This is an optimization exercise on Yosys and OpenROAD, whose aim is small area, a short achievable clock period and few clock cycles per item, not a production implementation. Only simulation tests tie the RTL to the original design; equivalence was not proved. Some runs may be left out. An edit can pass the tests and still lose a function that they never use.

==> design.v <==
module net_4_8_12_16_16_1_10(clk, reset, input_valid, input_ready, input_data, output_valid, output_ready, output_data);
   localparam N = 4;
   localparam M1 = 8;
   localparam M2 = 12;
   localparam M3 = 16;
   localparam T = 16;
   localparam R = 1;
   localparam B = 10;
   input                    clk, reset, input_valid, output_ready;
   input  signed [T-1:0]    input_data;
   output                   output_valid, input_ready;
   output signed [T-1:0]    output_data;
   logic                    output_valid_l1;
   logic  signed [T-1:0]    output_data_l1;
   logic                    input_ready_l2, output_valid_l2, output_ready_l2;
   logic  signed [T-1:0]    output_data_l2;
   logic                    input_ready_l3;
   l1_fc_8_4_16_1_2 l1(.clk(clk), .reset(reset), .input_valid(input_valid), .input_ready(input_ready), .input_data(input_data),
                       .output_valid(output_valid_l1), .output_ready(input_ready_l2), .output_data(output_data_l1));
   l2_fc_12_8_16_1_4 l2(.clk(clk), .reset(reset), .input_valid(output_valid_l1), .input_ready(input_ready_l2), .input_data(output_data_l1),
                       .output_valid(output_valid_l2), .output_ready(input_ready_l3), .output_data(output_data_l2));
   l3_fc_16_12_16_1_4 l3(.clk(clk), .reset(reset), .input_valid(output_valid_l2), .input_ready(input_ready_l3), .input_data(output_data_l2),
                      .output_valid(output_valid), .output_ready(output_ready), .output_data(output_data));
endmodule
module l1_fc_8_4_16_1_2(clk, reset, input_valid, input_ready, input_data, output_valid, output_ready, output_data);
    localparam              WIDTH = 16;
    localparam              W_M = 8;
    localparam              W_N = 4;
    localparam              P = 2;
    localparam              R = 1;
    localparam              LOGSIZE_X = $clog2(W_N);
    localparam              LOGSIZE_W = $clog2(W_M/P * W_N);
    localparam              NUM_OUTPUT = $clog2(P);
    input                           clk, reset, input_valid, output_ready;
    input  signed [WIDTH-1:0]       input_data;
    output signed [WIDTH-1:0]       output_data;
    output                          output_valid, input_ready;
    logic                           clk, reset, wr_en_x, clear_acc, en_acc;
    logic [LOGSIZE_X-1:0]           addr_x;
    logic [LOGSIZE_W-1:0]           addr_w;
    logic [NUM_OUTPUT:0]            out_addr;
    logic [1:0]                     delay_ctrl;
    l1_fc_8_4_16_1_2_datapath #(WIDTH, W_M, W_N, P, R) dp( 
                            .in_data(input_data), .clk(clk), .reset(reset), .clear_acc(clear_acc), .en_acc(en_acc), 
                            .addr_x(addr_x), .wr_en_x(wr_en_x), .addr_w(addr_w),
                            .out_addr(out_addr), .delay_ctrl(delay_ctrl),
                            .out_data(output_data));
    l1_fc_8_4_16_1_2_control #(WIDTH, W_M, W_N, P) ctrl(
                            .clk(clk), .reset(reset), .in_valid(input_valid), .out_ready(output_ready),
                            .addr_x(addr_x), .wr_en_x(wr_en_x), .addr_w(addr_w),
                            .clear_acc(clear_acc), .en_acc(en_acc), .in_ready(input_ready),
                            .out_valid(output_valid), .out_addr(out_addr),
                            .delay_ctrl(delay_ctrl));
endmodule
module l1_fc_8_4_16_1_2_datapath(in_data, clk, reset, 
                addr_x, wr_en_x, addr_w,
                clear_acc, en_acc, out_data, out_addr, delay_ctrl);
    parameter                           WIDTH = 20, W_M = 5, W_N = 4, P = 1, R = 1;
    localparam                          X_SIZE = W_N;
    localparam                          LOGSIZE_X=$clog2(W_N);
    localparam                          LOGSIZE_W=$clog2(W_M/P * W_N);
    localparam                          NUM_PER_ROM = W_M/P * W_N;
    localparam                          NUM_OUTPUT = $clog2(P);
    input                               clk, reset, clear_acc, en_acc;
    input signed    [WIDTH-1:0]         in_data;
    input                               wr_en_x;
    input           [LOGSIZE_X-1:0]     addr_x;
    input           [LOGSIZE_W-1:0]     addr_w;
    input           [NUM_OUTPUT:0]      out_addr;
    input           [1:0]               delay_ctrl;
    output signed   [WIDTH-1:0]         out_data;
    logic                               acc_clr;
    logic signed    [WIDTH-1:0]         w_in0;
    logic signed    [WIDTH-1:0]         w_in1;
    logic signed    [WIDTH-1:0]         x_in;
    logic signed    [WIDTH-1:0]         mac_out0;
    logic signed    [WIDTH-1:0]         mac_out1;
    logic                               mac_out_valid0;
    logic                               mac_out_valid1;
    logic signed    [P:0][WIDTH-1:0]     out_v;
    logic signed    [WIDTH-1:0]          out;
    memory #(WIDTH, X_SIZE) l1_fc_8_4_16_1_2_vector(.clk(clk), .data_in(in_data), .addr(addr_x), .wr_en(wr_en_x), .data_out(x_in));
    l1_fc_8_4_16_1_2_W_rom0 l1_fc_8_4_16_1_2_w0(.clk(clk), .addr(addr_w), .z(w_in0));
    l1_fc_8_4_16_1_2_W_rom1 l1_fc_8_4_16_1_2_w1(.clk(clk), .addr(addr_w), .z(w_in1));
    mac #(WIDTH) l1_fc_8_4_16_1_2_mc0(.clk(clk), .reset(acc_clr), .a(w_in0), .b(x_in), .valid_in(en_acc), .f(mac_out0), .valid_out(mac_out_valid0));
    mac #(WIDTH) l1_fc_8_4_16_1_2_mc1(.clk(clk), .reset(acc_clr), .a(w_in1), .b(x_in), .valid_in(en_acc), .f(mac_out1), .valid_out(mac_out_valid1));
    always_comb begin
        acc_clr = reset || clear_acc;
    end
    always_ff @(posedge clk) begin
        if(delay_ctrl == 2)begin
            if (R==0)begin
                out_v[0] <= mac_out0;
                out_v[1] <= mac_out1;
            end
            else begin
                if (mac_out0 > 0)
                    out_v[0] <= mac_out0;
                else
                    out_v[0] <= 0;
                if (mac_out1 > 0)
                    out_v[1] <= mac_out1;
                else
                    out_v[1] <= 0;
            end
        end
        else
            out_v <= out_v;
        end
        always_comb begin
            case(out_addr)
                0: out = out_v[0];
                1: out = out_v[1];
                default: out = 0;
            endcase
        end
        assign out_data = out;
endmodule
module l1_fc_8_4_16_1_2_control(clk, reset, in_valid, out_ready,
               addr_x, wr_en_x, addr_w, 
               clear_acc, en_acc, in_ready, out_valid, out_addr, delay_ctrl);
    parameter                     WIDTH = 20, W_M = 5, W_N = 4, P = 1;
    localparam                    X_SIZE = W_N;
    localparam                    LOGSIZE_X=$clog2(W_N);
    localparam                    LOGSIZE_W=$clog2(W_M/P * W_N);
    localparam                    NUM_ACC=W_N;
    localparam                    LOG_NUM_ACC = $clog2(W_N);
    localparam                    NUM_OUTPUT = W_M;
    localparam                    LOG_NUM_OUTPUT = $clog2(W_M);
    localparam                    NUM_ITER = P;
    localparam                    LOG_NUM_ITER = $clog2(P);
    input                                   clk, reset, in_valid, out_ready;
    output                                  wr_en_x;
    output                                  clear_acc;
    output logic                            en_acc;
    output logic [LOGSIZE_X-1:0]            addr_x;
    output logic [LOGSIZE_W-1:0]            addr_w;
    output                                  in_ready, out_valid;
    output       [LOG_NUM_ITER:0]           out_addr;
    output logic [1:0]                      delay_ctrl;
    logic        [2:0]                      state, next_state;
    logic        [LOG_NUM_ACC:0]            acc_count;
    logic        [LOG_NUM_OUTPUT:0]         output_count;
    logic        [LOGSIZE_W+1:0]            addr_count_w; 
    logic        [LOGSIZE_X+1:0]            addr_count_x;
    logic                                   last_valid;
    logic        [LOG_NUM_ITER+1:0]         iter_count;
    always_ff @(posedge clk) begin
        if(reset)
            state <= 0;
        else
            state <= next_state;
    end
    always_comb begin
        next_state = state;
        if(state == 0) begin
            if(in_valid == 1)begin
                next_state = 2;
            end 
            else
                next_state = 0;
        end
        else if(state == 2) begin
            if (addr_count_x < X_SIZE)
                next_state = 2;
            else if (delay_ctrl == 2 && output_count < W_M)
                next_state = 2;
            else
                next_state = 3;
        end
        else if (state == 3) begin
            if(last_valid == 0) 
                next_state = 3;
            else if (output_count < W_M-P)
                next_state = 4;
            else
                next_state = 0;
        end
        else if (state == 4) begin
            if(delay_ctrl == 2 && iter_count < P)
               next_state = 4;
            else
               next_state = 3;
        end
    end
    assign clear_acc = ((state == 2 && output_count >= W_M) ||(state == 4 && iter_count >= P) || reset == 1)? 1 : 0;
    assign in_ready = (state == 2 && addr_count_x < X_SIZE)? 1 : 0; 
    assign wr_en_x = (state == 2) && (in_valid == 1) && (addr_count_x < X_SIZE)? 1 : 0;
    assign out_valid = ( last_valid == 1 && (((state == 2 || state == 0) && output_count < W_M) || (state == 4 && iter_count < P)))? 1 : 0;
    assign out_addr = iter_count;
    always_ff @(posedge clk)begin
        if(state == 0) begin
            addr_x <= 0;
            addr_count_x <= 0;
        end 
        else if (state == 2 && addr_count_x >= X_SIZE && output_count >= W_M)begin
                addr_x <= 0;
                addr_count_x <= 0;
        end
        else if (state == 2 && delay_ctrl < 2 && addr_count_x >= X_SIZE)begin
                addr_x <= 0;
                addr_count_x <= 0;
        end
        else if (state == 4 && iter_count >= P)begin
                addr_x <= 0;
                addr_count_x <= 0;
        end
        else if ((state == 2 && in_valid == 1 && addr_count_x < X_SIZE)|| (state == 3 && acc_count < NUM_ACC)) begin
            addr_x <= addr_x + 1;
            addr_count_x <= addr_count_x + 1;
        end else begin
            addr_x <= addr_x;
            addr_count_x <= addr_count_x;
        end
    end
    always_ff @(posedge clk)begin
        if(state == 0 || state == 2) begin
            addr_w <= 0;
            addr_count_w <= 0;
        end 
        else if (state == 3 && acc_count < NUM_ACC) begin
            addr_w <= addr_w + 1;
            addr_count_w <= addr_count_w + 1;
        end
        else begin
            addr_w <= addr_w;
            addr_count_w <= addr_count_w;
        end
    end
    always_ff @(posedge clk)begin
        if(state == 0 | state == 4)
            acc_count <= 0;
        else if(state == 3 && acc_count < NUM_ACC)
            acc_count <= acc_count + 1;
        else
            acc_count <= acc_count;
    end
    always_ff @(posedge clk)begin
        if(reset == 1 || (state == 2 && addr_count_x >= X_SIZE && output_count >= W_M))
            output_count <= 0;
        else if(out_ready == 1 && out_valid == 1 && (((state == 2 || state == 0) && output_count < W_M) || (state == 4 && iter_count < P)))
            output_count <= output_count + 1;
        else
            output_count <= output_count;
    end
    always_ff @(posedge clk) begin
        if(state == 3 && acc_count < NUM_ACC )
            en_acc <= 1;
        else
            en_acc <= 0;
    end
    always_ff @(posedge clk)begin
       if(reset == 1 | state == 3)
         iter_count <= 0;
       else if ((state == 4 || state == 2 || state == 0) && out_ready == 1 && out_valid == 1 && iter_count < P)
         iter_count <= iter_count + 1;
       else
         iter_count <= iter_count;
    end
    always_ff @(posedge clk) begin
        if(reset == 1 || en_acc == 1 || ((state == 4 || state ==3) && iter_count >= P))
            delay_ctrl <= 0;
        else if (state == 3 && delay_ctrl < 2)
            delay_ctrl <= delay_ctrl + 1;
        else
            delay_ctrl <= delay_ctrl;
    end
    always_ff @(posedge clk) begin
        if(delay_ctrl == 2 && (((state == 4||state == 3) && iter_count < P) || ((state == 2 || state == 0) && output_count < W_M))) 
            last_valid <= 1;
        else
            last_valid <= 0;
    end
endmodule
module l1_fc_8_4_16_1_2_W_rom0(clk, addr, z);
   input clk;
   input [3:0] addr;
   output logic signed [15:0] z;
   always_ff @(posedge clk) begin
      case(addr)
        0: z <= 16'd7;
        1: z <= 16'd1;
        2: z <= -16'd4;
        3: z <= -16'd5;
        4: z <= 16'd0;
        5: z <= -16'd3;
        6: z <= 16'd2;
        7: z <= 16'd2;
        8: z <= -16'd1;
        9: z <= 16'd1;
        10: z <= -16'd7;
        11: z <= 16'd5;
        12: z <= 16'd7;
        13: z <= -16'd4;
        14: z <= 16'd2;
        15: z <= 16'd3;
      endcase
   end
endmodule
module l1_fc_8_4_16_1_2_W_rom1(clk, addr, z);
   input clk;
   input [3:0] addr;
   output logic signed [15:0] z;
   always_ff @(posedge clk) begin
      case(addr)
        0: z <= 16'd1;
        1: z <= 16'd7;
        2: z <= 16'd2;
        3: z <= -16'd1;
        4: z <= -16'd6;
        5: z <= 16'd6;
        6: z <= -16'd6;
        7: z <= -16'd2;
        8: z <= -16'd1;
        9: z <= -16'd2;
        10: z <= 16'd0;
        11: z <= -16'd4;
        12: z <= -16'd2;
        13: z <= -16'd4;
        14: z <= 16'd7;
        15: z <= -16'd3;
      endcase
   end
endmodule
module l2_fc_12_8_16_1_4(clk, reset, input_valid, input_ready, input_data, output_valid, output_ready, output_data);
    localparam              WIDTH = 16;
    localparam              W_M = 12;
    localparam              W_N = 8;
    localparam              P = 4;
    localparam              R = 1;
    localparam              LOGSIZE_X = $clog2(W_N);
    localparam              LOGSIZE_W = $clog2(W_M/P * W_N);
    localparam              NUM_OUTPUT = $clog2(P);
    input                           clk, reset, input_valid, output_ready;
    input  signed [WIDTH-1:0]       input_data;
    output signed [WIDTH-1:0]       output_data;
    output                          output_valid, input_ready;
    logic                           clk, reset, wr_en_x, clear_acc, en_acc;
    logic [LOGSIZE_X-1:0]           addr_x;
    logic [LOGSIZE_W-1:0]           addr_w;
    logic [NUM_OUTPUT:0]            out_addr;
    logic [1:0]                     delay_ctrl;
    l2_fc_12_8_16_1_4_datapath #(WIDTH, W_M, W_N, P, R) dp( 
                            .in_data(input_data), .clk(clk), .reset(reset), .clear_acc(clear_acc), .en_acc(en_acc), 
                            .addr_x(addr_x), .wr_en_x(wr_en_x), .addr_w(addr_w),
                            .out_addr(out_addr), .delay_ctrl(delay_ctrl),
                            .out_data(output_data));
    l2_fc_12_8_16_1_4_control #(WIDTH, W_M, W_N, P) ctrl(
                            .clk(clk), .reset(reset), .in_valid(input_valid), .out_ready(output_ready),
                            .addr_x(addr_x), .wr_en_x(wr_en_x), .addr_w(addr_w),
                            .clear_acc(clear_acc), .en_acc(en_acc), .in_ready(input_ready),
                            .out_valid(output_valid), .out_addr(out_addr),
                            .delay_ctrl(delay_ctrl));
endmodule
module l2_fc_12_8_16_1_4_datapath(in_data, clk, reset, 
                addr_x, wr_en_x, addr_w,
                clear_acc, en_acc, out_data, out_addr, delay_ctrl);
    parameter                           WIDTH = 20, W_M = 5, W_N = 4, P = 1, R = 1;
    localparam                          X_SIZE = W_N;
    localparam                          LOGSIZE_X=$clog2(W_N);
    localparam                          LOGSIZE_W=$clog2(W_M/P * W_N);
    localparam                          NUM_PER_ROM = W_M/P * W_N;
    localparam                          NUM_OUTPUT = $clog2(P);
    input                               clk, reset, clear_acc, en_acc;
    input signed    [WIDTH-1:0]         in_data;
    input                               wr_en_x;
    input           [LOGSIZE_X-1:0]     addr_x;
    input           [LOGSIZE_W-1:0]     addr_w;
    input           [NUM_OUTPUT:0]      out_addr;
    input           [1:0]               delay_ctrl;
    output signed   [WIDTH-1:0]         out_data;
    logic                               acc_clr;
    logic signed    [WIDTH-1:0]         w_in0;
    logic signed    [WIDTH-1:0]         w_in1;
    logic signed    [WIDTH-1:0]         w_in2;
    logic signed    [WIDTH-1:0]         w_in3;
    logic signed    [WIDTH-1:0]         x_in;
    logic signed    [WIDTH-1:0]         mac_out0;
    logic signed    [WIDTH-1:0]         mac_out1;
    logic signed    [WIDTH-1:0]         mac_out2;
    logic signed    [WIDTH-1:0]         mac_out3;
    logic                               mac_out_valid0;
    logic                               mac_out_valid1;
    logic                               mac_out_valid2;
    logic                               mac_out_valid3;
    logic signed    [P:0][WIDTH-1:0]     out_v;
    logic signed    [WIDTH-1:0]          out;
    memory #(WIDTH, X_SIZE) l2_fc_12_8_16_1_4_vector(.clk(clk), .data_in(in_data), .addr(addr_x), .wr_en(wr_en_x), .data_out(x_in));
    l2_fc_12_8_16_1_4_W_rom0 l2_fc_12_8_16_1_4_w0(.clk(clk), .addr(addr_w), .z(w_in0));
    l2_fc_12_8_16_1_4_W_rom1 l2_fc_12_8_16_1_4_w1(.clk(clk), .addr(addr_w), .z(w_in1));
    l2_fc_12_8_16_1_4_W_rom2 l2_fc_12_8_16_1_4_w2(.clk(clk), .addr(addr_w), .z(w_in2));
    l2_fc_12_8_16_1_4_W_rom3 l2_fc_12_8_16_1_4_w3(.clk(clk), .addr(addr_w), .z(w_in3));
    mac #(WIDTH) l2_fc_12_8_16_1_4_mc0(.clk(clk), .reset(acc_clr), .a(w_in0), .b(x_in), .valid_in(en_acc), .f(mac_out0), .valid_out(mac_out_valid0));
    mac #(WIDTH) l2_fc_12_8_16_1_4_mc1(.clk(clk), .reset(acc_clr), .a(w_in1), .b(x_in), .valid_in(en_acc), .f(mac_out1), .valid_out(mac_out_valid1));
    mac #(WIDTH) l2_fc_12_8_16_1_4_mc2(.clk(clk), .reset(acc_clr), .a(w_in2), .b(x_in), .valid_in(en_acc), .f(mac_out2), .valid_out(mac_out_valid2));
    mac #(WIDTH) l2_fc_12_8_16_1_4_mc3(.clk(clk), .reset(acc_clr), .a(w_in3), .b(x_in), .valid_in(en_acc), .f(mac_out3), .valid_out(mac_out_valid3));
    always_comb begin
        acc_clr = reset || clear_acc;
    end
    always_ff @(posedge clk) begin
        if(delay_ctrl == 2)begin
            if (R==0)begin
                out_v[0] <= mac_out0;
                out_v[1] <= mac_out1;
                out_v[2] <= mac_out2;
                out_v[3] <= mac_out3;
            end
            else begin
                if (mac_out0 > 0)
                    out_v[0] <= mac_out0;
                else
                    out_v[0] <= 0;
                if (mac_out1 > 0)
                    out_v[1] <= mac_out1;
                else
                    out_v[1] <= 0;
                if (mac_out2 > 0)
                    out_v[2] <= mac_out2;
                else
                    out_v[2] <= 0;
                if (mac_out3 > 0)
                    out_v[3] <= mac_out3;
                else
                    out_v[3] <= 0;
            end
        end
        else
            out_v <= out_v;
        end
        always_comb begin
            case(out_addr)
                0: out = out_v[0];
                1: out = out_v[1];
                2: out = out_v[2];
                3: out = out_v[3];
                default: out = 0;
            endcase
        end
        assign out_data = out;
endmodule
module l2_fc_12_8_16_1_4_control(clk, reset, in_valid, out_ready,
               addr_x, wr_en_x, addr_w, 
               clear_acc, en_acc, in_ready, out_valid, out_addr, delay_ctrl);
    parameter                     WIDTH = 20, W_M = 5, W_N = 4, P = 1;
    localparam                    X_SIZE = W_N;
    localparam                    LOGSIZE_X=$clog2(W_N);
    localparam                    LOGSIZE_W=$clog2(W_M/P * W_N);
    localparam                    NUM_ACC=W_N;
    localparam                    LOG_NUM_ACC = $clog2(W_N);
    localparam                    NUM_OUTPUT = W_M;
    localparam                    LOG_NUM_OUTPUT = $clog2(W_M);
    localparam                    NUM_ITER = P;
    localparam                    LOG_NUM_ITER = $clog2(P);
    input                                   clk, reset, in_valid, out_ready;
    output                                  wr_en_x;
    output                                  clear_acc;
    output logic                            en_acc;
    output logic [LOGSIZE_X-1:0]            addr_x;
    output logic [LOGSIZE_W-1:0]            addr_w;
    output                                  in_ready, out_valid;
    output       [LOG_NUM_ITER:0]           out_addr;
    output logic [1:0]                      delay_ctrl;
    logic        [2:0]                      state, next_state;
    logic        [LOG_NUM_ACC:0]            acc_count;
    logic        [LOG_NUM_OUTPUT:0]         output_count;
    logic        [LOGSIZE_W+1:0]            addr_count_w; 
    logic        [LOGSIZE_X+1:0]            addr_count_x;
    logic                                   last_valid;
    logic        [LOG_NUM_ITER+1:0]         iter_count;
    always_ff @(posedge clk) begin
        if(reset)
            state <= 0;
        else
            state <= next_state;
    end
    always_comb begin
        next_state = state;
        if(state == 0) begin
            if(in_valid == 1)begin
                next_state = 2;
            end 
            else
                next_state = 0;
        end
        else if(state == 2) begin
            if (addr_count_x < X_SIZE)
                next_state = 2;
            else if (delay_ctrl == 2 && output_count < W_M)
                next_state = 2;
            else
                next_state = 3;
        end
        else if (state == 3) begin
            if(last_valid == 0) 
                next_state = 3;
            else if (output_count < W_M-P)
                next_state = 4;
            else
                next_state = 0;
        end
        else if (state == 4) begin
            if(delay_ctrl == 2 && iter_count < P)
               next_state = 4;
            else
               next_state = 3;
        end
    end
    assign clear_acc = ((state == 2 && output_count >= W_M) ||(state == 4 && iter_count >= P) || reset == 1)? 1 : 0;
    assign in_ready = (state == 2 && addr_count_x < X_SIZE)? 1 : 0; 
    assign wr_en_x = (state == 2) && (in_valid == 1) && (addr_count_x < X_SIZE)? 1 : 0;
    assign out_valid = ( last_valid == 1 && (((state == 2 || state == 0) && output_count < W_M) || (state == 4 && iter_count < P)))? 1 : 0;
    assign out_addr = iter_count;
    always_ff @(posedge clk)begin
        if(state == 0) begin
            addr_x <= 0;
            addr_count_x <= 0;
        end 
        else if (state == 2 && addr_count_x >= X_SIZE && output_count >= W_M)begin
                addr_x <= 0;
                addr_count_x <= 0;
        end
        else if (state == 2 && delay_ctrl < 2 && addr_count_x >= X_SIZE)begin
                addr_x <= 0;
                addr_count_x <= 0;
        end
        else if (state == 4 && iter_count >= P)begin
                addr_x <= 0;
                addr_count_x <= 0;
        end
        else if ((state == 2 && in_valid == 1 && addr_count_x < X_SIZE)|| (state == 3 && acc_count < NUM_ACC)) begin
            addr_x <= addr_x + 1;
            addr_count_x <= addr_count_x + 1;
        end else begin
            addr_x <= addr_x;
            addr_count_x <= addr_count_x;
        end
    end
    always_ff @(posedge clk)begin
        if(state == 0 || state == 2) begin
            addr_w <= 0;
            addr_count_w <= 0;
        end 
        else if (state == 3 && acc_count < NUM_ACC) begin
            addr_w <= addr_w + 1;
            addr_count_w <= addr_count_w + 1;
        end
        else begin
            addr_w <= addr_w;
            addr_count_w <= addr_count_w;
        end
    end
    always_ff @(posedge clk)begin
        if(state == 0 | state == 4)
            acc_count <= 0;
        else if(state == 3 && acc_count < NUM_ACC)
            acc_count <= acc_count + 1;
        else
            acc_count <= acc_count;
    end
    always_ff @(posedge clk)begin
        if(reset == 1 || (state == 2 && addr_count_x >= X_SIZE && output_count >= W_M))
            output_count <= 0;
        else if(out_ready == 1 && out_valid == 1 && (((state == 2 || state == 0) && output_count < W_M) || (state == 4 && iter_count < P)))
            output_count <= output_count + 1;
        else
            output_count <= output_count;
    end
    always_ff @(posedge clk) begin
        if(state == 3 && acc_count < NUM_ACC )
            en_acc <= 1;
        else
            en_acc <= 0;
    end
    always_ff @(posedge clk)begin
       if(reset == 1 | state == 3)
         iter_count <= 0;
       else if ((state == 4 || state == 2 || state == 0) && out_ready == 1 && out_valid == 1 && iter_count < P)
         iter_count <= iter_count + 1;
       else
         iter_count <= iter_count;
    end
    always_ff @(posedge clk) begin
        if(reset == 1 || en_acc == 1 || ((state == 4 || state ==3) && iter_count >= P))
            delay_ctrl <= 0;
        else if (state == 3 && delay_ctrl < 2)
            delay_ctrl <= delay_ctrl + 1;
        else
            delay_ctrl <= delay_ctrl;
    end
    always_ff @(posedge clk) begin
        if(delay_ctrl == 2 && (((state == 4||state == 3) && iter_count < P) || ((state == 2 || state == 0) && output_count < W_M))) 
            last_valid <= 1;
        else
            last_valid <= 0;
    end
endmodule
module l2_fc_12_8_16_1_4_W_rom0(clk, addr, z);
   input clk;
   input [4:0] addr;
   output logic signed [15:0] z;
   always_ff @(posedge clk) begin
      case(addr)
        0: z <= 16'd5;
        1: z <= -16'd5;
        2: z <= 16'd0;
        3: z <= -16'd1;
        4: z <= -16'd5;
        5: z <= -16'd6;
        6: z <= 16'd6;
        7: z <= 16'd3;
        8: z <= -16'd3;
        9: z <= 16'd4;
        10: z <= 16'd6;
        11: z <= 16'd0;
        12: z <= 16'd6;
        13: z <= 16'd5;
        14: z <= -16'd4;
        15: z <= -16'd2;
        16: z <= 16'd7;
        17: z <= 16'd2;
        18: z <= -16'd2;
        19: z <= 16'd6;
        20: z <= -16'd1;
        21: z <= 16'd2;
        22: z <= -16'd4;
        23: z <= 16'd5;
      endcase
   end
endmodule
module l2_fc_12_8_16_1_4_W_rom1(clk, addr, z);
   input clk;
   input [4:0] addr;
   output logic signed [15:0] z;
   always_ff @(posedge clk) begin
      case(addr)
        0: z <= 16'd0;
        1: z <= 16'd1;
        2: z <= -16'd3;
        3: z <= 16'd2;
        4: z <= -16'd1;
        5: z <= -16'd1;
        6: z <= -16'd7;
        7: z <= 16'd6;
        8: z <= -16'd2;
        9: z <= 16'd1;
        10: z <= -16'd7;
        11: z <= 16'd5;
        12: z <= -16'd7;
        13: z <= -16'd6;
        14: z <= 16'd3;
        15: z <= -16'd7;
        16: z <= -16'd4;
        17: z <= -16'd3;
        18: z <= 16'd2;
        19: z <= -16'd3;
        20: z <= -16'd1;
        21: z <= -16'd2;
        22: z <= -16'd2;
        23: z <= 16'd3;
      endcase
   end
endmodule
module l2_fc_12_8_16_1_4_W_rom2(clk, addr, z);
   input clk;
   input [4:0] addr;
   output logic signed [15:0] z;
   always_ff @(posedge clk) begin
      case(addr)
        0: z <= -16'd8;
        1: z <= -16'd6;
        2: z <= 16'd3;
        3: z <= -16'd1;
        4: z <= 16'd0;
        5: z <= -16'd5;
        6: z <= 16'd3;
        7: z <= -16'd1;
        8: z <= -16'd4;
        9: z <= -16'd1;
        10: z <= 16'd1;
        11: z <= 16'd4;
        12: z <= 16'd2;
        13: z <= -16'd4;
        14: z <= -16'd4;
        15: z <= -16'd6;
        16: z <= 16'd5;
        17: z <= 16'd7;
        18: z <= 16'd0;
        19: z <= -16'd1;
        20: z <= -16'd4;
        21: z <= 16'd4;
        22: z <= 16'd1;
        23: z <= 16'd6;
      endcase
   end
endmodule
module l2_fc_12_8_16_1_4_W_rom3(clk, addr, z);
   input clk;
   input [4:0] addr;
   output logic signed [15:0] z;
   always_ff @(posedge clk) begin
      case(addr)
        0: z <= -16'd1;
        1: z <= -16'd2;
        2: z <= -16'd6;
        3: z <= 16'd6;
        4: z <= 16'd2;
        5: z <= -16'd6;
        6: z <= -16'd5;
        7: z <= -16'd1;
        8: z <= 16'd2;
        9: z <= -16'd2;
        10: z <= -16'd8;
        11: z <= -16'd4;
        12: z <= 16'd0;
        13: z <= -16'd5;
        14: z <= 16'd4;
        15: z <= 16'd6;
        16: z <= -16'd6;
        17: z <= 16'd1;
        18: z <= -16'd5;
        19: z <= 16'd3;
        20: z <= 16'd5;
        21: z <= 16'd7;
        22: z <= 16'd1;
        23: z <= 16'd4;
      endcase
   end
endmodule
module l3_fc_16_12_16_1_4(clk, reset, input_valid, input_ready, input_data, output_valid, output_ready, output_data);
    localparam              WIDTH = 16;
    localparam              W_M = 16;
    localparam              W_N = 12;
    localparam              P = 4;
    localparam              R = 1;
    localparam              LOGSIZE_X = $clog2(W_N);
    localparam              LOGSIZE_W = $clog2(W_M/P * W_N);
    localparam              NUM_OUTPUT = $clog2(P);
    input                           clk, reset, input_valid, output_ready;
    input  signed [WIDTH-1:0]       input_data;
    output signed [WIDTH-1:0]       output_data;
    output                          output_valid, input_ready;
    logic                           clk, reset, wr_en_x, clear_acc, en_acc;
    logic [LOGSIZE_X-1:0]           addr_x;
    logic [LOGSIZE_W-1:0]           addr_w;
    logic [NUM_OUTPUT:0]            out_addr;
    logic [1:0]                     delay_ctrl;
    l3_fc_16_12_16_1_4_datapath #(WIDTH, W_M, W_N, P, R) dp( 
                            .in_data(input_data), .clk(clk), .reset(reset), .clear_acc(clear_acc), .en_acc(en_acc), 
                            .addr_x(addr_x), .wr_en_x(wr_en_x), .addr_w(addr_w),
                            .out_addr(out_addr), .delay_ctrl(delay_ctrl),
                            .out_data(output_data));
    l3_fc_16_12_16_1_4_control #(WIDTH, W_M, W_N, P) ctrl(
                            .clk(clk), .reset(reset), .in_valid(input_valid), .out_ready(output_ready),
                            .addr_x(addr_x), .wr_en_x(wr_en_x), .addr_w(addr_w),
                            .clear_acc(clear_acc), .en_acc(en_acc), .in_ready(input_ready),
                            .out_valid(output_valid), .out_addr(out_addr),
                            .delay_ctrl(delay_ctrl));
endmodule
module l3_fc_16_12_16_1_4_datapath(in_data, clk, reset, 
                addr_x, wr_en_x, addr_w,
                clear_acc, en_acc, out_data, out_addr, delay_ctrl);
    parameter                           WIDTH = 20, W_M = 5, W_N = 4, P = 1, R = 1;
    localparam                          X_SIZE = W_N;
    localparam                          LOGSIZE_X=$clog2(W_N);
    localparam                          LOGSIZE_W=$clog2(W_M/P * W_N);
    localparam                          NUM_PER_ROM = W_M/P * W_N;
    localparam                          NUM_OUTPUT = $clog2(P);
    input                               clk, reset, clear_acc, en_acc;
    input signed    [WIDTH-1:0]         in_data;
    input                               wr_en_x;
    input           [LOGSIZE_X-1:0]     addr_x;
    input           [LOGSIZE_W-1:0]     addr_w;
    input           [NUM_OUTPUT:0]      out_addr;
    input           [1:0]               delay_ctrl;
    output signed   [WIDTH-1:0]         out_data;
    logic                               acc_clr;
    logic signed    [WIDTH-1:0]         w_in0;
    logic signed    [WIDTH-1:0]         w_in1;
    logic signed    [WIDTH-1:0]         w_in2;
    logic signed    [WIDTH-1:0]         w_in3;
    logic signed    [WIDTH-1:0]         x_in;
    logic signed    [WIDTH-1:0]         mac_out0;
    logic signed    [WIDTH-1:0]         mac_out1;
    logic signed    [WIDTH-1:0]         mac_out2;
    logic signed    [WIDTH-1:0]         mac_out3;
    logic                               mac_out_valid0;
    logic                               mac_out_valid1;
    logic                               mac_out_valid2;
    logic                               mac_out_valid3;
    logic signed    [P:0][WIDTH-1:0]     out_v;
    logic signed    [WIDTH-1:0]          out;
    memory #(WIDTH, X_SIZE) l3_fc_16_12_16_1_4_vector(.clk(clk), .data_in(in_data), .addr(addr_x), .wr_en(wr_en_x), .data_out(x_in));
    l3_fc_16_12_16_1_4_W_rom0 l3_fc_16_12_16_1_4_w0(.clk(clk), .addr(addr_w), .z(w_in0));
    l3_fc_16_12_16_1_4_W_rom1 l3_fc_16_12_16_1_4_w1(.clk(clk), .addr(addr_w), .z(w_in1));
    l3_fc_16_12_16_1_4_W_rom2 l3_fc_16_12_16_1_4_w2(.clk(clk), .addr(addr_w), .z(w_in2));
    l3_fc_16_12_16_1_4_W_rom3 l3_fc_16_12_16_1_4_w3(.clk(clk), .addr(addr_w), .z(w_in3));
    mac #(WIDTH) l3_fc_16_12_16_1_4_mc0(.clk(clk), .reset(acc_clr), .a(w_in0), .b(x_in), .valid_in(en_acc), .f(mac_out0), .valid_out(mac_out_valid0));
    mac #(WIDTH) l3_fc_16_12_16_1_4_mc1(.clk(clk), .reset(acc_clr), .a(w_in1), .b(x_in), .valid_in(en_acc), .f(mac_out1), .valid_out(mac_out_valid1));
    mac #(WIDTH) l3_fc_16_12_16_1_4_mc2(.clk(clk), .reset(acc_clr), .a(w_in2), .b(x_in), .valid_in(en_acc), .f(mac_out2), .valid_out(mac_out_valid2));
    mac #(WIDTH) l3_fc_16_12_16_1_4_mc3(.clk(clk), .reset(acc_clr), .a(w_in3), .b(x_in), .valid_in(en_acc), .f(mac_out3), .valid_out(mac_out_valid3));
    always_comb begin
        acc_clr = reset || clear_acc;
    end
    always_ff @(posedge clk) begin
        if(delay_ctrl == 2)begin
            if (R==0)begin
                out_v[0] <= mac_out0;
                out_v[1] <= mac_out1;
                out_v[2] <= mac_out2;
                out_v[3] <= mac_out3;
            end
            else begin
                if (mac_out0 > 0)
                    out_v[0] <= mac_out0;
                else
                    out_v[0] <= 0;
                if (mac_out1 > 0)
                    out_v[1] <= mac_out1;
                else
                    out_v[1] <= 0;
                if (mac_out2 > 0)
                    out_v[2] <= mac_out2;
                else
                    out_v[2] <= 0;
                if (mac_out3 > 0)
                    out_v[3] <= mac_out3;
                else
                    out_v[3] <= 0;
            end
        end
        else
            out_v <= out_v;
        end
        always_comb begin
            case(out_addr)
                0: out = out_v[0];
                1: out = out_v[1];
                2: out = out_v[2];
                3: out = out_v[3];
                default: out = 0;
            endcase
        end
        assign out_data = out;
endmodule
module l3_fc_16_12_16_1_4_control(clk, reset, in_valid, out_ready,
               addr_x, wr_en_x, addr_w, 
               clear_acc, en_acc, in_ready, out_valid, out_addr, delay_ctrl);
    parameter                     WIDTH = 20, W_M = 5, W_N = 4, P = 1;
    localparam                    X_SIZE = W_N;
    localparam                    LOGSIZE_X=$clog2(W_N);
    localparam                    LOGSIZE_W=$clog2(W_M/P * W_N);
    localparam                    NUM_ACC=W_N;
    localparam                    LOG_NUM_ACC = $clog2(W_N);
    localparam                    NUM_OUTPUT = W_M;
    localparam                    LOG_NUM_OUTPUT = $clog2(W_M);
    localparam                    NUM_ITER = P;
    localparam                    LOG_NUM_ITER = $clog2(P);
    input                                   clk, reset, in_valid, out_ready;
    output                                  wr_en_x;
    output                                  clear_acc;
    output logic                            en_acc;
    output logic [LOGSIZE_X-1:0]            addr_x;
    output logic [LOGSIZE_W-1:0]            addr_w;
    output                                  in_ready, out_valid;
    output       [LOG_NUM_ITER:0]           out_addr;
    output logic [1:0]                      delay_ctrl;
    logic        [2:0]                      state, next_state;
    logic        [LOG_NUM_ACC:0]            acc_count;
    logic        [LOG_NUM_OUTPUT:0]         output_count;
    logic        [LOGSIZE_W+1:0]            addr_count_w; 
    logic        [LOGSIZE_X+1:0]            addr_count_x;
    logic                                   last_valid;
    logic        [LOG_NUM_ITER+1:0]         iter_count;
    always_ff @(posedge clk) begin
        if(reset)
            state <= 0;
        else
            state <= next_state;
    end
    always_comb begin
        next_state = state;
        if(state == 0) begin
            if(in_valid == 1)begin
                next_state = 2;
            end 
            else
                next_state = 0;
        end
        else if(state == 2) begin
            if (addr_count_x < X_SIZE)
                next_state = 2;
            else if (delay_ctrl == 2 && output_count < W_M)
                next_state = 2;
            else
                next_state = 3;
        end
        else if (state == 3) begin
            if(last_valid == 0) 
                next_state = 3;
            else if (output_count < W_M-P)
                next_state = 4;
            else
                next_state = 0;
        end
        else if (state == 4) begin
            if(delay_ctrl == 2 && iter_count < P)
               next_state = 4;
            else
               next_state = 3;
        end
    end
    assign clear_acc = ((state == 2 && output_count >= W_M) ||(state == 4 && iter_count >= P) || reset == 1)? 1 : 0;
    assign in_ready = (state == 2 && addr_count_x < X_SIZE)? 1 : 0; 
    assign wr_en_x = (state == 2) && (in_valid == 1) && (addr_count_x < X_SIZE)? 1 : 0;
    assign out_valid = ( last_valid == 1 && (((state == 2 || state == 0) && output_count < W_M) || (state == 4 && iter_count < P)))? 1 : 0;
    assign out_addr = iter_count;
    always_ff @(posedge clk)begin
        if(state == 0) begin
            addr_x <= 0;
            addr_count_x <= 0;
        end 
        else if (state == 2 && addr_count_x >= X_SIZE && output_count >= W_M)begin
                addr_x <= 0;
                addr_count_x <= 0;
        end
        else if (state == 2 && delay_ctrl < 2 && addr_count_x >= X_SIZE)begin
                addr_x <= 0;
                addr_count_x <= 0;
        end
        else if (state == 4 && iter_count >= P)begin
                addr_x <= 0;
                addr_count_x <= 0;
        end
        else if ((state == 2 && in_valid == 1 && addr_count_x < X_SIZE)|| (state == 3 && acc_count < NUM_ACC)) begin
            addr_x <= addr_x + 1;
            addr_count_x <= addr_count_x + 1;
        end else begin
            addr_x <= addr_x;
            addr_count_x <= addr_count_x;
        end
    end
    always_ff @(posedge clk)begin
        if(state == 0 || state == 2) begin
            addr_w <= 0;
            addr_count_w <= 0;
        end 
        else if (state == 3 && acc_count < NUM_ACC) begin
            addr_w <= addr_w + 1;
            addr_count_w <= addr_count_w + 1;
        end
        else begin
            addr_w <= addr_w;
            addr_count_w <= addr_count_w;
        end
    end
    always_ff @(posedge clk)begin
        if(state == 0 | state == 4)
            acc_count <= 0;
        else if(state == 3 && acc_count < NUM_ACC)
            acc_count <= acc_count + 1;
        else
            acc_count <= acc_count;
    end
    always_ff @(posedge clk)begin
        if(reset == 1 || (state == 2 && addr_count_x >= X_SIZE && output_count >= W_M))
            output_count <= 0;
        else if(out_ready == 1 && out_valid == 1 && (((state == 2 || state == 0) && output_count < W_M) || (state == 4 && iter_count < P)))
            output_count <= output_count + 1;
        else
            output_count <= output_count;
    end
    always_ff @(posedge clk) begin
        if(state == 3 && acc_count < NUM_ACC )
            en_acc <= 1;
        else
            en_acc <= 0;
    end
    always_ff @(posedge clk)begin
       if(reset == 1 | state == 3)
         iter_count <= 0;
       else if ((state == 4 || state == 2 || state == 0) && out_ready == 1 && out_valid == 1 && iter_count < P)
         iter_count <= iter_count + 1;
       else
         iter_count <= iter_count;
    end
    always_ff @(posedge clk) begin
        if(reset == 1 || en_acc == 1 || ((state == 4 || state ==3) && iter_count >= P))
            delay_ctrl <= 0;
        else if (state == 3 && delay_ctrl < 2)
            delay_ctrl <= delay_ctrl + 1;
        else
            delay_ctrl <= delay_ctrl;
    end
    always_ff @(posedge clk) begin
        if(delay_ctrl == 2 && (((state == 4||state == 3) && iter_count < P) || ((state == 2 || state == 0) && output_count < W_M))) 
            last_valid <= 1;
        else
            last_valid <= 0;
    end
endmodule
module l3_fc_16_12_16_1_4_W_rom0(clk, addr, z);
   input clk;
   input [5:0] addr;
   output logic signed [15:0] z;
   always_ff @(posedge clk) begin
      case(addr)
        0: z <= 16'd1;
        1: z <= 16'd7;
        2: z <= 16'd2;
        3: z <= -16'd7;
        4: z <= 16'd2;
        5: z <= 16'd7;
        6: z <= 16'd6;
        7: z <= 16'd6;
        8: z <= -16'd4;
        9: z <= 16'd1;
        10: z <= -16'd5;
        11: z <= 16'd4;
        12: z <= -16'd7;
        13: z <= 16'd6;
        14: z <= 16'd4;
        15: z <= 16'd4;
        16: z <= 16'd3;
        17: z <= -16'd1;
        18: z <= 16'd2;
        19: z <= -16'd7;
        20: z <= -16'd2;
        21: z <= -16'd5;
        22: z <= -16'd3;
        23: z <= -16'd5;
        24: z <= -16'd1;
        25: z <= 16'd5;
        26: z <= 16'd6;
        27: z <= -16'd8;
        28: z <= 16'd1;
        29: z <= -16'd3;
        30: z <= 16'd1;
        31: z <= -16'd7;
        32: z <= -16'd2;
        33: z <= -16'd8;
        34: z <= -16'd8;
        35: z <= 16'd1;
        36: z <= -16'd8;
        37: z <= 16'd5;
        38: z <= -16'd1;
        39: z <= -16'd1;
        40: z <= -16'd3;
        41: z <= -16'd2;
        42: z <= 16'd4;
        43: z <= 16'd5;
        44: z <= 16'd7;
        45: z <= -16'd3;
        46: z <= 16'd4;
        47: z <= 16'd6;
      endcase
   end
endmodule
module l3_fc_16_12_16_1_4_W_rom1(clk, addr, z);
   input clk;
   input [5:0] addr;
   output logic signed [15:0] z;
   always_ff @(posedge clk) begin
      case(addr)
        0: z <= 16'd7;
        1: z <= 16'd1;
        2: z <= -16'd1;
        3: z <= 16'd4;
        4: z <= 16'd1;
        5: z <= 16'd7;
        6: z <= -16'd5;
        7: z <= 16'd5;
        8: z <= 16'd3;
        9: z <= 16'd5;
        10: z <= 16'd3;
        11: z <= 16'd6;
        12: z <= -16'd3;
        13: z <= -16'd3;
        14: z <= 16'd2;
        15: z <= -16'd1;
        16: z <= 16'd7;
        17: z <= -16'd6;
        18: z <= -16'd6;
        19: z <= 16'd1;
        20: z <= 16'd1;
        21: z <= 16'd4;
        22: z <= -16'd1;
        23: z <= 16'd0;
        24: z <= -16'd7;
        25: z <= 16'd5;
        26: z <= 16'd4;
        27: z <= -16'd7;
        28: z <= -16'd1;
        29: z <= 16'd4;
        30: z <= 16'd3;
        31: z <= 16'd0;
        32: z <= -16'd1;
        33: z <= -16'd1;
        34: z <= 16'd7;
        35: z <= -16'd3;
        36: z <= 16'd0;
        37: z <= -16'd8;
        38: z <= -16'd4;
        39: z <= 16'd0;
        40: z <= -16'd6;
        41: z <= 16'd2;
        42: z <= -16'd7;
        43: z <= 16'd2;
        44: z <= 16'd2;
        45: z <= 16'd3;
        46: z <= 16'd1;
        47: z <= 16'd1;
      endcase
   end
endmodule
module l3_fc_16_12_16_1_4_W_rom2(clk, addr, z);
   input clk;
   input [5:0] addr;
   output logic signed [15:0] z;
   always_ff @(posedge clk) begin
      case(addr)
        0: z <= -16'd2;
        1: z <= 16'd6;
        2: z <= 16'd1;
        3: z <= -16'd5;
        4: z <= 16'd5;
        5: z <= -16'd6;
        6: z <= -16'd8;
        7: z <= -16'd1;
        8: z <= -16'd7;
        9: z <= 16'd2;
        10: z <= 16'd0;
        11: z <= 16'd3;
        12: z <= 16'd0;
        13: z <= -16'd7;
        14: z <= -16'd1;
        15: z <= 16'd6;
        16: z <= -16'd6;
        17: z <= -16'd7;
        18: z <= 16'd5;
        19: z <= -16'd5;
        20: z <= 16'd7;
        21: z <= 16'd1;
        22: z <= -16'd8;
        23: z <= 16'd2;
        24: z <= 16'd0;
        25: z <= 16'd1;
        26: z <= 16'd0;
        27: z <= 16'd6;
        28: z <= 16'd6;
        29: z <= -16'd5;
        30: z <= -16'd4;
        31: z <= -16'd2;
        32: z <= -16'd8;
        33: z <= -16'd6;
        34: z <= -16'd2;
        35: z <= 16'd1;
        36: z <= -16'd2;
        37: z <= -16'd8;
        38: z <= 16'd2;
        39: z <= 16'd6;
        40: z <= -16'd4;
        41: z <= 16'd4;
        42: z <= 16'd5;
        43: z <= -16'd3;
        44: z <= 16'd2;
        45: z <= -16'd4;
        46: z <= 16'd4;
        47: z <= 16'd7;
      endcase
   end
endmodule
module l3_fc_16_12_16_1_4_W_rom3(clk, addr, z);
   input clk;
   input [5:0] addr;
   output logic signed [15:0] z;
   always_ff @(posedge clk) begin
      case(addr)
        0: z <= 16'd1;
        1: z <= -16'd2;
        2: z <= 16'd1;
        3: z <= 16'd6;
        4: z <= 16'd7;
        5: z <= 16'd4;
        6: z <= 16'd2;
        7: z <= 16'd6;
        8: z <= -16'd2;
        9: z <= -16'd7;
        10: z <= 16'd2;
        11: z <= 16'd7;
        12: z <= -16'd7;
        13: z <= 16'd2;
        14: z <= 16'd4;
        15: z <= -16'd1;
        16: z <= 16'd6;
        17: z <= -16'd7;
        18: z <= 16'd2;
        19: z <= -16'd5;
        20: z <= -16'd2;
        21: z <= -16'd3;
        22: z <= 16'd2;
        23: z <= -16'd3;
        24: z <= 16'd0;
        25: z <= 16'd7;
        26: z <= 16'd2;
        27: z <= 16'd6;
        28: z <= 16'd7;
        29: z <= 16'd2;
        30: z <= -16'd1;
        31: z <= -16'd7;
        32: z <= 16'd0;
        33: z <= -16'd4;
        34: z <= -16'd6;
        35: z <= 16'd7;
        36: z <= 16'd2;
        37: z <= 16'd1;
        38: z <= 16'd4;
        39: z <= 16'd1;
        40: z <= 16'd6;
        41: z <= 16'd0;
        42: z <= -16'd1;
        43: z <= -16'd2;
        44: z <= 16'd0;
        45: z <= 16'd3;
        46: z <= 16'd6;
        47: z <= 16'd3;
      endcase
   end
endmodule
module memory(clk, data_in, data_out, addr, wr_en);
    parameter                   WIDTH=16, SIZE=64;
    localparam                  LOGSIZE=$clog2(SIZE);
    input [WIDTH-1:0]           data_in;
    output logic [WIDTH-1:0]    data_out;
    input [LOGSIZE-1:0]         addr;
    input                       clk, wr_en;
    logic [SIZE-1:0][WIDTH-1:0] mem;
    always_ff @(posedge clk) begin
        data_out <= mem[addr];
        if (wr_en)
            mem[addr] <= data_in;
    end
endmodule
module mac(clk, reset, a, b, valid_in, f, valid_out);
    parameter                           WIDTH = 16;
    localparam                          MAX = 32767;
    localparam                          MIN = -32768;
    input                               clk, reset, valid_in;
    input signed [WIDTH - 1:0]          a, b;
    output logic signed [WIDTH - 1:0]   f;
    output                              valid_out;
    logic signed [WIDTH - 1:0]          a_r, b_r;
    logic signed [WIDTH*2 - 1:0]        product;
    logic signed [WIDTH-1:0]            acc;
    logic [2:0]                         shift_delay;
    logic signed [WIDTH-1:0]            product_sat;
    always_ff @(posedge clk) begin
          if(reset)
            shift_delay <= 0;
          else
            shift_delay <= {shift_delay[2:0], valid_in};
    end
    assign valid_out = shift_delay[2];
    always_comb begin
        if(shift_delay[1]==1)
            acc = f + product_sat;
        else
            acc = 0;
    end
    always_comb begin
        product = a_r*b_r;
    end
    always_ff @(posedge clk) begin
        if (product > MAX)
            product_sat <= MAX;
        else if (product < MIN)
            product_sat <= MIN;
        else
            product_sat <= product[WIDTH-1:0];
    end
    always_ff @(posedge clk)begin
        if(reset) begin
            a_r <= 0;
            b_r <= 0;
        end
        else if(valid_in)begin
            a_r <= a;
            b_r <= b;
        end
        else begin
            a_r <= a_r;
            b_r <= b_r;
        end
    end
    always_ff @ (posedge clk) begin
        if(reset)
            f <= 0;
		else if(shift_delay[1]==1)begin
		      if(f[WIDTH-1]==0 & product_sat[WIDTH-1]==0 & acc[WIDTH-1]==1)    
	              f <= MAX;
		      else if (f[WIDTH-1]==1 & product_sat[WIDTH-1]==1 & acc[WIDTH-1]==0)  
			      f <= MIN;
		      else
		   	      f <= acc;
        end
        else
            f <= f;
    end
endmodule
==> run.sh <==
#!/bin/bash
# synth_recipe.tcl (not shown) runs the flow's synth.tcl, then flattens the netlist and writes it again
# the make line also repeats each setting of config.mk as NAME=value (left out here)
make -C /OpenROAD-flow-scripts/flow DESIGN_CONFIG=/design/flow/config.mk WORK_HOME=/design/flow/orfs CLKGATE_MAP_FILE= SYNTH_SCRIPT=/design/flow/synth_recipe.tcl finish
==> config.mk <==
export PLATFORM = sky130hd
export DESIGN_NAME = net_4_8_12_16_16_1_10
export DESIGN_NICKNAME = net_4_8_12_16_16_1_10
export VERILOG_FILES = /design/flow/design.v
export SDC_FILE = /design/flow/constraint.sdc
export NUM_CORES = 4
export LEC_CHECK = 0
export CAP_MARGIN = 20
export CORE_MARGIN = 2
export CORE_UTILIZATION = 40
export SLEW_MARGIN = 20
==> constraint.sdc <==
create_clock -name core_clock -period 8.0 [get_ports {clk}]
set_input_delay 1.6000 -clock core_clock [delete_from_list [all_inputs] [get_ports {clk}]]
set_output_delay 1.6000 -clock core_clock [all_outputs]
set_load 0.01 [all_outputs]
==> run summary, run 1 <==
The flow ran to the end and the layout has no timing, DRC or antenna violations. The largest clock skew in the final design came out at 0.04666 ns. The pin count of the biggest net entering global routing is 83.

The number of cells on the worst hold path came out at 1. The tool flagged a number of max-cap violations equal to 0. In the synthesized netlist, mux cells make up 3.529% of the area. The global-route usage over all layers is 18.87%. The critical path class is reg2reg. The die width came out at about 500 um.

The compound-gate portion of the synthesized area is 13.25%. The most frequently used flop master after synthesis is sky130_fd_sc_hd__edfxtp_1. The number of iterations in the first detailed-routing pass is 5.

In this run the worst path has a maximum fanout of 15. The residual antenna-violating net count after detailed routing is 0. The biggest area consumer among synthesized cells is sky130_fd_sc_hd__fa_1. The die is 512.4 um tall. The H-tree was split into 4 levels. The routed design could run at a clock period as short as roughly 7.6 ns. met2 is the most crowded layer.

After clock tree synthesis, the setup repair step added 0 buffers. The maximum frequency from static timing analysis came out at around 0.13 GHz. The slowest stage of the critical path belongs to the cell sky130_fd_sc_hd__fa_1. The number of DRC markers after the initial detailed-route iteration is 4441.

The post-synthesis cell type count is around 110. The average vias per placed instance came out at between 5 and 6. On the worst path, the slowest cell contributes a delay of 0.65 ns. By area the synthesized netlist is led by sky130_fd_sc_hd__fa_1, sky130_fd_sc_hd__edfxtp_1, sky130_fd_sc_hd__dfxtp_1.

The number of cell rows is 186. The number of placed I/O pins is 38. Counting flops and latches in the post-synthesis netlist gives 1143. In the synthesized netlist, the number of instances is between 10000 and 15000.

The wire length of the first global-routing pass is 406700 um. The final weighted congestion in routability-driven placement came out at ~0.89. The number of sinks on the clock net came out at ~1100. The final hold violation count is 0. The number of buffers and inverters on the critical path is 4. The post-synthesis share of cell area spent on xor and xnor gates is between 3 and 4%.

The area of the core is 256900 um^2. The data arrival time of the critical path is 8.29 ns. Of the post-synthesis cell area, the dominant cell type holds a little over a fifth.

After synthesis the cells add up to about 100000 um^2. The synthesized netlist devotes 12.18% of its cell area to simple gates. The number of standard cells in the layout, taps in and fillers out is roughly 14000.

The number of synthesis warnings is 20. The number of buffers added on ports is 37.
Testbench counts for the RTL of run 1, summed over its fixed seeds: cycles 120,576, items 960.
-- run 1: Yosys cell counts, types with 219 or more instances --
master                     instances
sky130_fd_sc_hd__and2_1          430
sky130_fd_sc_hd__clkbuf_1        382
sky130_fd_sc_hd__a21oi_1         568
sky130_fd_sc_hd__inv_1          1906
sky130_fd_sc_hd__o21ai_0         563
sky130_fd_sc_hd__ha_1            898
sky130_fd_sc_hd__fa_1           1080
sky130_fd_sc_hd__edfxtp_1        576
sky130_fd_sc_hd__xnor2_1         219
sky130_fd_sc_hd__nor2_1          662
sky130_fd_sc_hd__dfxtp_1         567
sky130_fd_sc_hd__nand2_1         810
-- run 1: placed cells by master (no fill, tap or decap), drive strengths merged, types with 36 or more instances in the layout --
cell,count
inv,1910
clkbuf,182
fa,1080
a21oi,571
nand2,810
o22ai,44
ha,898
xor2,138
nor3,108
buf,167
clkinv,43
a211oi,43
edfxtp,576
a22o,153
o21a,55
and2,431
nor2,662
a31oi,40
nand4,41
xnor2,219
mux4,96
nand3,102
mux2i,135
o31ai,39
nand2b,84
a21o,182
o21ai,581
o21bai,85
nor2b,162
a22oi,57
dfxtp,567
and3,36
clkdlybuf4s50,36
nor4,52
-- run 1: per-stage QoR --
step	worst slack, ns	cell area, um^2	hold WS, ns
floorplan	0.4748	103400	0.4057
global placement	0.4571	107600	0.4100
detailed placement	0.2570	107700	0.4163
CTS	0.2125	112200	0.4213
global route	0.0008091	112400	0.4482
finish	0.4301	112400	0.4156
-- run 1: cell type report --
cell class                 instances  area, um^2  area share [%]
multi-input combinational       7329       66100           58.79
sequential                      1143       28660           25.49
inverter                        1909        7183           6.388
tap                             3384        4234           3.766
clock buffer                     182        3638           3.236
timing repair buffer             203        1697           1.509
clock inverter                    66       919.6          0.8179
antenna                            2       5.005        0.004451
-- run 1: flip-flops by register name, indices dropped and copies added (netlist names), 32 cells and up --
register,cells
l1.dp.l1_fc_8_4_16_1_2_vector.mem,64
l1.dp.out_v,32
l2.dp.l2_fc_12_8_16_1_4_vector.mem,128
l2.dp.out_v,64
l3.dp.l3_fc_16_12_16_1_4_vector.mem,192
l3.dp.out_v,64
Figure 1. The metal 1 layer (run 1).
Bar = 200 um.
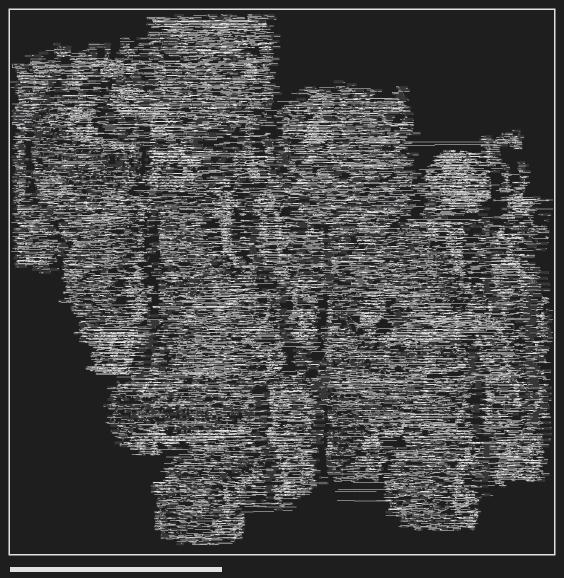
main direction: horizontal
wire length on this layer: 108 mm
longest straight run: 83.7 um
nets with wire on the layer: 12244

Figure 2. Met2 routing (run 1).
Bar = 200 um.
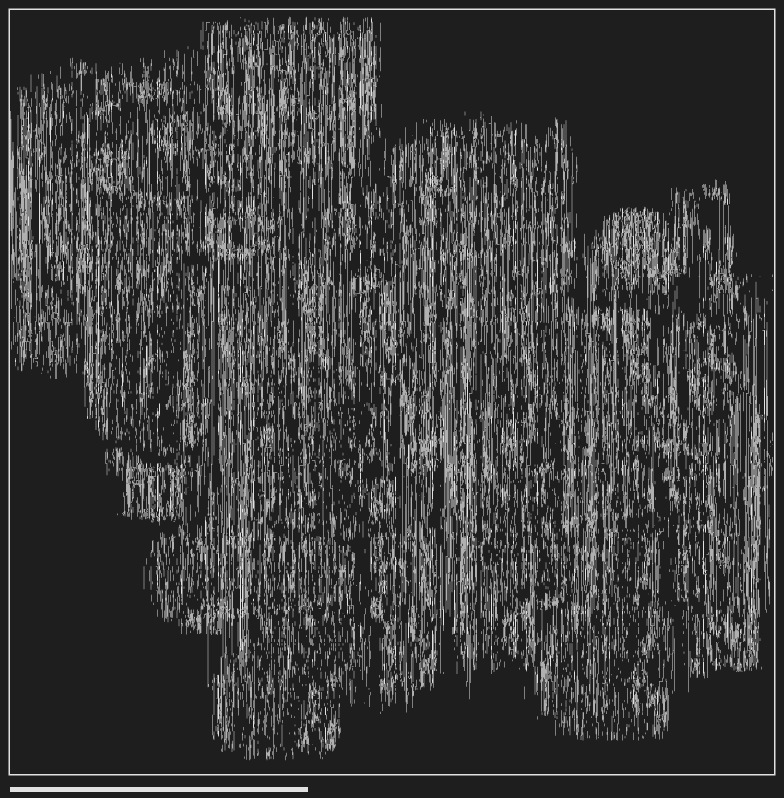
nets with wire on the layer: 10352
main direction: vertical
longest straight run: 134 um
share of all routed wire: 50%

Figure 3. M3 wires (run 1).
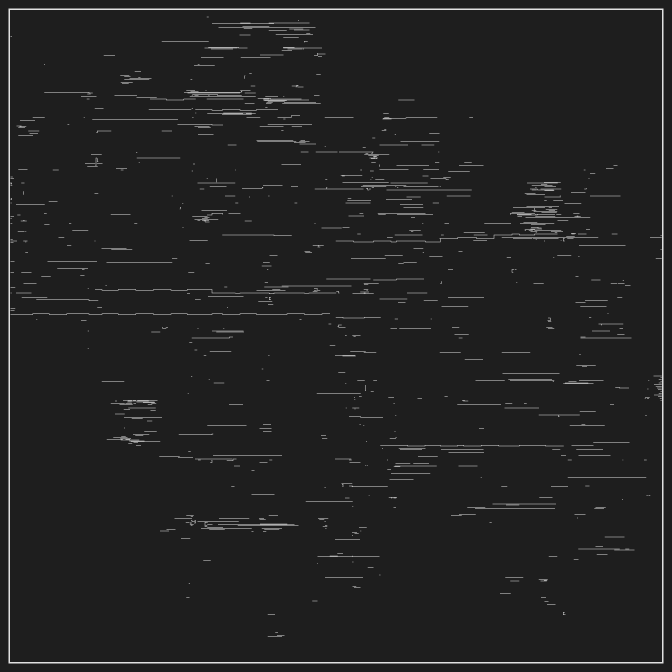
nets with wire on the layer: 478
main direction: horizontal
met3 GRT Util: 2.136%
aggregate routed wire length: 246300 um
total number of vias: 73590

Figure 4. M4 wires (run 1).
Bar = 200 um.
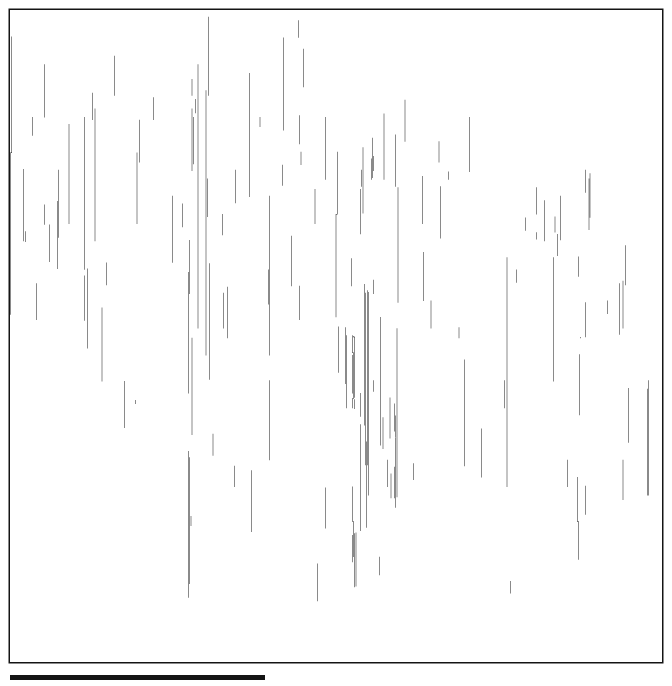
wire length on this layer: 6910 um
longest straight run: 208 um
share of all routed wire: 2.8%
nets with wire on the layer: 97
main direction: vertical

==> run 2: a larger rewrite; changed files in full <==
==> design.v <==
module net_4_8_12_16_16_1_10(clk, reset, input_valid, input_ready, input_data, output_valid, output_ready, output_data);
    input                    clk, reset, input_valid, output_ready;
    input  signed [15:0]     input_data;
    output                   output_valid, input_ready;
    output signed [15:0]     output_data;
    function automatic logic signed [15:0] mac(input logic signed [15:0] f, input logic signed [3:0] w, input logic signed [16:0] x);
        logic signed [20:0] pr;
        logic signed [15:0] ps;
        logic signed [16:0] s;
        pr = w * x;
        if (pr > 21'sd32767) ps = 16'sd32767;
        else if (pr < -21'sd32768) ps = -16'sd32768;
        else ps = pr[15:0];
        s = f + ps;
        if (s > 17'sd32767) mac = 16'sd32767;
        else if (s < -17'sd32768) mac = -16'sd32768;
        else mac = s[15:0];
    endfunction
    logic [3:0]  ph;           
    logic [2:0]  fvs;          
    logic [2:0]  wcnt;         
    logic        in_v;         
    logic signed [15:0] in_r;
    logic        v0, v1;       
    logic [14:0] o0, o1;       
    wire         en = ~v1;
    wire         wr = in_v && (wcnt < 3'd4) && (!fvs[0] || ph >= {1'b0, wcnt} + 4'd8);
    wire         launch = en && (ph == 4'd15);
    assign input_ready = ~in_v;
    always_ff @(posedge clk) begin
        if (reset) begin
            ph <= 4'd6;
            fvs <= 3'd0;
            wcnt <= 3'd0;
            in_v <= 1'b0;
        end else begin
            if (en) ph <= ph + 4'd1;
            if (launch) fvs <= {fvs[1:0], wcnt == 3'd4};
            if (launch && wcnt == 3'd4) wcnt <= 3'd0;
            else if (wr) wcnt <= wcnt + 3'd1;
            if (in_v) in_v <= ~wr;
            else in_v <= input_valid;
        end
    end
    always_ff @(posedge clk)
        if (!in_v) in_r <= input_data;
    logic signed [15:0] x1_0;
    logic signed [3:0] w1_0;
    logic signed [15:0] f1_0;
    logic signed [15:0] x1_1;
    logic signed [3:0] w1_1;
    logic signed [15:0] f1_1;
    logic signed [15:0] x1_2;
    logic signed [3:0] w1_2;
    logic signed [15:0] f1_2;
    logic signed [15:0] x1_3;
    logic signed [3:0] w1_3;
    logic signed [15:0] f1_3;
    logic [14:0] x2_0;
    logic signed [3:0] w2_0;
    logic signed [15:0] f2_0;
    logic [14:0] x2_1;
    logic signed [3:0] w2_1;
    logic signed [15:0] f2_1;
    logic [14:0] x2_2;
    logic signed [3:0] w2_2;
    logic signed [15:0] f2_2;
    logic [14:0] x2_3;
    logic signed [3:0] w2_3;
    logic signed [15:0] f2_3;
    logic [14:0] x2_4;
    logic signed [3:0] w2_4;
    logic signed [15:0] f2_4;
    logic [14:0] x2_5;
    logic signed [3:0] w2_5;
    logic signed [15:0] f2_5;
    logic [14:0] x2_6;
    logic signed [3:0] w2_6;
    logic signed [15:0] f2_6;
    logic [14:0] x2_7;
    logic signed [3:0] w2_7;
    logic signed [15:0] f2_7;
    logic [14:0] x3_0;
    logic signed [3:0] w3_0;
    logic signed [15:0] f3_0;
    logic [14:0] x3_1;
    logic signed [3:0] w3_1;
    logic signed [15:0] f3_1;
    logic [14:0] x3_2;
    logic signed [3:0] w3_2;
    logic signed [15:0] f3_2;
    logic [14:0] x3_3;
    logic signed [3:0] w3_3;
    logic signed [15:0] f3_3;
    logic [14:0] x3_4;
    logic signed [3:0] w3_4;
    logic signed [15:0] f3_4;
    logic [14:0] x3_5;
    logic signed [3:0] w3_5;
    logic signed [15:0] f3_5;
    logic [14:0] x3_6;
    logic signed [3:0] w3_6;
    logic signed [15:0] f3_6;
    logic [14:0] x3_7;
    logic signed [3:0] w3_7;
    logic signed [15:0] f3_7;
    logic [14:0] x3_8;
    logic signed [3:0] w3_8;
    logic signed [15:0] f3_8;
    logic [14:0] x3_9;
    logic signed [3:0] w3_9;
    logic signed [15:0] f3_9;
    logic [14:0] x3_10;
    logic signed [3:0] w3_10;
    logic signed [15:0] f3_10;
    logic [14:0] x3_11;
    logic signed [3:0] w3_11;
    always_comb begin
        case (ph)
            4'd0: w1_0 = 4'sd7;
            4'd1: w1_0 = 4'sd1;
            4'd2: w1_0 = 4'sd0;
            4'd3: w1_0 = -4'sd6;
            4'd4: w1_0 = -4'sd1;
            4'd5: w1_0 = -4'sd1;
            4'd6: w1_0 = 4'sd7;
            4'd7: w1_0 = -4'sd2;
            4'd8: w1_0 = 4'sd0;
            4'd9: w1_0 = 4'sd0;
            4'd10: w1_0 = 4'sd0;
            4'd11: w1_0 = 4'sd0;
            4'd12: w1_0 = 4'sd0;
            4'd13: w1_0 = 4'sd0;
            4'd14: w1_0 = 4'sd0;
            4'd15: w1_0 = 4'sd0;
            default: w1_0 = 4'sd0;
        endcase
    end
    always_comb begin
        case (ph)
            4'd0: w1_1 = 4'sd0;
            4'd1: w1_1 = 4'sd1;
            4'd2: w1_1 = 4'sd7;
            4'd3: w1_1 = -4'sd3;
            4'd4: w1_1 = 4'sd6;
            4'd5: w1_1 = 4'sd1;
            4'd6: w1_1 = -4'sd2;
            4'd7: w1_1 = -4'sd4;
            4'd8: w1_1 = -4'sd4;
            4'd9: w1_1 = 4'sd0;
            4'd10: w1_1 = 4'sd0;
            4'd11: w1_1 = 4'sd0;
            4'd12: w1_1 = 4'sd0;
            4'd13: w1_1 = 4'sd0;
            4'd14: w1_1 = 4'sd0;
            4'd15: w1_1 = 4'sd0;
            default: w1_1 = 4'sd0;
        endcase
    end
    always_comb begin
        case (ph)
            4'd0: w1_2 = 4'sd0;
            4'd1: w1_2 = 4'sd0;
            4'd2: w1_2 = -4'sd4;
            4'd3: w1_2 = 4'sd2;
            4'd4: w1_2 = 4'sd2;
            4'd5: w1_2 = -4'sd6;
            4'd6: w1_2 = -4'sd7;
            4'd7: w1_2 = 4'sd0;
            4'd8: w1_2 = 4'sd2;
            4'd9: w1_2 = 4'sd7;
            4'd10: w1_2 = 4'sd0;
            4'd11: w1_2 = 4'sd0;
            4'd12: w1_2 = 4'sd0;
            4'd13: w1_2 = 4'sd0;
            4'd14: w1_2 = 4'sd0;
            4'd15: w1_2 = 4'sd0;
            default: w1_2 = 4'sd0;
        endcase
    end
    always_comb begin
        case (ph)
            4'd0: w1_3 = 4'sd0;
            4'd1: w1_3 = 4'sd0;
            4'd2: w1_3 = 4'sd0;
            4'd3: w1_3 = -4'sd5;
            4'd4: w1_3 = -4'sd1;
            4'd5: w1_3 = 4'sd2;
            4'd6: w1_3 = -4'sd2;
            4'd7: w1_3 = 4'sd5;
            4'd8: w1_3 = -4'sd4;
            4'd9: w1_3 = 4'sd3;
            4'd10: w1_3 = -4'sd3;
            4'd11: w1_3 = 4'sd0;
            4'd12: w1_3 = 4'sd0;
            4'd13: w1_3 = 4'sd0;
            4'd14: w1_3 = 4'sd0;
            4'd15: w1_3 = 4'sd0;
            default: w1_3 = 4'sd0;
        endcase
    end
    always_comb begin
        case (ph)
            4'd0: w2_0 = -4'sd6;
            4'd1: w2_0 = 4'sd0;
            4'd2: w2_0 = 4'sd0;
            4'd3: w2_0 = 4'sd0;
            4'd4: w2_0 = 4'sd0;
            4'd5: w2_0 = 4'sd5;
            4'd6: w2_0 = 4'sd0;
            4'd7: w2_0 = -4'sd8;
            4'd8: w2_0 = -4'sd1;
            4'd9: w2_0 = -4'sd3;
            4'd10: w2_0 = -4'sd2;
            4'd11: w2_0 = -4'sd4;
            4'd12: w2_0 = 4'sd2;
            4'd13: w2_0 = 4'sd7;
            4'd14: w2_0 = -4'sd4;
            4'd15: w2_0 = 4'sd5;
            default: w2_0 = 4'sd0;
        endcase
    end
    always_comb begin
        case (ph)
            4'd0: w2_1 = 4'sd7;
            4'd1: w2_1 = 4'sd1;
            4'd2: w2_1 = 4'sd0;
            4'd3: w2_1 = 4'sd0;
            4'd4: w2_1 = 4'sd0;
            4'd5: w2_1 = 4'sd0;
            4'd6: w2_1 = -4'sd5;
            4'd7: w2_1 = 4'sd1;
            4'd8: w2_1 = -4'sd6;
            4'd9: w2_1 = -4'sd2;
            4'd10: w2_1 = 4'sd4;
            4'd11: w2_1 = 4'sd1;
            4'd12: w2_1 = -4'sd1;
            4'd13: w2_1 = -4'sd2;
            4'd14: w2_1 = 4'sd2;
            4'd15: w2_1 = -4'sd3;
            default: w2_1 = 4'sd0;
        endcase
    end
    always_comb begin
        case (ph)
            4'd0: w2_2 = 4'sd2;
            4'd1: w2_2 = 4'sd0;
            4'd2: w2_2 = -4'sd5;
            4'd3: w2_2 = 4'sd0;
            4'd4: w2_2 = 4'sd0;
            4'd5: w2_2 = 4'sd0;
            4'd6: w2_2 = 4'sd0;
            4'd7: w2_2 = 4'sd0;
            4'd8: w2_2 = -4'sd3;
            4'd9: w2_2 = 4'sd3;
            4'd10: w2_2 = -4'sd6;
            4'd11: w2_2 = 4'sd6;
            4'd12: w2_2 = -4'sd7;
            4'd13: w2_2 = 4'sd1;
            4'd14: w2_2 = -4'sd8;
            4'd15: w2_2 = -4'sd2;
            default: w2_2 = 4'sd0;
        endcase
    end
    always_comb begin
        case (ph)
            4'd0: w2_3 = 4'sd6;
            4'd1: w2_3 = -4'sd3;
            4'd2: w2_3 = -4'sd1;
            4'd3: w2_3 = 4'sd3;
            4'd4: w2_3 = 4'sd0;
            4'd5: w2_3 = 4'sd0;
            4'd6: w2_3 = 4'sd0;
            4'd7: w2_3 = 4'sd0;
            4'd8: w2_3 = -4'sd1;
            4'd9: w2_3 = 4'sd2;
            4'd10: w2_3 = -4'sd1;
            4'd11: w2_3 = 4'sd6;
            4'd12: w2_3 = 4'sd0;
            4'd13: w2_3 = 4'sd5;
            4'd14: w2_3 = 4'sd4;
            4'd15: w2_3 = -4'sd4;
            default: w2_3 = 4'sd0;
        endcase
    end
    always_comb begin
        case (ph)
            4'd0: w2_4 = 4'sd0;
            4'd1: w2_4 = -4'sd1;
            4'd2: w2_4 = -4'sd1;
            4'd3: w2_4 = -4'sd4;
            4'd4: w2_4 = 4'sd5;
            4'd5: w2_4 = 4'sd0;
            4'd6: w2_4 = 4'sd0;
            4'd7: w2_4 = 4'sd0;
            4'd8: w2_4 = 4'sd0;
            4'd9: w2_4 = -4'sd5;
            4'd10: w2_4 = -4'sd1;
            4'd11: w2_4 = 4'sd0;
            4'd12: w2_4 = 4'sd2;
            4'd13: w2_4 = 4'sd6;
            4'd14: w2_4 = -4'sd7;
            4'd15: w2_4 = 4'sd2;
            default: w2_4 = 4'sd0;
        endcase
    end
    always_comb begin
        case (ph)
            4'd0: w2_5 = -4'sd4;
            4'd1: w2_5 = -4'sd5;
            4'd2: w2_5 = 4'sd2;
            4'd3: w2_5 = -4'sd2;
            4'd4: w2_5 = 4'sd4;
            4'd5: w2_5 = 4'sd7;
            4'd6: w2_5 = 4'sd0;
            4'd7: w2_5 = 4'sd0;
            4'd8: w2_5 = 4'sd0;
            4'd9: w2_5 = 4'sd0;
            4'd10: w2_5 = -4'sd6;
            4'd11: w2_5 = -4'sd1;
            4'd12: w2_5 = -4'sd5;
            4'd13: w2_5 = -4'sd6;
            4'd14: w2_5 = 4'sd5;
            4'd15: w2_5 = -4'sd6;
            default: w2_5 = 4'sd0;
        endcase
    end
    always_comb begin
        case (ph)
            4'd0: w2_6 = 4'sd3;
            4'd1: w2_6 = -4'sd4;
            4'd2: w2_6 = 4'sd4;
            4'd3: w2_6 = -4'sd4;
            4'd4: w2_6 = -4'sd2;
            4'd5: w2_6 = 4'sd1;
            4'd6: w2_6 = 4'sd1;
            4'd7: w2_6 = 4'sd0;
            4'd8: w2_6 = 4'sd0;
            4'd9: w2_6 = 4'sd0;
            4'd10: w2_6 = 4'sd0;
            4'd11: w2_6 = 4'sd6;
            4'd12: w2_6 = -4'sd7;
            4'd13: w2_6 = 4'sd3;
            4'd14: w2_6 = -4'sd5;
            4'd15: w2_6 = -4'sd4;
            default: w2_6 = 4'sd0;
        endcase
    end
    always_comb begin
        case (ph)
            4'd0: w2_7 = -4'sd2;
            4'd1: w2_7 = -4'sd7;
            4'd2: w2_7 = -4'sd6;
            4'd3: w2_7 = 4'sd6;
            4'd4: w2_7 = 4'sd5;
            4'd5: w2_7 = 4'sd3;
            4'd6: w2_7 = 4'sd6;
            4'd7: w2_7 = 4'sd4;
            4'd8: w2_7 = 4'sd0;
            4'd9: w2_7 = 4'sd0;
            4'd10: w2_7 = 4'sd0;
            4'd11: w2_7 = 4'sd0;
            4'd12: w2_7 = 4'sd3;
            4'd13: w2_7 = 4'sd6;
            4'd14: w2_7 = -4'sd1;
            4'd15: w2_7 = -4'sd1;
            default: w2_7 = 4'sd0;
        endcase
    end
    always_comb begin
        case (ph)
            4'd0: w3_0 = -4'sd2;
            4'd1: w3_0 = 4'sd1;
            4'd2: w3_0 = -4'sd7;
            4'd3: w3_0 = -4'sd3;
            4'd4: w3_0 = 4'sd0;
            4'd5: w3_0 = -4'sd7;
            4'd6: w3_0 = -4'sd1;
            4'd7: w3_0 = -4'sd7;
            4'd8: w3_0 = 4'sd0;
            4'd9: w3_0 = 4'sd0;
            4'd10: w3_0 = -4'sd8;
            4'd11: w3_0 = 4'sd0;
            4'd12: w3_0 = -4'sd2;
            4'd13: w3_0 = 4'sd2;
            4'd14: w3_0 = 4'sd1;
            4'd15: w3_0 = 4'sd7;
            default: w3_0 = 4'sd0;
        endcase
    end
    always_comb begin
        case (ph)
            4'd0: w3_1 = 4'sd1;
            4'd1: w3_1 = 4'sd6;
            4'd2: w3_1 = -4'sd2;
            4'd3: w3_1 = 4'sd6;
            4'd4: w3_1 = -4'sd3;
            4'd5: w3_1 = -4'sd7;
            4'd6: w3_1 = 4'sd2;
            4'd7: w3_1 = 4'sd5;
            4'd8: w3_1 = 4'sd5;
            4'd9: w3_1 = 4'sd1;
            4'd10: w3_1 = 4'sd7;
            4'd11: w3_1 = 4'sd5;
            4'd12: w3_1 = -4'sd8;
            4'd13: w3_1 = -4'sd8;
            4'd14: w3_1 = 4'sd1;
            4'd15: w3_1 = 4'sd7;
            default: w3_1 = 4'sd0;
        endcase
    end
    always_comb begin
        case (ph)
            4'd0: w3_2 = 4'sd2;
            4'd1: w3_2 = -4'sd1;
            4'd2: w3_2 = 4'sd1;
            4'd3: w3_2 = 4'sd1;
            4'd4: w3_2 = 4'sd4;
            4'd5: w3_2 = 4'sd2;
            4'd6: w3_2 = -4'sd1;
            4'd7: w3_2 = 4'sd4;
            4'd8: w3_2 = 4'sd6;
            4'd9: w3_2 = 4'sd4;
            4'd10: w3_2 = 4'sd0;
            4'd11: w3_2 = 4'sd2;
            4'd12: w3_2 = -4'sd1;
            4'd13: w3_2 = -4'sd4;
            4'd14: w3_2 = 4'sd2;
            4'd15: w3_2 = 4'sd4;
            default: w3_2 = 4'sd0;
        endcase
    end
    always_comb begin
        case (ph)
            4'd0: w3_3 = 4'sd1;
            4'd1: w3_3 = -4'sd7;
            4'd2: w3_3 = 4'sd4;
            4'd3: w3_3 = -4'sd5;
            4'd4: w3_3 = 4'sd6;
            4'd5: w3_3 = 4'sd4;
            4'd6: w3_3 = -4'sd1;
            4'd7: w3_3 = 4'sd6;
            4'd8: w3_3 = -4'sd1;
            4'd9: w3_3 = -4'sd8;
            4'd10: w3_3 = -4'sd7;
            4'd11: w3_3 = 4'sd6;
            4'd12: w3_3 = 4'sd6;
            4'd13: w3_3 = -4'sd1;
            4'd14: w3_3 = 4'sd0;
            4'd15: w3_3 = 4'sd6;
            default: w3_3 = 4'sd0;
        endcase
    end
    always_comb begin
        case (ph)
            4'd0: w3_4 = -4'sd4;
            4'd1: w3_4 = 4'sd6;
            4'd2: w3_4 = 4'sd2;
            4'd3: w3_4 = 4'sd1;
            4'd4: w3_4 = 4'sd5;
            4'd5: w3_4 = 4'sd7;
            4'd6: w3_4 = 4'sd3;
            4'd7: w3_4 = 4'sd7;
            4'd8: w3_4 = -4'sd6;
            4'd9: w3_4 = 4'sd6;
            4'd10: w3_4 = 4'sd1;
            4'd11: w3_4 = -4'sd1;
            4'd12: w3_4 = 4'sd6;
            4'd13: w3_4 = 4'sd7;
            4'd14: w3_4 = -4'sd3;
            4'd15: w3_4 = -4'sd6;
            default: w3_4 = 4'sd0;
        endcase
    end
    always_comb begin
        case (ph)
            4'd0: w3_5 = 4'sd2;
            4'd1: w3_5 = 4'sd4;
            4'd2: w3_5 = 4'sd0;
            4'd3: w3_5 = 4'sd7;
            4'd4: w3_5 = 4'sd7;
            4'd5: w3_5 = -4'sd6;
            4'd6: w3_5 = 4'sd4;
            4'd7: w3_5 = -4'sd1;
            4'd8: w3_5 = -4'sd6;
            4'd9: w3_5 = -4'sd7;
            4'd10: w3_5 = -4'sd7;
            4'd11: w3_5 = -4'sd3;
            4'd12: w3_5 = 4'sd4;
            4'd13: w3_5 = -4'sd5;
            4'd14: w3_5 = 4'sd2;
            4'd15: w3_5 = -4'sd2;
            default: w3_5 = 4'sd0;
        endcase
    end
    always_comb begin
        case (ph)
            4'd0: w3_6 = 4'sd4;
            4'd1: w3_6 = -4'sd7;
            4'd2: w3_6 = 4'sd5;
            4'd3: w3_6 = -4'sd1;
            4'd4: w3_6 = 4'sd6;
            4'd5: w3_6 = -4'sd5;
            4'd6: w3_6 = -4'sd8;
            4'd7: w3_6 = 4'sd2;
            4'd8: w3_6 = 4'sd2;
            4'd9: w3_6 = -4'sd6;
            4'd10: w3_6 = 4'sd5;
            4'd11: w3_6 = 4'sd2;
            4'd12: w3_6 = 4'sd1;
            4'd13: w3_6 = 4'sd3;
            4'd14: w3_6 = -4'sd4;
            4'd15: w3_6 = -4'sd1;
            default: w3_6 = 4'sd0;
        endcase
    end
    always_comb begin
        case (ph)
            4'd0: w3_7 = -4'sd7;
            4'd1: w3_7 = 4'sd5;
            4'd2: w3_7 = 4'sd2;
            4'd3: w3_7 = -4'sd3;
            4'd4: w3_7 = -4'sd2;
            4'd5: w3_7 = 4'sd6;
            4'd6: w3_7 = 4'sd5;
            4'd7: w3_7 = -4'sd1;
            4'd8: w3_7 = 4'sd6;
            4'd9: w3_7 = -4'sd7;
            4'd10: w3_7 = 4'sd1;
            4'd11: w3_7 = -4'sd5;
            4'd12: w3_7 = -4'sd5;
            4'd13: w3_7 = -4'sd7;
            4'd14: w3_7 = 4'sd0;
            4'd15: w3_7 = -4'sd2;
            default: w3_7 = 4'sd0;
        endcase
    end
    always_comb begin
        case (ph)
            4'd0: w3_8 = -4'sd8;
            4'd1: w3_8 = 4'sd0;
            4'd2: w3_8 = 4'sd7;
            4'd3: w3_8 = 4'sd2;
            4'd4: w3_8 = 4'sd2;
            4'd5: w3_8 = 4'sd0;
            4'd6: w3_8 = -4'sd4;
            4'd7: w3_8 = 4'sd3;
            4'd8: w3_8 = -4'sd7;
            4'd9: w3_8 = -4'sd2;
            4'd10: w3_8 = -4'sd2;
            4'd11: w3_8 = 4'sd1;
            4'd12: w3_8 = 4'sd7;
            4'd13: w3_8 = -4'sd2;
            4'd14: w3_8 = -4'sd2;
            4'd15: w3_8 = -4'sd1;
            default: w3_8 = 4'sd0;
        endcase
    end
    always_comb begin
        case (ph)
            4'd0: w3_9 = -4'sd1;
            4'd1: w3_9 = -4'sd6;
            4'd2: w3_9 = -4'sd4;
            4'd3: w3_9 = -4'sd3;
            4'd4: w3_9 = 4'sd3;
            4'd5: w3_9 = -4'sd4;
            4'd6: w3_9 = 4'sd3;
            4'd7: w3_9 = 4'sd1;
            4'd8: w3_9 = 4'sd5;
            4'd9: w3_9 = 4'sd2;
            4'd10: w3_9 = -4'sd7;
            4'd11: w3_9 = -4'sd5;
            4'd12: w3_9 = 4'sd4;
            4'd13: w3_9 = 4'sd1;
            4'd14: w3_9 = -4'sd3;
            4'd15: w3_9 = -4'sd8;
            default: w3_9 = 4'sd0;
        endcase
    end
    always_comb begin
        case (ph)
            4'd0: w3_10 = -4'sd8;
            4'd1: w3_10 = 4'sd7;
            4'd2: w3_10 = -4'sd2;
            4'd3: w3_10 = -4'sd6;
            4'd4: w3_10 = 4'sd4;
            4'd5: w3_10 = 4'sd1;
            4'd6: w3_10 = 4'sd4;
            4'd7: w3_10 = 4'sd6;
            4'd8: w3_10 = -4'sd5;
            4'd9: w3_10 = 4'sd3;
            4'd10: w3_10 = 4'sd0;
            4'd11: w3_10 = 4'sd2;
            4'd12: w3_10 = -4'sd3;
            4'd13: w3_10 = -4'sd1;
            4'd14: w3_10 = -4'sd8;
            4'd15: w3_10 = 4'sd2;
            default: w3_10 = 4'sd0;
        endcase
    end
    always_comb begin
        case (ph)
            4'd0: w3_11 = -4'sd3;
            4'd1: w3_11 = 4'sd1;
            4'd2: w3_11 = -4'sd3;
            4'd3: w3_11 = 4'sd1;
            4'd4: w3_11 = 4'sd7;
            4'd5: w3_11 = 4'sd6;
            4'd6: w3_11 = 4'sd1;
            4'd7: w3_11 = 4'sd7;
            4'd8: w3_11 = 4'sd3;
            4'd9: w3_11 = 4'sd4;
            4'd10: w3_11 = 4'sd6;
            4'd11: w3_11 = 4'sd3;
            4'd12: w3_11 = 4'sd7;
            4'd13: w3_11 = -4'sd5;
            4'd14: w3_11 = 4'sd0;
            4'd15: w3_11 = 4'sd2;
            default: w3_11 = 4'sd0;
        endcase
    end
    always_ff @(posedge clk) if (wr && wcnt == 3'd0) x1_0 <= in_r;
    always_ff @(posedge clk) if (wr && wcnt == 3'd1) x1_1 <= in_r;
    always_ff @(posedge clk) if (wr && wcnt == 3'd2) x1_2 <= in_r;
    always_ff @(posedge clk) if (wr && wcnt == 3'd3) x1_3 <= in_r;
    always_ff @(posedge clk) if (en && ph == 4'd4) x2_0 <= f1_3[15] ? 15'd0 : f1_3[14:0];
    always_ff @(posedge clk) if (en && ph == 4'd5) x2_1 <= f1_3[15] ? 15'd0 : f1_3[14:0];
    always_ff @(posedge clk) if (en && ph == 4'd6) x2_2 <= f1_3[15] ? 15'd0 : f1_3[14:0];
    always_ff @(posedge clk) if (en && ph == 4'd7) x2_3 <= f1_3[15] ? 15'd0 : f1_3[14:0];
    always_ff @(posedge clk) if (en && ph == 4'd8) x2_4 <= f1_3[15] ? 15'd0 : f1_3[14:0];
    always_ff @(posedge clk) if (en && ph == 4'd9) x2_5 <= f1_3[15] ? 15'd0 : f1_3[14:0];
    always_ff @(posedge clk) if (en && ph == 4'd10) x2_6 <= f1_3[15] ? 15'd0 : f1_3[14:0];
    always_ff @(posedge clk) if (en && ph == 4'd11) x2_7 <= f1_3[15] ? 15'd0 : f1_3[14:0];
    always_ff @(posedge clk) if (en && ph == 4'd13) x3_0 <= f2_7[15] ? 15'd0 : f2_7[14:0];
    always_ff @(posedge clk) if (en && ph == 4'd14) x3_1 <= f2_7[15] ? 15'd0 : f2_7[14:0];
    always_ff @(posedge clk) if (en && ph == 4'd15) x3_2 <= f2_7[15] ? 15'd0 : f2_7[14:0];
    always_ff @(posedge clk) if (en && ph == 4'd0) x3_3 <= f2_7[15] ? 15'd0 : f2_7[14:0];
    always_ff @(posedge clk) if (en && ph == 4'd1) x3_4 <= f2_7[15] ? 15'd0 : f2_7[14:0];
    always_ff @(posedge clk) if (en && ph == 4'd2) x3_5 <= f2_7[15] ? 15'd0 : f2_7[14:0];
    always_ff @(posedge clk) if (en && ph == 4'd3) x3_6 <= f2_7[15] ? 15'd0 : f2_7[14:0];
    always_ff @(posedge clk) if (en && ph == 4'd4) x3_7 <= f2_7[15] ? 15'd0 : f2_7[14:0];
    always_ff @(posedge clk) if (en && ph == 4'd5) x3_8 <= f2_7[15] ? 15'd0 : f2_7[14:0];
    always_ff @(posedge clk) if (en && ph == 4'd6) x3_9 <= f2_7[15] ? 15'd0 : f2_7[14:0];
    always_ff @(posedge clk) if (en && ph == 4'd7) x3_10 <= f2_7[15] ? 15'd0 : f2_7[14:0];
    always_ff @(posedge clk) if (en && ph == 4'd8) x3_11 <= f2_7[15] ? 15'd0 : f2_7[14:0];
    always_ff @(posedge clk) if (en) f1_0 <= mac(16'sd0, w1_0, {x1_0[15], x1_0});
    always_ff @(posedge clk) if (en) f1_1 <= mac(f1_0, w1_1, {x1_1[15], x1_1});
    always_ff @(posedge clk) if (en) f1_2 <= mac(f1_1, w1_2, {x1_2[15], x1_2});
    always_ff @(posedge clk) if (en) f1_3 <= mac(f1_2, w1_3, {x1_3[15], x1_3});
    always_ff @(posedge clk) if (en) f2_0 <= mac(16'sd0, w2_0, {2'b00, x2_0});
    always_ff @(posedge clk) if (en) f2_1 <= mac(f2_0, w2_1, {2'b00, x2_1});
    always_ff @(posedge clk) if (en) f2_2 <= mac(f2_1, w2_2, {2'b00, x2_2});
    always_ff @(posedge clk) if (en) f2_3 <= mac(f2_2, w2_3, {2'b00, x2_3});
    always_ff @(posedge clk) if (en) f2_4 <= mac(f2_3, w2_4, {2'b00, x2_4});
    always_ff @(posedge clk) if (en) f2_5 <= mac(f2_4, w2_5, {2'b00, x2_5});
    always_ff @(posedge clk) if (en) f2_6 <= mac(f2_5, w2_6, {2'b00, x2_6});
    always_ff @(posedge clk) if (en) f2_7 <= mac(f2_6, w2_7, {2'b00, x2_7});
    always_ff @(posedge clk) if (en) f3_0 <= mac(16'sd0, w3_0, {2'b00, x3_0});
    always_ff @(posedge clk) if (en) f3_1 <= mac(f3_0, w3_1, {2'b00, x3_1});
    always_ff @(posedge clk) if (en) f3_2 <= mac(f3_1, w3_2, {2'b00, x3_2});
    always_ff @(posedge clk) if (en) f3_3 <= mac(f3_2, w3_3, {2'b00, x3_3});
    always_ff @(posedge clk) if (en) f3_4 <= mac(f3_3, w3_4, {2'b00, x3_4});
    always_ff @(posedge clk) if (en) f3_5 <= mac(f3_4, w3_5, {2'b00, x3_5});
    always_ff @(posedge clk) if (en) f3_6 <= mac(f3_5, w3_6, {2'b00, x3_6});
    always_ff @(posedge clk) if (en) f3_7 <= mac(f3_6, w3_7, {2'b00, x3_7});
    always_ff @(posedge clk) if (en) f3_8 <= mac(f3_7, w3_8, {2'b00, x3_8});
    always_ff @(posedge clk) if (en) f3_9 <= mac(f3_8, w3_9, {2'b00, x3_9});
    always_ff @(posedge clk) if (en) f3_10 <= mac(f3_9, w3_10, {2'b00, x3_10});
    wire signed [15:0] y = mac(f3_10, w3_11, {2'b00, x3_11});
    wire [14:0] yr = y[15] ? 15'd0 : y[14:0];
    wire push = en && (ph >= 4'd9 ? fvs[1] : fvs[2]);
    wire pop = v0 && output_ready;
    always_ff @(posedge clk) begin
        if (reset) begin
            v0 <= 1'b0;
            v1 <= 1'b0;
        end else begin
            if (!v0) v0 <= push;
            else if (!v1) begin
                if (pop && !push) v0 <= 1'b0;
                if (!pop && push) v1 <= 1'b1;
            end else if (pop) v1 <= 1'b0;
        end
    end
    always_ff @(posedge clk) begin
        if (!v0 || (!v1 && pop)) begin
            if (push) o0 <= yr;
        end else if (v1 && pop) o0 <= o1;
        if (v0 && !v1 && !pop && push) o1 <= yr;
    end
    assign output_valid = v0;
    assign output_data = {1'b0, o0};
endmodule
Figure 5. M3 wires (run 2).
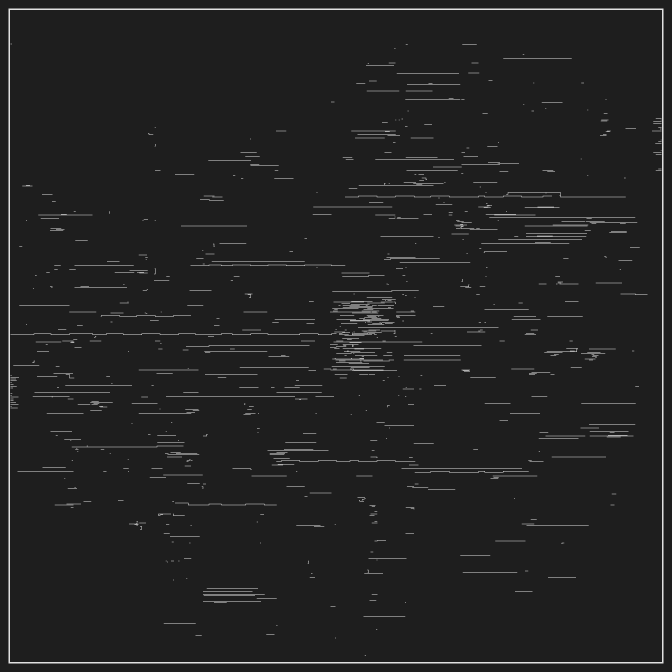
share of all routed wire: 3.7%
longest straight run: 110 um
nets with wire on the layer: 489
main direction: horizontal
wire length on this layer: 8890 um
aggregate routed wire length: 239600 um
total number of vias: 69280

Figure 6. The whole layout, all layers (run 2).
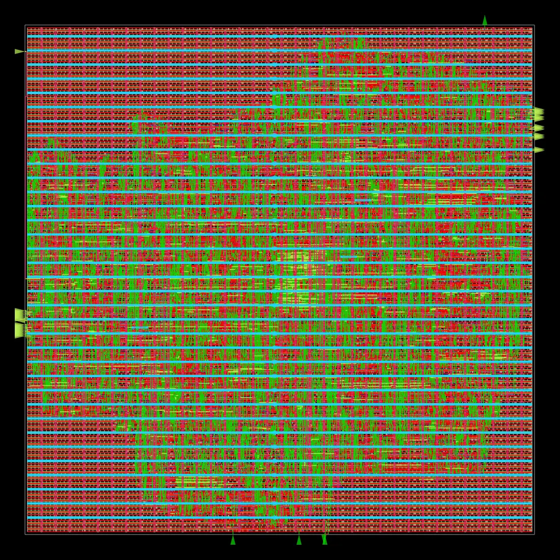
final std cells w/o fill: 12950
I/O pin count: 38
post-layout util: 44.63%
post-route design area: 104800 um^2

==> run summary, run 2 <==
The worst setup path is launched from a register. Entering global routing, the biggest net connects ~120 pins. The number of endpoints failing setup at the final stage is 0. In the final routed layout, each cell accounts on average for roughly 18 um. The sequential area share after synthesis is 27.08%. Leaving out fill and tap cells, the most frequent cells in the layout are sky130_fd_sc_hd__ha_1, sky130_fd_sc_hd__and2_1, sky130_fd_sc_hd__edfxtp_1. The number of pins with negative max-slew slack in the final report is 0. The H-tree depth is 3.

In the global route stage, overall resource usage came out at 19.85%. In this run, CTS created clock tree buffers numbering about 100. The average vias per placed instance came out at ~5.3. sky130_fd_sc_hd__ha_1 is the most common cell in the netlist. The synthesized netlist devotes 15.51% of its cell area to simple gates.

The number of filler instances in the final layout came out at 22290. CTS placed an instance of sky130_fd_sc_hd__clkbuf_16 at the clock tree root. The max-cap violation count is 0. The instance count of the mapped netlist came out at 9544. The DRC violations left is 0. The die width came out at 489.6 um. The number of buffers added on ports is 36.

In this run the register-to-register setup slack is 0.32 ns. The residual antenna-violating net count after detailed routing is 0. The maximum frequency from static timing analysis is 0.1301 GHz.

Hold repair after CTS inserted 0 buffers. The category of the worst setup path capture point is a register. The clock slew at the register clock pins of the worst setup and hold paths came out at 0.07 ns. The critical path in this run is classified as reg2reg. Summed over all instances, the cell type with the most area after synthesis is sky130_fd_sc_hd__edfxtp_1.

The number of iterations in the first detailed-routing pass came out at 6. The post-synthesis cell type count came out at 104.

The commonest cells after synthesis are sky130_fd_sc_hd__ha_1, sky130_fd_sc_hd__and2_1, sky130_fd_sc_hd__edfxtp_1, sky130_fd_sc_hd__fa_1, sky130_fd_sc_hd__inv_1. The final hold violation count is 0. In this run the worst setup path terminates at f2_4[0]. The number of buffers between clock root and the deepest sink came out at 3.

Tracing the worst setup path back leads to its startpoint at x2_4[0]. The per-instance average area after synthesis came out at 9.882 um^2.

The area share of the largest cell type after synthesis came out at 24.77%. In the final layout, the share of cells above drive strength 1 is 7.920%. The floorplan step defined a die boundary enclosing 239700 um^2. The library cell used most frequently in the layout, excluding fill and tap cells, is sky130_fd_sc_hd__ha_1. The largest individual stage delay along the critical path comes from the cell sky130_fd_sc_hd__fa_1.

The number of cells on the worst reg-to-reg path came out at 30. Yosys attributes the largest share of cell area to sky130_fd_sc_hd__edfxtp_1, sky130_fd_sc_hd__ha_1, sky130_fd_sc_hd__fa_1. The startpoint identified for the worst register-to-register timing path is x2_4[0].

The number of synthesis warnings is 1. The worst slew margin relative to its limit came out at 18.89%. The least setup slack across all paths after layout is 0.3162 ns. The largest incremental delay on the critical path came out at 0.55 ns. The multi-input logic area is 66520 um^2.

The run finished with no timing, DRC or antenna violations. The count of flip-flops with a built-in enable after synthesis came out at 778. The wire length of the first global-routing pass is 381100 um.

The number of antenna violations at the first check in global routing is 13. The register bit count reported by yosys is 887. The post-synthesis adder-cell area fraction came out at 32.31%.

The sequential cell area is 25550 um^2. The first routing iteration left between 4000 and 5000 violations. The worst register-to-register path ends at f2_4[0]. The number of global-route vias before repair is between 70000 and 80000.

The total placed cells including tap cells is 12680. The data required time of the critical path came out at 8.47 ns. The maximum net fanout on the critical path is 8. The share of synthesized flip-flops with an asynchronous set or reset is 0%.

The post-CTS repair timing setup buffer count is 4. The height of the die is 489.6 um. The clock latency on the worst-skew pair came out at 0.79 ns. The final cycle utilization of the critical path came out at 96.05%. The post-synthesis share of cell area spent on xor and xnor gates is 5.718%.

The net total in the final layout is 11710. The post-synthesis mux area share is less than 1%. The region available for standard cell placement spans about 230000 um^2. Detailed placement finished with a half-perimeter wire length of approximately 190000 um. The final global-route overflow total came out at 0. The worst setup slack before clock tree synthesis is -0.2267 ns. In this run, post-CTS repair resized a total of 20 instances. The initial core utilization is approximately two fifths. The most used flip-flop cell after synthesis is sky130_fd_sc_hd__edfxtp_1.

The number of cell rows is ~180. The largest clock skew in the final design came out at 0.04612 ns. The layout overhead on the synthesized area is 11.07%. The final worst hold slack is 0.4644 ns.

In this run the cell area of the synthesized design comes to ~94000 um^2. The compound-gate portion of the synthesized area is 15.44%. After synthesis, the largest family of logic cells by area is adder cells. For this design, the sink count on the clock tree is 887. The path class of the lowest-slack min-delay path is reg2reg. For the pin with the worst max-slew slack, the measured transition is 1.211 ns.

The CTS tree is done. At the end of routability-driven placement, the weighted congestion stood at roughly 0.90. The minimum period implied by the final worst setup slack came out at 7.684 ns.

The data arrival time of the critical path came out at 8.16 ns.
Testbench counts for the RTL of run 2, summed over its fixed seeds: cycles 15,640, items 960.
Figure 7. M4 wires (run 2).
Bar = 100 um.
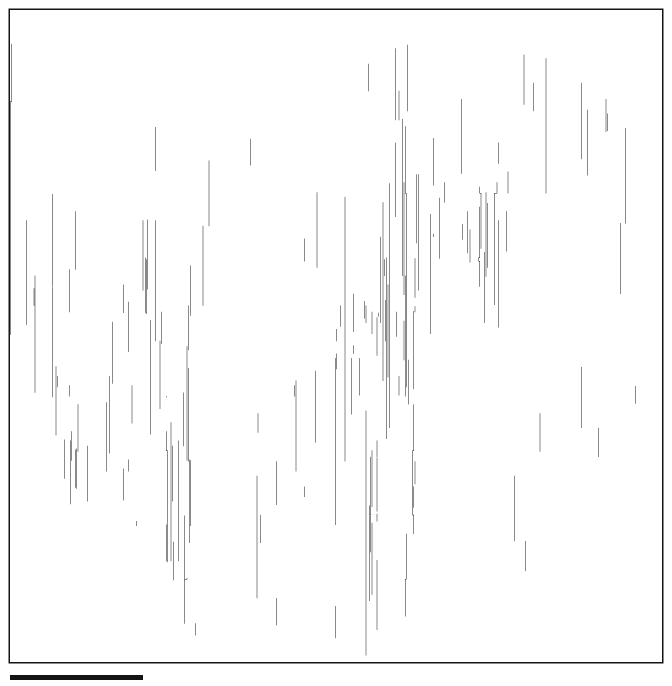
longest straight run: 199 um
main direction: vertical
wire length on this layer: 7420 um

-- run 2: cell types whose count changed after synthesis, moves of 193 or more --
cell	previous run	this run
sky130_fd_sc_hd__nand2_1	810	561
sky130_fd_sc_hd__ha_1	898	1285
sky130_fd_sc_hd__and2_1	430	850
sky130_fd_sc_hd__edfxtp_1	576	778
sky130_fd_sc_hd__a21o_1	180	373
sky130_fd_sc_hd__inv_1	1906	692
sky130_fd_sc_hd__fa_1	1080	693
sky130_fd_sc_hd__nor2_1	662	416
sky130_fd_sc_hd__dfxtp_1	567	109
-- run 2: cells by family (layout without fill, tap and decap cells) --
family,after synthesis,after routing
buf+inv,944,1194
compound gates,2312,2312
simple gates,2745,2748
xor+xnor,614,615
other cells,1,7
mux,11,11
flops,887,887
fa+ha+maj,2030,2030
-- run 2: cell type report --
cell class              instances  area share [%]
multi-input cells            7717           63.50
flip-flops and latches        887           24.39
well taps                    3150           3.762
clock buffers                 128           2.726
inverters                     693           2.499
repair buffers                305           2.335
clock inverters                68          0.7752
diodes                          6         0.01433
-- run 2: how the worst min path moves through the flow --
stage            from      to  slack [ns]  cells past startpoint
2_1_floorplan  fvs[1]  fvs[2]        0.44                      2
3_3_place_gp   fvs[1]  fvs[2]        0.46                      2
3_5_place_dp   fvs[1]  fvs[2]        0.46                      2
4_1_cts        fvs[1]  fvs[2]        0.47                      2
5_1_grt        fvs[1]  fvs[2]        0.48                      2
6_report       fvs[1]  fvs[2]        0.46                      2
-- run 2: per-stage QoR --
stage          cell area, um^2  util, %  TNS (ns)
2_1_floorplan            94320        -         0
3_3_place_gp             99370    42.33    -2.633
3_5_place_dp             99380    42.34    -4.229
4_1_cts                 103200    43.96         0
5_1_grt                 104700    44.62   -0.8596
6_report                104800    44.63         0
-- run 2: layer usage --
layer  vias up  track usage, %  share of wire (%)
met5         -               0              0.017
met4         6           5.913                3.1
met3       352           2.207                3.7
met2      1286           34.47                 49
met1     33790           25.89                 44
li1      33840               -                  -
-- run 2: worst max-delay path, delay by kind of cell (launching register included) --
kind | cells | cell delay, ns
AO/OA/AOI/OAI | 14 | 2.81
XOR/XNOR | 1 | 0.12
adder cells (fa/ha/maj) | 7 | 2.75
buffers and inverters | 3 | 0.41
flip-flops | 1 | 0.38
AND/OR/NAND/NOR | 5 | 0.92
==> run 3: a larger rewrite; changed files in full <==
==> design.v <==
module net_4_8_12_16_16_1_10(clk, reset, input_valid, input_ready, input_data, output_valid, output_ready, output_data);
    input                    clk, reset, input_valid, output_ready;
    input  signed [15:0]     input_data;
    output                   output_valid, input_ready;
    output signed [15:0]     output_data;
    logic [3:0]  ph;           
    logic [2:0]  fvs;          
    logic [2:0]  wcnt;         
    logic        in_v;         
    logic signed [15:0] in_r;
    logic        v0, v1;       
    logic [14:0] o0, o1;       
    wire         en = ~v1;
    wire         wr = in_v && (wcnt < 3'd4) && (!fvs[0] || ph >= {1'b0, wcnt} + 4'd8);
    wire         launch = en && (ph == 4'd15);
    assign input_ready = ~in_v;
    always_ff @(posedge clk) begin
        if (reset) begin
            ph <= 4'd6;
            fvs <= 3'd0;
            wcnt <= 3'd0;
            in_v <= 1'b0;
        end else begin
            if (en) ph <= ph + 4'd1;
            if (launch) fvs <= {fvs[1:0], wcnt == 3'd4};
            if (launch && wcnt == 3'd4) wcnt <= 3'd0;
            else if (wr) wcnt <= wcnt + 3'd1;
            if (in_v) in_v <= ~wr;
            else in_v <= input_valid;
        end
    end
    always_ff @(posedge clk)
        if (!in_v) in_r <= input_data;
    logic signed [15:0] x1_0;
    logic [5:0] c1_0;
    logic signed [15:0] f1_0, g1_0;
    logic signed [15:0] x1_1;
    logic [5:0] c1_1;
    logic signed [15:0] f1_1, g1_1;
    logic signed [15:0] x1_2;
    logic [5:0] c1_2;
    logic signed [15:0] f1_2, g1_2;
    logic signed [15:0] x1_3;
    logic [5:0] c1_3;
    logic signed [15:0] f1_3, g1_3;
    logic [14:0] x2_0;
    logic [5:0] c2_0;
    logic signed [15:0] f2_0, g2_0;
    logic [14:0] x2_1;
    logic [5:0] c2_1;
    logic signed [15:0] f2_1, g2_1;
    logic [14:0] x2_2;
    logic [5:0] c2_2;
    logic signed [15:0] f2_2, g2_2;
    logic [14:0] x2_3;
    logic [5:0] c2_3;
    logic signed [15:0] f2_3, g2_3;
    logic [14:0] x2_4;
    logic [5:0] c2_4;
    logic signed [15:0] f2_4, g2_4;
    logic [14:0] x2_5;
    logic [5:0] c2_5;
    logic signed [15:0] f2_5, g2_5;
    logic [14:0] x2_6;
    logic [5:0] c2_6;
    logic signed [15:0] f2_6, g2_6;
    logic [14:0] x2_7;
    logic [5:0] c2_7;
    logic signed [15:0] f2_7, g2_7;
    logic [14:0] x3_0;
    logic [5:0] c3_0;
    logic signed [15:0] f3_0, g3_0;
    logic [14:0] x3_1;
    logic [5:0] c3_1;
    logic signed [15:0] f3_1, g3_1;
    logic [14:0] x3_2;
    logic [5:0] c3_2;
    logic signed [15:0] f3_2, g3_2;
    logic [14:0] x3_3;
    logic [5:0] c3_3;
    logic signed [15:0] f3_3, g3_3;
    logic [14:0] x3_4;
    logic [5:0] c3_4;
    logic signed [15:0] f3_4, g3_4;
    logic [14:0] x3_5;
    logic [5:0] c3_5;
    logic signed [15:0] f3_5, g3_5;
    logic [14:0] x3_6;
    logic [5:0] c3_6;
    logic signed [15:0] f3_6, g3_6;
    logic [14:0] x3_7;
    logic [5:0] c3_7;
    logic signed [15:0] f3_7, g3_7;
    logic [14:0] x3_8;
    logic [5:0] c3_8;
    logic signed [15:0] f3_8, g3_8;
    logic [14:0] x3_9;
    logic [5:0] c3_9;
    logic signed [15:0] f3_9, g3_9;
    logic [14:0] x3_10;
    logic [5:0] c3_10;
    logic signed [15:0] f3_10, g3_10;
    logic [14:0] x3_11;
    logic [5:0] c3_11;
    logic signed [15:0] f3_11, g3_11;
    always_comb begin
        case (ph)
            4'd0: c1_0 = 6'b010101;
            4'd1: c1_0 = 6'b000001;
            4'd2: c1_0 = 6'b000000;
            4'd3: c1_0 = 6'b101110;
            4'd4: c1_0 = 6'b000101;
            4'd5: c1_0 = 6'b000101;
            4'd6: c1_0 = 6'b010101;
            4'd7: c1_0 = 6'b000110;
            4'd8: c1_0 = 6'b000000;
            4'd9: c1_0 = 6'b000000;
            4'd10: c1_0 = 6'b000000;
            4'd11: c1_0 = 6'b000000;
            4'd12: c1_0 = 6'b000000;
            4'd13: c1_0 = 6'b000000;
            4'd14: c1_0 = 6'b000000;
            4'd15: c1_0 = 6'b000000;
            default: c1_0 = 6'b000000;
        endcase
    end
    always_comb begin
        case (ph)
            4'd0: c1_1 = 6'b000000;
            4'd1: c1_1 = 6'b000001;
            4'd2: c1_1 = 6'b010101;
            4'd3: c1_1 = 6'b101001;
            4'd4: c1_1 = 6'b010110;
            4'd5: c1_1 = 6'b000001;
            4'd6: c1_1 = 6'b000110;
            4'd7: c1_1 = 6'b101000;
            4'd8: c1_1 = 6'b101000;
            4'd9: c1_1 = 6'b000000;
            4'd10: c1_1 = 6'b000000;
            4'd11: c1_1 = 6'b000000;
            4'd12: c1_1 = 6'b000000;
            4'd13: c1_1 = 6'b000000;
            4'd14: c1_1 = 6'b000000;
            4'd15: c1_1 = 6'b000000;
            default: c1_1 = 6'b000000;
        endcase
    end
    always_comb begin
        case (ph)
            4'd0: c1_2 = 6'b000000;
            4'd1: c1_2 = 6'b000000;
            4'd2: c1_2 = 6'b101000;
            4'd3: c1_2 = 6'b001110;
            4'd4: c1_2 = 6'b001110;
            4'd5: c1_2 = 6'b101110;
            4'd6: c1_2 = 6'b110001;
            4'd7: c1_2 = 6'b000000;
            4'd8: c1_2 = 6'b001110;
            4'd9: c1_2 = 6'b010101;
            4'd10: c1_2 = 6'b000000;
            4'd11: c1_2 = 6'b000000;
            4'd12: c1_2 = 6'b000000;
            4'd13: c1_2 = 6'b000000;
            4'd14: c1_2 = 6'b000000;
            4'd15: c1_2 = 6'b000000;
            default: c1_2 = 6'b000000;
        endcase
    end
    always_comb begin
        case (ph)
            4'd0: c1_3 = 6'b000000;
            4'd1: c1_3 = 6'b000000;
            4'd2: c1_3 = 6'b000000;
            4'd3: c1_3 = 6'b101101;
            4'd4: c1_3 = 6'b000101;
            4'd5: c1_3 = 6'b001110;
            4'd6: c1_3 = 6'b000110;
            4'd7: c1_3 = 6'b001001;
            4'd8: c1_3 = 6'b101000;
            4'd9: c1_3 = 6'b001101;
            4'd10: c1_3 = 6'b101001;
            4'd11: c1_3 = 6'b000000;
            4'd12: c1_3 = 6'b000000;
            4'd13: c1_3 = 6'b000000;
            4'd14: c1_3 = 6'b000000;
            4'd15: c1_3 = 6'b000000;
            default: c1_3 = 6'b000000;
        endcase
    end
    always_comb begin
        case (ph)
            4'd0: c2_0 = 6'b110110;
            4'd1: c2_0 = 6'b000000;
            4'd2: c2_0 = 6'b000000;
            4'd3: c2_0 = 6'b000000;
            4'd4: c2_0 = 6'b000000;
            4'd5: c2_0 = 6'b001001;
            4'd6: c2_0 = 6'b000000;
            4'd7: c2_0 = 6'b110000;
            4'd8: c2_0 = 6'b100001;
            4'd9: c2_0 = 6'b101101;
            4'd10: c2_0 = 6'b101110;
            4'd11: c2_0 = 6'b101000;
            4'd12: c2_0 = 6'b001110;
            4'd13: c2_0 = 6'b010101;
            4'd14: c2_0 = 6'b101000;
            4'd15: c2_0 = 6'b001001;
            default: c2_0 = 6'b000000;
        endcase
    end
    always_comb begin
        case (ph)
            4'd0: c2_1 = 6'b010101;
            4'd1: c2_1 = 6'b000001;
            4'd2: c2_1 = 6'b000000;
            4'd3: c2_1 = 6'b000000;
            4'd4: c2_1 = 6'b000000;
            4'd5: c2_1 = 6'b000000;
            4'd6: c2_1 = 6'b101001;
            4'd7: c2_1 = 6'b000001;
            4'd8: c2_1 = 6'b110110;
            4'd9: c2_1 = 6'b101110;
            4'd10: c2_1 = 6'b001000;
            4'd11: c2_1 = 6'b000001;
            4'd12: c2_1 = 6'b100001;
            4'd13: c2_1 = 6'b101110;
            4'd14: c2_1 = 6'b001110;
            4'd15: c2_1 = 6'b101101;
            default: c2_1 = 6'b000000;
        endcase
    end
    always_comb begin
        case (ph)
            4'd0: c2_2 = 6'b001110;
            4'd1: c2_2 = 6'b000000;
            4'd2: c2_2 = 6'b101001;
            4'd3: c2_2 = 6'b000000;
            4'd4: c2_2 = 6'b000000;
            4'd5: c2_2 = 6'b000000;
            4'd6: c2_2 = 6'b000000;
            4'd7: c2_2 = 6'b000000;
            4'd8: c2_2 = 6'b101101;
            4'd9: c2_2 = 6'b001101;
            4'd10: c2_2 = 6'b110110;
            4'd11: c2_2 = 6'b010110;
            4'd12: c2_2 = 6'b110101;
            4'd13: c2_2 = 6'b000001;
            4'd14: c2_2 = 6'b110000;
            4'd15: c2_2 = 6'b101110;
            default: c2_2 = 6'b000000;
        endcase
    end
    always_comb begin
        case (ph)
            4'd0: c2_3 = 6'b010110;
            4'd1: c2_3 = 6'b101101;
            4'd2: c2_3 = 6'b100001;
            4'd3: c2_3 = 6'b001101;
            4'd4: c2_3 = 6'b000000;
            4'd5: c2_3 = 6'b000000;
            4'd6: c2_3 = 6'b000000;
            4'd7: c2_3 = 6'b000000;
            4'd8: c2_3 = 6'b100001;
            4'd9: c2_3 = 6'b001110;
            4'd10: c2_3 = 6'b100001;
            4'd11: c2_3 = 6'b010110;
            4'd12: c2_3 = 6'b000000;
            4'd13: c2_3 = 6'b001001;
            4'd14: c2_3 = 6'b001000;
            4'd15: c2_3 = 6'b101000;
            default: c2_3 = 6'b000000;
        endcase
    end
    always_comb begin
        case (ph)
            4'd0: c2_4 = 6'b000000;
            4'd1: c2_4 = 6'b100001;
            4'd2: c2_4 = 6'b100001;
            4'd3: c2_4 = 6'b101000;
            4'd4: c2_4 = 6'b001001;
            4'd5: c2_4 = 6'b000000;
            4'd6: c2_4 = 6'b000000;
            4'd7: c2_4 = 6'b000000;
            4'd8: c2_4 = 6'b000000;
            4'd9: c2_4 = 6'b101001;
            4'd10: c2_4 = 6'b100001;
            4'd11: c2_4 = 6'b000000;
            4'd12: c2_4 = 6'b001110;
            4'd13: c2_4 = 6'b010110;
            4'd14: c2_4 = 6'b110101;
            4'd15: c2_4 = 6'b001110;
            default: c2_4 = 6'b000000;
        endcase
    end
    always_comb begin
        case (ph)
            4'd0: c2_5 = 6'b101000;
            4'd1: c2_5 = 6'b101001;
            4'd2: c2_5 = 6'b001110;
            4'd3: c2_5 = 6'b101110;
            4'd4: c2_5 = 6'b001000;
            4'd5: c2_5 = 6'b010101;
            4'd6: c2_5 = 6'b000000;
            4'd7: c2_5 = 6'b000000;
            4'd8: c2_5 = 6'b000000;
            4'd9: c2_5 = 6'b000000;
            4'd10: c2_5 = 6'b110110;
            4'd11: c2_5 = 6'b100001;
            4'd12: c2_5 = 6'b101001;
            4'd13: c2_5 = 6'b110110;
            4'd14: c2_5 = 6'b001001;
            4'd15: c2_5 = 6'b110110;
            default: c2_5 = 6'b000000;
        endcase
    end
    always_comb begin
        case (ph)
            4'd0: c2_6 = 6'b001101;
            4'd1: c2_6 = 6'b101000;
            4'd2: c2_6 = 6'b001000;
            4'd3: c2_6 = 6'b101000;
            4'd4: c2_6 = 6'b101110;
            4'd5: c2_6 = 6'b000001;
            4'd6: c2_6 = 6'b000001;
            4'd7: c2_6 = 6'b000000;
            4'd8: c2_6 = 6'b000000;
            4'd9: c2_6 = 6'b000000;
            4'd10: c2_6 = 6'b000000;
            4'd11: c2_6 = 6'b010110;
            4'd12: c2_6 = 6'b110101;
            4'd13: c2_6 = 6'b001101;
            4'd14: c2_6 = 6'b101001;
            4'd15: c2_6 = 6'b101000;
            default: c2_6 = 6'b000000;
        endcase
    end
    always_comb begin
        case (ph)
            4'd0: c2_7 = 6'b101110;
            4'd1: c2_7 = 6'b110101;
            4'd2: c2_7 = 6'b110110;
            4'd3: c2_7 = 6'b010110;
            4'd4: c2_7 = 6'b001001;
            4'd5: c2_7 = 6'b001101;
            4'd6: c2_7 = 6'b010110;
            4'd7: c2_7 = 6'b001000;
            4'd8: c2_7 = 6'b000000;
            4'd9: c2_7 = 6'b000000;
            4'd10: c2_7 = 6'b000000;
            4'd11: c2_7 = 6'b000000;
            4'd12: c2_7 = 6'b001101;
            4'd13: c2_7 = 6'b010110;
            4'd14: c2_7 = 6'b100001;
            4'd15: c2_7 = 6'b100001;
            default: c2_7 = 6'b000000;
        endcase
    end
    always_comb begin
        case (ph)
            4'd0: c3_0 = 6'b101110;
            4'd1: c3_0 = 6'b000001;
            4'd2: c3_0 = 6'b110101;
            4'd3: c3_0 = 6'b101101;
            4'd4: c3_0 = 6'b000000;
            4'd5: c3_0 = 6'b110101;
            4'd6: c3_0 = 6'b100001;
            4'd7: c3_0 = 6'b110101;
            4'd8: c3_0 = 6'b000000;
            4'd9: c3_0 = 6'b000000;
            4'd10: c3_0 = 6'b110000;
            4'd11: c3_0 = 6'b000000;
            4'd12: c3_0 = 6'b101110;
            4'd13: c3_0 = 6'b001110;
            4'd14: c3_0 = 6'b000001;
            4'd15: c3_0 = 6'b010101;
            default: c3_0 = 6'b000000;
        endcase
    end
    always_comb begin
        case (ph)
            4'd0: c3_1 = 6'b000001;
            4'd1: c3_1 = 6'b010110;
            4'd2: c3_1 = 6'b101110;
            4'd3: c3_1 = 6'b010110;
            4'd4: c3_1 = 6'b101101;
            4'd5: c3_1 = 6'b110101;
            4'd6: c3_1 = 6'b001110;
            4'd7: c3_1 = 6'b001001;
            4'd8: c3_1 = 6'b001001;
            4'd9: c3_1 = 6'b000001;
            4'd10: c3_1 = 6'b010101;
            4'd11: c3_1 = 6'b001001;
            4'd12: c3_1 = 6'b110000;
            4'd13: c3_1 = 6'b110000;
            4'd14: c3_1 = 6'b000001;
            4'd15: c3_1 = 6'b010101;
            default: c3_1 = 6'b000000;
        endcase
    end
    always_comb begin
        case (ph)
            4'd0: c3_2 = 6'b001110;
            4'd1: c3_2 = 6'b100001;
            4'd2: c3_2 = 6'b000001;
            4'd3: c3_2 = 6'b000001;
            4'd4: c3_2 = 6'b001000;
            4'd5: c3_2 = 6'b001110;
            4'd6: c3_2 = 6'b100001;
            4'd7: c3_2 = 6'b001000;
            4'd8: c3_2 = 6'b010110;
            4'd9: c3_2 = 6'b001000;
            4'd10: c3_2 = 6'b000000;
            4'd11: c3_2 = 6'b001110;
            4'd12: c3_2 = 6'b100001;
            4'd13: c3_2 = 6'b101000;
            4'd14: c3_2 = 6'b001110;
            4'd15: c3_2 = 6'b001000;
            default: c3_2 = 6'b000000;
        endcase
    end
    always_comb begin
        case (ph)
            4'd0: c3_3 = 6'b000001;
            4'd1: c3_3 = 6'b110101;
            4'd2: c3_3 = 6'b001000;
            4'd3: c3_3 = 6'b101001;
            4'd4: c3_3 = 6'b010110;
            4'd5: c3_3 = 6'b001000;
            4'd6: c3_3 = 6'b100001;
            4'd7: c3_3 = 6'b010110;
            4'd8: c3_3 = 6'b100001;
            4'd9: c3_3 = 6'b110000;
            4'd10: c3_3 = 6'b110101;
            4'd11: c3_3 = 6'b010110;
            4'd12: c3_3 = 6'b010110;
            4'd13: c3_3 = 6'b100001;
            4'd14: c3_3 = 6'b000000;
            4'd15: c3_3 = 6'b010110;
            default: c3_3 = 6'b000000;
        endcase
    end
    always_comb begin
        case (ph)
            4'd0: c3_4 = 6'b101000;
            4'd1: c3_4 = 6'b010110;
            4'd2: c3_4 = 6'b001110;
            4'd3: c3_4 = 6'b000001;
            4'd4: c3_4 = 6'b001001;
            4'd5: c3_4 = 6'b010101;
            4'd6: c3_4 = 6'b001101;
            4'd7: c3_4 = 6'b010101;
            4'd8: c3_4 = 6'b110110;
            4'd9: c3_4 = 6'b010110;
            4'd10: c3_4 = 6'b000001;
            4'd11: c3_4 = 6'b100001;
            4'd12: c3_4 = 6'b010110;
            4'd13: c3_4 = 6'b010101;
            4'd14: c3_4 = 6'b101101;
            4'd15: c3_4 = 6'b110110;
            default: c3_4 = 6'b000000;
        endcase
    end
    always_comb begin
        case (ph)
            4'd0: c3_5 = 6'b001110;
            4'd1: c3_5 = 6'b001000;
            4'd2: c3_5 = 6'b000000;
            4'd3: c3_5 = 6'b010101;
            4'd4: c3_5 = 6'b010101;
            4'd5: c3_5 = 6'b110110;
            4'd6: c3_5 = 6'b001000;
            4'd7: c3_5 = 6'b100001;
            4'd8: c3_5 = 6'b110110;
            4'd9: c3_5 = 6'b110101;
            4'd10: c3_5 = 6'b110101;
            4'd11: c3_5 = 6'b101101;
            4'd12: c3_5 = 6'b001000;
            4'd13: c3_5 = 6'b101001;
            4'd14: c3_5 = 6'b001110;
            4'd15: c3_5 = 6'b101110;
            default: c3_5 = 6'b000000;
        endcase
    end
    always_comb begin
        case (ph)
            4'd0: c3_6 = 6'b001000;
            4'd1: c3_6 = 6'b110101;
            4'd2: c3_6 = 6'b001001;
            4'd3: c3_6 = 6'b100001;
            4'd4: c3_6 = 6'b010110;
            4'd5: c3_6 = 6'b101001;
            4'd6: c3_6 = 6'b110000;
            4'd7: c3_6 = 6'b001110;
            4'd8: c3_6 = 6'b001110;
            4'd9: c3_6 = 6'b110110;
            4'd10: c3_6 = 6'b001001;
            4'd11: c3_6 = 6'b001110;
            4'd12: c3_6 = 6'b000001;
            4'd13: c3_6 = 6'b001101;
            4'd14: c3_6 = 6'b101000;
            4'd15: c3_6 = 6'b100001;
            default: c3_6 = 6'b000000;
        endcase
    end
    always_comb begin
        case (ph)
            4'd0: c3_7 = 6'b110101;
            4'd1: c3_7 = 6'b001001;
            4'd2: c3_7 = 6'b001110;
            4'd3: c3_7 = 6'b101101;
            4'd4: c3_7 = 6'b101110;
            4'd5: c3_7 = 6'b010110;
            4'd6: c3_7 = 6'b001001;
            4'd7: c3_7 = 6'b100001;
            4'd8: c3_7 = 6'b010110;
            4'd9: c3_7 = 6'b110101;
            4'd10: c3_7 = 6'b000001;
            4'd11: c3_7 = 6'b101001;
            4'd12: c3_7 = 6'b101001;
            4'd13: c3_7 = 6'b110101;
            4'd14: c3_7 = 6'b000000;
            4'd15: c3_7 = 6'b101110;
            default: c3_7 = 6'b000000;
        endcase
    end
    always_comb begin
        case (ph)
            4'd0: c3_8 = 6'b110000;
            4'd1: c3_8 = 6'b000000;
            4'd2: c3_8 = 6'b010101;
            4'd3: c3_8 = 6'b001110;
            4'd4: c3_8 = 6'b001110;
            4'd5: c3_8 = 6'b000000;
            4'd6: c3_8 = 6'b101000;
            4'd7: c3_8 = 6'b001101;
            4'd8: c3_8 = 6'b110101;
            4'd9: c3_8 = 6'b101110;
            4'd10: c3_8 = 6'b101110;
            4'd11: c3_8 = 6'b000001;
            4'd12: c3_8 = 6'b010101;
            4'd13: c3_8 = 6'b101110;
            4'd14: c3_8 = 6'b101110;
            4'd15: c3_8 = 6'b100001;
            default: c3_8 = 6'b000000;
        endcase
    end
    always_comb begin
        case (ph)
            4'd0: c3_9 = 6'b100001;
            4'd1: c3_9 = 6'b110110;
            4'd2: c3_9 = 6'b101000;
            4'd3: c3_9 = 6'b101101;
            4'd4: c3_9 = 6'b001101;
            4'd5: c3_9 = 6'b101000;
            4'd6: c3_9 = 6'b001101;
            4'd7: c3_9 = 6'b000001;
            4'd8: c3_9 = 6'b001001;
            4'd9: c3_9 = 6'b001110;
            4'd10: c3_9 = 6'b110101;
            4'd11: c3_9 = 6'b101001;
            4'd12: c3_9 = 6'b001000;
            4'd13: c3_9 = 6'b000001;
            4'd14: c3_9 = 6'b101101;
            4'd15: c3_9 = 6'b110000;
            default: c3_9 = 6'b000000;
        endcase
    end
    always_comb begin
        case (ph)
            4'd0: c3_10 = 6'b110000;
            4'd1: c3_10 = 6'b010101;
            4'd2: c3_10 = 6'b101110;
            4'd3: c3_10 = 6'b110110;
            4'd4: c3_10 = 6'b001000;
            4'd5: c3_10 = 6'b000001;
            4'd6: c3_10 = 6'b001000;
            4'd7: c3_10 = 6'b010110;
            4'd8: c3_10 = 6'b101001;
            4'd9: c3_10 = 6'b001101;
            4'd10: c3_10 = 6'b000000;
            4'd11: c3_10 = 6'b001110;
            4'd12: c3_10 = 6'b101101;
            4'd13: c3_10 = 6'b100001;
            4'd14: c3_10 = 6'b110000;
            4'd15: c3_10 = 6'b001110;
            default: c3_10 = 6'b000000;
        endcase
    end
    always_comb begin
        case (ph)
            4'd0: c3_11 = 6'b101101;
            4'd1: c3_11 = 6'b000001;
            4'd2: c3_11 = 6'b101101;
            4'd3: c3_11 = 6'b000001;
            4'd4: c3_11 = 6'b010101;
            4'd5: c3_11 = 6'b010110;
            4'd6: c3_11 = 6'b000001;
            4'd7: c3_11 = 6'b010101;
            4'd8: c3_11 = 6'b001101;
            4'd9: c3_11 = 6'b001000;
            4'd10: c3_11 = 6'b010110;
            4'd11: c3_11 = 6'b001101;
            4'd12: c3_11 = 6'b010101;
            4'd13: c3_11 = 6'b101001;
            4'd14: c3_11 = 6'b000000;
            4'd15: c3_11 = 6'b001110;
            default: c3_11 = 6'b000000;
        endcase
    end
    always_ff @(posedge clk) if (wr && wcnt == 3'd0) x1_0 <= in_r;
    always_ff @(posedge clk) if (wr && wcnt == 3'd1) x1_1 <= in_r;
    always_ff @(posedge clk) if (wr && wcnt == 3'd2) x1_2 <= in_r;
    always_ff @(posedge clk) if (wr && wcnt == 3'd3) x1_3 <= in_r;
    always_ff @(posedge clk) if (en && ph == 4'd4) x2_0 <= f1_3[15] ? 15'd0 : f1_3[14:0];
    always_ff @(posedge clk) if (en && ph == 4'd5) x2_1 <= f1_3[15] ? 15'd0 : f1_3[14:0];
    always_ff @(posedge clk) if (en && ph == 4'd6) x2_2 <= f1_3[15] ? 15'd0 : f1_3[14:0];
    always_ff @(posedge clk) if (en && ph == 4'd7) x2_3 <= f1_3[15] ? 15'd0 : f1_3[14:0];
    always_ff @(posedge clk) if (en && ph == 4'd8) x2_4 <= f1_3[15] ? 15'd0 : f1_3[14:0];
    always_ff @(posedge clk) if (en && ph == 4'd9) x2_5 <= f1_3[15] ? 15'd0 : f1_3[14:0];
    always_ff @(posedge clk) if (en && ph == 4'd10) x2_6 <= f1_3[15] ? 15'd0 : f1_3[14:0];
    always_ff @(posedge clk) if (en && ph == 4'd11) x2_7 <= f1_3[15] ? 15'd0 : f1_3[14:0];
    always_ff @(posedge clk) if (en && ph == 4'd13) x3_0 <= f2_7[15] ? 15'd0 : f2_7[14:0];
    always_ff @(posedge clk) if (en && ph == 4'd14) x3_1 <= f2_7[15] ? 15'd0 : f2_7[14:0];
    always_ff @(posedge clk) if (en && ph == 4'd15) x3_2 <= f2_7[15] ? 15'd0 : f2_7[14:0];
    always_ff @(posedge clk) if (en && ph == 4'd0) x3_3 <= f2_7[15] ? 15'd0 : f2_7[14:0];
    always_ff @(posedge clk) if (en && ph == 4'd1) x3_4 <= f2_7[15] ? 15'd0 : f2_7[14:0];
    always_ff @(posedge clk) if (en && ph == 4'd2) x3_5 <= f2_7[15] ? 15'd0 : f2_7[14:0];
    always_ff @(posedge clk) if (en && ph == 4'd3) x3_6 <= f2_7[15] ? 15'd0 : f2_7[14:0];
    always_ff @(posedge clk) if (en && ph == 4'd4) x3_7 <= f2_7[15] ? 15'd0 : f2_7[14:0];
    always_ff @(posedge clk) if (en && ph == 4'd5) x3_8 <= f2_7[15] ? 15'd0 : f2_7[14:0];
    always_ff @(posedge clk) if (en && ph == 4'd6) x3_9 <= f2_7[15] ? 15'd0 : f2_7[14:0];
    always_ff @(posedge clk) if (en && ph == 4'd7) x3_10 <= f2_7[15] ? 15'd0 : f2_7[14:0];
    always_ff @(posedge clk) if (en && ph == 4'd8) x3_11 <= f2_7[15] ? 15'd0 : f2_7[14:0];
    mac_s m1_0(.f(16'sd0), .x(x1_0), .c(c1_0), .g(g1_0));
    always_ff @(posedge clk) if (en) f1_0 <= g1_0;
    mac_s m1_1(.f(f1_0), .x(x1_1), .c(c1_1), .g(g1_1));
    always_ff @(posedge clk) if (en) f1_1 <= g1_1;
    mac_s m1_2(.f(f1_1), .x(x1_2), .c(c1_2), .g(g1_2));
    always_ff @(posedge clk) if (en) f1_2 <= g1_2;
    mac_s m1_3(.f(f1_2), .x(x1_3), .c(c1_3), .g(g1_3));
    always_ff @(posedge clk) if (en) f1_3 <= g1_3;
    mac_u m2_0(.f(16'sd0), .x(x2_0), .c(c2_0), .g(g2_0));
    always_ff @(posedge clk) if (en) f2_0 <= g2_0;
    mac_u m2_1(.f(f2_0), .x(x2_1), .c(c2_1), .g(g2_1));
    always_ff @(posedge clk) if (en) f2_1 <= g2_1;
    mac_u m2_2(.f(f2_1), .x(x2_2), .c(c2_2), .g(g2_2));
    always_ff @(posedge clk) if (en) f2_2 <= g2_2;
    mac_u m2_3(.f(f2_2), .x(x2_3), .c(c2_3), .g(g2_3));
    always_ff @(posedge clk) if (en) f2_3 <= g2_3;
    mac_u m2_4(.f(f2_3), .x(x2_4), .c(c2_4), .g(g2_4));
    always_ff @(posedge clk) if (en) f2_4 <= g2_4;
    mac_u m2_5(.f(f2_4), .x(x2_5), .c(c2_5), .g(g2_5));
    always_ff @(posedge clk) if (en) f2_5 <= g2_5;
    mac_u m2_6(.f(f2_5), .x(x2_6), .c(c2_6), .g(g2_6));
    always_ff @(posedge clk) if (en) f2_6 <= g2_6;
    mac_u m2_7(.f(f2_6), .x(x2_7), .c(c2_7), .g(g2_7));
    always_ff @(posedge clk) if (en) f2_7 <= g2_7;
    mac_u m3_0(.f(16'sd0), .x(x3_0), .c(c3_0), .g(g3_0));
    always_ff @(posedge clk) if (en) f3_0 <= g3_0;
    mac_u m3_1(.f(f3_0), .x(x3_1), .c(c3_1), .g(g3_1));
    always_ff @(posedge clk) if (en) f3_1 <= g3_1;
    mac_u m3_2(.f(f3_1), .x(x3_2), .c(c3_2), .g(g3_2));
    always_ff @(posedge clk) if (en) f3_2 <= g3_2;
    mac_u m3_3(.f(f3_2), .x(x3_3), .c(c3_3), .g(g3_3));
    always_ff @(posedge clk) if (en) f3_3 <= g3_3;
    mac_u m3_4(.f(f3_3), .x(x3_4), .c(c3_4), .g(g3_4));
    always_ff @(posedge clk) if (en) f3_4 <= g3_4;
    mac_u m3_5(.f(f3_4), .x(x3_5), .c(c3_5), .g(g3_5));
    always_ff @(posedge clk) if (en) f3_5 <= g3_5;
    mac_u m3_6(.f(f3_5), .x(x3_6), .c(c3_6), .g(g3_6));
    always_ff @(posedge clk) if (en) f3_6 <= g3_6;
    mac_u m3_7(.f(f3_6), .x(x3_7), .c(c3_7), .g(g3_7));
    always_ff @(posedge clk) if (en) f3_7 <= g3_7;
    mac_u m3_8(.f(f3_7), .x(x3_8), .c(c3_8), .g(g3_8));
    always_ff @(posedge clk) if (en) f3_8 <= g3_8;
    mac_u m3_9(.f(f3_8), .x(x3_9), .c(c3_9), .g(g3_9));
    always_ff @(posedge clk) if (en) f3_9 <= g3_9;
    mac_u m3_10(.f(f3_9), .x(x3_10), .c(c3_10), .g(g3_10));
    always_ff @(posedge clk) if (en) f3_10 <= g3_10;
    mac_u m3_11(.f(f3_10), .x(x3_11), .c(c3_11), .g(g3_11));
    wire [14:0] yr = g3_11[15] ? 15'd0 : g3_11[14:0];
    wire push = en && (ph >= 4'd9 ? fvs[1] : fvs[2]);
    wire pop = v0 && output_ready;
    always_ff @(posedge clk) begin
        if (reset) begin
            v0 <= 1'b0;
            v1 <= 1'b0;
        end else begin
            if (!v0) v0 <= push;
            else if (!v1) begin
                if (pop && !push) v0 <= 1'b0;
                if (!pop && push) v1 <= 1'b1;
            end else if (pop) v1 <= 1'b0;
        end
    end
    always_ff @(posedge clk) begin
        if (!v0 || (!v1 && pop)) begin
            if (push) o0 <= yr;
        end else if (v1 && pop) o0 <= o1;
        if (v0 && !v1 && !pop && push) o1 <= yr;
    end
    assign output_valid = v0;
    assign output_data = {1'b0, o0};
endmodule
module mac_u(f, x, c, g);
    input  signed [15:0] f;
    input         [14:0] x;
    input         [5:0]  c;
    output signed [15:0] g;
    wire         s = c[5];
    wire  [17:0] t1 = c[4] ? {x, 3'b000} : c[3] ? {1'b0, x, 2'b00} : 18'd0;
    wire  [17:0] t0 = c[1] ? {2'b00, x, 1'b0} : c[0] ? {3'b000, x} : 18'd0;
    wire  [17:0] m = t1 + (t0 ^ {18{c[2]}}) + {17'd0, c[2]};    
    wire         ovf = |m[17:15];
    wire  [15:0] a = ovf ? {s, {15{~s}}} : {s, m[14:0] ^ {15{s}}};
    wire  [16:0] sum = {f[15], f} + {a[15], a} + {16'd0, s & ~ovf};
    assign g = (sum[16] != sum[15]) ? {sum[16], {15{~sum[16]}}} : sum[15:0];
endmodule
module mac_s(f, x, c, g);
    input  signed [15:0] f;
    input  signed [15:0] x;
    input         [5:0]  c;
    output signed [15:0] g;
    wire  [17:0] xe = {{2{x[15]}}, x};
    wire  [17:0] s1 = c[4] ? {xe[16:0], 1'b0} : c[3] ? xe : 18'd0;
    wire  [17:0] s0 = c[1] ? {xe[16:0], 1'b0} : c[0] ? xe : 18'd0;
    wire  [19:0] pr = {s1 ^ {18{c[5]}}, 2'b00} + {{2{s0[17] ^ c[2]}}, s0 ^ {18{c[2]}}} + {17'd0, c[5], 1'b0, c[2]};
    wire  [15:0] ps = (pr[19:15] == 5'b00000 || pr[19:15] == 5'b11111) ? pr[15:0] : {pr[19], {15{~pr[19]}}};
    wire  [16:0] sum = {f[15], f} + {ps[15], ps};
    assign g = (sum[16] != sum[15]) ? {sum[16], {15{~sum[16]}}} : sum[15:0];
endmodule
Figure 8. Met2 routing (run 3).
Bar = 100 um.
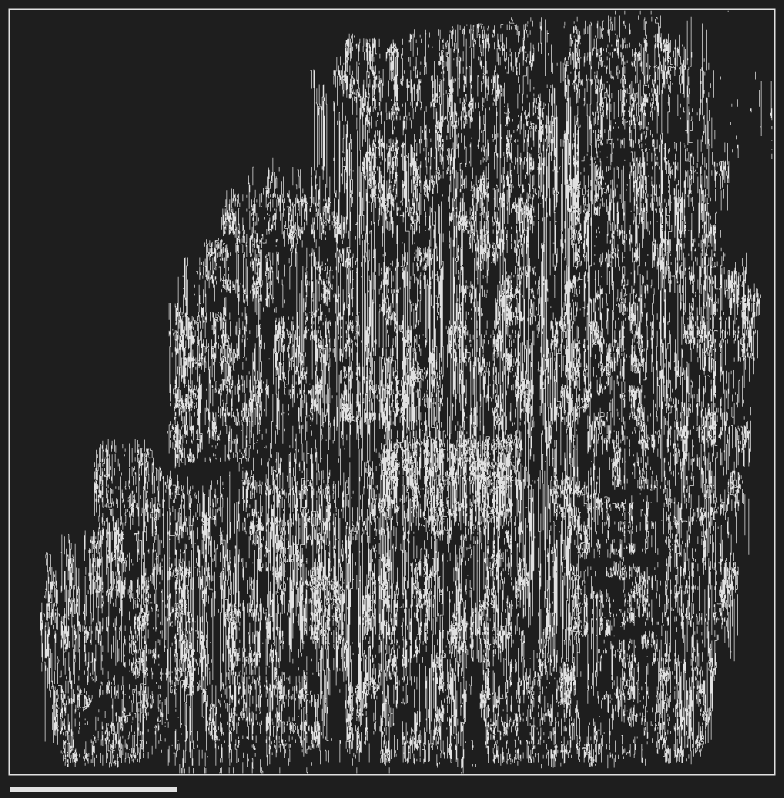
longest straight run: 199 um
wire length on this layer: 103 mm
total number of vias: 66430
aggregate routed wire length: 227100 um
global-route track usage on met2: 34.45%

Figure 9. The metal 1 layer (run 3).
Bar = 100 um.
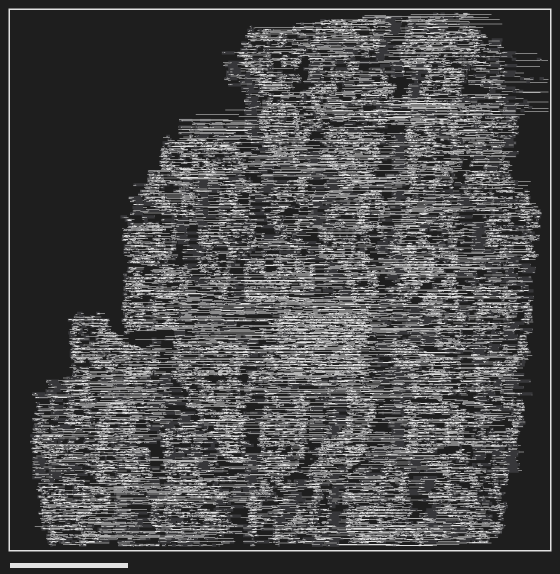
main direction: horizontal
nets with wire on the layer: 9475
share of all routed wire: 47%
wire length on this layer: 106 mm

==> run summary, run 3 <==
The initial core utilization came out at 40.14%. The kind of start point of the critical path is a register. The area of the core is 204000 um^2. The largest incremental delay on the critical path is 0.50 ns. The global-route usage over all layers is a little over a fifth. The critical path's slowest cell is sky130_fd_sc_hd__or3b_2. The first global-routing pass estimated 355300 um of wire. The worst setup slack before clock tree synthesis came out at -0.01675 ns. The top routing layer in use is met5. The global-route met3 utilization came out at 2.632%. Summing all non-filler instances in the final layout gives an area of 89850 um^2. Once the clock tree was built, the resizer swapped 2 gates to a different size. The clock latency on the worst-skew pair came out at a little under 0.8 ns. The floorplan has between 150 and 200 rows. The worst slew margin relative to its limit is 23.39%. The number of buffers and inverters on the critical path is 1.

The biggest area contributor in the post-synthesis netlist is sky130_fd_sc_hd__edfxtp_1. The most used flip-flop cell after synthesis is sky130_fd_sc_hd__edfxtp_1. Using the TritonRoute via totals, the vias-per-cell ratio works out to between 5 and 6. The pin count of the biggest net entering global routing is 70. The area growth from synthesis to layout is 9.739%. Yosys instantiated no cell more often than sky130_fd_sc_hd__xnor2_1.

Summing all placed instances gives a cell area of 85790 um^2. The number of pins with negative max-slew slack in the final report is 0. The total placed cells including tap cells is 11520. Dividing the detail-routed wire length by the instance count gives between 15 and 20 um. The path class of the lowest-slack min-delay path is reg2reg. The number of standard cells in the layout, taps in and fillers out came out at 11730. The layer flagged by global routing as most heavily used is met2. The full die area is about 210000 um^2. In the layout the commonest cells are sky130_fd_sc_hd__xnor2_1, sky130_fd_sc_hd__ha_1, sky130_fd_sc_hd__nand2_1. The H-tree generated during clock tree synthesis spans 3 levels. The cell sitting at the root of the clock tree is a sky130_fd_sc_hd__clkbuf_16. The number of endpoints failing setup at the final stage came out at 0. The layout has 19570 filler cells. On the final layout, the worst clock skew is between 0.02 and 0.025 ns. STA classifies the critical path endpoint as a register. The max-cap violation count is 0.

The sum of negative setup slack is 0 ns. Before antenna repair, the detailed router went through 7 iterations. The clock slew at the register clock pins of the worst setup and hold paths is 0.06 ns. The maximum frequency from static timing analysis is 0.1319 GHz.

The run finished with no timing, DRC or antenna violations. The final weighted congestion in routability-driven placement is 0.9583. The final hold violation count came out at 0. The data arrival time of the critical path is 8.08 ns. TritonCTS built the clock tree. For this run, the post-layout net count is 9829. The residual antenna-violating net count after detailed routing is 0. The number of sinks on the clock net is 930. The number of global-route vias before repair came out at 63260. The number of DRC markers after the initial detailed-route iteration came out at approximately 5700. By area the synthesized netlist is led by sky130_fd_sc_hd__edfxtp_1, sky130_fd_sc_hd__ha_1, sky130_fd_sc_hd__xnor2_1. The post-route netlist has 7.042% of its cells at a drive strength greater than 1.
Testbench counts for the RTL of run 3, summed over its fixed seeds: cycles 15,640, items 960.
Figure 10. M3 wires (run 3).
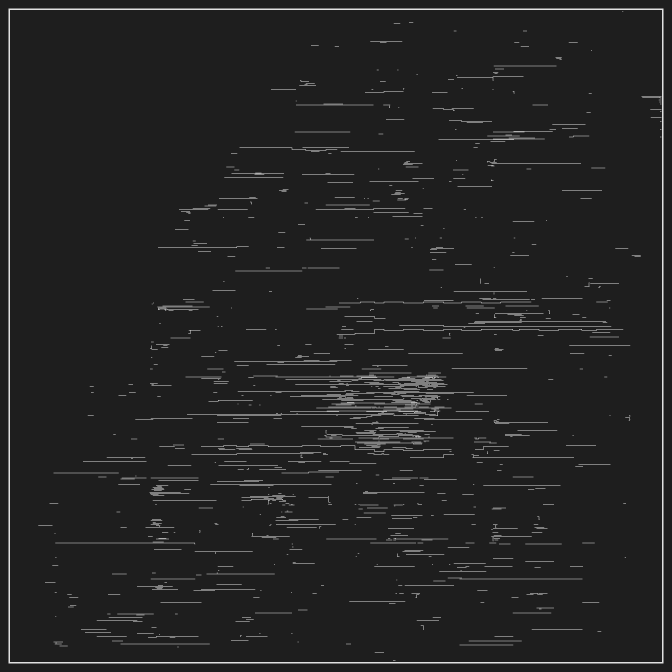
share of all routed wire: 4.9%
nets with wire on the layer: 565

run 3: cell count changes after synthesis, moves of 84 or more:
cell | previous run | this run
sky130_fd_sc_hd__a21o_1 | 373 | 257
sky130_fd_sc_hd__a22o_1 | 4 | 205
sky130_fd_sc_hd__a22oi_1 | 6 | 265
sky130_fd_sc_hd__and2_1 | 850 | 124
sky130_fd_sc_hd__clkbuf_1 | 218 | 356
sky130_fd_sc_hd__fa_1 | 693 | 39
sky130_fd_sc_hd__ha_1 | 1285 | 829
sky130_fd_sc_hd__inv_1 | 692 | 244
sky130_fd_sc_hd__nand2_1 | 561 | 789
sky130_fd_sc_hd__nand2b_1 | 182 | 87
sky130_fd_sc_hd__nor2_1 | 416 | 591
sky130_fd_sc_hd__nor2b_1 | 331 | 139
sky130_fd_sc_hd__xnor2_1 | 383 | 939
sky130_fd_sc_hd__xor2_1 | 229 | 313
run 3: final timing paths:
path,start,endpoint,slack [ns],cells after the start
setup / recovery,m1_1.c[0],f1_1[4],0.42,32
hold / removal,fvs[2],fvs[2],0.46,2
hold reg to reg,fvs[2],fvs[2],0.46,2
setup reg to reg,m1_1.c[0],f1_1[4],0.42,32
run 3: worst min-delay path, cell delays in order (launching register included):
cell and delay, ns:
sky130_fd_sc_hd__dfxtp_1 0.31, sky130_fd_sc_hd__nand2_1 0.05, sky130_fd_sc_hd__a21oi_1 0.05
run 3: logic make-up after synthesis:
family / after synthesis / synth area share, %
other: 1 / 0.004580
and+or+nand+nor: 2378 / 13.79
AOI/OAI and AO/OA: 2835 / 22.81
DFF: 930 / 32.25
buffers and inverters: 648 / 3.006
adders and majority gates: 869 / 13.63
xor gates and xnor gates: 1256 / 13.50
muxes: 78 / 1.007
run 3: cell type report:
type	count	area [um^2]	area share [%]
diodes	11	27.53	0.03064
clock buffers	130	2899	3.227
clock inverters	65	700.7	0.7799
inverters	247	930.9	1.036
multi-input cells	7418	53590	59.65
flip-flops and latches	930	26420	29.40
well taps	2688	3363	3.743
repair buffers	241	1918	2.135
==> run 4: a larger rewrite; changed files in full <==
==> design.v <==
module net_4_8_12_16_16_1_10(clk, reset, input_valid, input_ready, input_data, output_valid, output_ready, output_data);
    input                    clk, reset, input_valid, output_ready;
    input  signed [15:0]     input_data;
    output                   output_valid, input_ready;
    output signed [15:0]     output_data;
    logic [3:0]  ph;           
    logic [2:0]  fvs;          
    logic [2:0]  wcnt;         
    logic        in_v;         
    logic signed [15:0] in_r;
    logic        v0, v1;       
    logic [14:0] o0, o1;       
    wire         en = ~v1;
    wire         wr = in_v && (wcnt < 3'd4) && (!fvs[0] || ph >= {1'b0, wcnt} + 4'd8);
    wire         launch = en && (ph == 4'd15);
    assign input_ready = ~in_v;
    always_ff @(posedge clk) begin
        if (reset) begin
            ph <= 4'd6;
            fvs <= 3'd0;
            wcnt <= 3'd0;
            in_v <= 1'b0;
        end else begin
            if (en) ph <= ph + 4'd1;
            if (launch) fvs <= {fvs[1:0], wcnt == 3'd4};
            if (launch && wcnt == 3'd4) wcnt <= 3'd0;
            else if (wr) wcnt <= wcnt + 3'd1;
            if (in_v) in_v <= ~wr;
            else in_v <= input_valid;
        end
    end
    always_ff @(posedge clk)
        if (!in_v) in_r <= input_data;
    logic signed [15:0] x1_0;
    logic [5:0] c1_0;
    logic signed [15:0] f1_0, g1_0;
    logic signed [15:0] x1_1;
    logic [5:0] c1_1;
    logic signed [15:0] f1_1, g1_1;
    logic signed [15:0] x1_2;
    logic [5:0] c1_2;
    logic signed [15:0] f1_2, g1_2;
    logic signed [15:0] x1_3;
    logic [5:0] c1_3;
    logic signed [15:0] f1_3, g1_3;
    logic [14:0] x2_0;
    logic [5:0] c2_0;
    logic signed [15:0] f2_0, g2_0;
    logic [14:0] x2_1;
    logic [5:0] c2_1;
    logic signed [15:0] f2_1, g2_1;
    logic [14:0] x2_2;
    logic [5:0] c2_2;
    logic signed [15:0] f2_2, g2_2;
    logic [14:0] x2_3;
    logic [5:0] c2_3;
    logic signed [15:0] f2_3, g2_3;
    logic [14:0] x2_4;
    logic [5:0] c2_4;
    logic signed [15:0] f2_4, g2_4;
    logic [14:0] x2_5;
    logic [5:0] c2_5;
    logic signed [15:0] f2_5, g2_5;
    logic [14:0] x2_6;
    logic [5:0] c2_6;
    logic signed [15:0] f2_6, g2_6;
    logic [14:0] x2_7;
    logic [5:0] c2_7;
    logic signed [15:0] f2_7, g2_7;
    logic [14:0] x3_0;
    logic [5:0] c3_0;
    logic signed [15:0] f3_0, g3_0;
    logic [14:0] x3_1;
    logic [5:0] c3_1;
    logic signed [15:0] f3_1, g3_1;
    logic [14:0] x3_2;
    logic [5:0] c3_2;
    logic signed [15:0] f3_2, g3_2;
    logic [14:0] x3_3;
    logic [5:0] c3_3;
    logic signed [15:0] f3_3, g3_3;
    logic [14:0] x3_4;
    logic [5:0] c3_4;
    logic signed [15:0] f3_4, g3_4;
    logic [14:0] x3_5;
    logic [5:0] c3_5;
    logic signed [15:0] f3_5, g3_5;
    logic [14:0] x3_6;
    logic [5:0] c3_6;
    logic signed [15:0] f3_6, g3_6;
    logic [14:0] x3_7;
    logic [5:0] c3_7;
    logic signed [15:0] f3_7, g3_7;
    logic [14:0] x3_8;
    logic [5:0] c3_8;
    logic signed [15:0] f3_8, g3_8;
    logic [14:0] x3_9;
    logic [5:0] c3_9;
    logic signed [15:0] f3_9, g3_9;
    logic [14:0] x3_10;
    logic [5:0] c3_10;
    logic signed [15:0] f3_10, g3_10;
    logic [14:0] x3_11;
    logic [5:0] c3_11;
    logic signed [15:0] f3_11, g3_11;
    always_comb begin
        case (ph)
            4'd0: c1_0 = 6'b010101;
            4'd1: c1_0 = 6'b000001;
            4'd2: c1_0 = 6'b000000;
            4'd3: c1_0 = 6'b101110;
            4'd4: c1_0 = 6'b000101;
            4'd5: c1_0 = 6'b000101;
            4'd6: c1_0 = 6'b010101;
            4'd7: c1_0 = 6'b000110;
            4'd8: c1_0 = 6'b000000;
            4'd9: c1_0 = 6'b000000;
            4'd10: c1_0 = 6'b000000;
            4'd11: c1_0 = 6'b000000;
            4'd12: c1_0 = 6'b000000;
            4'd13: c1_0 = 6'b000000;
            4'd14: c1_0 = 6'b000000;
            4'd15: c1_0 = 6'b000000;
            default: c1_0 = 6'b000000;
        endcase
    end
    always_comb begin
        case (ph)
            4'd0: c1_1 = 6'b000000;
            4'd1: c1_1 = 6'b000001;
            4'd2: c1_1 = 6'b010101;
            4'd3: c1_1 = 6'b101001;
            4'd4: c1_1 = 6'b010110;
            4'd5: c1_1 = 6'b000001;
            4'd6: c1_1 = 6'b000110;
            4'd7: c1_1 = 6'b101000;
            4'd8: c1_1 = 6'b101000;
            4'd9: c1_1 = 6'b000000;
            4'd10: c1_1 = 6'b000000;
            4'd11: c1_1 = 6'b000000;
            4'd12: c1_1 = 6'b000000;
            4'd13: c1_1 = 6'b000000;
            4'd14: c1_1 = 6'b000000;
            4'd15: c1_1 = 6'b000000;
            default: c1_1 = 6'b000000;
        endcase
    end
    always_comb begin
        case (ph)
            4'd0: c1_2 = 6'b000000;
            4'd1: c1_2 = 6'b000000;
            4'd2: c1_2 = 6'b101000;
            4'd3: c1_2 = 6'b001110;
            4'd4: c1_2 = 6'b001110;
            4'd5: c1_2 = 6'b101110;
            4'd6: c1_2 = 6'b110001;
            4'd7: c1_2 = 6'b000000;
            4'd8: c1_2 = 6'b001110;
            4'd9: c1_2 = 6'b010101;
            4'd10: c1_2 = 6'b000000;
            4'd11: c1_2 = 6'b000000;
            4'd12: c1_2 = 6'b000000;
            4'd13: c1_2 = 6'b000000;
            4'd14: c1_2 = 6'b000000;
            4'd15: c1_2 = 6'b000000;
            default: c1_2 = 6'b000000;
        endcase
    end
    always_comb begin
        case (ph)
            4'd0: c1_3 = 6'b000000;
            4'd1: c1_3 = 6'b000000;
            4'd2: c1_3 = 6'b000000;
            4'd3: c1_3 = 6'b101101;
            4'd4: c1_3 = 6'b000101;
            4'd5: c1_3 = 6'b001110;
            4'd6: c1_3 = 6'b000110;
            4'd7: c1_3 = 6'b001001;
            4'd8: c1_3 = 6'b101000;
            4'd9: c1_3 = 6'b001101;
            4'd10: c1_3 = 6'b101001;
            4'd11: c1_3 = 6'b000000;
            4'd12: c1_3 = 6'b000000;
            4'd13: c1_3 = 6'b000000;
            4'd14: c1_3 = 6'b000000;
            4'd15: c1_3 = 6'b000000;
            default: c1_3 = 6'b000000;
        endcase
    end
    always_comb begin
        case (ph)
            4'd0: c2_0 = 6'b001001;
            4'd1: c2_0 = 6'b110110;
            4'd2: c2_0 = 6'b000000;
            4'd3: c2_0 = 6'b000000;
            4'd4: c2_0 = 6'b000000;
            4'd5: c2_0 = 6'b000000;
            4'd6: c2_0 = 6'b001001;
            4'd7: c2_0 = 6'b000000;
            4'd8: c2_0 = 6'b110000;
            4'd9: c2_0 = 6'b100001;
            4'd10: c2_0 = 6'b101101;
            4'd11: c2_0 = 6'b101110;
            4'd12: c2_0 = 6'b101000;
            4'd13: c2_0 = 6'b001110;
            4'd14: c2_0 = 6'b010101;
            4'd15: c2_0 = 6'b101000;
            default: c2_0 = 6'b000000;
        endcase
    end
    always_comb begin
        case (ph)
            4'd0: c2_1 = 6'b101101;
            4'd1: c2_1 = 6'b010101;
            4'd2: c2_1 = 6'b000001;
            4'd3: c2_1 = 6'b000000;
            4'd4: c2_1 = 6'b000000;
            4'd5: c2_1 = 6'b000000;
            4'd6: c2_1 = 6'b000000;
            4'd7: c2_1 = 6'b101001;
            4'd8: c2_1 = 6'b000001;
            4'd9: c2_1 = 6'b110110;
            4'd10: c2_1 = 6'b101110;
            4'd11: c2_1 = 6'b001000;
            4'd12: c2_1 = 6'b000001;
            4'd13: c2_1 = 6'b100001;
            4'd14: c2_1 = 6'b101110;
            4'd15: c2_1 = 6'b001110;
            default: c2_1 = 6'b000000;
        endcase
    end
    always_comb begin
        case (ph)
            4'd0: c2_2 = 6'b101110;
            4'd1: c2_2 = 6'b001110;
            4'd2: c2_2 = 6'b000000;
            4'd3: c2_2 = 6'b101001;
            4'd4: c2_2 = 6'b000000;
            4'd5: c2_2 = 6'b000000;
            4'd6: c2_2 = 6'b000000;
            4'd7: c2_2 = 6'b000000;
            4'd8: c2_2 = 6'b000000;
            4'd9: c2_2 = 6'b101101;
            4'd10: c2_2 = 6'b001101;
            4'd11: c2_2 = 6'b110110;
            4'd12: c2_2 = 6'b010110;
            4'd13: c2_2 = 6'b110101;
            4'd14: c2_2 = 6'b000001;
            4'd15: c2_2 = 6'b110000;
            default: c2_2 = 6'b000000;
        endcase
    end
    always_comb begin
        case (ph)
            4'd0: c2_3 = 6'b101000;
            4'd1: c2_3 = 6'b010110;
            4'd2: c2_3 = 6'b101101;
            4'd3: c2_3 = 6'b100001;
            4'd4: c2_3 = 6'b001101;
            4'd5: c2_3 = 6'b000000;
            4'd6: c2_3 = 6'b000000;
            4'd7: c2_3 = 6'b000000;
            4'd8: c2_3 = 6'b000000;
            4'd9: c2_3 = 6'b100001;
            4'd10: c2_3 = 6'b001110;
            4'd11: c2_3 = 6'b100001;
            4'd12: c2_3 = 6'b010110;
            4'd13: c2_3 = 6'b000000;
            4'd14: c2_3 = 6'b001001;
            4'd15: c2_3 = 6'b001000;
            default: c2_3 = 6'b000000;
        endcase
    end
    always_comb begin
        case (ph)
            4'd0: c2_4 = 6'b001110;
            4'd1: c2_4 = 6'b000000;
            4'd2: c2_4 = 6'b100001;
            4'd3: c2_4 = 6'b100001;
            4'd4: c2_4 = 6'b101000;
            4'd5: c2_4 = 6'b001001;
            4'd6: c2_4 = 6'b000000;
            4'd7: c2_4 = 6'b000000;
            4'd8: c2_4 = 6'b000000;
            4'd9: c2_4 = 6'b000000;
            4'd10: c2_4 = 6'b101001;
            4'd11: c2_4 = 6'b100001;
            4'd12: c2_4 = 6'b000000;
            4'd13: c2_4 = 6'b001110;
            4'd14: c2_4 = 6'b010110;
            4'd15: c2_4 = 6'b110101;
            default: c2_4 = 6'b000000;
        endcase
    end
    always_comb begin
        case (ph)
            4'd0: c2_5 = 6'b110110;
            4'd1: c2_5 = 6'b101000;
            4'd2: c2_5 = 6'b101001;
            4'd3: c2_5 = 6'b001110;
            4'd4: c2_5 = 6'b101110;
            4'd5: c2_5 = 6'b001000;
            4'd6: c2_5 = 6'b010101;
            4'd7: c2_5 = 6'b000000;
            4'd8: c2_5 = 6'b000000;
            4'd9: c2_5 = 6'b000000;
            4'd10: c2_5 = 6'b000000;
            4'd11: c2_5 = 6'b110110;
            4'd12: c2_5 = 6'b100001;
            4'd13: c2_5 = 6'b101001;
            4'd14: c2_5 = 6'b110110;
            4'd15: c2_5 = 6'b001001;
            default: c2_5 = 6'b000000;
        endcase
    end
    always_comb begin
        case (ph)
            4'd0: c2_6 = 6'b101000;
            4'd1: c2_6 = 6'b001101;
            4'd2: c2_6 = 6'b101000;
            4'd3: c2_6 = 6'b001000;
            4'd4: c2_6 = 6'b101000;
            4'd5: c2_6 = 6'b101110;
            4'd6: c2_6 = 6'b000001;
            4'd7: c2_6 = 6'b000001;
            4'd8: c2_6 = 6'b000000;
            4'd9: c2_6 = 6'b000000;
            4'd10: c2_6 = 6'b000000;
            4'd11: c2_6 = 6'b000000;
            4'd12: c2_6 = 6'b010110;
            4'd13: c2_6 = 6'b110101;
            4'd14: c2_6 = 6'b001101;
            4'd15: c2_6 = 6'b101001;
            default: c2_6 = 6'b000000;
        endcase
    end
    always_comb begin
        case (ph)
            4'd0: c2_7 = 6'b100001;
            4'd1: c2_7 = 6'b101110;
            4'd2: c2_7 = 6'b110101;
            4'd3: c2_7 = 6'b110110;
            4'd4: c2_7 = 6'b010110;
            4'd5: c2_7 = 6'b001001;
            4'd6: c2_7 = 6'b001101;
            4'd7: c2_7 = 6'b010110;
            4'd8: c2_7 = 6'b001000;
            4'd9: c2_7 = 6'b000000;
            4'd10: c2_7 = 6'b000000;
            4'd11: c2_7 = 6'b000000;
            4'd12: c2_7 = 6'b000000;
            4'd13: c2_7 = 6'b001101;
            4'd14: c2_7 = 6'b010110;
            4'd15: c2_7 = 6'b100001;
            default: c2_7 = 6'b000000;
        endcase
    end
    always_comb begin
        case (ph)
            4'd0: c3_0 = 6'b000001;
            4'd1: c3_0 = 6'b010101;
            4'd2: c3_0 = 6'b101110;
            4'd3: c3_0 = 6'b000001;
            4'd4: c3_0 = 6'b110101;
            4'd5: c3_0 = 6'b101101;
            4'd6: c3_0 = 6'b000000;
            4'd7: c3_0 = 6'b110101;
            4'd8: c3_0 = 6'b100001;
            4'd9: c3_0 = 6'b110101;
            4'd10: c3_0 = 6'b000000;
            4'd11: c3_0 = 6'b000000;
            4'd12: c3_0 = 6'b110000;
            4'd13: c3_0 = 6'b000000;
            4'd14: c3_0 = 6'b101110;
            4'd15: c3_0 = 6'b001110;
            default: c3_0 = 6'b000000;
        endcase
    end
    always_comb begin
        case (ph)
            4'd0: c3_1 = 6'b000001;
            4'd1: c3_1 = 6'b010101;
            4'd2: c3_1 = 6'b000001;
            4'd3: c3_1 = 6'b010110;
            4'd4: c3_1 = 6'b101110;
            4'd5: c3_1 = 6'b010110;
            4'd6: c3_1 = 6'b101101;
            4'd7: c3_1 = 6'b110101;
            4'd8: c3_1 = 6'b001110;
            4'd9: c3_1 = 6'b001001;
            4'd10: c3_1 = 6'b001001;
            4'd11: c3_1 = 6'b000001;
            4'd12: c3_1 = 6'b010101;
            4'd13: c3_1 = 6'b001001;
            4'd14: c3_1 = 6'b110000;
            4'd15: c3_1 = 6'b110000;
            default: c3_1 = 6'b000000;
        endcase
    end
    always_comb begin
        case (ph)
            4'd0: c3_2 = 6'b001110;
            4'd1: c3_2 = 6'b001000;
            4'd2: c3_2 = 6'b001110;
            4'd3: c3_2 = 6'b100001;
            4'd4: c3_2 = 6'b000001;
            4'd5: c3_2 = 6'b000001;
            4'd6: c3_2 = 6'b001000;
            4'd7: c3_2 = 6'b001110;
            4'd8: c3_2 = 6'b100001;
            4'd9: c3_2 = 6'b001000;
            4'd10: c3_2 = 6'b010110;
            4'd11: c3_2 = 6'b001000;
            4'd12: c3_2 = 6'b000000;
            4'd13: c3_2 = 6'b001110;
            4'd14: c3_2 = 6'b100001;
            4'd15: c3_2 = 6'b101000;
            default: c3_2 = 6'b000000;
        endcase
    end
    always_comb begin
        case (ph)
            4'd0: c3_3 = 6'b000000;
            4'd1: c3_3 = 6'b010110;
            4'd2: c3_3 = 6'b000001;
            4'd3: c3_3 = 6'b110101;
            4'd4: c3_3 = 6'b001000;
            4'd5: c3_3 = 6'b101001;
            4'd6: c3_3 = 6'b010110;
            4'd7: c3_3 = 6'b001000;
            4'd8: c3_3 = 6'b100001;
            4'd9: c3_3 = 6'b010110;
            4'd10: c3_3 = 6'b100001;
            4'd11: c3_3 = 6'b110000;
            4'd12: c3_3 = 6'b110101;
            4'd13: c3_3 = 6'b010110;
            4'd14: c3_3 = 6'b010110;
            4'd15: c3_3 = 6'b100001;
            default: c3_3 = 6'b000000;
        endcase
    end
    always_comb begin
        case (ph)
            4'd0: c3_4 = 6'b101101;
            4'd1: c3_4 = 6'b110110;
            4'd2: c3_4 = 6'b101000;
            4'd3: c3_4 = 6'b010110;
            4'd4: c3_4 = 6'b001110;
            4'd5: c3_4 = 6'b000001;
            4'd6: c3_4 = 6'b001001;
            4'd7: c3_4 = 6'b010101;
            4'd8: c3_4 = 6'b001101;
            4'd9: c3_4 = 6'b010101;
            4'd10: c3_4 = 6'b110110;
            4'd11: c3_4 = 6'b010110;
            4'd12: c3_4 = 6'b000001;
            4'd13: c3_4 = 6'b100001;
            4'd14: c3_4 = 6'b010110;
            4'd15: c3_4 = 6'b010101;
            default: c3_4 = 6'b000000;
        endcase
    end
    always_comb begin
        case (ph)
            4'd0: c3_5 = 6'b001110;
            4'd1: c3_5 = 6'b101110;
            4'd2: c3_5 = 6'b001110;
            4'd3: c3_5 = 6'b001000;
            4'd4: c3_5 = 6'b000000;
            4'd5: c3_5 = 6'b010101;
            4'd6: c3_5 = 6'b010101;
            4'd7: c3_5 = 6'b110110;
            4'd8: c3_5 = 6'b001000;
            4'd9: c3_5 = 6'b100001;
            4'd10: c3_5 = 6'b110110;
            4'd11: c3_5 = 6'b110101;
            4'd12: c3_5 = 6'b110101;
            4'd13: c3_5 = 6'b101101;
            4'd14: c3_5 = 6'b001000;
            4'd15: c3_5 = 6'b101001;
            default: c3_5 = 6'b000000;
        endcase
    end
    always_comb begin
        case (ph)
            4'd0: c3_6 = 6'b101000;
            4'd1: c3_6 = 6'b100001;
            4'd2: c3_6 = 6'b001000;
            4'd3: c3_6 = 6'b110101;
            4'd4: c3_6 = 6'b001001;
            4'd5: c3_6 = 6'b100001;
            4'd6: c3_6 = 6'b010110;
            4'd7: c3_6 = 6'b101001;
            4'd8: c3_6 = 6'b110000;
            4'd9: c3_6 = 6'b001110;
            4'd10: c3_6 = 6'b001110;
            4'd11: c3_6 = 6'b110110;
            4'd12: c3_6 = 6'b001001;
            4'd13: c3_6 = 6'b001110;
            4'd14: c3_6 = 6'b000001;
            4'd15: c3_6 = 6'b001101;
            default: c3_6 = 6'b000000;
        endcase
    end
    always_comb begin
        case (ph)
            4'd0: c3_7 = 6'b000000;
            4'd1: c3_7 = 6'b101110;
            4'd2: c3_7 = 6'b110101;
            4'd3: c3_7 = 6'b001001;
            4'd4: c3_7 = 6'b001110;
            4'd5: c3_7 = 6'b101101;
            4'd6: c3_7 = 6'b101110;
            4'd7: c3_7 = 6'b010110;
            4'd8: c3_7 = 6'b001001;
            4'd9: c3_7 = 6'b100001;
            4'd10: c3_7 = 6'b010110;
            4'd11: c3_7 = 6'b110101;
            4'd12: c3_7 = 6'b000001;
            4'd13: c3_7 = 6'b101001;
            4'd14: c3_7 = 6'b101001;
            4'd15: c3_7 = 6'b110101;
            default: c3_7 = 6'b000000;
        endcase
    end
    always_comb begin
        case (ph)
            4'd0: c3_8 = 6'b101110;
            4'd1: c3_8 = 6'b100001;
            4'd2: c3_8 = 6'b110000;
            4'd3: c3_8 = 6'b000000;
            4'd4: c3_8 = 6'b010101;
            4'd5: c3_8 = 6'b001110;
            4'd6: c3_8 = 6'b001110;
            4'd7: c3_8 = 6'b000000;
            4'd8: c3_8 = 6'b101000;
            4'd9: c3_8 = 6'b001101;
            4'd10: c3_8 = 6'b110101;
            4'd11: c3_8 = 6'b101110;
            4'd12: c3_8 = 6'b101110;
            4'd13: c3_8 = 6'b000001;
            4'd14: c3_8 = 6'b010101;
            4'd15: c3_8 = 6'b101110;
            default: c3_8 = 6'b000000;
        endcase
    end
    always_comb begin
        case (ph)
            4'd0: c3_9 = 6'b101101;
            4'd1: c3_9 = 6'b110000;
            4'd2: c3_9 = 6'b100001;
            4'd3: c3_9 = 6'b110110;
            4'd4: c3_9 = 6'b101000;
            4'd5: c3_9 = 6'b101101;
            4'd6: c3_9 = 6'b001101;
            4'd7: c3_9 = 6'b101000;
            4'd8: c3_9 = 6'b001101;
            4'd9: c3_9 = 6'b000001;
            4'd10: c3_9 = 6'b001001;
            4'd11: c3_9 = 6'b001110;
            4'd12: c3_9 = 6'b110101;
            4'd13: c3_9 = 6'b101001;
            4'd14: c3_9 = 6'b001000;
            4'd15: c3_9 = 6'b000001;
            default: c3_9 = 6'b000000;
        endcase
    end
    always_comb begin
        case (ph)
            4'd0: c3_10 = 6'b110000;
            4'd1: c3_10 = 6'b001110;
            4'd2: c3_10 = 6'b110000;
            4'd3: c3_10 = 6'b010101;
            4'd4: c3_10 = 6'b101110;
            4'd5: c3_10 = 6'b110110;
            4'd6: c3_10 = 6'b001000;
            4'd7: c3_10 = 6'b000001;
            4'd8: c3_10 = 6'b001000;
            4'd9: c3_10 = 6'b010110;
            4'd10: c3_10 = 6'b101001;
            4'd11: c3_10 = 6'b001101;
            4'd12: c3_10 = 6'b000000;
            4'd13: c3_10 = 6'b001110;
            4'd14: c3_10 = 6'b101101;
            4'd15: c3_10 = 6'b100001;
            default: c3_10 = 6'b000000;
        endcase
    end
    always_comb begin
        case (ph)
            4'd0: c3_11 = 6'b000000;
            4'd1: c3_11 = 6'b001110;
            4'd2: c3_11 = 6'b101101;
            4'd3: c3_11 = 6'b000001;
            4'd4: c3_11 = 6'b101101;
            4'd5: c3_11 = 6'b000001;
            4'd6: c3_11 = 6'b010101;
            4'd7: c3_11 = 6'b010110;
            4'd8: c3_11 = 6'b000001;
            4'd9: c3_11 = 6'b010101;
            4'd10: c3_11 = 6'b001101;
            4'd11: c3_11 = 6'b001000;
            4'd12: c3_11 = 6'b010110;
            4'd13: c3_11 = 6'b001101;
            4'd14: c3_11 = 6'b010101;
            4'd15: c3_11 = 6'b101001;
            default: c3_11 = 6'b000000;
        endcase
    end
    always_ff @(posedge clk) if (wr && wcnt == 3'd0) x1_0 <= in_r;
    always_ff @(posedge clk) if (wr && wcnt == 3'd1) x1_1 <= in_r;
    always_ff @(posedge clk) if (wr && wcnt == 3'd2) x1_2 <= in_r;
    always_ff @(posedge clk) if (wr && wcnt == 3'd3) x1_3 <= in_r;
    always_ff @(posedge clk) if (en && ph == 4'd5) x2_0 <= f1_3[15] ? 15'd0 : f1_3[14:0];
    always_ff @(posedge clk) if (en && ph == 4'd6) x2_1 <= f1_3[15] ? 15'd0 : f1_3[14:0];
    always_ff @(posedge clk) if (en && ph == 4'd7) x2_2 <= f1_3[15] ? 15'd0 : f1_3[14:0];
    always_ff @(posedge clk) if (en && ph == 4'd8) x2_3 <= f1_3[15] ? 15'd0 : f1_3[14:0];
    always_ff @(posedge clk) if (en && ph == 4'd9) x2_4 <= f1_3[15] ? 15'd0 : f1_3[14:0];
    always_ff @(posedge clk) if (en && ph == 4'd10) x2_5 <= f1_3[15] ? 15'd0 : f1_3[14:0];
    always_ff @(posedge clk) if (en && ph == 4'd11) x2_6 <= f1_3[15] ? 15'd0 : f1_3[14:0];
    always_ff @(posedge clk) if (en && ph == 4'd12) x2_7 <= f1_3[15] ? 15'd0 : f1_3[14:0];
    always_ff @(posedge clk) if (en && ph == 4'd15) x3_0 <= f2_7[15] ? 15'd0 : f2_7[14:0];
    always_ff @(posedge clk) if (en && ph == 4'd0) x3_1 <= f2_7[15] ? 15'd0 : f2_7[14:0];
    always_ff @(posedge clk) if (en && ph == 4'd1) x3_2 <= f2_7[15] ? 15'd0 : f2_7[14:0];
    always_ff @(posedge clk) if (en && ph == 4'd2) x3_3 <= f2_7[15] ? 15'd0 : f2_7[14:0];
    always_ff @(posedge clk) if (en && ph == 4'd3) x3_4 <= f2_7[15] ? 15'd0 : f2_7[14:0];
    always_ff @(posedge clk) if (en && ph == 4'd4) x3_5 <= f2_7[15] ? 15'd0 : f2_7[14:0];
    always_ff @(posedge clk) if (en && ph == 4'd5) x3_6 <= f2_7[15] ? 15'd0 : f2_7[14:0];
    always_ff @(posedge clk) if (en && ph == 4'd6) x3_7 <= f2_7[15] ? 15'd0 : f2_7[14:0];
    always_ff @(posedge clk) if (en && ph == 4'd7) x3_8 <= f2_7[15] ? 15'd0 : f2_7[14:0];
    always_ff @(posedge clk) if (en && ph == 4'd8) x3_9 <= f2_7[15] ? 15'd0 : f2_7[14:0];
    always_ff @(posedge clk) if (en && ph == 4'd9) x3_10 <= f2_7[15] ? 15'd0 : f2_7[14:0];
    always_ff @(posedge clk) if (en && ph == 4'd10) x3_11 <= f2_7[15] ? 15'd0 : f2_7[14:0];
    wire signed [15:0] pn1_0;
    logic signed [15:0] pr1_0;
    mul_s u1_0(.x(x1_0), .c(c1_0), .p(pn1_0));
    always_ff @(posedge clk) if (en) pr1_0 <= pn1_0;
    acc a1_0(.f(16'sd0), .a(pr1_0), .ci(1'b0), .g(g1_0));
    always_ff @(posedge clk) if (en) f1_0 <= g1_0;
    wire signed [15:0] pn1_1;
    logic signed [15:0] pr1_1;
    mul_s u1_1(.x(x1_1), .c(c1_1), .p(pn1_1));
    always_ff @(posedge clk) if (en) pr1_1 <= pn1_1;
    acc a1_1(.f(f1_0), .a(pr1_1), .ci(1'b0), .g(g1_1));
    always_ff @(posedge clk) if (en) f1_1 <= g1_1;
    wire signed [15:0] pn1_2;
    logic signed [15:0] pr1_2;
    mul_s u1_2(.x(x1_2), .c(c1_2), .p(pn1_2));
    always_ff @(posedge clk) if (en) pr1_2 <= pn1_2;
    acc a1_2(.f(f1_1), .a(pr1_2), .ci(1'b0), .g(g1_2));
    always_ff @(posedge clk) if (en) f1_2 <= g1_2;
    wire signed [15:0] pn1_3;
    logic signed [15:0] pr1_3;
    mul_s u1_3(.x(x1_3), .c(c1_3), .p(pn1_3));
    always_ff @(posedge clk) if (en) pr1_3 <= pn1_3;
    acc a1_3(.f(f1_2), .a(pr1_3), .ci(1'b0), .g(g1_3));
    always_ff @(posedge clk) if (en) f1_3 <= g1_3;
    wire [16:0] pn2_0;
    logic [16:0] pr2_0;
    mul_u u2_0(.x(x2_0), .c(c2_0), .p(pn2_0));
    always_ff @(posedge clk) if (en) pr2_0 <= pn2_0;
    acc a2_0(.f(16'sd0), .a(pr2_0[15:0]), .ci(pr2_0[16]), .g(g2_0));
    always_ff @(posedge clk) if (en) f2_0 <= g2_0;
    wire [16:0] pn2_1;
    logic [16:0] pr2_1;
    mul_u u2_1(.x(x2_1), .c(c2_1), .p(pn2_1));
    always_ff @(posedge clk) if (en) pr2_1 <= pn2_1;
    acc a2_1(.f(f2_0), .a(pr2_1[15:0]), .ci(pr2_1[16]), .g(g2_1));
    always_ff @(posedge clk) if (en) f2_1 <= g2_1;
    wire [16:0] pn2_2;
    logic [16:0] pr2_2;
    mul_u u2_2(.x(x2_2), .c(c2_2), .p(pn2_2));
    always_ff @(posedge clk) if (en) pr2_2 <= pn2_2;
    acc a2_2(.f(f2_1), .a(pr2_2[15:0]), .ci(pr2_2[16]), .g(g2_2));
    always_ff @(posedge clk) if (en) f2_2 <= g2_2;
    wire [16:0] pn2_3;
    logic [16:0] pr2_3;
    mul_u u2_3(.x(x2_3), .c(c2_3), .p(pn2_3));
    always_ff @(posedge clk) if (en) pr2_3 <= pn2_3;
    acc a2_3(.f(f2_2), .a(pr2_3[15:0]), .ci(pr2_3[16]), .g(g2_3));
    always_ff @(posedge clk) if (en) f2_3 <= g2_3;
    wire [16:0] pn2_4;
    logic [16:0] pr2_4;
    mul_u u2_4(.x(x2_4), .c(c2_4), .p(pn2_4));
    always_ff @(posedge clk) if (en) pr2_4 <= pn2_4;
    acc a2_4(.f(f2_3), .a(pr2_4[15:0]), .ci(pr2_4[16]), .g(g2_4));
    always_ff @(posedge clk) if (en) f2_4 <= g2_4;
    wire [16:0] pn2_5;
    logic [16:0] pr2_5;
    mul_u u2_5(.x(x2_5), .c(c2_5), .p(pn2_5));
    always_ff @(posedge clk) if (en) pr2_5 <= pn2_5;
    acc a2_5(.f(f2_4), .a(pr2_5[15:0]), .ci(pr2_5[16]), .g(g2_5));
    always_ff @(posedge clk) if (en) f2_5 <= g2_5;
    wire [16:0] pn2_6;
    logic [16:0] pr2_6;
    mul_u u2_6(.x(x2_6), .c(c2_6), .p(pn2_6));
    always_ff @(posedge clk) if (en) pr2_6 <= pn2_6;
    acc a2_6(.f(f2_5), .a(pr2_6[15:0]), .ci(pr2_6[16]), .g(g2_6));
    always_ff @(posedge clk) if (en) f2_6 <= g2_6;
    wire [16:0] pn2_7;
    logic [16:0] pr2_7;
    mul_u u2_7(.x(x2_7), .c(c2_7), .p(pn2_7));
    always_ff @(posedge clk) if (en) pr2_7 <= pn2_7;
    acc a2_7(.f(f2_6), .a(pr2_7[15:0]), .ci(pr2_7[16]), .g(g2_7));
    always_ff @(posedge clk) if (en) f2_7 <= g2_7;
    wire [16:0] pn3_0;
    logic [16:0] pr3_0;
    mul_u u3_0(.x(x3_0), .c(c3_0), .p(pn3_0));
    always_ff @(posedge clk) if (en) pr3_0 <= pn3_0;
    acc a3_0(.f(16'sd0), .a(pr3_0[15:0]), .ci(pr3_0[16]), .g(g3_0));
    always_ff @(posedge clk) if (en) f3_0 <= g3_0;
    wire [16:0] pn3_1;
    logic [16:0] pr3_1;
    mul_u u3_1(.x(x3_1), .c(c3_1), .p(pn3_1));
    always_ff @(posedge clk) if (en) pr3_1 <= pn3_1;
    acc a3_1(.f(f3_0), .a(pr3_1[15:0]), .ci(pr3_1[16]), .g(g3_1));
    always_ff @(posedge clk) if (en) f3_1 <= g3_1;
    wire [16:0] pn3_2;
    logic [16:0] pr3_2;
    mul_u u3_2(.x(x3_2), .c(c3_2), .p(pn3_2));
    always_ff @(posedge clk) if (en) pr3_2 <= pn3_2;
    acc a3_2(.f(f3_1), .a(pr3_2[15:0]), .ci(pr3_2[16]), .g(g3_2));
    always_ff @(posedge clk) if (en) f3_2 <= g3_2;
    wire [16:0] pn3_3;
    logic [16:0] pr3_3;
    mul_u u3_3(.x(x3_3), .c(c3_3), .p(pn3_3));
    always_ff @(posedge clk) if (en) pr3_3 <= pn3_3;
    acc a3_3(.f(f3_2), .a(pr3_3[15:0]), .ci(pr3_3[16]), .g(g3_3));
    always_ff @(posedge clk) if (en) f3_3 <= g3_3;
    wire [16:0] pn3_4;
    logic [16:0] pr3_4;
    mul_u u3_4(.x(x3_4), .c(c3_4), .p(pn3_4));
    always_ff @(posedge clk) if (en) pr3_4 <= pn3_4;
    acc a3_4(.f(f3_3), .a(pr3_4[15:0]), .ci(pr3_4[16]), .g(g3_4));
    always_ff @(posedge clk) if (en) f3_4 <= g3_4;
    wire [16:0] pn3_5;
    logic [16:0] pr3_5;
    mul_u u3_5(.x(x3_5), .c(c3_5), .p(pn3_5));
    always_ff @(posedge clk) if (en) pr3_5 <= pn3_5;
    acc a3_5(.f(f3_4), .a(pr3_5[15:0]), .ci(pr3_5[16]), .g(g3_5));
    always_ff @(posedge clk) if (en) f3_5 <= g3_5;
    wire [16:0] pn3_6;
    logic [16:0] pr3_6;
    mul_u u3_6(.x(x3_6), .c(c3_6), .p(pn3_6));
    always_ff @(posedge clk) if (en) pr3_6 <= pn3_6;
    acc a3_6(.f(f3_5), .a(pr3_6[15:0]), .ci(pr3_6[16]), .g(g3_6));
    always_ff @(posedge clk) if (en) f3_6 <= g3_6;
    wire [16:0] pn3_7;
    logic [16:0] pr3_7;
    mul_u u3_7(.x(x3_7), .c(c3_7), .p(pn3_7));
    always_ff @(posedge clk) if (en) pr3_7 <= pn3_7;
    acc a3_7(.f(f3_6), .a(pr3_7[15:0]), .ci(pr3_7[16]), .g(g3_7));
    always_ff @(posedge clk) if (en) f3_7 <= g3_7;
    wire [16:0] pn3_8;
    logic [16:0] pr3_8;
    mul_u u3_8(.x(x3_8), .c(c3_8), .p(pn3_8));
    always_ff @(posedge clk) if (en) pr3_8 <= pn3_8;
    acc a3_8(.f(f3_7), .a(pr3_8[15:0]), .ci(pr3_8[16]), .g(g3_8));
    always_ff @(posedge clk) if (en) f3_8 <= g3_8;
    wire [16:0] pn3_9;
    logic [16:0] pr3_9;
    mul_u u3_9(.x(x3_9), .c(c3_9), .p(pn3_9));
    always_ff @(posedge clk) if (en) pr3_9 <= pn3_9;
    acc a3_9(.f(f3_8), .a(pr3_9[15:0]), .ci(pr3_9[16]), .g(g3_9));
    always_ff @(posedge clk) if (en) f3_9 <= g3_9;
    wire [16:0] pn3_10;
    logic [16:0] pr3_10;
    mul_u u3_10(.x(x3_10), .c(c3_10), .p(pn3_10));
    always_ff @(posedge clk) if (en) pr3_10 <= pn3_10;
    acc a3_10(.f(f3_9), .a(pr3_10[15:0]), .ci(pr3_10[16]), .g(g3_10));
    always_ff @(posedge clk) if (en) f3_10 <= g3_10;
    wire [16:0] pn3_11;
    logic [16:0] pr3_11;
    mul_u u3_11(.x(x3_11), .c(c3_11), .p(pn3_11));
    always_ff @(posedge clk) if (en) pr3_11 <= pn3_11;
    acc a3_11(.f(f3_10), .a(pr3_11[15:0]), .ci(pr3_11[16]), .g(g3_11));
    wire [14:0] yr = g3_11[15] ? 15'd0 : g3_11[14:0];
    wire push = en && (ph >= 4'd12 ? fvs[1] : fvs[2]);
    wire pop = v0 && output_ready;
    always_ff @(posedge clk) begin
        if (reset) begin
            v0 <= 1'b0;
            v1 <= 1'b0;
        end else begin
            if (!v0) v0 <= push;
            else if (!v1) begin
                if (pop && !push) v0 <= 1'b0;
                if (!pop && push) v1 <= 1'b1;
            end else if (pop) v1 <= 1'b0;
        end
    end
    always_ff @(posedge clk) begin
        if (!v0 || (!v1 && pop)) begin
            if (push) o0 <= yr;
        end else if (v1 && pop) o0 <= o1;
        if (v0 && !v1 && !pop && push) o1 <= yr;
    end
    assign output_valid = v0;
    assign output_data = {1'b0, o0};
endmodule
module mul_u(x, c, p);
    input         [14:0] x;
    input         [5:0]  c;
    output        [16:0] p;
    wire         s = c[5];
    wire  [17:0] t1 = c[4] ? {x, 3'b000} : c[3] ? {1'b0, x, 2'b00} : 18'd0;
    wire  [17:0] t0 = c[1] ? {2'b00, x, 1'b0} : c[0] ? {3'b000, x} : 18'd0;
    wire  [17:0] m = t1 + (t0 ^ {18{c[2]}}) + {17'd0, c[2]};    
    wire         ovf = |m[17:15];
    assign p = ovf ? {1'b0, s, {15{~s}}} : {s, s, m[14:0] ^ {15{s}}};
endmodule
module mul_s(x, c, p);
    input  signed [15:0] x;
    input         [5:0]  c;
    output signed [15:0] p;
    wire  [17:0] xe = {{2{x[15]}}, x};
    wire  [17:0] s1 = c[4] ? {xe[16:0], 1'b0} : c[3] ? xe : 18'd0;
    wire  [17:0] s0 = c[1] ? {xe[16:0], 1'b0} : c[0] ? xe : 18'd0;
    wire  [19:0] pr = {s1 ^ {18{c[5]}}, 2'b00} + {{2{s0[17] ^ c[2]}}, s0 ^ {18{c[2]}}} + {17'd0, c[5], 1'b0, c[2]};
    assign p = (pr[19:15] == 5'b00000 || pr[19:15] == 5'b11111) ? pr[15:0] : {pr[19], {15{~pr[19]}}};
endmodule
module acc(f, a, ci, g);
    input  signed [15:0] f;
    input  signed [15:0] a;
    input                ci;
    output signed [15:0] g;
    wire  [16:0] sum = {f[15], f} + {a[15], a} + {16'd0, ci};
    assign g = (sum[16] != sum[15]) ? {sum[16], {15{~sum[16]}}} : sum[15:0];
endmodule
==> config.mk <==
export PLATFORM = sky130hd
export DESIGN_NAME = net_4_8_12_16_16_1_10
export DESIGN_NICKNAME = net_4_8_12_16_16_1_10
export VERILOG_FILES = /design/flow/design.v
export SDC_FILE = /design/flow/constraint.sdc
export NUM_CORES = 4
export LEC_CHECK = 0
export CAP_MARGIN = 20
export CORE_MARGIN = 2
export CORE_UTILIZATION = 40
export SETUP_SLACK_MARGIN = 5
export SLEW_MARGIN = 20
Figure 11. Met2 routing (run 4).
Bar = 100 um.
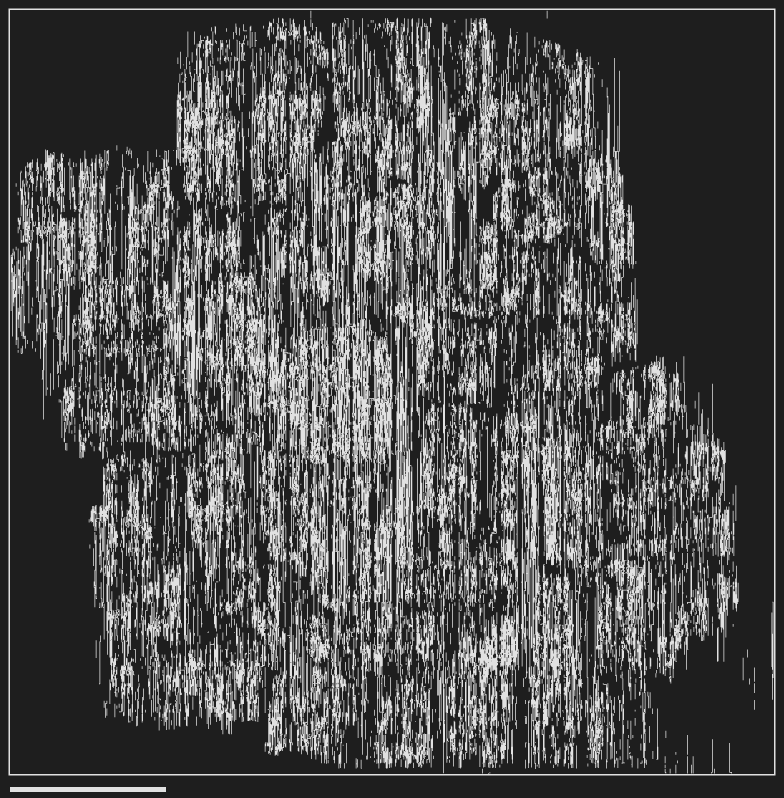
nets with wire on the layer: 9905
longest straight run: 135 um
share of all routed wire: 48%

Figure 12. M4 wires (run 4).
Bar = 100 um.
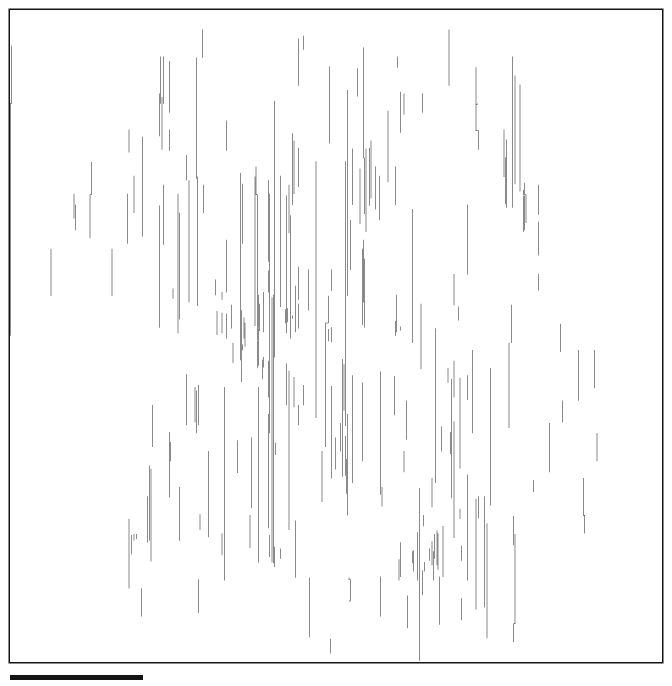
nets with wire on the layer: 172
longest straight run: 202 um
share of all routed wire: 3.7%
main direction: vertical
wire length on this layer: 10400 um
total number of vias: 77900
aggregate routed wire length: 280000 um

==> run summary, run 4 <==
Synthesis produced a netlist whose cell count is 9635. Yosys mapped a number of flops with a built-in enable equal to 1182. In this run the worst hold path is classified as reg2reg.

In the synthesized netlist the dominant register cell turns out to be sky130_fd_sc_hd__edfxtp_1. Among all cell types in the netlist, the one instantiated most often is sky130_fd_sc_hd__edfxtp_1. The run finished with no timing, DRC or antenna violations.

The quantity of gates resized following cts is 2127. Of all nets on the critical path, the largest fanout is 6. The data arrival time of the critical path came out at about 4.7 ns. The critical path's slowest cell is sky130_fd_sc_hd__a2111o_1.

The total CTS buffers is 157. The number of buffers added on ports came out at 36. The worst hold path passes through 0 cells.

The full die area came out at around 240000 um^2. Counting flops and latches in the post-synthesis netlist gives between 1000 and 1500. CTS placed an instance of sky130_fd_sc_hd__clkbuf_16 at the clock tree root. The clock latency on the worst-skew pair came out at 0.83 ns. The number of DRC markers after the initial detailed-route iteration came out at 5660. Measured in cells, the most critical reg-to-reg path has a length of 16. Static timing analysis puts the maximum clock frequency at 0.2387 GHz. The max-cap violation count came out at 0. In this run the remaining antenna-violating nets after routing total 0. The pin count of the biggest net entering global routing came out at 86. The clock net in this run drives a total of 1333 sinks.

The DRC violations left came out at 0. The number of pins with negative max-slew slack in the final report is 0. The largest incremental delay on the critical path came out at 0.38 ns. The CTS tree is done. The number of global-route vias before repair is ~76000. The post-CTS repair timing setup buffer count came out at 741. The worst slew margin relative to its limit came out at 14.08%. The startpoint of the worst register-to-register path is u1_2.c[3]. Setup violations remaining at the end of the flow were counted as 0. The wire length of the first global-routing pass is 424100 um.

The most common library cell in the layout ignoring fill and taps is sky130_fd_sc_hd__edfxtp_1. The post-synthesis cell type count came out at 95.

The sum of negative setup slack is 0 ns. The path with the worst hold slack has its endpoint at f1_0[7].

The initial core utilization came out at 40.28%. The final weighted congestion in routability-driven placement is 0.9095. For this run, the detailed router's first-pass iteration total came to 6. After detailed routing, the number of vias per cell comes to between 5 and 6. The data required time of the critical path came out at 8.55 ns. The critical path class is reg2reg. The per-instance average area after synthesis came out at 9.850 um^2. The hold buffer count at CTS is 0. The area of the core is 235600 um^2. The net total in the final layout came out at 11450.

The family with the most delay on the worst path is compound AO/OA/AOI/OAI gates. The logic depth of the worst setup path including buffers came out at 16. The number of buffers between clock root and the deepest sink came out at 3. Tracing the worst setup path back leads to its startpoint at u1_2.c[3]. In the layout the commonest cells are sky130_fd_sc_hd__edfxtp_1, sky130_fd_sc_hd__xnor2_1, sky130_fd_sc_hd__buf_4. The most critical setup path has its endpoint at pr1_2[0].

The final global-route overflow total came out at 0. In this run the most critical hold path is launched from pr1_0[7]. Once detailed placement completed, the half-perimeter wirelength came to 182400 um. The final hold violation count came out at 0. The kind of start point of the critical path is a register. The post-synthesis cell area is around 95000 um^2. The worst setup path is captured at a register. The floorplan has 178 rows.
Testbench counts for the RTL of run 4, summed over its fixed seeds: cycles 15,664, items 960.
Figure 13. The metal 1 layer (run 4).
Bar = 100 um.
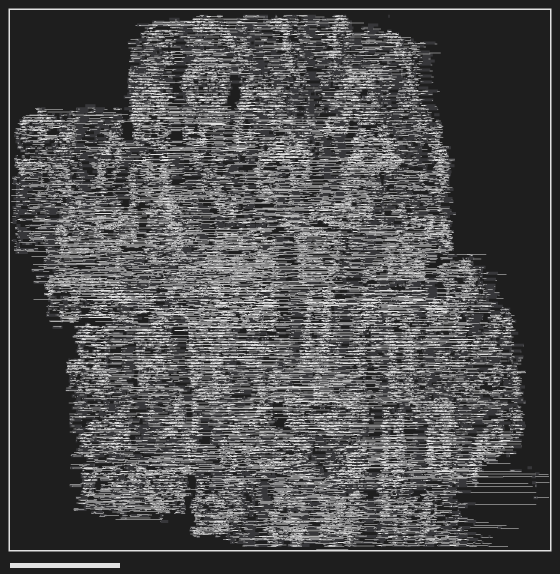
longest straight run: 123 um
nets with wire on the layer: 10965
share of all routed wire: 43%
global routing usage on met1: 28.75%

-- run 4: metrics by stage --
step           std cells  util (%)  setup slack [ns]
2_1_floorplan       9635         -            -5.111
3_3_place_gp       12510     41.79             2.339
3_5_place_dp       12510     41.82             2.327
4_1_cts            13610     50.32             3.923
5_1_grt            13840     52.55             3.662
6_report           13840     52.56             3.812
-- run 4: logic make-up after synthesis --
kind of cell    count (synthesis)  synth area share (%)
xor+xnor                     1293                 11.95
mux                            57                0.6315
buf+inv                       731                 2.943
other cells                     1              0.003951
fa+ha+maj                     875                 11.82
compound gates               2791                 19.41
flops                        1333                 40.58
simple gates                 2554                 12.67
-- run 4: worst reg2reg max path, stage by stage, from the launching register on --
cell and delay, ns:
sky130_fd_sc_hd__dfxtp_2 0.34, sky130_fd_sc_hd__nor2b_4 0.27, sky130_fd_sc_hd__buf_6 0.14, sky130_fd_sc_hd__a21boi_2 0.05
sky130_fd_sc_hd__xnor2_1 0.13, sky130_fd_sc_hd__ha_1 0.32, sky130_fd_sc_hd__ha_4 0.24, sky130_fd_sc_hd__a2111o_1 0.38
sky130_fd_sc_hd__or3_1 0.31, sky130_fd_sc_hd__a31o_1 0.21, sky130_fd_sc_hd__a311o_1 0.31, sky130_fd_sc_hd__a41oi_2 0.25
sky130_fd_sc_hd__nor2b_4 0.20, sky130_fd_sc_hd__xnor2_2 0.11, sky130_fd_sc_hd__o41ai_4 0.35, sky130_fd_sc_hd__buf_4 0.20
sky130_fd_sc_hd__o21ai_0 0.10
-- run 4: per-layer routing --
| metal | track usage [%] | wire, um | vias up |
|---|---|---|---|
| li1 | - | - | 37290 |
| met1 | 28.75 | 121500 | 38000 |
| met5 | 0 | 13 | - |
| met3 | 2.671 | 13950 | 511 |
| met2 | 37.08 | 134200 | 2094 |
| met4 | 7.503 | 10360 | 2 |
-- run 4: layout make-up --
| type | count | area, um^2 |
|---|---|---|
| Fill cell | 20240 | 111800 |
| Multi-Input combinational cell | 7609 | 64020 |
| Sequential cell | 1333 | 38830 |
| Timing Repair Buffer | 1122 | 10410 |
| Clock buffer | 189 | 4121 |
| Tap cell | 3150 | 3941 |
| Inverter | 335 | 1289 |
| Clock inverter | 100 | 1200 |
| Timing Repair inverter | 3 | 17.52 |
| Antenna cell | 2 | 5.005 |
==> run 5: too many edits to list; what changed since run 4 <==
design.v: 829 -> 1026 lines; modules unchanged: 0
  net_4_8_12_16_16_1_10: edited, 800 -> 824 lines
  mulp: new, 14 lines
  acc: edited, 8 -> 10 lines
  padd16: new, 88 lines
  padd16c: new, 90 lines
  removed: mul_u, mul_s
==> module padd16c as of run 5 <==
module padd16c(a, b, ci, s, c);
    input  [15:0] a, b;
    input            ci;
    output [15:0] s;
    output [1:0]     c;
    wire   [15:0] p = a ^ b;
    wire   [15:0] g0 = a & b;
    wire gc0 = g0[0] | (p[0] & ci);
    wire g_1 = g0[1] | (p[1] & gc0);
    wire p_1 = p[1] & p[0];
    wire g_2 = g0[3] | (p[3] & g0[2]);
    wire p_2 = p[3] & p[2];
    wire g_3 = g0[5] | (p[5] & g0[4]);
    wire p_3 = p[5] & p[4];
    wire g_4 = g0[7] | (p[7] & g0[6]);
    wire p_4 = p[7] & p[6];
    wire g_5 = g0[9] | (p[9] & g0[8]);
    wire p_5 = p[9] & p[8];
    wire g_6 = g0[11] | (p[11] & g0[10]);
    wire p_6 = p[11] & p[10];
    wire g_7 = g0[13] | (p[13] & g0[12]);
    wire p_7 = p[13] & p[12];
    wire g_8 = g0[15] | (p[15] & g0[14]);
    wire p_8 = p[15] & p[14];
    wire g_9 = g0[2] | (p[2] & g_1);
    wire p_9 = p[2] & p_1;
    wire g_10 = g_2 | (p_2 & g_1);
    wire p_10 = p_2 & p_1;
    wire g_11 = g0[6] | (p[6] & g_3);
    wire p_11 = p[6] & p_3;
    wire g_12 = g_4 | (p_4 & g_3);
    wire p_12 = p_4 & p_3;
    wire g_13 = g0[10] | (p[10] & g_5);
    wire p_13 = p[10] & p_5;
    wire g_14 = g_6 | (p_6 & g_5);
    wire p_14 = p_6 & p_5;
    wire g_15 = g0[14] | (p[14] & g_7);
    wire p_15 = p[14] & p_7;
    wire g_16 = g_8 | (p_8 & g_7);
    wire p_16 = p_8 & p_7;
    wire g_17 = g0[4] | (p[4] & g_10);
    wire p_17 = p[4] & p_10;
    wire g_18 = g_3 | (p_3 & g_10);
    wire p_18 = p_3 & p_10;
    wire g_19 = g_11 | (p_11 & g_10);
    wire p_19 = p_11 & p_10;
    wire g_20 = g_12 | (p_12 & g_10);
    wire p_20 = p_12 & p_10;
    wire g_21 = g0[12] | (p[12] & g_14);
    wire p_21 = p[12] & p_14;
    wire g_22 = g_7 | (p_7 & g_14);
    wire p_22 = p_7 & p_14;
    wire g_23 = g_15 | (p_15 & g_14);
    wire p_23 = p_15 & p_14;
    wire g_24 = g_16 | (p_16 & g_14);
    wire p_24 = p_16 & p_14;
    wire g_25 = g0[8] | (p[8] & g_20);
    wire p_25 = p[8] & p_20;
    wire g_26 = g_5 | (p_5 & g_20);
    wire p_26 = p_5 & p_20;
    wire g_27 = g_13 | (p_13 & g_20);
    wire p_27 = p_13 & p_20;
    wire g_28 = g_14 | (p_14 & g_20);
    wire p_28 = p_14 & p_20;
    wire g_29 = g_21 | (p_21 & g_20);
    wire p_29 = p_21 & p_20;
    wire g_30 = g_22 | (p_22 & g_20);
    wire p_30 = p_22 & p_20;
    wire g_31 = g_23 | (p_23 & g_20);
    wire p_31 = p_23 & p_20;
    wire g_32 = g_24 | (p_24 & g_20);
    wire p_32 = p_24 & p_20;
    assign s[0] = p[0] ^ ci;
    assign s[1] = p[1] ^ gc0;
    assign s[2] = p[2] ^ g_1;
    assign s[3] = p[3] ^ g_9;
    assign s[4] = p[4] ^ g_10;
    assign s[5] = p[5] ^ g_17;
    assign s[6] = p[6] ^ g_18;
    assign s[7] = p[7] ^ g_19;
    assign s[8] = p[8] ^ g_20;
    assign s[9] = p[9] ^ g_25;
    assign s[10] = p[10] ^ g_26;
    assign s[11] = p[11] ^ g_27;
    assign s[12] = p[12] ^ g_28;
    assign s[13] = p[13] ^ g_29;
    assign s[14] = p[14] ^ g_30;
    assign s[15] = p[15] ^ g_31;
    assign c = {g_32, g_31};
endmodule
==> module mulp as of run 5 <==
module mulp(xe, c, ovf, ps, p);
    input         [17:0] xe;      
    input         [5:0]  c;
    input                ovf;
    input                ps;
    output        [16:0] p;
    wire        s = c[5];
    wire        n0 = c[5] ^ c[2];
    wire [15:0] t1 = c[4] ? {xe[12:0], 3'b000} : c[3] ? {xe[13:0], 2'b00} : 16'd0;
    wire [15:0] t0 = c[1] ? {xe[14:0], 1'b0} : c[0] ? xe[15:0] : 16'd0;
    wire [15:0] m;
    padd16 ad(.a(t1 ^ {16{s}}), .b(t0 ^ {16{n0}}), .ci(s), .s(m));
    assign p = ovf ? {1'b0, ps, {15{~ps}}} : {n0, m};
endmodule
==> module acc as of run 5 <==
module acc(f, a, ci, g);
    input  signed [15:0] f;
    input  signed [15:0] a;
    input                ci;
    output signed [15:0] g;
    wire   [15:0] sum;
    wire   [1:0]  cy;
    padd16c ad(.a(f), .b(a), .ci(ci), .s(sum), .c(cy));
    assign g = (cy[1] ^ cy[0]) ? {f[15], {15{~f[15]}}} : sum;
endmodule
==> module padd16 as of run 5 <==
module padd16(a, b, ci, s);
    input  [15:0] a, b;
    input            ci;
    output [15:0] s;
    wire   [15:0] p = a ^ b;
    wire   [15:0] g0 = a & b;
    wire gc0 = g0[0] | (p[0] & ci);
    wire g_1 = g0[1] | (p[1] & gc0);
    wire p_1 = p[1] & p[0];
    wire g_2 = g0[3] | (p[3] & g0[2]);
    wire p_2 = p[3] & p[2];
    wire g_3 = g0[5] | (p[5] & g0[4]);
    wire p_3 = p[5] & p[4];
    wire g_4 = g0[7] | (p[7] & g0[6]);
    wire p_4 = p[7] & p[6];
    wire g_5 = g0[9] | (p[9] & g0[8]);
    wire p_5 = p[9] & p[8];
    wire g_6 = g0[11] | (p[11] & g0[10]);
    wire p_6 = p[11] & p[10];
    wire g_7 = g0[13] | (p[13] & g0[12]);
    wire p_7 = p[13] & p[12];
    wire g_8 = g0[15] | (p[15] & g0[14]);
    wire p_8 = p[15] & p[14];
    wire g_9 = g0[2] | (p[2] & g_1);
    wire p_9 = p[2] & p_1;
    wire g_10 = g_2 | (p_2 & g_1);
    wire p_10 = p_2 & p_1;
    wire g_11 = g0[6] | (p[6] & g_3);
    wire p_11 = p[6] & p_3;
    wire g_12 = g_4 | (p_4 & g_3);
    wire p_12 = p_4 & p_3;
    wire g_13 = g0[10] | (p[10] & g_5);
    wire p_13 = p[10] & p_5;
    wire g_14 = g_6 | (p_6 & g_5);
    wire p_14 = p_6 & p_5;
    wire g_15 = g0[14] | (p[14] & g_7);
    wire p_15 = p[14] & p_7;
    wire g_16 = g_8 | (p_8 & g_7);
    wire p_16 = p_8 & p_7;
    wire g_17 = g0[4] | (p[4] & g_10);
    wire p_17 = p[4] & p_10;
    wire g_18 = g_3 | (p_3 & g_10);
    wire p_18 = p_3 & p_10;
    wire g_19 = g_11 | (p_11 & g_10);
    wire p_19 = p_11 & p_10;
    wire g_20 = g_12 | (p_12 & g_10);
    wire p_20 = p_12 & p_10;
    wire g_21 = g0[12] | (p[12] & g_14);
    wire p_21 = p[12] & p_14;
    wire g_22 = g_7 | (p_7 & g_14);
    wire p_22 = p_7 & p_14;
    wire g_23 = g_15 | (p_15 & g_14);
    wire p_23 = p_15 & p_14;
    wire g_24 = g_16 | (p_16 & g_14);
    wire p_24 = p_16 & p_14;
    wire g_25 = g0[8] | (p[8] & g_20);
    wire p_25 = p[8] & p_20;
    wire g_26 = g_5 | (p_5 & g_20);
    wire p_26 = p_5 & p_20;
    wire g_27 = g_13 | (p_13 & g_20);
    wire p_27 = p_13 & p_20;
    wire g_28 = g_14 | (p_14 & g_20);
    wire p_28 = p_14 & p_20;
    wire g_29 = g_21 | (p_21 & g_20);
    wire p_29 = p_21 & p_20;
    wire g_30 = g_22 | (p_22 & g_20);
    wire p_30 = p_22 & p_20;
    wire g_31 = g_23 | (p_23 & g_20);
    wire p_31 = p_23 & p_20;
    wire g_32 = g_24 | (p_24 & g_20);
    wire p_32 = p_24 & p_20;
    assign s[0] = p[0] ^ ci;
    assign s[1] = p[1] ^ gc0;
    assign s[2] = p[2] ^ g_1;
    assign s[3] = p[3] ^ g_9;
    assign s[4] = p[4] ^ g_10;
    assign s[5] = p[5] ^ g_17;
    assign s[6] = p[6] ^ g_18;
    assign s[7] = p[7] ^ g_19;
    assign s[8] = p[8] ^ g_20;
    assign s[9] = p[9] ^ g_25;
    assign s[10] = p[10] ^ g_26;
    assign s[11] = p[11] ^ g_27;
    assign s[12] = p[12] ^ g_28;
    assign s[13] = p[13] ^ g_29;
    assign s[14] = p[14] ^ g_30;
    assign s[15] = p[15] ^ g_31;
endmodule
Figure 14. The metal 1 layer (run 5).
Bar = 100 um.
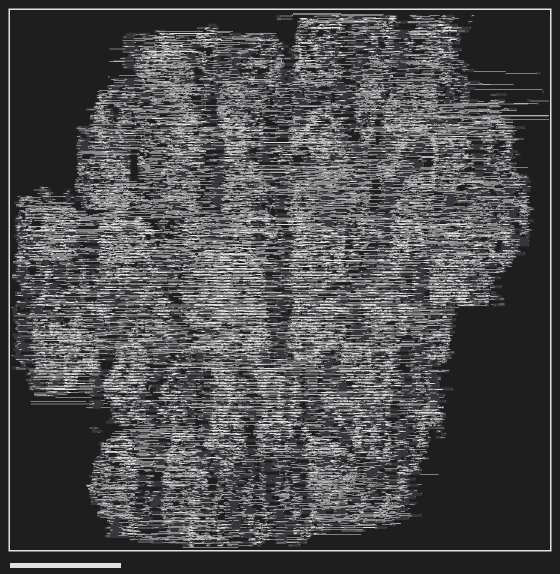
share of all routed wire: 41%
longest straight run: 113 um
nets with wire on the layer: 10189
total number of vias: 74670
global routing usage on met1: 28.76%
aggregate routed wire length: 280500 um

Figure 15. Routing congestion (run 5).
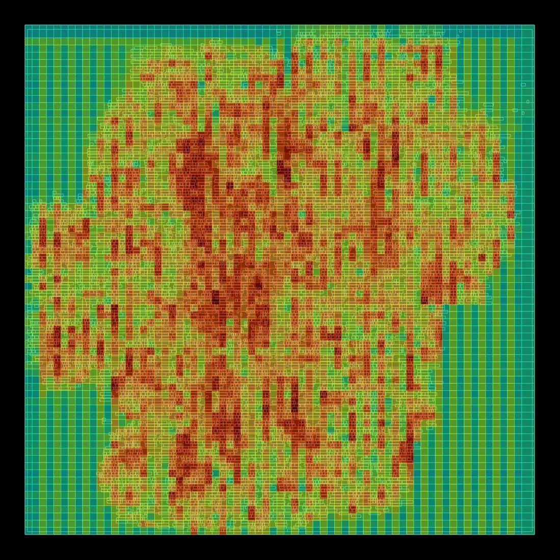
global-route track usage on met2: 37.22%
routed wirelength normalized by instance count: 21.43 um

==> run summary, run 5 <==
The number of endpoints failing setup at the final stage is 0. The critical path's slowest cell is sky130_fd_sc_hd__edfxtp_1. The number of sinks on the clock net came out at 1339. The flow ran to the end and the layout has no timing, DRC or antenna violations.

Data on the critical path is required at its endpoint by 8.53 ns. At the later pin of the worst-skew pair, clock insertion delay measures between 0.8 and 0.9 ns. Counting every instance in the synthesized netlist gives around 9000. Sorting the synthesized cells by how often they occur yields sky130_fd_sc_hd__edfxtp_1, sky130_fd_sc_hd__xnor2_1, sky130_fd_sc_hd__ha_1, sky130_fd_sc_hd__a22oi_1, sky130_fd_sc_hd__nand2_1. The total placed cells including tap cells came out at 11700. sky130_fd_sc_hd__edfxtp_1 is the most common cell in the netlist. Ranked by total cell area, the synthesized netlist is headed by sky130_fd_sc_hd__edfxtp_1, sky130_fd_sc_hd__ha_1, sky130_fd_sc_hd__xnor2_1. In the finished design, the share of the clock period the worst path needs comes to 42.82%.

The routed length on met3 came out at between 15000 and 20000 um. The number of pins with negative max-slew slack in the final report is 0. In this run the number of H-tree levels came out at 4. Of all nets on the critical path, the largest fanout is 5. The post-synthesis cell type count is 112. Leaving out fill and tap cells, the most frequent cell in the layout is sky130_fd_sc_hd__edfxtp_1. By startpoint and endpoint, the worst setup path is classified as reg2reg. For this run, the post-layout net count is 10630. The residual antenna-violating net count after detailed routing is 0.

The number of standard cells in the layout, taps in and fillers out is 13090. After detailed routing, the met2 layer carries 134200 um of wire. The transition time of the tightest slew-check pin came out at between 1 and 1.5 ns.

The worst hold path belongs to the class reg2reg. The biggest area contributor in the post-synthesis netlist is sky130_fd_sc_hd__edfxtp_1. The die covers between 200000 and 250000 um^2. The height of the die is 488.4 um. The number of DRC markers after the initial detailed-route iteration came out at 6607.

During I/O placement, the number of pins put on the boundary was 38.

The global-route usage over all layers came out at 22.34%. The number of buffers and inverters on the critical path came out at 5. The number of synthesis warnings came out at 1. The register bit count reported by yosys is 1339. The fraction of layout cells with a size suffix above 1 came out at 28.87%. The DRC violations left is 0. The clock slew at the register clock pins of the worst setup and hold paths came out at 0.06 ns.

The cell family contributing the most delay on the critical path is compound AO/OA/AOI/OAI gates. The share of synthesized flip-flops with an asynchronous set or reset is 0%. The final worst hold slack came out at 0.4823 ns. The sum of negative setup slack is 0 ns. The sequential area share after synthesis is 41.21%. CTS placed an instance of sky130_fd_sc_hd__clkbuf_16 at the clock tree root.

The worst slew margin relative to its limit came out at approximately a quarter. The count of flip-flops with a built-in enable after synthesis is 1186. After detailed routing, the number of vias per cell comes to ~5.7. In this run, post-CTS hold repair placed 0 buffers. The minimum period implied by the final worst setup slack is 3.425 ns. The clock passes through at most 3 buffers. Leaving out fill and tap cells, the most frequent cells in the layout are sky130_fd_sc_hd__edfxtp_1, sky130_fd_sc_hd__buf_4, sky130_fd_sc_hd__xnor2_1. The number of clock buffers added by TritonCTS is 161. The area of the core is around 230000 um^2. The detailed placer's ending HPWL is 177800 um. The data arrival time of the critical path is 3.96 ns. Row generation in the floorplan step produced 177 rows. STA classifies the critical path startpoint as a register. For this run, the top clock speed supported by timing is around 0.29 GHz. The number of iterations in the first detailed-routing pass came out at 6. Entering global routing, the biggest net connects 165 pins.

The most frequently used flop master after synthesis is sky130_fd_sc_hd__edfxtp_1. The number of global-route vias before repair is 72740. The wire length of the first global-routing pass is 419300 um. The final hold violation count came to 0. The layout overhead on the synthesized area is 28.98%.

The register-to-register setup slack is 4.57 ns. The largest incremental delay on the critical path is 0.42 ns. The die width is 488.4 um. The number of antenna violations at the first check in global routing is 25.

The post-synthesis cell area is 93860 um^2. The number of buffers added on ports came out at 36.

The top routing layer in use is met5.
Testbench counts for the RTL of run 5, summed over its fixed seeds: cycles 15,664, items 960.
Figure 16. M4 wires (run 5).
Bar = 100 um.
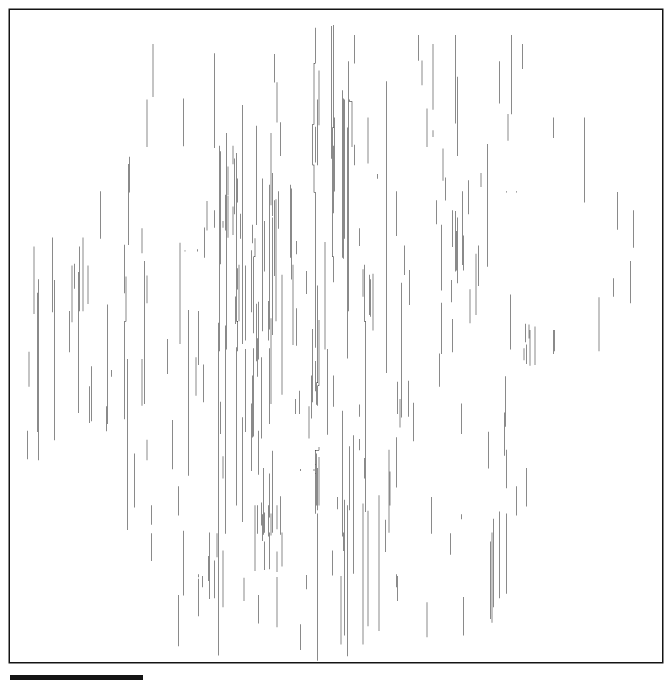
share of all routed wire: 4.6%
nets with wire on the layer: 206
longest straight run: 249 um
main direction: vertical

## run 5: changes by cell type after synthesis, sizes merged, moves of 114 or more
cell and delta:
a22o -209, nand2 -275, fa +114, nor2 -318
a22oi +356, a21oi -198, clkbuf +139, mux2i +193
ha -174
## run 5: cells by family after synthesis
logic type	count (synthesis)	share of synthesized area, %
AO/OA/AOI/OAI	2668	19.54
XOR/XNOR	1215	11.35
adder cells (fa/ha/maj)	810	12.01
buffers and inverters	913	3.790
flip-flops	1339	41.21
multiplexers	254	2.799
other	1	0.003995
AND/OR/NAND/NOR	1779	9.298
## run 5: per-layer routing
layer | global-route usage, % | vias up
li1 | - | 34920
met1 | 28.76 | 36680
met2 | 37.22 | 2463
met3 | 3.301 | 600
met4 | 9.773 | 6
met5 | 0 | -
## run 5: stage by stage
stage	instance area (um^2)	setup slack, ns	util, %
after detailed placement	97330	2.367	41.77
after floorplan	94240	4.329	-
final	121100	4.575	51.96
after global routing	121100	4.370	51.96
after CTS	115500	4.433	49.59
after global placement	97240	2.492	41.74
## run 5: worst paths after layout
path	start	end	cells after the start
setup / recovery	f3_1[0]	f3_2[11]	15
hold / removal	fvs[0]	fvs[1]	2
setup reg to reg	f3_1[0]	f3_2[11]	15
hold reg to reg	fvs[0]	fvs[1]	2
## run 5: layout make-up
class                   instances  area (um^2)  share of cell area [%]
clock buffers                 194         4374                   3.613
repair inverters                1        16.27                 0.01344
repair buffers               1243        12170                   10.05
well taps                    3132         3919                   3.237
inverters                     324         1281                   1.058
clock inverters               107         1175                  0.9705
diodes                          6        15.01                 0.01240
multi-input cells            6740        58970                   48.71
flip-flops and latches       1339        39140                   32.33
## run 5: timing repair
action / CTS / global route
endpoints found under the setup margin: 918 / 783
pin swaps: 605 / 459
setup buffers: 773 / 246
gates resized for setup: 1459 / 710
gates cloned: 46 / 12
--- run 6 (diff from run 5) ---
--- a/config.mk
+++ b/config.mk
@@ -10,3 +10,3 @@
 export CORE_UTILIZATION = 40
-export SETUP_SLACK_MARGIN = 5
+export SETUP_SLACK_MARGIN = 4.0
 export SLEW_MARGIN = 20
Figure 17. Routing congestion (run 6).
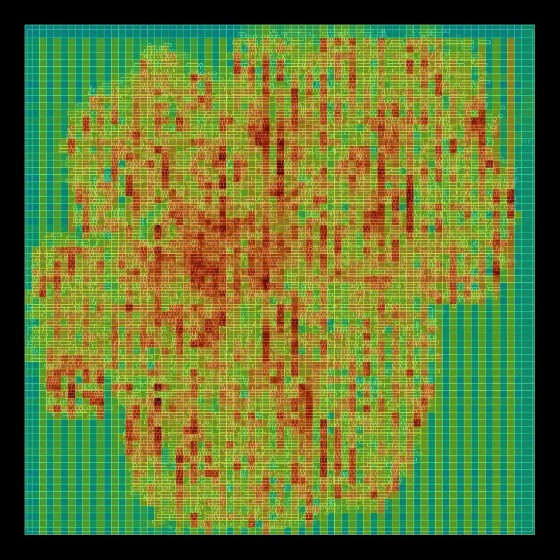
GRT Max-Usage Layer: met2
met3 GRT Util: 2.329%
all-layer global routing usage: 20.19%

Figure 18. The metal 1 layer (run 6).
Bar = 100 um.
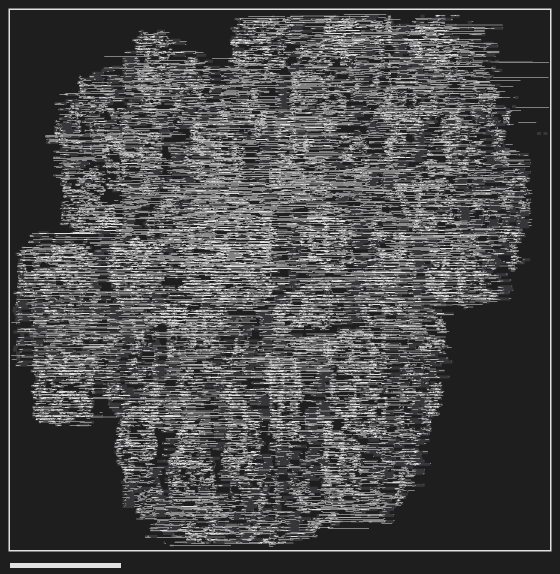
wire length on this layer: 112 mm
nets with wire on the layer: 9220
main direction: horizontal
share of all routed wire: 45%
aggregate routed wire length: 247200 um
global routing usage on met1: 27.87%
total number of vias: 68350

==> run summary, run 6 <==
The layout has around 22000 filler cells. The max-cap violation count came out at 0. The clock passes through at most 3 buffers. The routed wire length per instance is 20.48 um.

The number of cells on the worst hold path came out at 2. The number of pins with negative max-slew slack in the final report is 0. The total CTS buffers came out at 154. The register bit count reported by yosys came out at 1339. Summed over all nets, the half-perimeter wirelength after detailed placement is 179700 um. Counting the inverters off the clock network in the layout gives roughly 330. The hold buffer count at CTS is 0. The endpoint of the worst-slack reg-to-reg timing path is pr2_3[13].

Setup slack closes at 4.107 ns. The number of global-route vias before repair came out at 65870. Ranked by instance count, the synthesized netlist is headed by sky130_fd_sc_hd__edfxtp_1, sky130_fd_sc_hd__xnor2_1, sky130_fd_sc_hd__ha_1, sky130_fd_sc_hd__a22oi_1, sky130_fd_sc_hd__nand2_1. 4 antenna diodes ended up in the layout.

The critical path starts at c2_3[3]. The largest total area in the synthesized netlist belongs to sky130_fd_sc_hd__edfxtp_1. The utilization of the core after routing is 44.56%. Clock-pin slew was measured on the worst setup and hold paths at 0.06 ns. The number of placed I/O pins came out at 38. The critical path's slowest cell is sky130_fd_sc_hd__dfxtp_1. The initial utilization of the core area, before any placement, comes to 40.29%.

The full die area is 238500 um^2. The number of buffers added on ports is 36. The worst hold path begins at fvs[1]. The residual antenna-violating net count after detailed routing came out at 0. There are 1339 flip-flops and latches. Data arrives at the worst endpoint at 4.42 ns. The multi-input logic cell count came out at 6727. Following the worst setup path forward leads to its endpoint at pr2_3[13]. Of all the cell area in the finished design, non-clock buffers hold 2.255%. The count of clock-net buffers in the final layout came out at 198. By area the synthesized netlist is led by sky130_fd_sc_hd__edfxtp_1, sky130_fd_sc_hd__ha_1, sky130_fd_sc_hd__xnor2_1. Synthesis produced 8979 cells. In this design, the stage delay of the slowest critical-path cell is 0.49 ns. The pin count of the biggest net entering global routing is just over 200.

The number of endpoints failing setup at the final stage is 0. The worst min-delay path endpoint is fvs[2]. Of the total standard cell area in the layout, the sequential portion is 37.33%. TritonCTS built the clock tree. In the final layout, clock buffers and inverters account for ~5.0% of the cell area. The post-synthesis cell area came out at 93860 um^2. The fraction of area in multi-input gates came out at between 50% and 60%. The first TritonRoute pass finished after 6 iterations. Among the stages of the critical path, the cell type that occurs most often is sky130_fd_sc_hd__a21o_1.

The sequential area share after synthesis is about two fifths. The final hold violation count came to 0. The number of cell rows came out at around 180. By area, the class that comes first in the final layout consists of multi-input combinational cells. The final global-route overflow total came out at 0.

Setup slack on the worst reg-to-reg path comes out at 4.11 ns. The multi-input logic area is 52290 um^2. The sum of negative setup slack is 0 ns. The data required time of the critical path came out at 8.53 ns. The floorplan step set the die width to 488.4 um. The count of flip-flops with a built-in enable after synthesis came out at roughly 1200. The worst setup slack before clock tree synthesis is 2.583 ns. The setup path with the least slack is of type reg2reg. The run finished with no timing, DRC or antenna violations. Leaving out fill and tap cells, the most frequent cell in the layout is sky130_fd_sc_hd__edfxtp_1. The worst setup path is captured at a register. The final weighted congestion in routability-driven placement is 0.9055. Measured against its own limit, the worst slew margin works out to 24.80%.

Walking the worst path, the cells encountered are nor2b_1, buf_4, nand2_1, xnor2_1, ha_1, a21o_1, a21o_1, a2111o_1, a21o_1, o41a_1, a21oi_1, xor2_1, o21ai_1. The post-synthesis cell type count is 112. The H-tree generated during clock tree synthesis spans 4 levels. The net total in the final layout is 9630.

The clock latency on the worst-skew pair is between 0.8 and 0.9 ns. Relative to the synthesized area, the layout overhead comes to 10.60%. The count of non-CTS buffers in the layout is 258.

The number of DRC markers after the initial detailed-route iteration came out at ~5900. The wire length of the first global-routing pass is 380800 um. The library cells used most frequently in the layout, excluding fill and tap cells, are sky130_fd_sc_hd__edfxtp_1, sky130_fd_sc_hd__xnor2_1, sky130_fd_sc_hd__ha_1. The number of synthesis warnings is 1. The per-instance average area after synthesis is 10.45 um^2. The inserted tap cell count is 3132.

The fraction of layout cells with a size suffix above 1 is 8.180%. The most frequently used flop master after synthesis is sky130_fd_sc_hd__edfxtp_1. Setup repair after global routing could not meet its margin everywhere. The min-delay analysis places its worst path in the category reg2reg. The maximum frequency from static timing analysis came out at 0.2569 GHz. The average vias per placed instance is 5.662.

The transition time of the tightest slew-check pin is roughly 1.1 ns. The number of cells on the worst reg-to-reg path came out at 13. The final critical path takes up between 40% and 50% of the cycle. The area share of the largest cell type after synthesis came out at 37.94%. In the final layout, flip-flops and latches occupy 38760 um^2.

The number of antenna violations at the first check in global routing came out at 18. In this run the critical register-to-register path is launched from c2_3[3]. In the post-synthesis netlist, the cell with the most instances is sky130_fd_sc_hd__edfxtp_1.

The largest clock skew in the final design came out at 0.03089 ns. Along the worst path, the maximum fanout reaches 17. Of all flip-flops after synthesis, the portion carrying an async set or reset was 0%.

For this run, design rule violations remaining after detail routing come to 0. The core region is 233000 um^2. The number of sinks on the clock net came out at 1339. The tree is rooted in a sky130_fd_sc_hd__clkbuf_16. The kind of start point of the critical path is a register. The minimum period implied by the final worst setup slack came out at 3.893 ns.
Figure 19. The whole layout, all layers (run 6).
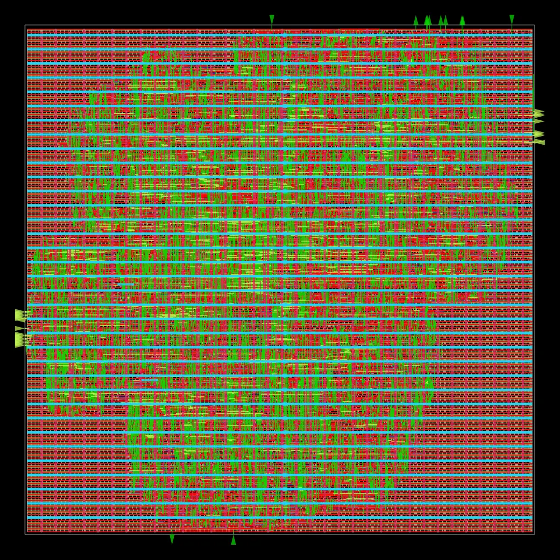
Die Ht: 488.4 um
post-route design area: 103800 um^2

[run 6: changes by cell type in the layout (fill, tap and decap cells not counted), moves of 99 or more]
cell / change
sky130_fd_sc_hd__buf_6: -231
sky130_fd_sc_hd__dfxtp_4: -112
sky130_fd_sc_hd__a21oi_2: -99
sky130_fd_sc_hd__buf_4: -648
sky130_fd_sc_hd__a21oi_1: +124
sky130_fd_sc_hd__o21ai_0: +121
sky130_fd_sc_hd__a22oi_2: -108
sky130_fd_sc_hd__xnor2_1: +110
sky130_fd_sc_hd__a22oi_1: +108
[run 6: repair_timing]
item / CTS / global route
pin swaps: 4 / 8
gates resized for setup: 62 / 94
setup endpoints to repair: 203 / 220
buffers inserted: 16 / 55
endpoints found under the hold margin: 0 / 0
cloned: 0 / 2
[run 6: worst max-delay path: cells and delay by family (launching register included)]
kind,cells,cell delay [ns]
AO/OA/AOI/OAI,7,1.79
XOR/XNOR,2,0.46
adder cells (fa/ha/maj),1,0.29
buffers and inverters,1,0.23
flip-flops,1,0.49
AND/OR/NAND/NOR,2,0.35
[run 6: kinds of logic after synthesis]
kind of cell	count (synthesis)	synth area share, %
buffers and inverters	913	3.790
AND/OR/NAND/NOR	1779	9.298
AO/OA/AOI/OAI	2668	19.54
other	1	0.003995
XOR/XNOR	1215	11.35
adder cells (fa/ha/maj)	810	12.01
flip-flops	1339	41.21
multiplexers	254	2.799
[run 6: routing by layer]
metal  global-route usage, %  vias up  wire length (um)
met3                   2.329      348             13250
met5                       0        -                27
li1                        -    32860                 -
met1                   27.87    33250            111800
met4                   5.860        4              7310
met2                   33.26     1885            114800
[run 6: per-stage QoR]
step                      hold WS [ns]  cell area, um^2  cells
after CTS                       0.4683           102800  12010
final                           0.4668           103800  12070
after floorplan                 0.4380            93890   8979
after global routing            0.4747           103800  12070
after global placement          0.4544            97120  11700
after detailed placement        0.4604            97200  11710
--- run 7 (diff from run 6) ---
--- a/config.mk
+++ b/config.mk
@@ -10,3 +10,3 @@
 export CORE_UTILIZATION = 40
-export SETUP_SLACK_MARGIN = 4.0
+export SETUP_SLACK_MARGIN = 4.5
 export SLEW_MARGIN = 20
Figure 20. Met2 routing (run 7).
Bar = 100 um.
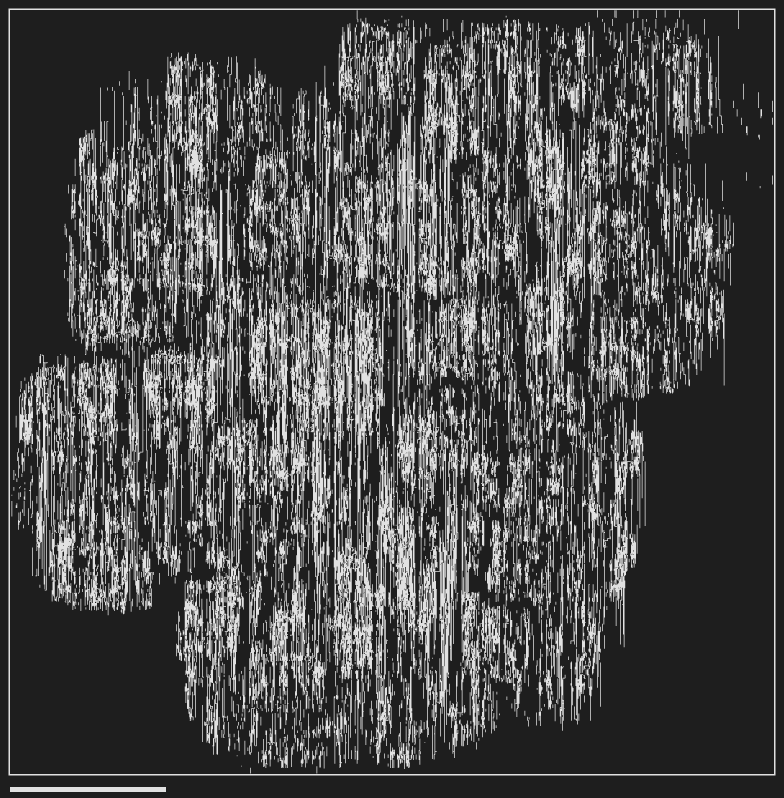
wire length on this layer: 120 mm
nets with wire on the layer: 8388
main direction: vertical
share of all routed wire: 47%

Figure 21. Routing congestion (run 7).
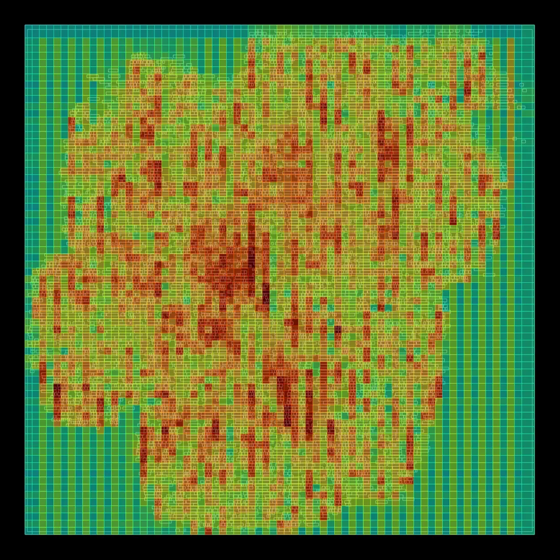
routed wirelength normalized by instance count: 20.68 um
met3 GRT Util: 2.672%
post-layout util: 46.74%
global routing usage on met1: 27.90%

==> run summary, run 7 <==
TritonCTS created 156 clock buffers. CTS placed an instance of sky130_fd_sc_hd__clkbuf_16 at the clock tree root. sky130_fd_sc_hd__edfxtp_1 takes more of the synthesized area than any other cell. The hold buffer count at CTS came out at 0. The residual antenna-violating net count after detailed routing is 0. The number of DRC markers after the initial detailed-route iteration is 6125. Routability-driven placement finished with a final weighted congestion of approximately 0.90. The data arrival time of the critical path came out at 4.14 ns. For this run, the number of Yosys warnings is 1.

The number of buffers between clock root and the deepest sink is 3. The first TritonRoute pass finished after 6 iterations.

The final hold violation count came out at 0. Detailed placement ended at an HPWL of 177400 um. For this design the top-level I/O count stands at 38. The area share of the largest cell type after synthesis came out at 37.94%. The setup path with the least slack is of type in2reg. The multi-input combinational cells in the finished layout cover a total of 53880 um^2.

Measured against its own limit, the worst slew margin works out to 25.76%. The number of endpoints failing setup at the final stage is 0. The number of pins with negative max-slew slack in the final report is 0. The library cell used most frequently in the layout, excluding fill and tap cells, is sky130_fd_sc_hd__edfxtp_1. Synthesis inferred around 1300 register bits. The pin count of the biggest net entering global routing came out at 105.

The net total in the final layout came out at between 9000 and 10000. On the final layout, the worst clock skew is 0.03863 ns. The average vias per placed instance came out at roughly 5.7. The minimum period implied by the final worst setup slack is 3.571 ns. TritonCTS built the clock tree. The max-cap violation count came out at 0. The data required time of the critical path came out at 8.57 ns.

The tightest min-delay check is of the reg2reg type. The total via count in the routed design is 70170. The worst setup path is launched from an input port. Based on the critical path, the design can be clocked at up to 0.2801 GHz. The number of cells on the worst reg-to-reg path is 13. In the synthesized netlist, the number of instances is ~9000. The DRC violations left came out at 0.

The sequential area share after synthesis is 41.21%. The share of synthesized flip-flops with an asynchronous set or reset is 0%. The run finished with no timing, DRC or antenna violations.

The clock latency on the worst-skew pair is 0.83 ns. The category of the worst setup path capture point is a register.

The total placed cells including tap cells is 11690. The post-synthesis cell type count came out at 112. The H-tree depth came out at 4. Sorting the synthesized cells by area gives the leading types as sky130_fd_sc_hd__edfxtp_1, sky130_fd_sc_hd__ha_1, sky130_fd_sc_hd__xnor2_1.

The number of global-route vias before repair came out at just under 70000. The number of cells on the worst hold path came out at 2. At the pin with the least slew margin, the transition time is 1.111 ns.

The initialized floorplan defines 177 standard-cell rows. For this run, the leading register cell type out of synthesis is sky130_fd_sc_hd__edfxtp_1. The number of antenna violations at the first check in global routing is 17.

The area of the core came out at about 230000 um^2. The commonest cells after synthesis are sky130_fd_sc_hd__edfxtp_1, sky130_fd_sc_hd__xnor2_1, sky130_fd_sc_hd__ha_1, sky130_fd_sc_hd__a22oi_1, sky130_fd_sc_hd__nand2_1. The worst path uses 44.63% of the clock period.

The most numerous cell in the Yosys netlist is sky130_fd_sc_hd__edfxtp_1. The final global-route overflow total is 0. The post-synthesis cell area came out at 93860 um^2.

The sequential cell area came out at 38980 um^2. The per-instance average area after synthesis came out at 10.45 um^2. The number of sinks on the clock net is 1339. The clock slew at the register clock pins of the worst setup and hold paths is 0.06 ns. Setup repair after global routing could not meet its margin everywhere. The sum of negative setup slack is 0 ns. The count of flip-flops with a built-in enable after synthesis is 1186. The wire length of the first global-routing pass is 387700 um.
Figure 22. The whole layout, all layers (run 7).
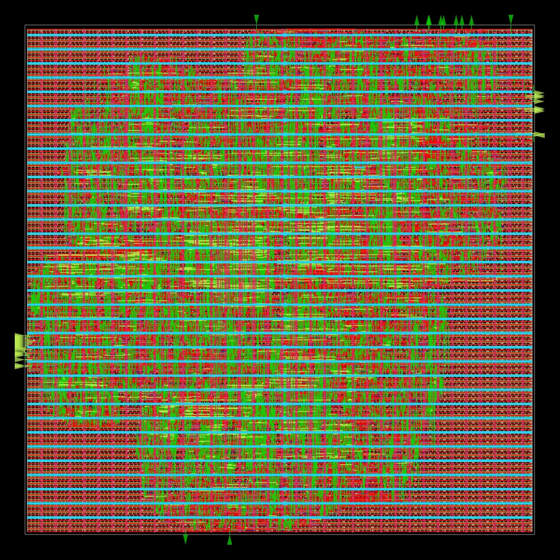
Total Die Area: 238500 um^2
post-route design area: 108900 um^2
Die W: 488.4 um
final std cells w/o fill: 12390
aggregate routed wire length: 256300 um

## run 7: routing by layer
metal | vias to the layer above | global-route usage [%] | wire length [um]
met4 | 2 | 6.843 | 9271
met3 | 440 | 2.672 | 15270
met2 | 2098 | 33.79 | 119600
met1 | 34100 | 27.90 | 112100
met5 | - | 0 | 7
li1 | 33530 | - | -
## run 7: worst paths after layout
path | endpoint | slack, ns | from
min | fvs[2] | 0.48 | fvs[1]
max reg2reg | pr2_3[15] | 4.46 | c2_3[3]
min reg2reg | fvs[2] | 0.48 | fvs[1]
max | c3_9[0] | 4.43 | reset
## run 7: metrics by stage
| step | cell area [um^2] | worst slack, ns | hold WS [ns] | util, % |
|---|---|---|---|---|
| final | 108900 | 4.429 | 0.4764 | 46.74 |
| after global routing | 108900 | 4.376 | 0.4928 | 46.73 |
| after CTS | 105600 | 4.411 | 0.4771 | 45.33 |
| after detailed placement | 97150 | 3.138 | 0.4675 | 41.70 |
| after global placement | 97110 | 3.226 | 0.4574 | 41.68 |
| after floorplan | 94130 | 4.237 | 0.4380 | - |
## run 7: area by class of cell
type | instances | share of cell area, %
Multi-Input combinational cell | 6732 | 49.48
Sequential cell | 1339 | 35.80
Timing Repair Buffer | 568 | 4.979
Clock buffer | 184 | 3.759
Tap cell | 3132 | 3.599
Clock inverter | 108 | 1.194
Inverter | 324 | 1.154
Timing Repair inverter | 2 | 0.02528
Antenna cell | 4 | 0.009193
## run 7: cell families after synthesis
kind of cell,after synthesis,share of synthesized area (%)
AO/OA/AOI/OAI,2668,19.54
XOR/XNOR,1215,11.35
adder cells (fa/ha/maj),810,12.01
buffers and inverters,913,3.790
flip-flops,1339,41.21
multiplexers,254,2.799
other,1,0.003995
AND/OR/NAND/NOR,1779,9.298
## run 7: timing repair
| action | in CTS | in global routing |
|---|---|---|
| pin swaps | 70 | 146 |
| hold endpoints to repair | 0 | 0 |
| resized for setup | 368 | 310 |
| cloned | 9 | 16 |
| setup endpoints to repair | 814 | 473 |
| setup buffers | 173 | 207 |
## run 7: worst max-delay path, cell delays in order
cell	delay, ns
sky130_fd_sc_hd__buf_2	0.17
sky130_fd_sc_hd__buf_8	0.33
sky130_fd_sc_hd__inv_1	0.10
sky130_fd_sc_hd__nand2_1	0.07
sky130_fd_sc_hd__buf_4	0.31
sky130_fd_sc_hd__ha_1	0.68
sky130_fd_sc_hd__or3_1	0.46
sky130_fd_sc_hd__nand3_1	0.37
--- run 8 (diff from run 7) ---
--- a/config.mk
+++ b/config.mk
@@ -9,3 +9,4 @@
 export CORE_MARGIN = 2
-export CORE_UTILIZATION = 40
+export CORE_UTILIZATION = 65
+export PLACE_DENSITY = 0.75
 export SETUP_SLACK_MARGIN = 4.5
Figure 23. The metal 1 layer (run 8).
Bar = 100 um.
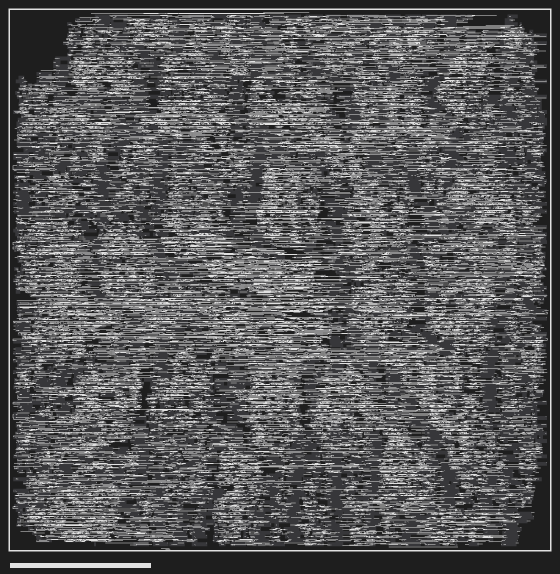
nets with wire on the layer: 9536
longest straight run: 139 um
wire length on this layer: 107 mm
global routing usage on met1: 45.88%
aggregate routed wire length: 251900 um
total number of vias: 71920

Figure 24. The whole layout, all layers (run 8).
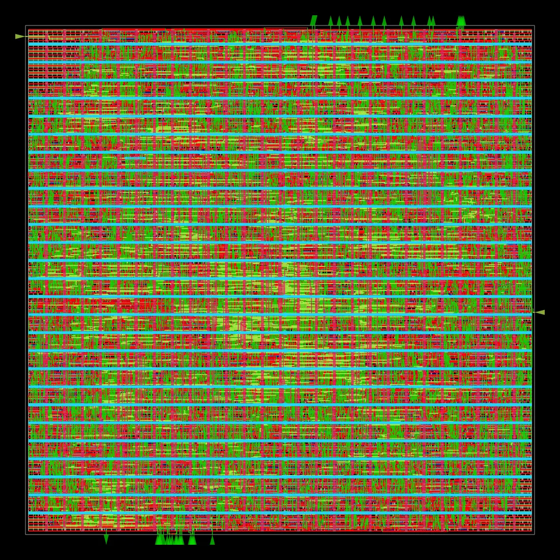
post-layout util: 74.74%
Total Die Area: 147500 um^2
post-route design area: 107200 um^2
Die W: 384 um
placement row count: 139

==> run summary, run 8 <==
The flow ran to the end and the layout has no timing, DRC or antenna violations. The critical path ends at f3_10[3]. The clock latency on the worst-skew pair came out at roughly 0.81 ns. In this run, post-CTS hold repair placed 0 buffers.

The sequential cell area came out at 38960 um^2. The post-synthesis share of cell area spent on xor and xnor gates came out at 11.35%. The most used flip-flop cell after synthesis is sky130_fd_sc_hd__edfxtp_1. The detailed placer's ending HPWL came out at 169100 um. The fraction of area in multi-input gates came out at 50.16%. Counting flops with an async set or reset pin after synthesis yields a share of 0%. The total CTS buffers is 149. Summed over all instances, the cell type with the most area after synthesis is sky130_fd_sc_hd__edfxtp_1. The total number of sequential cells came out at 1339. The layout has 179 clock buffers. The post-synthesis adder-cell area fraction came out at 12.01%. The layout has 594 buffers outside the clock class. After the last flow step, the layout net total stands at 9965. The number of iterations in the first detailed-routing pass came out at 8. STA classifies the critical path endpoint as a register. Summed over all failing endpoints, the final setup total negative slack is 0 ns. The residual antenna-violating net count after detailed routing came out at 0. The repair_antennas step left the layout with diodes totalling 7. The portion of the layout cell area used by clock cells came out at 4.826%. The placed cell area came out at 95660 um^2.

In this run the critical register-to-register path is captured at f3_10[3]. Counting flops and latches in the post-synthesis netlist gives 1339. The fraction of standard cell area that is sequential came out at 36.33%. The fraction of layout cells with a size suffix above 1 came out at 14.97%.

The non-clock inverter total of the final layout is 327. The worst slew margin relative to its limit came out at 27.01%. The number of antenna violations at the first check in global routing was 15. The area share of the largest cell type after synthesis came out at 37.94%.

The number of pins with negative max-slew slack in the final report was 0. The multi-input logic cell count came out at 6730.

In the layout the commonest cells are sky130_fd_sc_hd__edfxtp_1, sky130_fd_sc_hd__xnor2_1, sky130_fd_sc_hd__ha_1. The final hold violation count came to 0. The compound-gate portion of the synthesized area is between 10% and 20%.

Measured in cells, the most critical reg-to-reg path has a length of 13. The critical path is of the reg2reg type. The startpoint of the worst register-to-register path is f3_9[0].

The minimum period implied by the final worst setup slack is about 3.6 ns. By area, the class that comes first in the final layout consists of multi-input combinational cells. The multi-input logic area is between 50000 and 60000 um^2. The instance count of the mapped netlist is 8979.

The first global-routing pass estimated 380000 um of wire. The number of filler instances in the final layout is 9655. The area of the core is ~140000 um^2. After the first detailed-routing iteration, the DRC count stood at 7380.

In the post-synthesis netlist, the cell with the most instances is sky130_fd_sc_hd__edfxtp_1. The critical path starts at f3_9[0]. The number of buffers added on ports is 36. The initial core utilization is 65.42%. The inserted tap cell count came out at 1903. The post-synthesis mux area share is 2.799%. In this run, distinct cell masters in the synthesized netlist total around 110. Setup repair after global routing could not meet its margin everywhere. The largest clock skew in the final design is ~0.023 ns. The register-to-register setup slack is 4.43 ns. For this run, the top clock speed supported by timing is between 0.2 and 0.3 GHz. The kind of start point of the critical path is a register. For this run, design rule violations remaining after detail routing come to 0. The tree is rooted in a sky130_fd_sc_hd__clkbuf_16. After synthesis, the largest family of logic cells by area is compound AO/OA/AOI/OAI gates. The tightest min-delay check is of the reg2reg type.
Figure 25. Routing congestion (run 8).
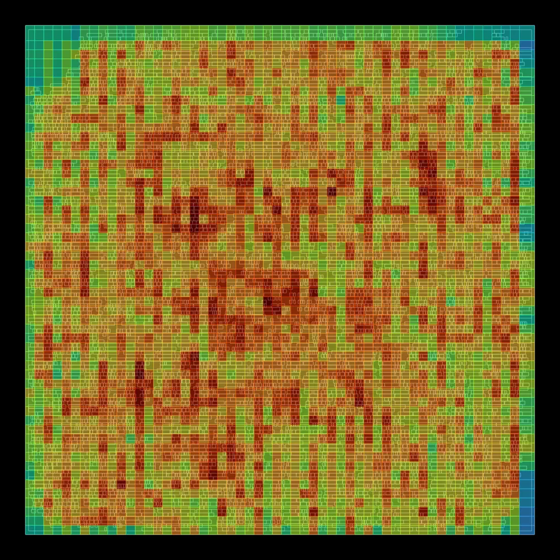
routed wirelength normalized by instance count: 22.54 um
met3 GRT Util: 5.644%
all-layer global routing usage: 32.74%
global-route track usage on met2: 51.54%

[run 8: cell counts after synthesis]
Identical to the previous run, type by type.
[run 8: timing repair]
item / in CTS / in global routing
pin swaps: 56 / 168
endpoints found under the setup margin: 628 / 457
hold endpoints to repair: 0 / 0
gates resized for setup: 340 / 323
setup buffers: 158 / 239
cloned: 10 / 18
[run 8: worst min-delay path by stage]
stage | start | to | slack (ns) | depth (start not counted)
after floorplan | fvs[0] | fvs[1] | 0.44 | 2
after global placement | fvs[1] | fvs[2] | 0.46 | 2
after detailed placement | fvs[0] | fvs[1] | 0.47 | 2
after CTS | fvs[0] | fvs[1] | 0.48 | 2
after global routing | fvs[0] | fvs[1] | 0.51 | 2
final | fvs[0] | fvs[1] | 0.49 | 2
[run 8: logic make-up after synthesis]
logic type      count (synthesis)
simple gates                 1779
fa+ha+maj                     810
flops                        1339
buf+inv                       913
mux                           254
xor+xnor                     1215
other cells                     1
compound gates               2668
[run 8: layer usage]
layer	track usage (%)	vias up	wire length, um
met5	0	-	13
met4	11.26	2	9787
met3	5.644	487	20710
met2	51.54	2803	114800
met1	45.88	35060	106600
li1	-	33570	-
[run 8: through the flow]
| step | std cells | util [%] | setup slack, ns |
|---|---|---|---|
| final | 11180 | 74.74 | 4.429 |
| after global placement | 10460 | 66.64 | 3.158 |
| after global routing | 11170 | 74.72 | 4.286 |
| after detailed placement | 10460 | 66.67 | 3.420 |
| after CTS | 10910 | 72.27 | 4.418 |
| after floorplan | 8979 | - | 4.237 |
[run 8: critical path: stages, from the launching register on]
cell and delay, ns:
sky130_fd_sc_hd__edfxtp_1 0.38, sky130_fd_sc_hd__inv_2 0.08, sky130_fd_sc_hd__fa_2 0.19, sky130_fd_sc_hd__inv_2 0.04, sky130_fd_sc_hd__fa_2 0.40, sky130_fd_sc_hd__a211o_1 0.36
sky130_fd_sc_hd__a2111oi_4 0.44, sky130_fd_sc_hd__o21ai_2 0.13, sky130_fd_sc_hd__a2111oi_4 0.44, sky130_fd_sc_hd__o31ai_4 0.13, sky130_fd_sc_hd__mux2i_4 0.24, sky130_fd_sc_hd__buf_6 0.16
sky130_fd_sc_hd__nor2b_4 0.24, sky130_fd_sc_hd__a21oi_2 0.07
--- run 9: outline of the changes from run 8 ---
design.v: 1026 -> 1055 lines; modules unchanged: 3
  net_4_8_12_16_16_1_10: edited, 824 -> 849 lines
  acc: edited, 10 -> 14 lines
==> module acc as of run 9 <==
module acc(f, fo, a, ci, g, go);
    input  signed [15:0] f;       
    input                fo;      
    input  signed [15:0] a;
    input                ci;
    output signed [15:0] g;       
    output               go;
    wire   [15:0] fc = fo ? {~f[15], {15{f[15]}}} : f;
    wire   [15:0] sum;
    wire   [1:0]  cy;
    padd16c ad(.a(fc), .b(a), .ci(ci), .s(sum), .c(cy));
    assign g = sum;
    assign go = cy[1] ^ cy[0];
endmodule
Figure 26. The whole layout, all layers (run 9).
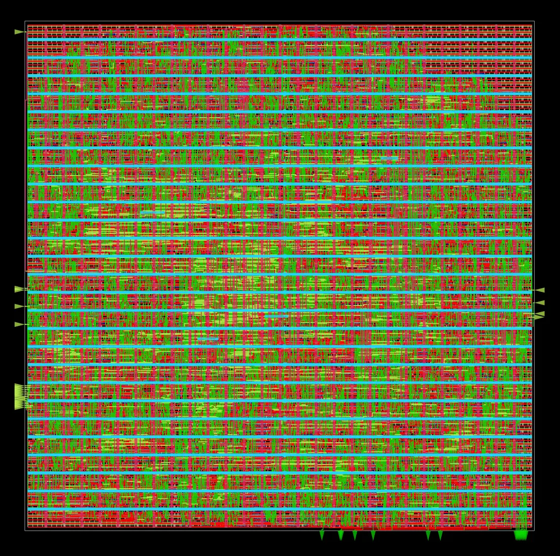
final std cells w/o fill: 11190
Die W: 383.9 um
Die Ht: 383.9 um

Figure 27. Met2 routing (run 9).
Bar = 100 um.
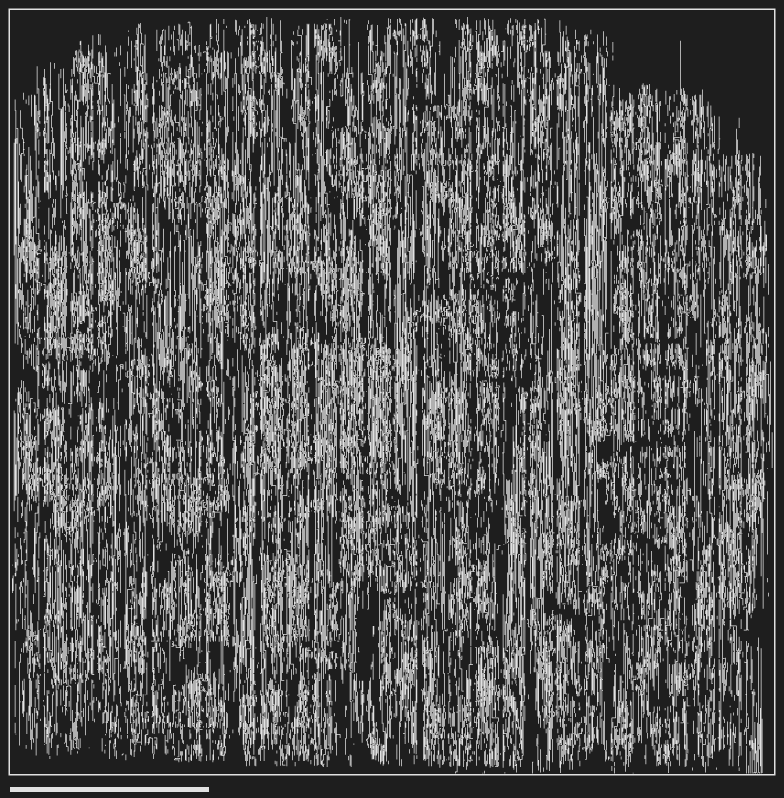
main direction: vertical
longest straight run: 103 um

==> run summary, run 9 <==
The min-delay analysis places its worst path in the category reg2reg. The number of placed I/O pins is 38. The run finished with no timing, DRC or antenna violations. The utilization of the core after routing is about three quarters.

Using the TritonRoute via totals, the vias-per-cell ratio works out to 6.303. The hold path startpoint is fvs[0]. The wire length of the first global-routing pass came out at 365200 um. Measured against its own limit, the worst slew margin works out to 20.46%. By count the netlist is led by sky130_fd_sc_hd__edfxtp_1, sky130_fd_sc_hd__xnor2_1, sky130_fd_sc_hd__o21ai_0, sky130_fd_sc_hd__ha_1, sky130_fd_sc_hd__a22oi_1.

The category of the worst setup path capture point is a register. The final layout contains routed wiring with a total length of 237300 um. The net total in the final layout is 9976.

The number of antenna violations at the first check in global routing is 11. In the synthesized netlist, the number of instances is 9168. In this run, post-CTS hold repair placed 0 buffers.

The maximum frequency from static timing analysis is 0.2845 GHz. The full die area is 147400 um^2. Hold timing on the final database bottoms out at a slack of 0.4963 ns. The critical path goes through mux2i_2, fa_2, inv_2, fa_2, a21o_1, a21o_4, a2111oi_4, o311ai_2, a31oi_2, buf_4, buf_6, buf_6, buf_6, nand2b_4, a21oi_2. Among all stages on the critical path, the largest delay is contributed by sky130_fd_sc_hd__edfxtp_1.

For this run, the number of Yosys warnings is 1. The routed layout has 70500 vias.

No sink is reached through more buffers than the 3 on the longest clock path. The top cell types in the final layout, fill and taps aside, are sky130_fd_sc_hd__edfxtp_1, sky130_fd_sc_hd__xnor2_1, sky130_fd_sc_hd__o21ai_0. The final hold violation count is 0. The minimum period implied by the final worst setup slack came out at 3.514 ns. Setup repair after global routing could not meet its margin everywhere. Detailed placement finished with a half-perimeter wire length of 165200 um. The H-tree depth came out at 4. The post-synthesis cell type count is 88. The start point of the critical path is fo3_4. The number of sinks on the clock net is roughly 1400.

The area of the core is 143500 um^2. The number of global-route vias before repair came out at 67300. The number of pins with negative max-slew slack in the final report is 0. The pin count of the biggest net entering global routing came out at roughly 190. For the worst setup path, the data arrival time is 4.03 ns.

The layout overhead on the synthesized area came out at 11.74%. At the pin with the least slew margin, the transition time is between 1 and 1.5 ns. Counting flops with a built-in enable in the synthesized netlist gives 1226.

The critical path class is reg2reg. The DRC violations left is 0. The startpoint identified for the worst register-to-register timing path is fo3_4. The sequential area share after synthesis came out at 42.52%.

The area share of the largest cell type after synthesis is 39.25%. The data required time of the critical path is 8.52 ns. The total CTS buffers came out at 150. The number of buffers added on ports came out at 36. STA classifies the critical path startpoint as a register.
Testbench counts for the RTL of run 9, summed over its fixed seeds: cycles 15,672, items 960.
Figure 28. Routing congestion (run 9).
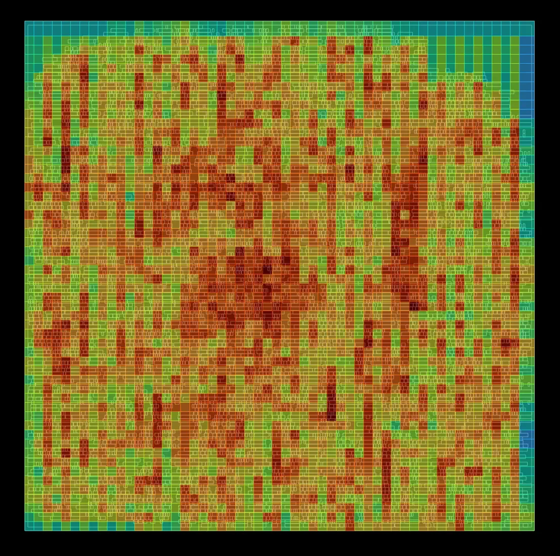
routed wirelength normalized by instance count: 21.21 um
global-route track usage on met2: 52.51%
global routing usage on met1: 40.35%

-- run 9: kinds of logic after synthesis --
family,count (synthesis),synth area share (%)
AOI/OAI and AO/OA,2714,19.03
and+or+nand+nor,1778,9.087
DFF,1379,42.52
xor gates and xnor gates,1267,11.83
buffers and inverters,1137,4.601
adders and majority gates,806,11.97
muxes,86,0.9578
other,1,0.003998
-- run 9: layout make-up --
cell class | instances | area (um^2) | share of cell area, %
clock buffers | 179 | 3948 | 3.767
repair inverters | 1 | 7.507 | 0.007163
inverters | 528 | 2001 | 1.909
clock inverters | 101 | 972.2 | 0.9276
well taps | 1903 | 2381 | 2.272
flip-flops and latches | 1379 | 40100 | 38.26
diodes | 3 | 7.507 | 0.007163
multi-input cells | 6652 | 51350 | 49.00
repair buffers | 439 | 4041 | 3.856
-- run 9: repair_timing --
action,4_1_cts,5_1_grt
gates resized for setup,312,332
pin swaps,37,113
setup buffers,145,115
gates cloned,3,8
setup endpoints to repair,475,403
-- run 9: worst paths after layout --
kind,endpoint,slack [ns]
worst max-delay path,f3_5[14],4.49
worst min-delay path,fvs[0],0.50
worst max register to register,f3_5[14],4.49
worst min register to register,fvs[0],0.50
-- run 9: stage by stage --
step / worst slack, ns / instance area, um^2 / setup TNS, ns
2_1_floorplan: -6.767 / 93840 / -5867.64
3_3_place_gp: 2.924 / 95350 / 0
3_5_place_dp: 2.855 / 95360 / 0
4_1_cts: 4.494 / 102500 / 0
5_1_grt: 4.360 / 104800 / 0
6_report: 4.486 / 104800 / 0
-- run 9: worst max-delay path: cells and delay by family (launching register included) --
kind,cells,cell delay (ns)
AOI/OAI and AO/OA,6,1.33
adders and majority gates,2,0.64
buffers and inverters,5,0.47
DFF,1,0.42
muxes,1,0.28
and+or+nand+nor,1,0.11
-- run 9: layer usage --
layer  up-vias  GRT usage, %  routed length (um)
met1     33960         40.35               95810
met3       574         4.671               16550
met5         -             0                  57
met2      2644         52.51              114600
met4         8         12.77               10210
li1      33320             -                   -
--- run 10 (diff from run 9) ---
--- a/design.v
+++ b/design.v
@@ -16,5 +16,10 @@
     assign input_ready = ~in_v;
+    logic        rst_q;
+    always_ff @(posedge clk) begin
+        rst_q <= reset;
+        if (rst_q) ph <= 4'd7;
+        else if (en) ph <= ph + 4'd1;
+    end
     always_ff @(posedge clk) begin
         if (reset) begin
-            ph <= 4'd6;
             fvs <= 3'd0;
@@ -23,3 +28,2 @@
         end else begin
-            if (en) ph <= ph + 4'd1;
             if (launch) fvs <= {fvs[1:0], wcnt == 3'd4};
@@ -857,4 +861,4 @@
     wire        n0 = c[5] ^ c[2];
-    wire [15:0] t1 = c[4] ? {xe[12:0], 3'b000} : c[3] ? {xe[13:0], 2'b00} : 16'd0;
-    wire [15:0] t0 = c[1] ? {xe[14:0], 1'b0} : c[0] ? xe[15:0] : 16'd0;
+    wire [15:0] t1 = ({16{c[4]}} & {xe[12:0], 3'b000}) | ({16{c[3]}} & {xe[13:0], 2'b00});    
+    wire [15:0] t0 = ({16{c[1]}} & {xe[14:0], 1'b0}) | ({16{c[0]}} & xe[15:0]);            
     wire [15:0] m;
Figure 29. Routing congestion (run 10).
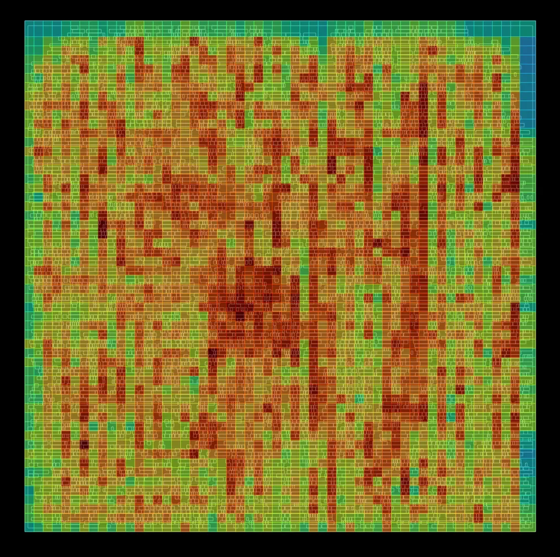
all-layer global routing usage: 31.29%
post-layout util: 72.81%

Figure 30. Met2 routing (run 10).
Bar = 100 um.
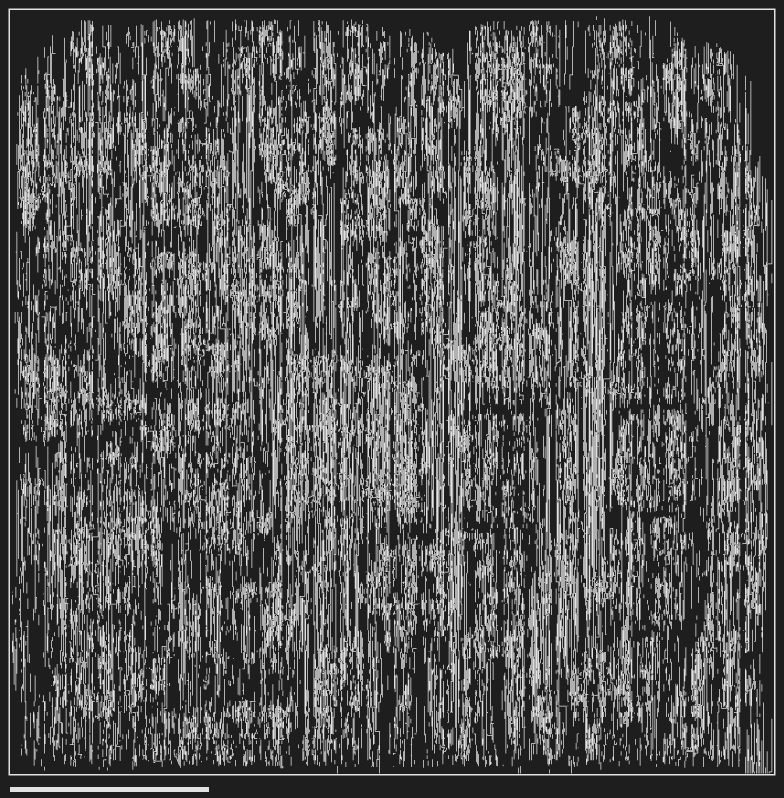
nets with wire on the layer: 8365
wire length on this layer: 115 mm
main direction: vertical
share of all routed wire: 48%
longest straight run: 146 um

==> run summary, run 10 <==
The flow ran to the end and the layout has no timing, DRC or antenna violations. The minimum period implied by the final worst setup slack came out at ~3.5 ns. The max-cap violation count came out at 0. The number of DRC markers after the initial detailed-route iteration is 6538. In the synthesized netlist, the number of instances is 9210.

The layout overhead on the synthesized area came out at 11.14%. On the critical path the largest part of the delay comes from buffers and inverters. The per-instance average area after synthesis is 10.22 um^2.

The final weighted congestion in routability-driven placement is 0.9414. The number of filler instances in the final layout came out at 10160. The routed wire length per instance came out at around 21 um. The number of antenna violations at the first check in global routing is 4. The final global-route overflow total came out at 0. After detailed routing, the number of remaining DRC violations is 0.

The synthesized netlist occupies a cell area of 94110 um^2. The tree is rooted in a sky130_fd_sc_hd__clkbuf_16. The total CTS buffers is 151.

The share of synthesized flip-flops with an asynchronous set or reset is 0%. The critical path class is reg2out. The number of buffers added on ports is 36.

After synthesis the netlist holds a flip-flop and latch count of approximately 1400. The number of endpoints failing setup at the final stage is 0. The H-tree was split into 4 levels. The final cycle utilization of the critical path is approximately 43%. The clock passes through at most 3 buffers. The number of sinks on the clock net is 1380. Summing the areas of all and, or, nand and nor instances in the mapped netlist gives 9.322% of the synthesized area. The synthesized netlist devotes 11.95% of its cell area to adder and majority cells. By area, the combinational part of the netlist is dominated by compound AO/OA/AOI/OAI gates. The data arrival time of the critical path came out at 1.86 ns. Derived from the worst setup path, the maximum achievable clock frequency is ~0.29 GHz. Setup repair after global routing could not meet its margin everywhere. In the post-synthesis netlist, the cell with the most instances is sky130_fd_sc_hd__edfxtp_1. The finished layout cell area came out at 104600 um^2. The compound-gate portion of the synthesized area came out at 18.81%. In the synthesized netlist, the cells that appear most often are sky130_fd_sc_hd__edfxtp_1, sky130_fd_sc_hd__xnor2_1, sky130_fd_sc_hd__o21ai_0, sky130_fd_sc_hd__ha_1, sky130_fd_sc_hd__a22oi_1.

The detail route stage leaves a number of antenna-violating nets equal to 0. After clock tree synthesis, the clock-pin slew on the worst setup and hold paths is 0.06 ns. The final layout contains 9936 nets. After detailed routing, the number of vias per cell comes to 6.302. In this run, post-CTS hold repair placed 0 buffers. The pin count of the biggest net entering global routing is 185. The post-synthesis mux area share came out at ~1.0%. Once detailed placement completed, the half-perimeter wirelength came to 165600 um. The number of global-route vias before repair came out at 67410. The count of flip-flops with a built-in enable after synthesis came out at 1226. The number of placed I/O pins came out at 38. The library cells used most frequently in the layout, excluding fill and tap cells, are sky130_fd_sc_hd__edfxtp_1, sky130_fd_sc_hd__xnor2_1, sky130_fd_sc_hd__ha_1. In this design, the stage delay of the slowest critical-path cell is 0.49 ns. The placed cell area came out at 95520 um^2. The synthesized netlist contains slightly above 90 unique library cells. The number of pins with negative max-slew slack in the final report is 0. Traced cell by cell, the critical path runs through clkinvlp_4, clkdlybuf4s50_1.

The CTS tree is done. Of all nets on the critical path, the largest fanout is 3. The final hold violation count is 0. The area share of the largest cell type after synthesis is 39.12%. The number of iterations in the first detailed-routing pass is 8. The worst slew margin relative to its limit is between 10% and 20%.

The data required time of the critical path came out at ~6.4 ns. The clock latency on the worst-skew pair is 0.81 ns. The initial core utilization is 65.51%. On the final layout, the worst hold slack is 0.4652 ns. The wire length of the first global-routing pass is 366400 um. The critical path's slowest cell is sky130_fd_sc_hd__clkdlybuf4s50_1. The number of cell rows is 139.

The area of the core is 143700 um^2. STA classifies the critical path endpoint as an output pin. Leaving out fill and tap cells, the most frequent cell in the layout is sky130_fd_sc_hd__edfxtp_1. The die width came out at 384.5 um. By area the synthesized netlist is led by sky130_fd_sc_hd__edfxtp_1, sky130_fd_sc_hd__xnor2_1, sky130_fd_sc_hd__ha_1. The largest total area in the synthesized netlist belongs to sky130_fd_sc_hd__edfxtp_1. The sequential area share after synthesis is 42.39%. The most frequently used flop master after synthesis is sky130_fd_sc_hd__edfxtp_1. The number of buffers and inverters on the critical path is 2.

For this run, the number of Yosys warnings is 1. The path class of the lowest-slack min-delay path is reg2reg. Cells with a size suffix above 1 make up between 10% and 20% of the layout. STA classifies the critical path startpoint as a register.

The transition time of the tightest slew-check pin came out at 1.246 ns. The height of the die came out at approximately 380 um. The floorplan step defined a die boundary enclosing between 100000 and 150000 um^2. The post-synthesis share of cell area spent on xor and xnor gates came out at about an eighth.

The largest clock skew in the final design came out at 0.04522 ns.
Testbench counts for the RTL of run 10, summed over its fixed seeds: cycles 15,672, items 960.
Figure 31. M3 wires (run 10).
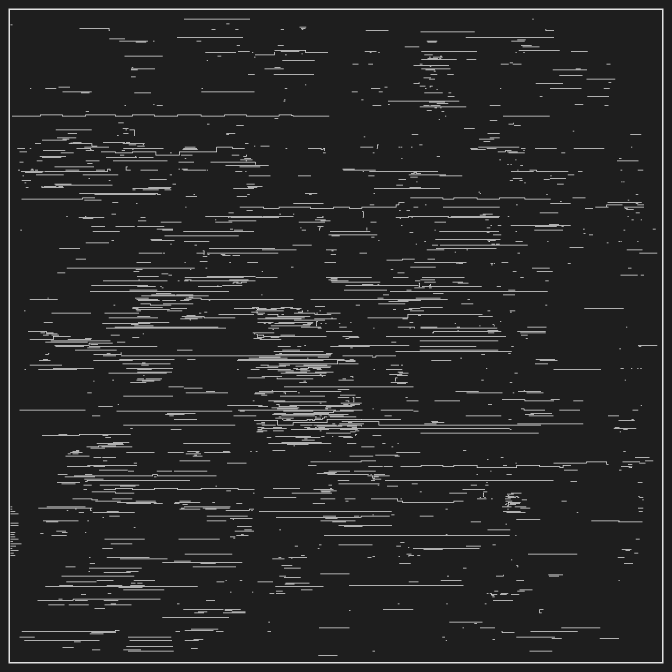
longest straight run: 124 um
nets with wire on the layer: 842
wire length on this layer: 14900 um
share of all routed wire: 6.3%
main direction: horizontal
total number of vias: 70250
met3 GRT Util: 4.473%
aggregate routed wire length: 238000 um

-- run 10: cell count changes in the layout (fill, tap and decap cells not counted), moves of 21 or more --
cell and delta:
sky130_fd_sc_hd__buf_4 -49, sky130_fd_sc_hd__dfxtp_2 +39, sky130_fd_sc_hd__dfxtp_4 -27, sky130_fd_sc_hd__nor2b_1 -21, sky130_fd_sc_hd__nor2b_4 -21, sky130_fd_sc_hd__o21ai_0 -78
sky130_fd_sc_hd__xnor2_1 +100, sky130_fd_sc_hd__xor2_1 -90
-- run 10: metal layers --
| metal | routed length, um | global-route usage [%] |
|---|---|---|
| met2 | 115300 | 52.82 |
| met3 | 14930 | 4.473 |
| met1 | 95990 | 39.78 |
| met4 | 11760 | 14.69 |
| met5 | 13 | 0 |
-- run 10: through the flow --
| step | std cells | setup WS, ns | TNS (ns) | utilization, % |
|---|---|---|---|---|
| floorplan | 9210 | -5.267 | -4880.21 | - |
| global placement | 10610 | 3.518 | 0 | 66.49 |
| detailed placement | 10610 | 3.401 | 0 | 66.49 |
| CTS | 10990 | 4.313 | 0 | 71.15 |
| global route | 11140 | 4.425 | 0 | 72.80 |
| finish | 11150 | 4.541 | 0 | 72.81 |
-- run 10: final timing paths --
check,start,endpoint,slack (ns),cells past startpoint
setup / recovery,in_v,input_ready,4.54,2
hold / removal,fvs[2],fvs[2],0.47,2
setup reg to reg,c3_4[4],pr3_4[9],4.57,11
hold reg to reg,fvs[2],fvs[2],0.47,2
-- run 10: what timing repair did --
action	in CTS	in global routing
pin swaps	33	87
gates cloned	2	10
hold endpoints to repair	0	0
buffers inserted	91	145
endpoints found under the setup margin	363	305
gates resized for setup	258	292
-- run 10: cell type report --
cell class	instances	area [um^2]	area share, %
clock buffers	192	4086	3.907
multi-input cells	6682	51500	49.24
flip-flops and latches	1380	40060	38.30
repair inverters	1	5.005	0.004785
repair buffers	377	3581	3.424
diodes	4	10.01	0.009570
inverters	517	1964	1.878
well taps	1903	2381	2.276
clock inverters	90	1003	0.9593

==> gallery <==
M3 wires.
panel A
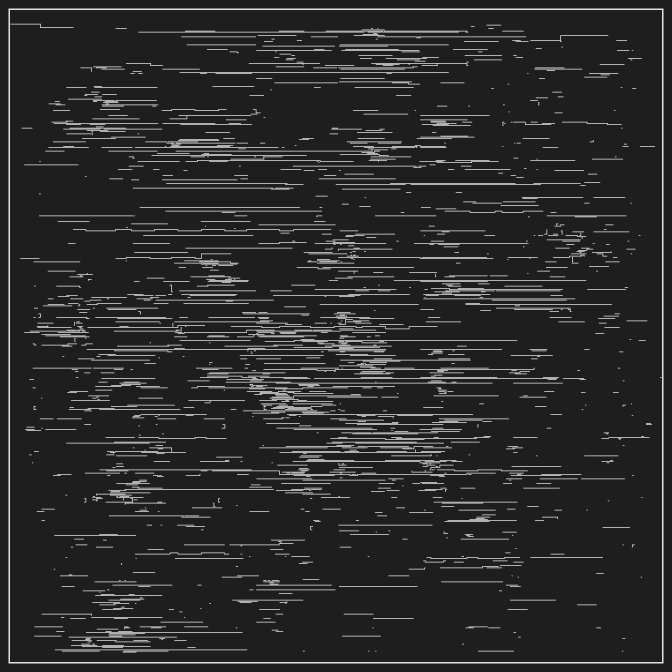
panel B
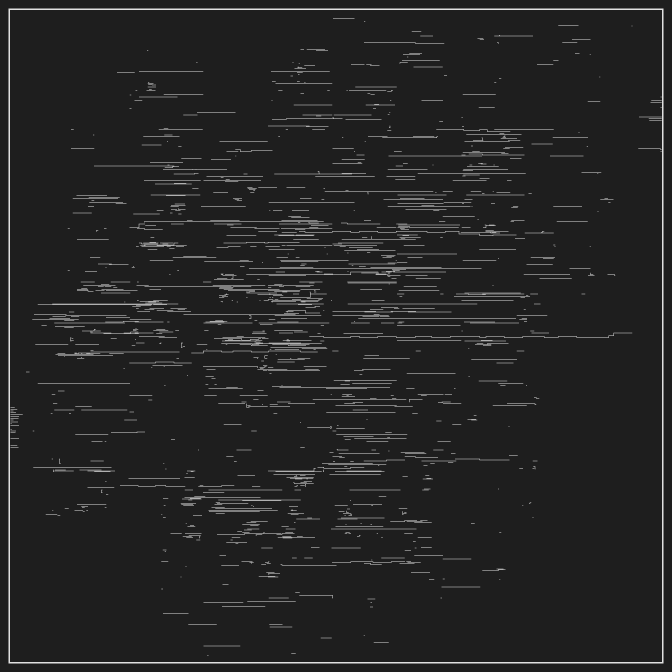
panel C
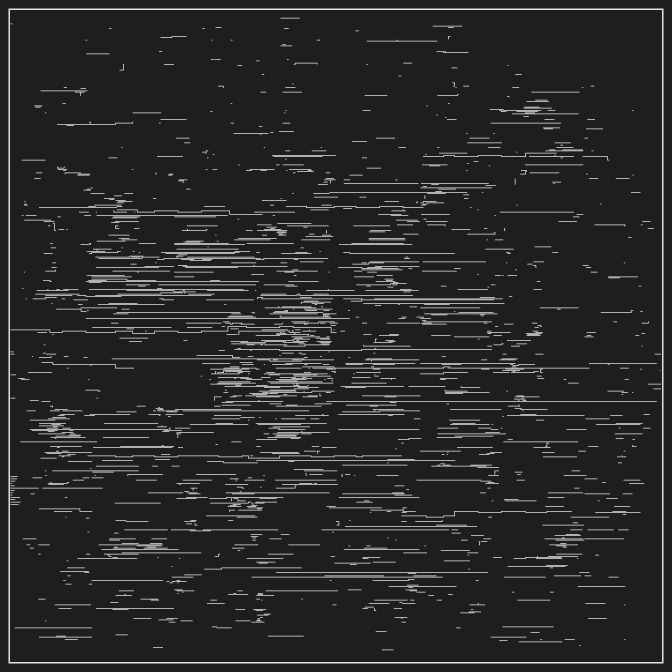
- panel B = run 7
- panel A = run 8
- panel C = run 9

Key to panel B:
wire length on this layer: 15300 um
nets with wire on the layer: 691
longest straight run: 174 um
main direction: horizontal
share of all routed wire: 6.0%


==> screenshots <==
M3 wires.
(a)
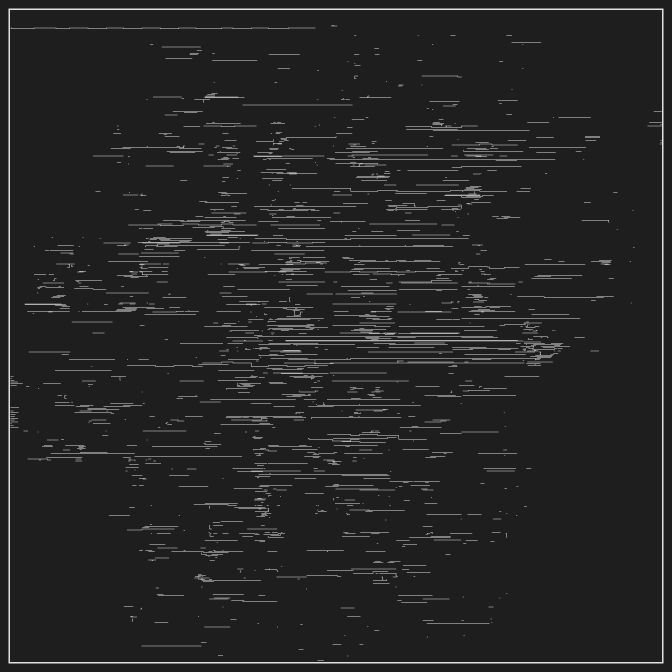
(b)
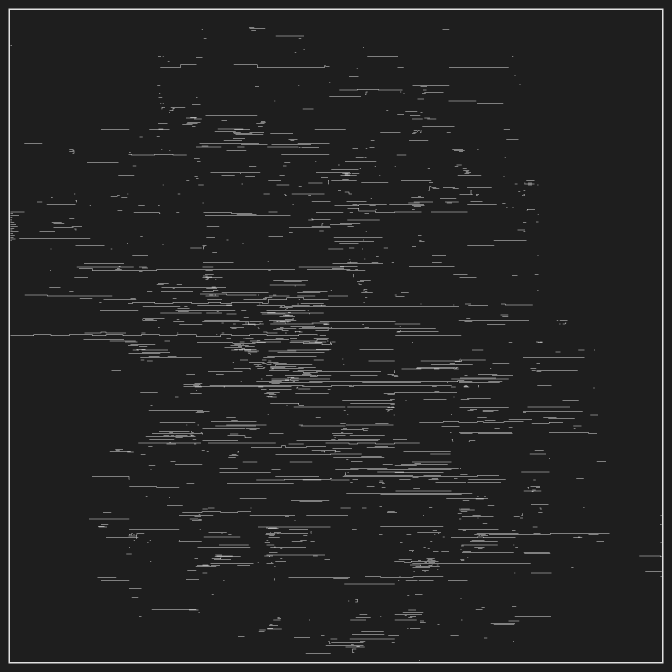
(a) is run 5.
(b) is run 4.

Key to (a):
wire length on this layer: 17000 um
share of all routed wire: 6.1%

==> port drivers added, routing unchanged <==
In the flow no input, the clock included, has a driving cell. The finished layouts below were timed again as built, in two steps.
Step 1 assumes that a clkbuf_16 drives the clock port and a buf_2 every other input.
Step 2 moves the port delays by t, midway between the first and last clock arrival at a register: inputs arrive t later, outputs are due t later. That takes back most of the time a late clock gives input paths.
a / b / c = ideal ports / drivers / drivers and shift; a / b = the first two.
run	t (ns)	slack for setup (ns)	worst setup path at the end	slew at the worst register clock pin (ns)
run 1	0.888	0.430 / 0.430 / 0.430	register to register	0.07 / 0.07
run 2	0.849	0.316 / 0.316 / 0.316	register to register	0.07 / 0.07
run 3	0.843	0.416 / 0.416 / 0.416	register to register	0.07 / 0.07
run 4	0.907	3.812 / 3.811 / 3.811	register to register	0.07 / 0.07
run 5	0.913	4.575 / 4.575 / 4.058	input to register	0.07 / 0.07
run 6	0.903	4.107 / 4.107 / 3.355	input to register	0.07 / 0.07
run 7	0.909	4.429 / 4.464 / 3.597	input to register	0.07 / 0.07
run 8	0.881	4.429 / 4.429 / 3.639	input to register	0.07 / 0.07
run 9	0.862	4.486 / 4.464 / 3.724	input to register	0.07 / 0.07
run 10	0.871	4.541 / 4.457 / 4.569	register to register	0.07 / 0.07
After both steps every run listed still meets setup and hold. For run 7, which loses most, drivers alone change the setup slack by +0.035 ns; drivers and shift together by -0.832 ns.
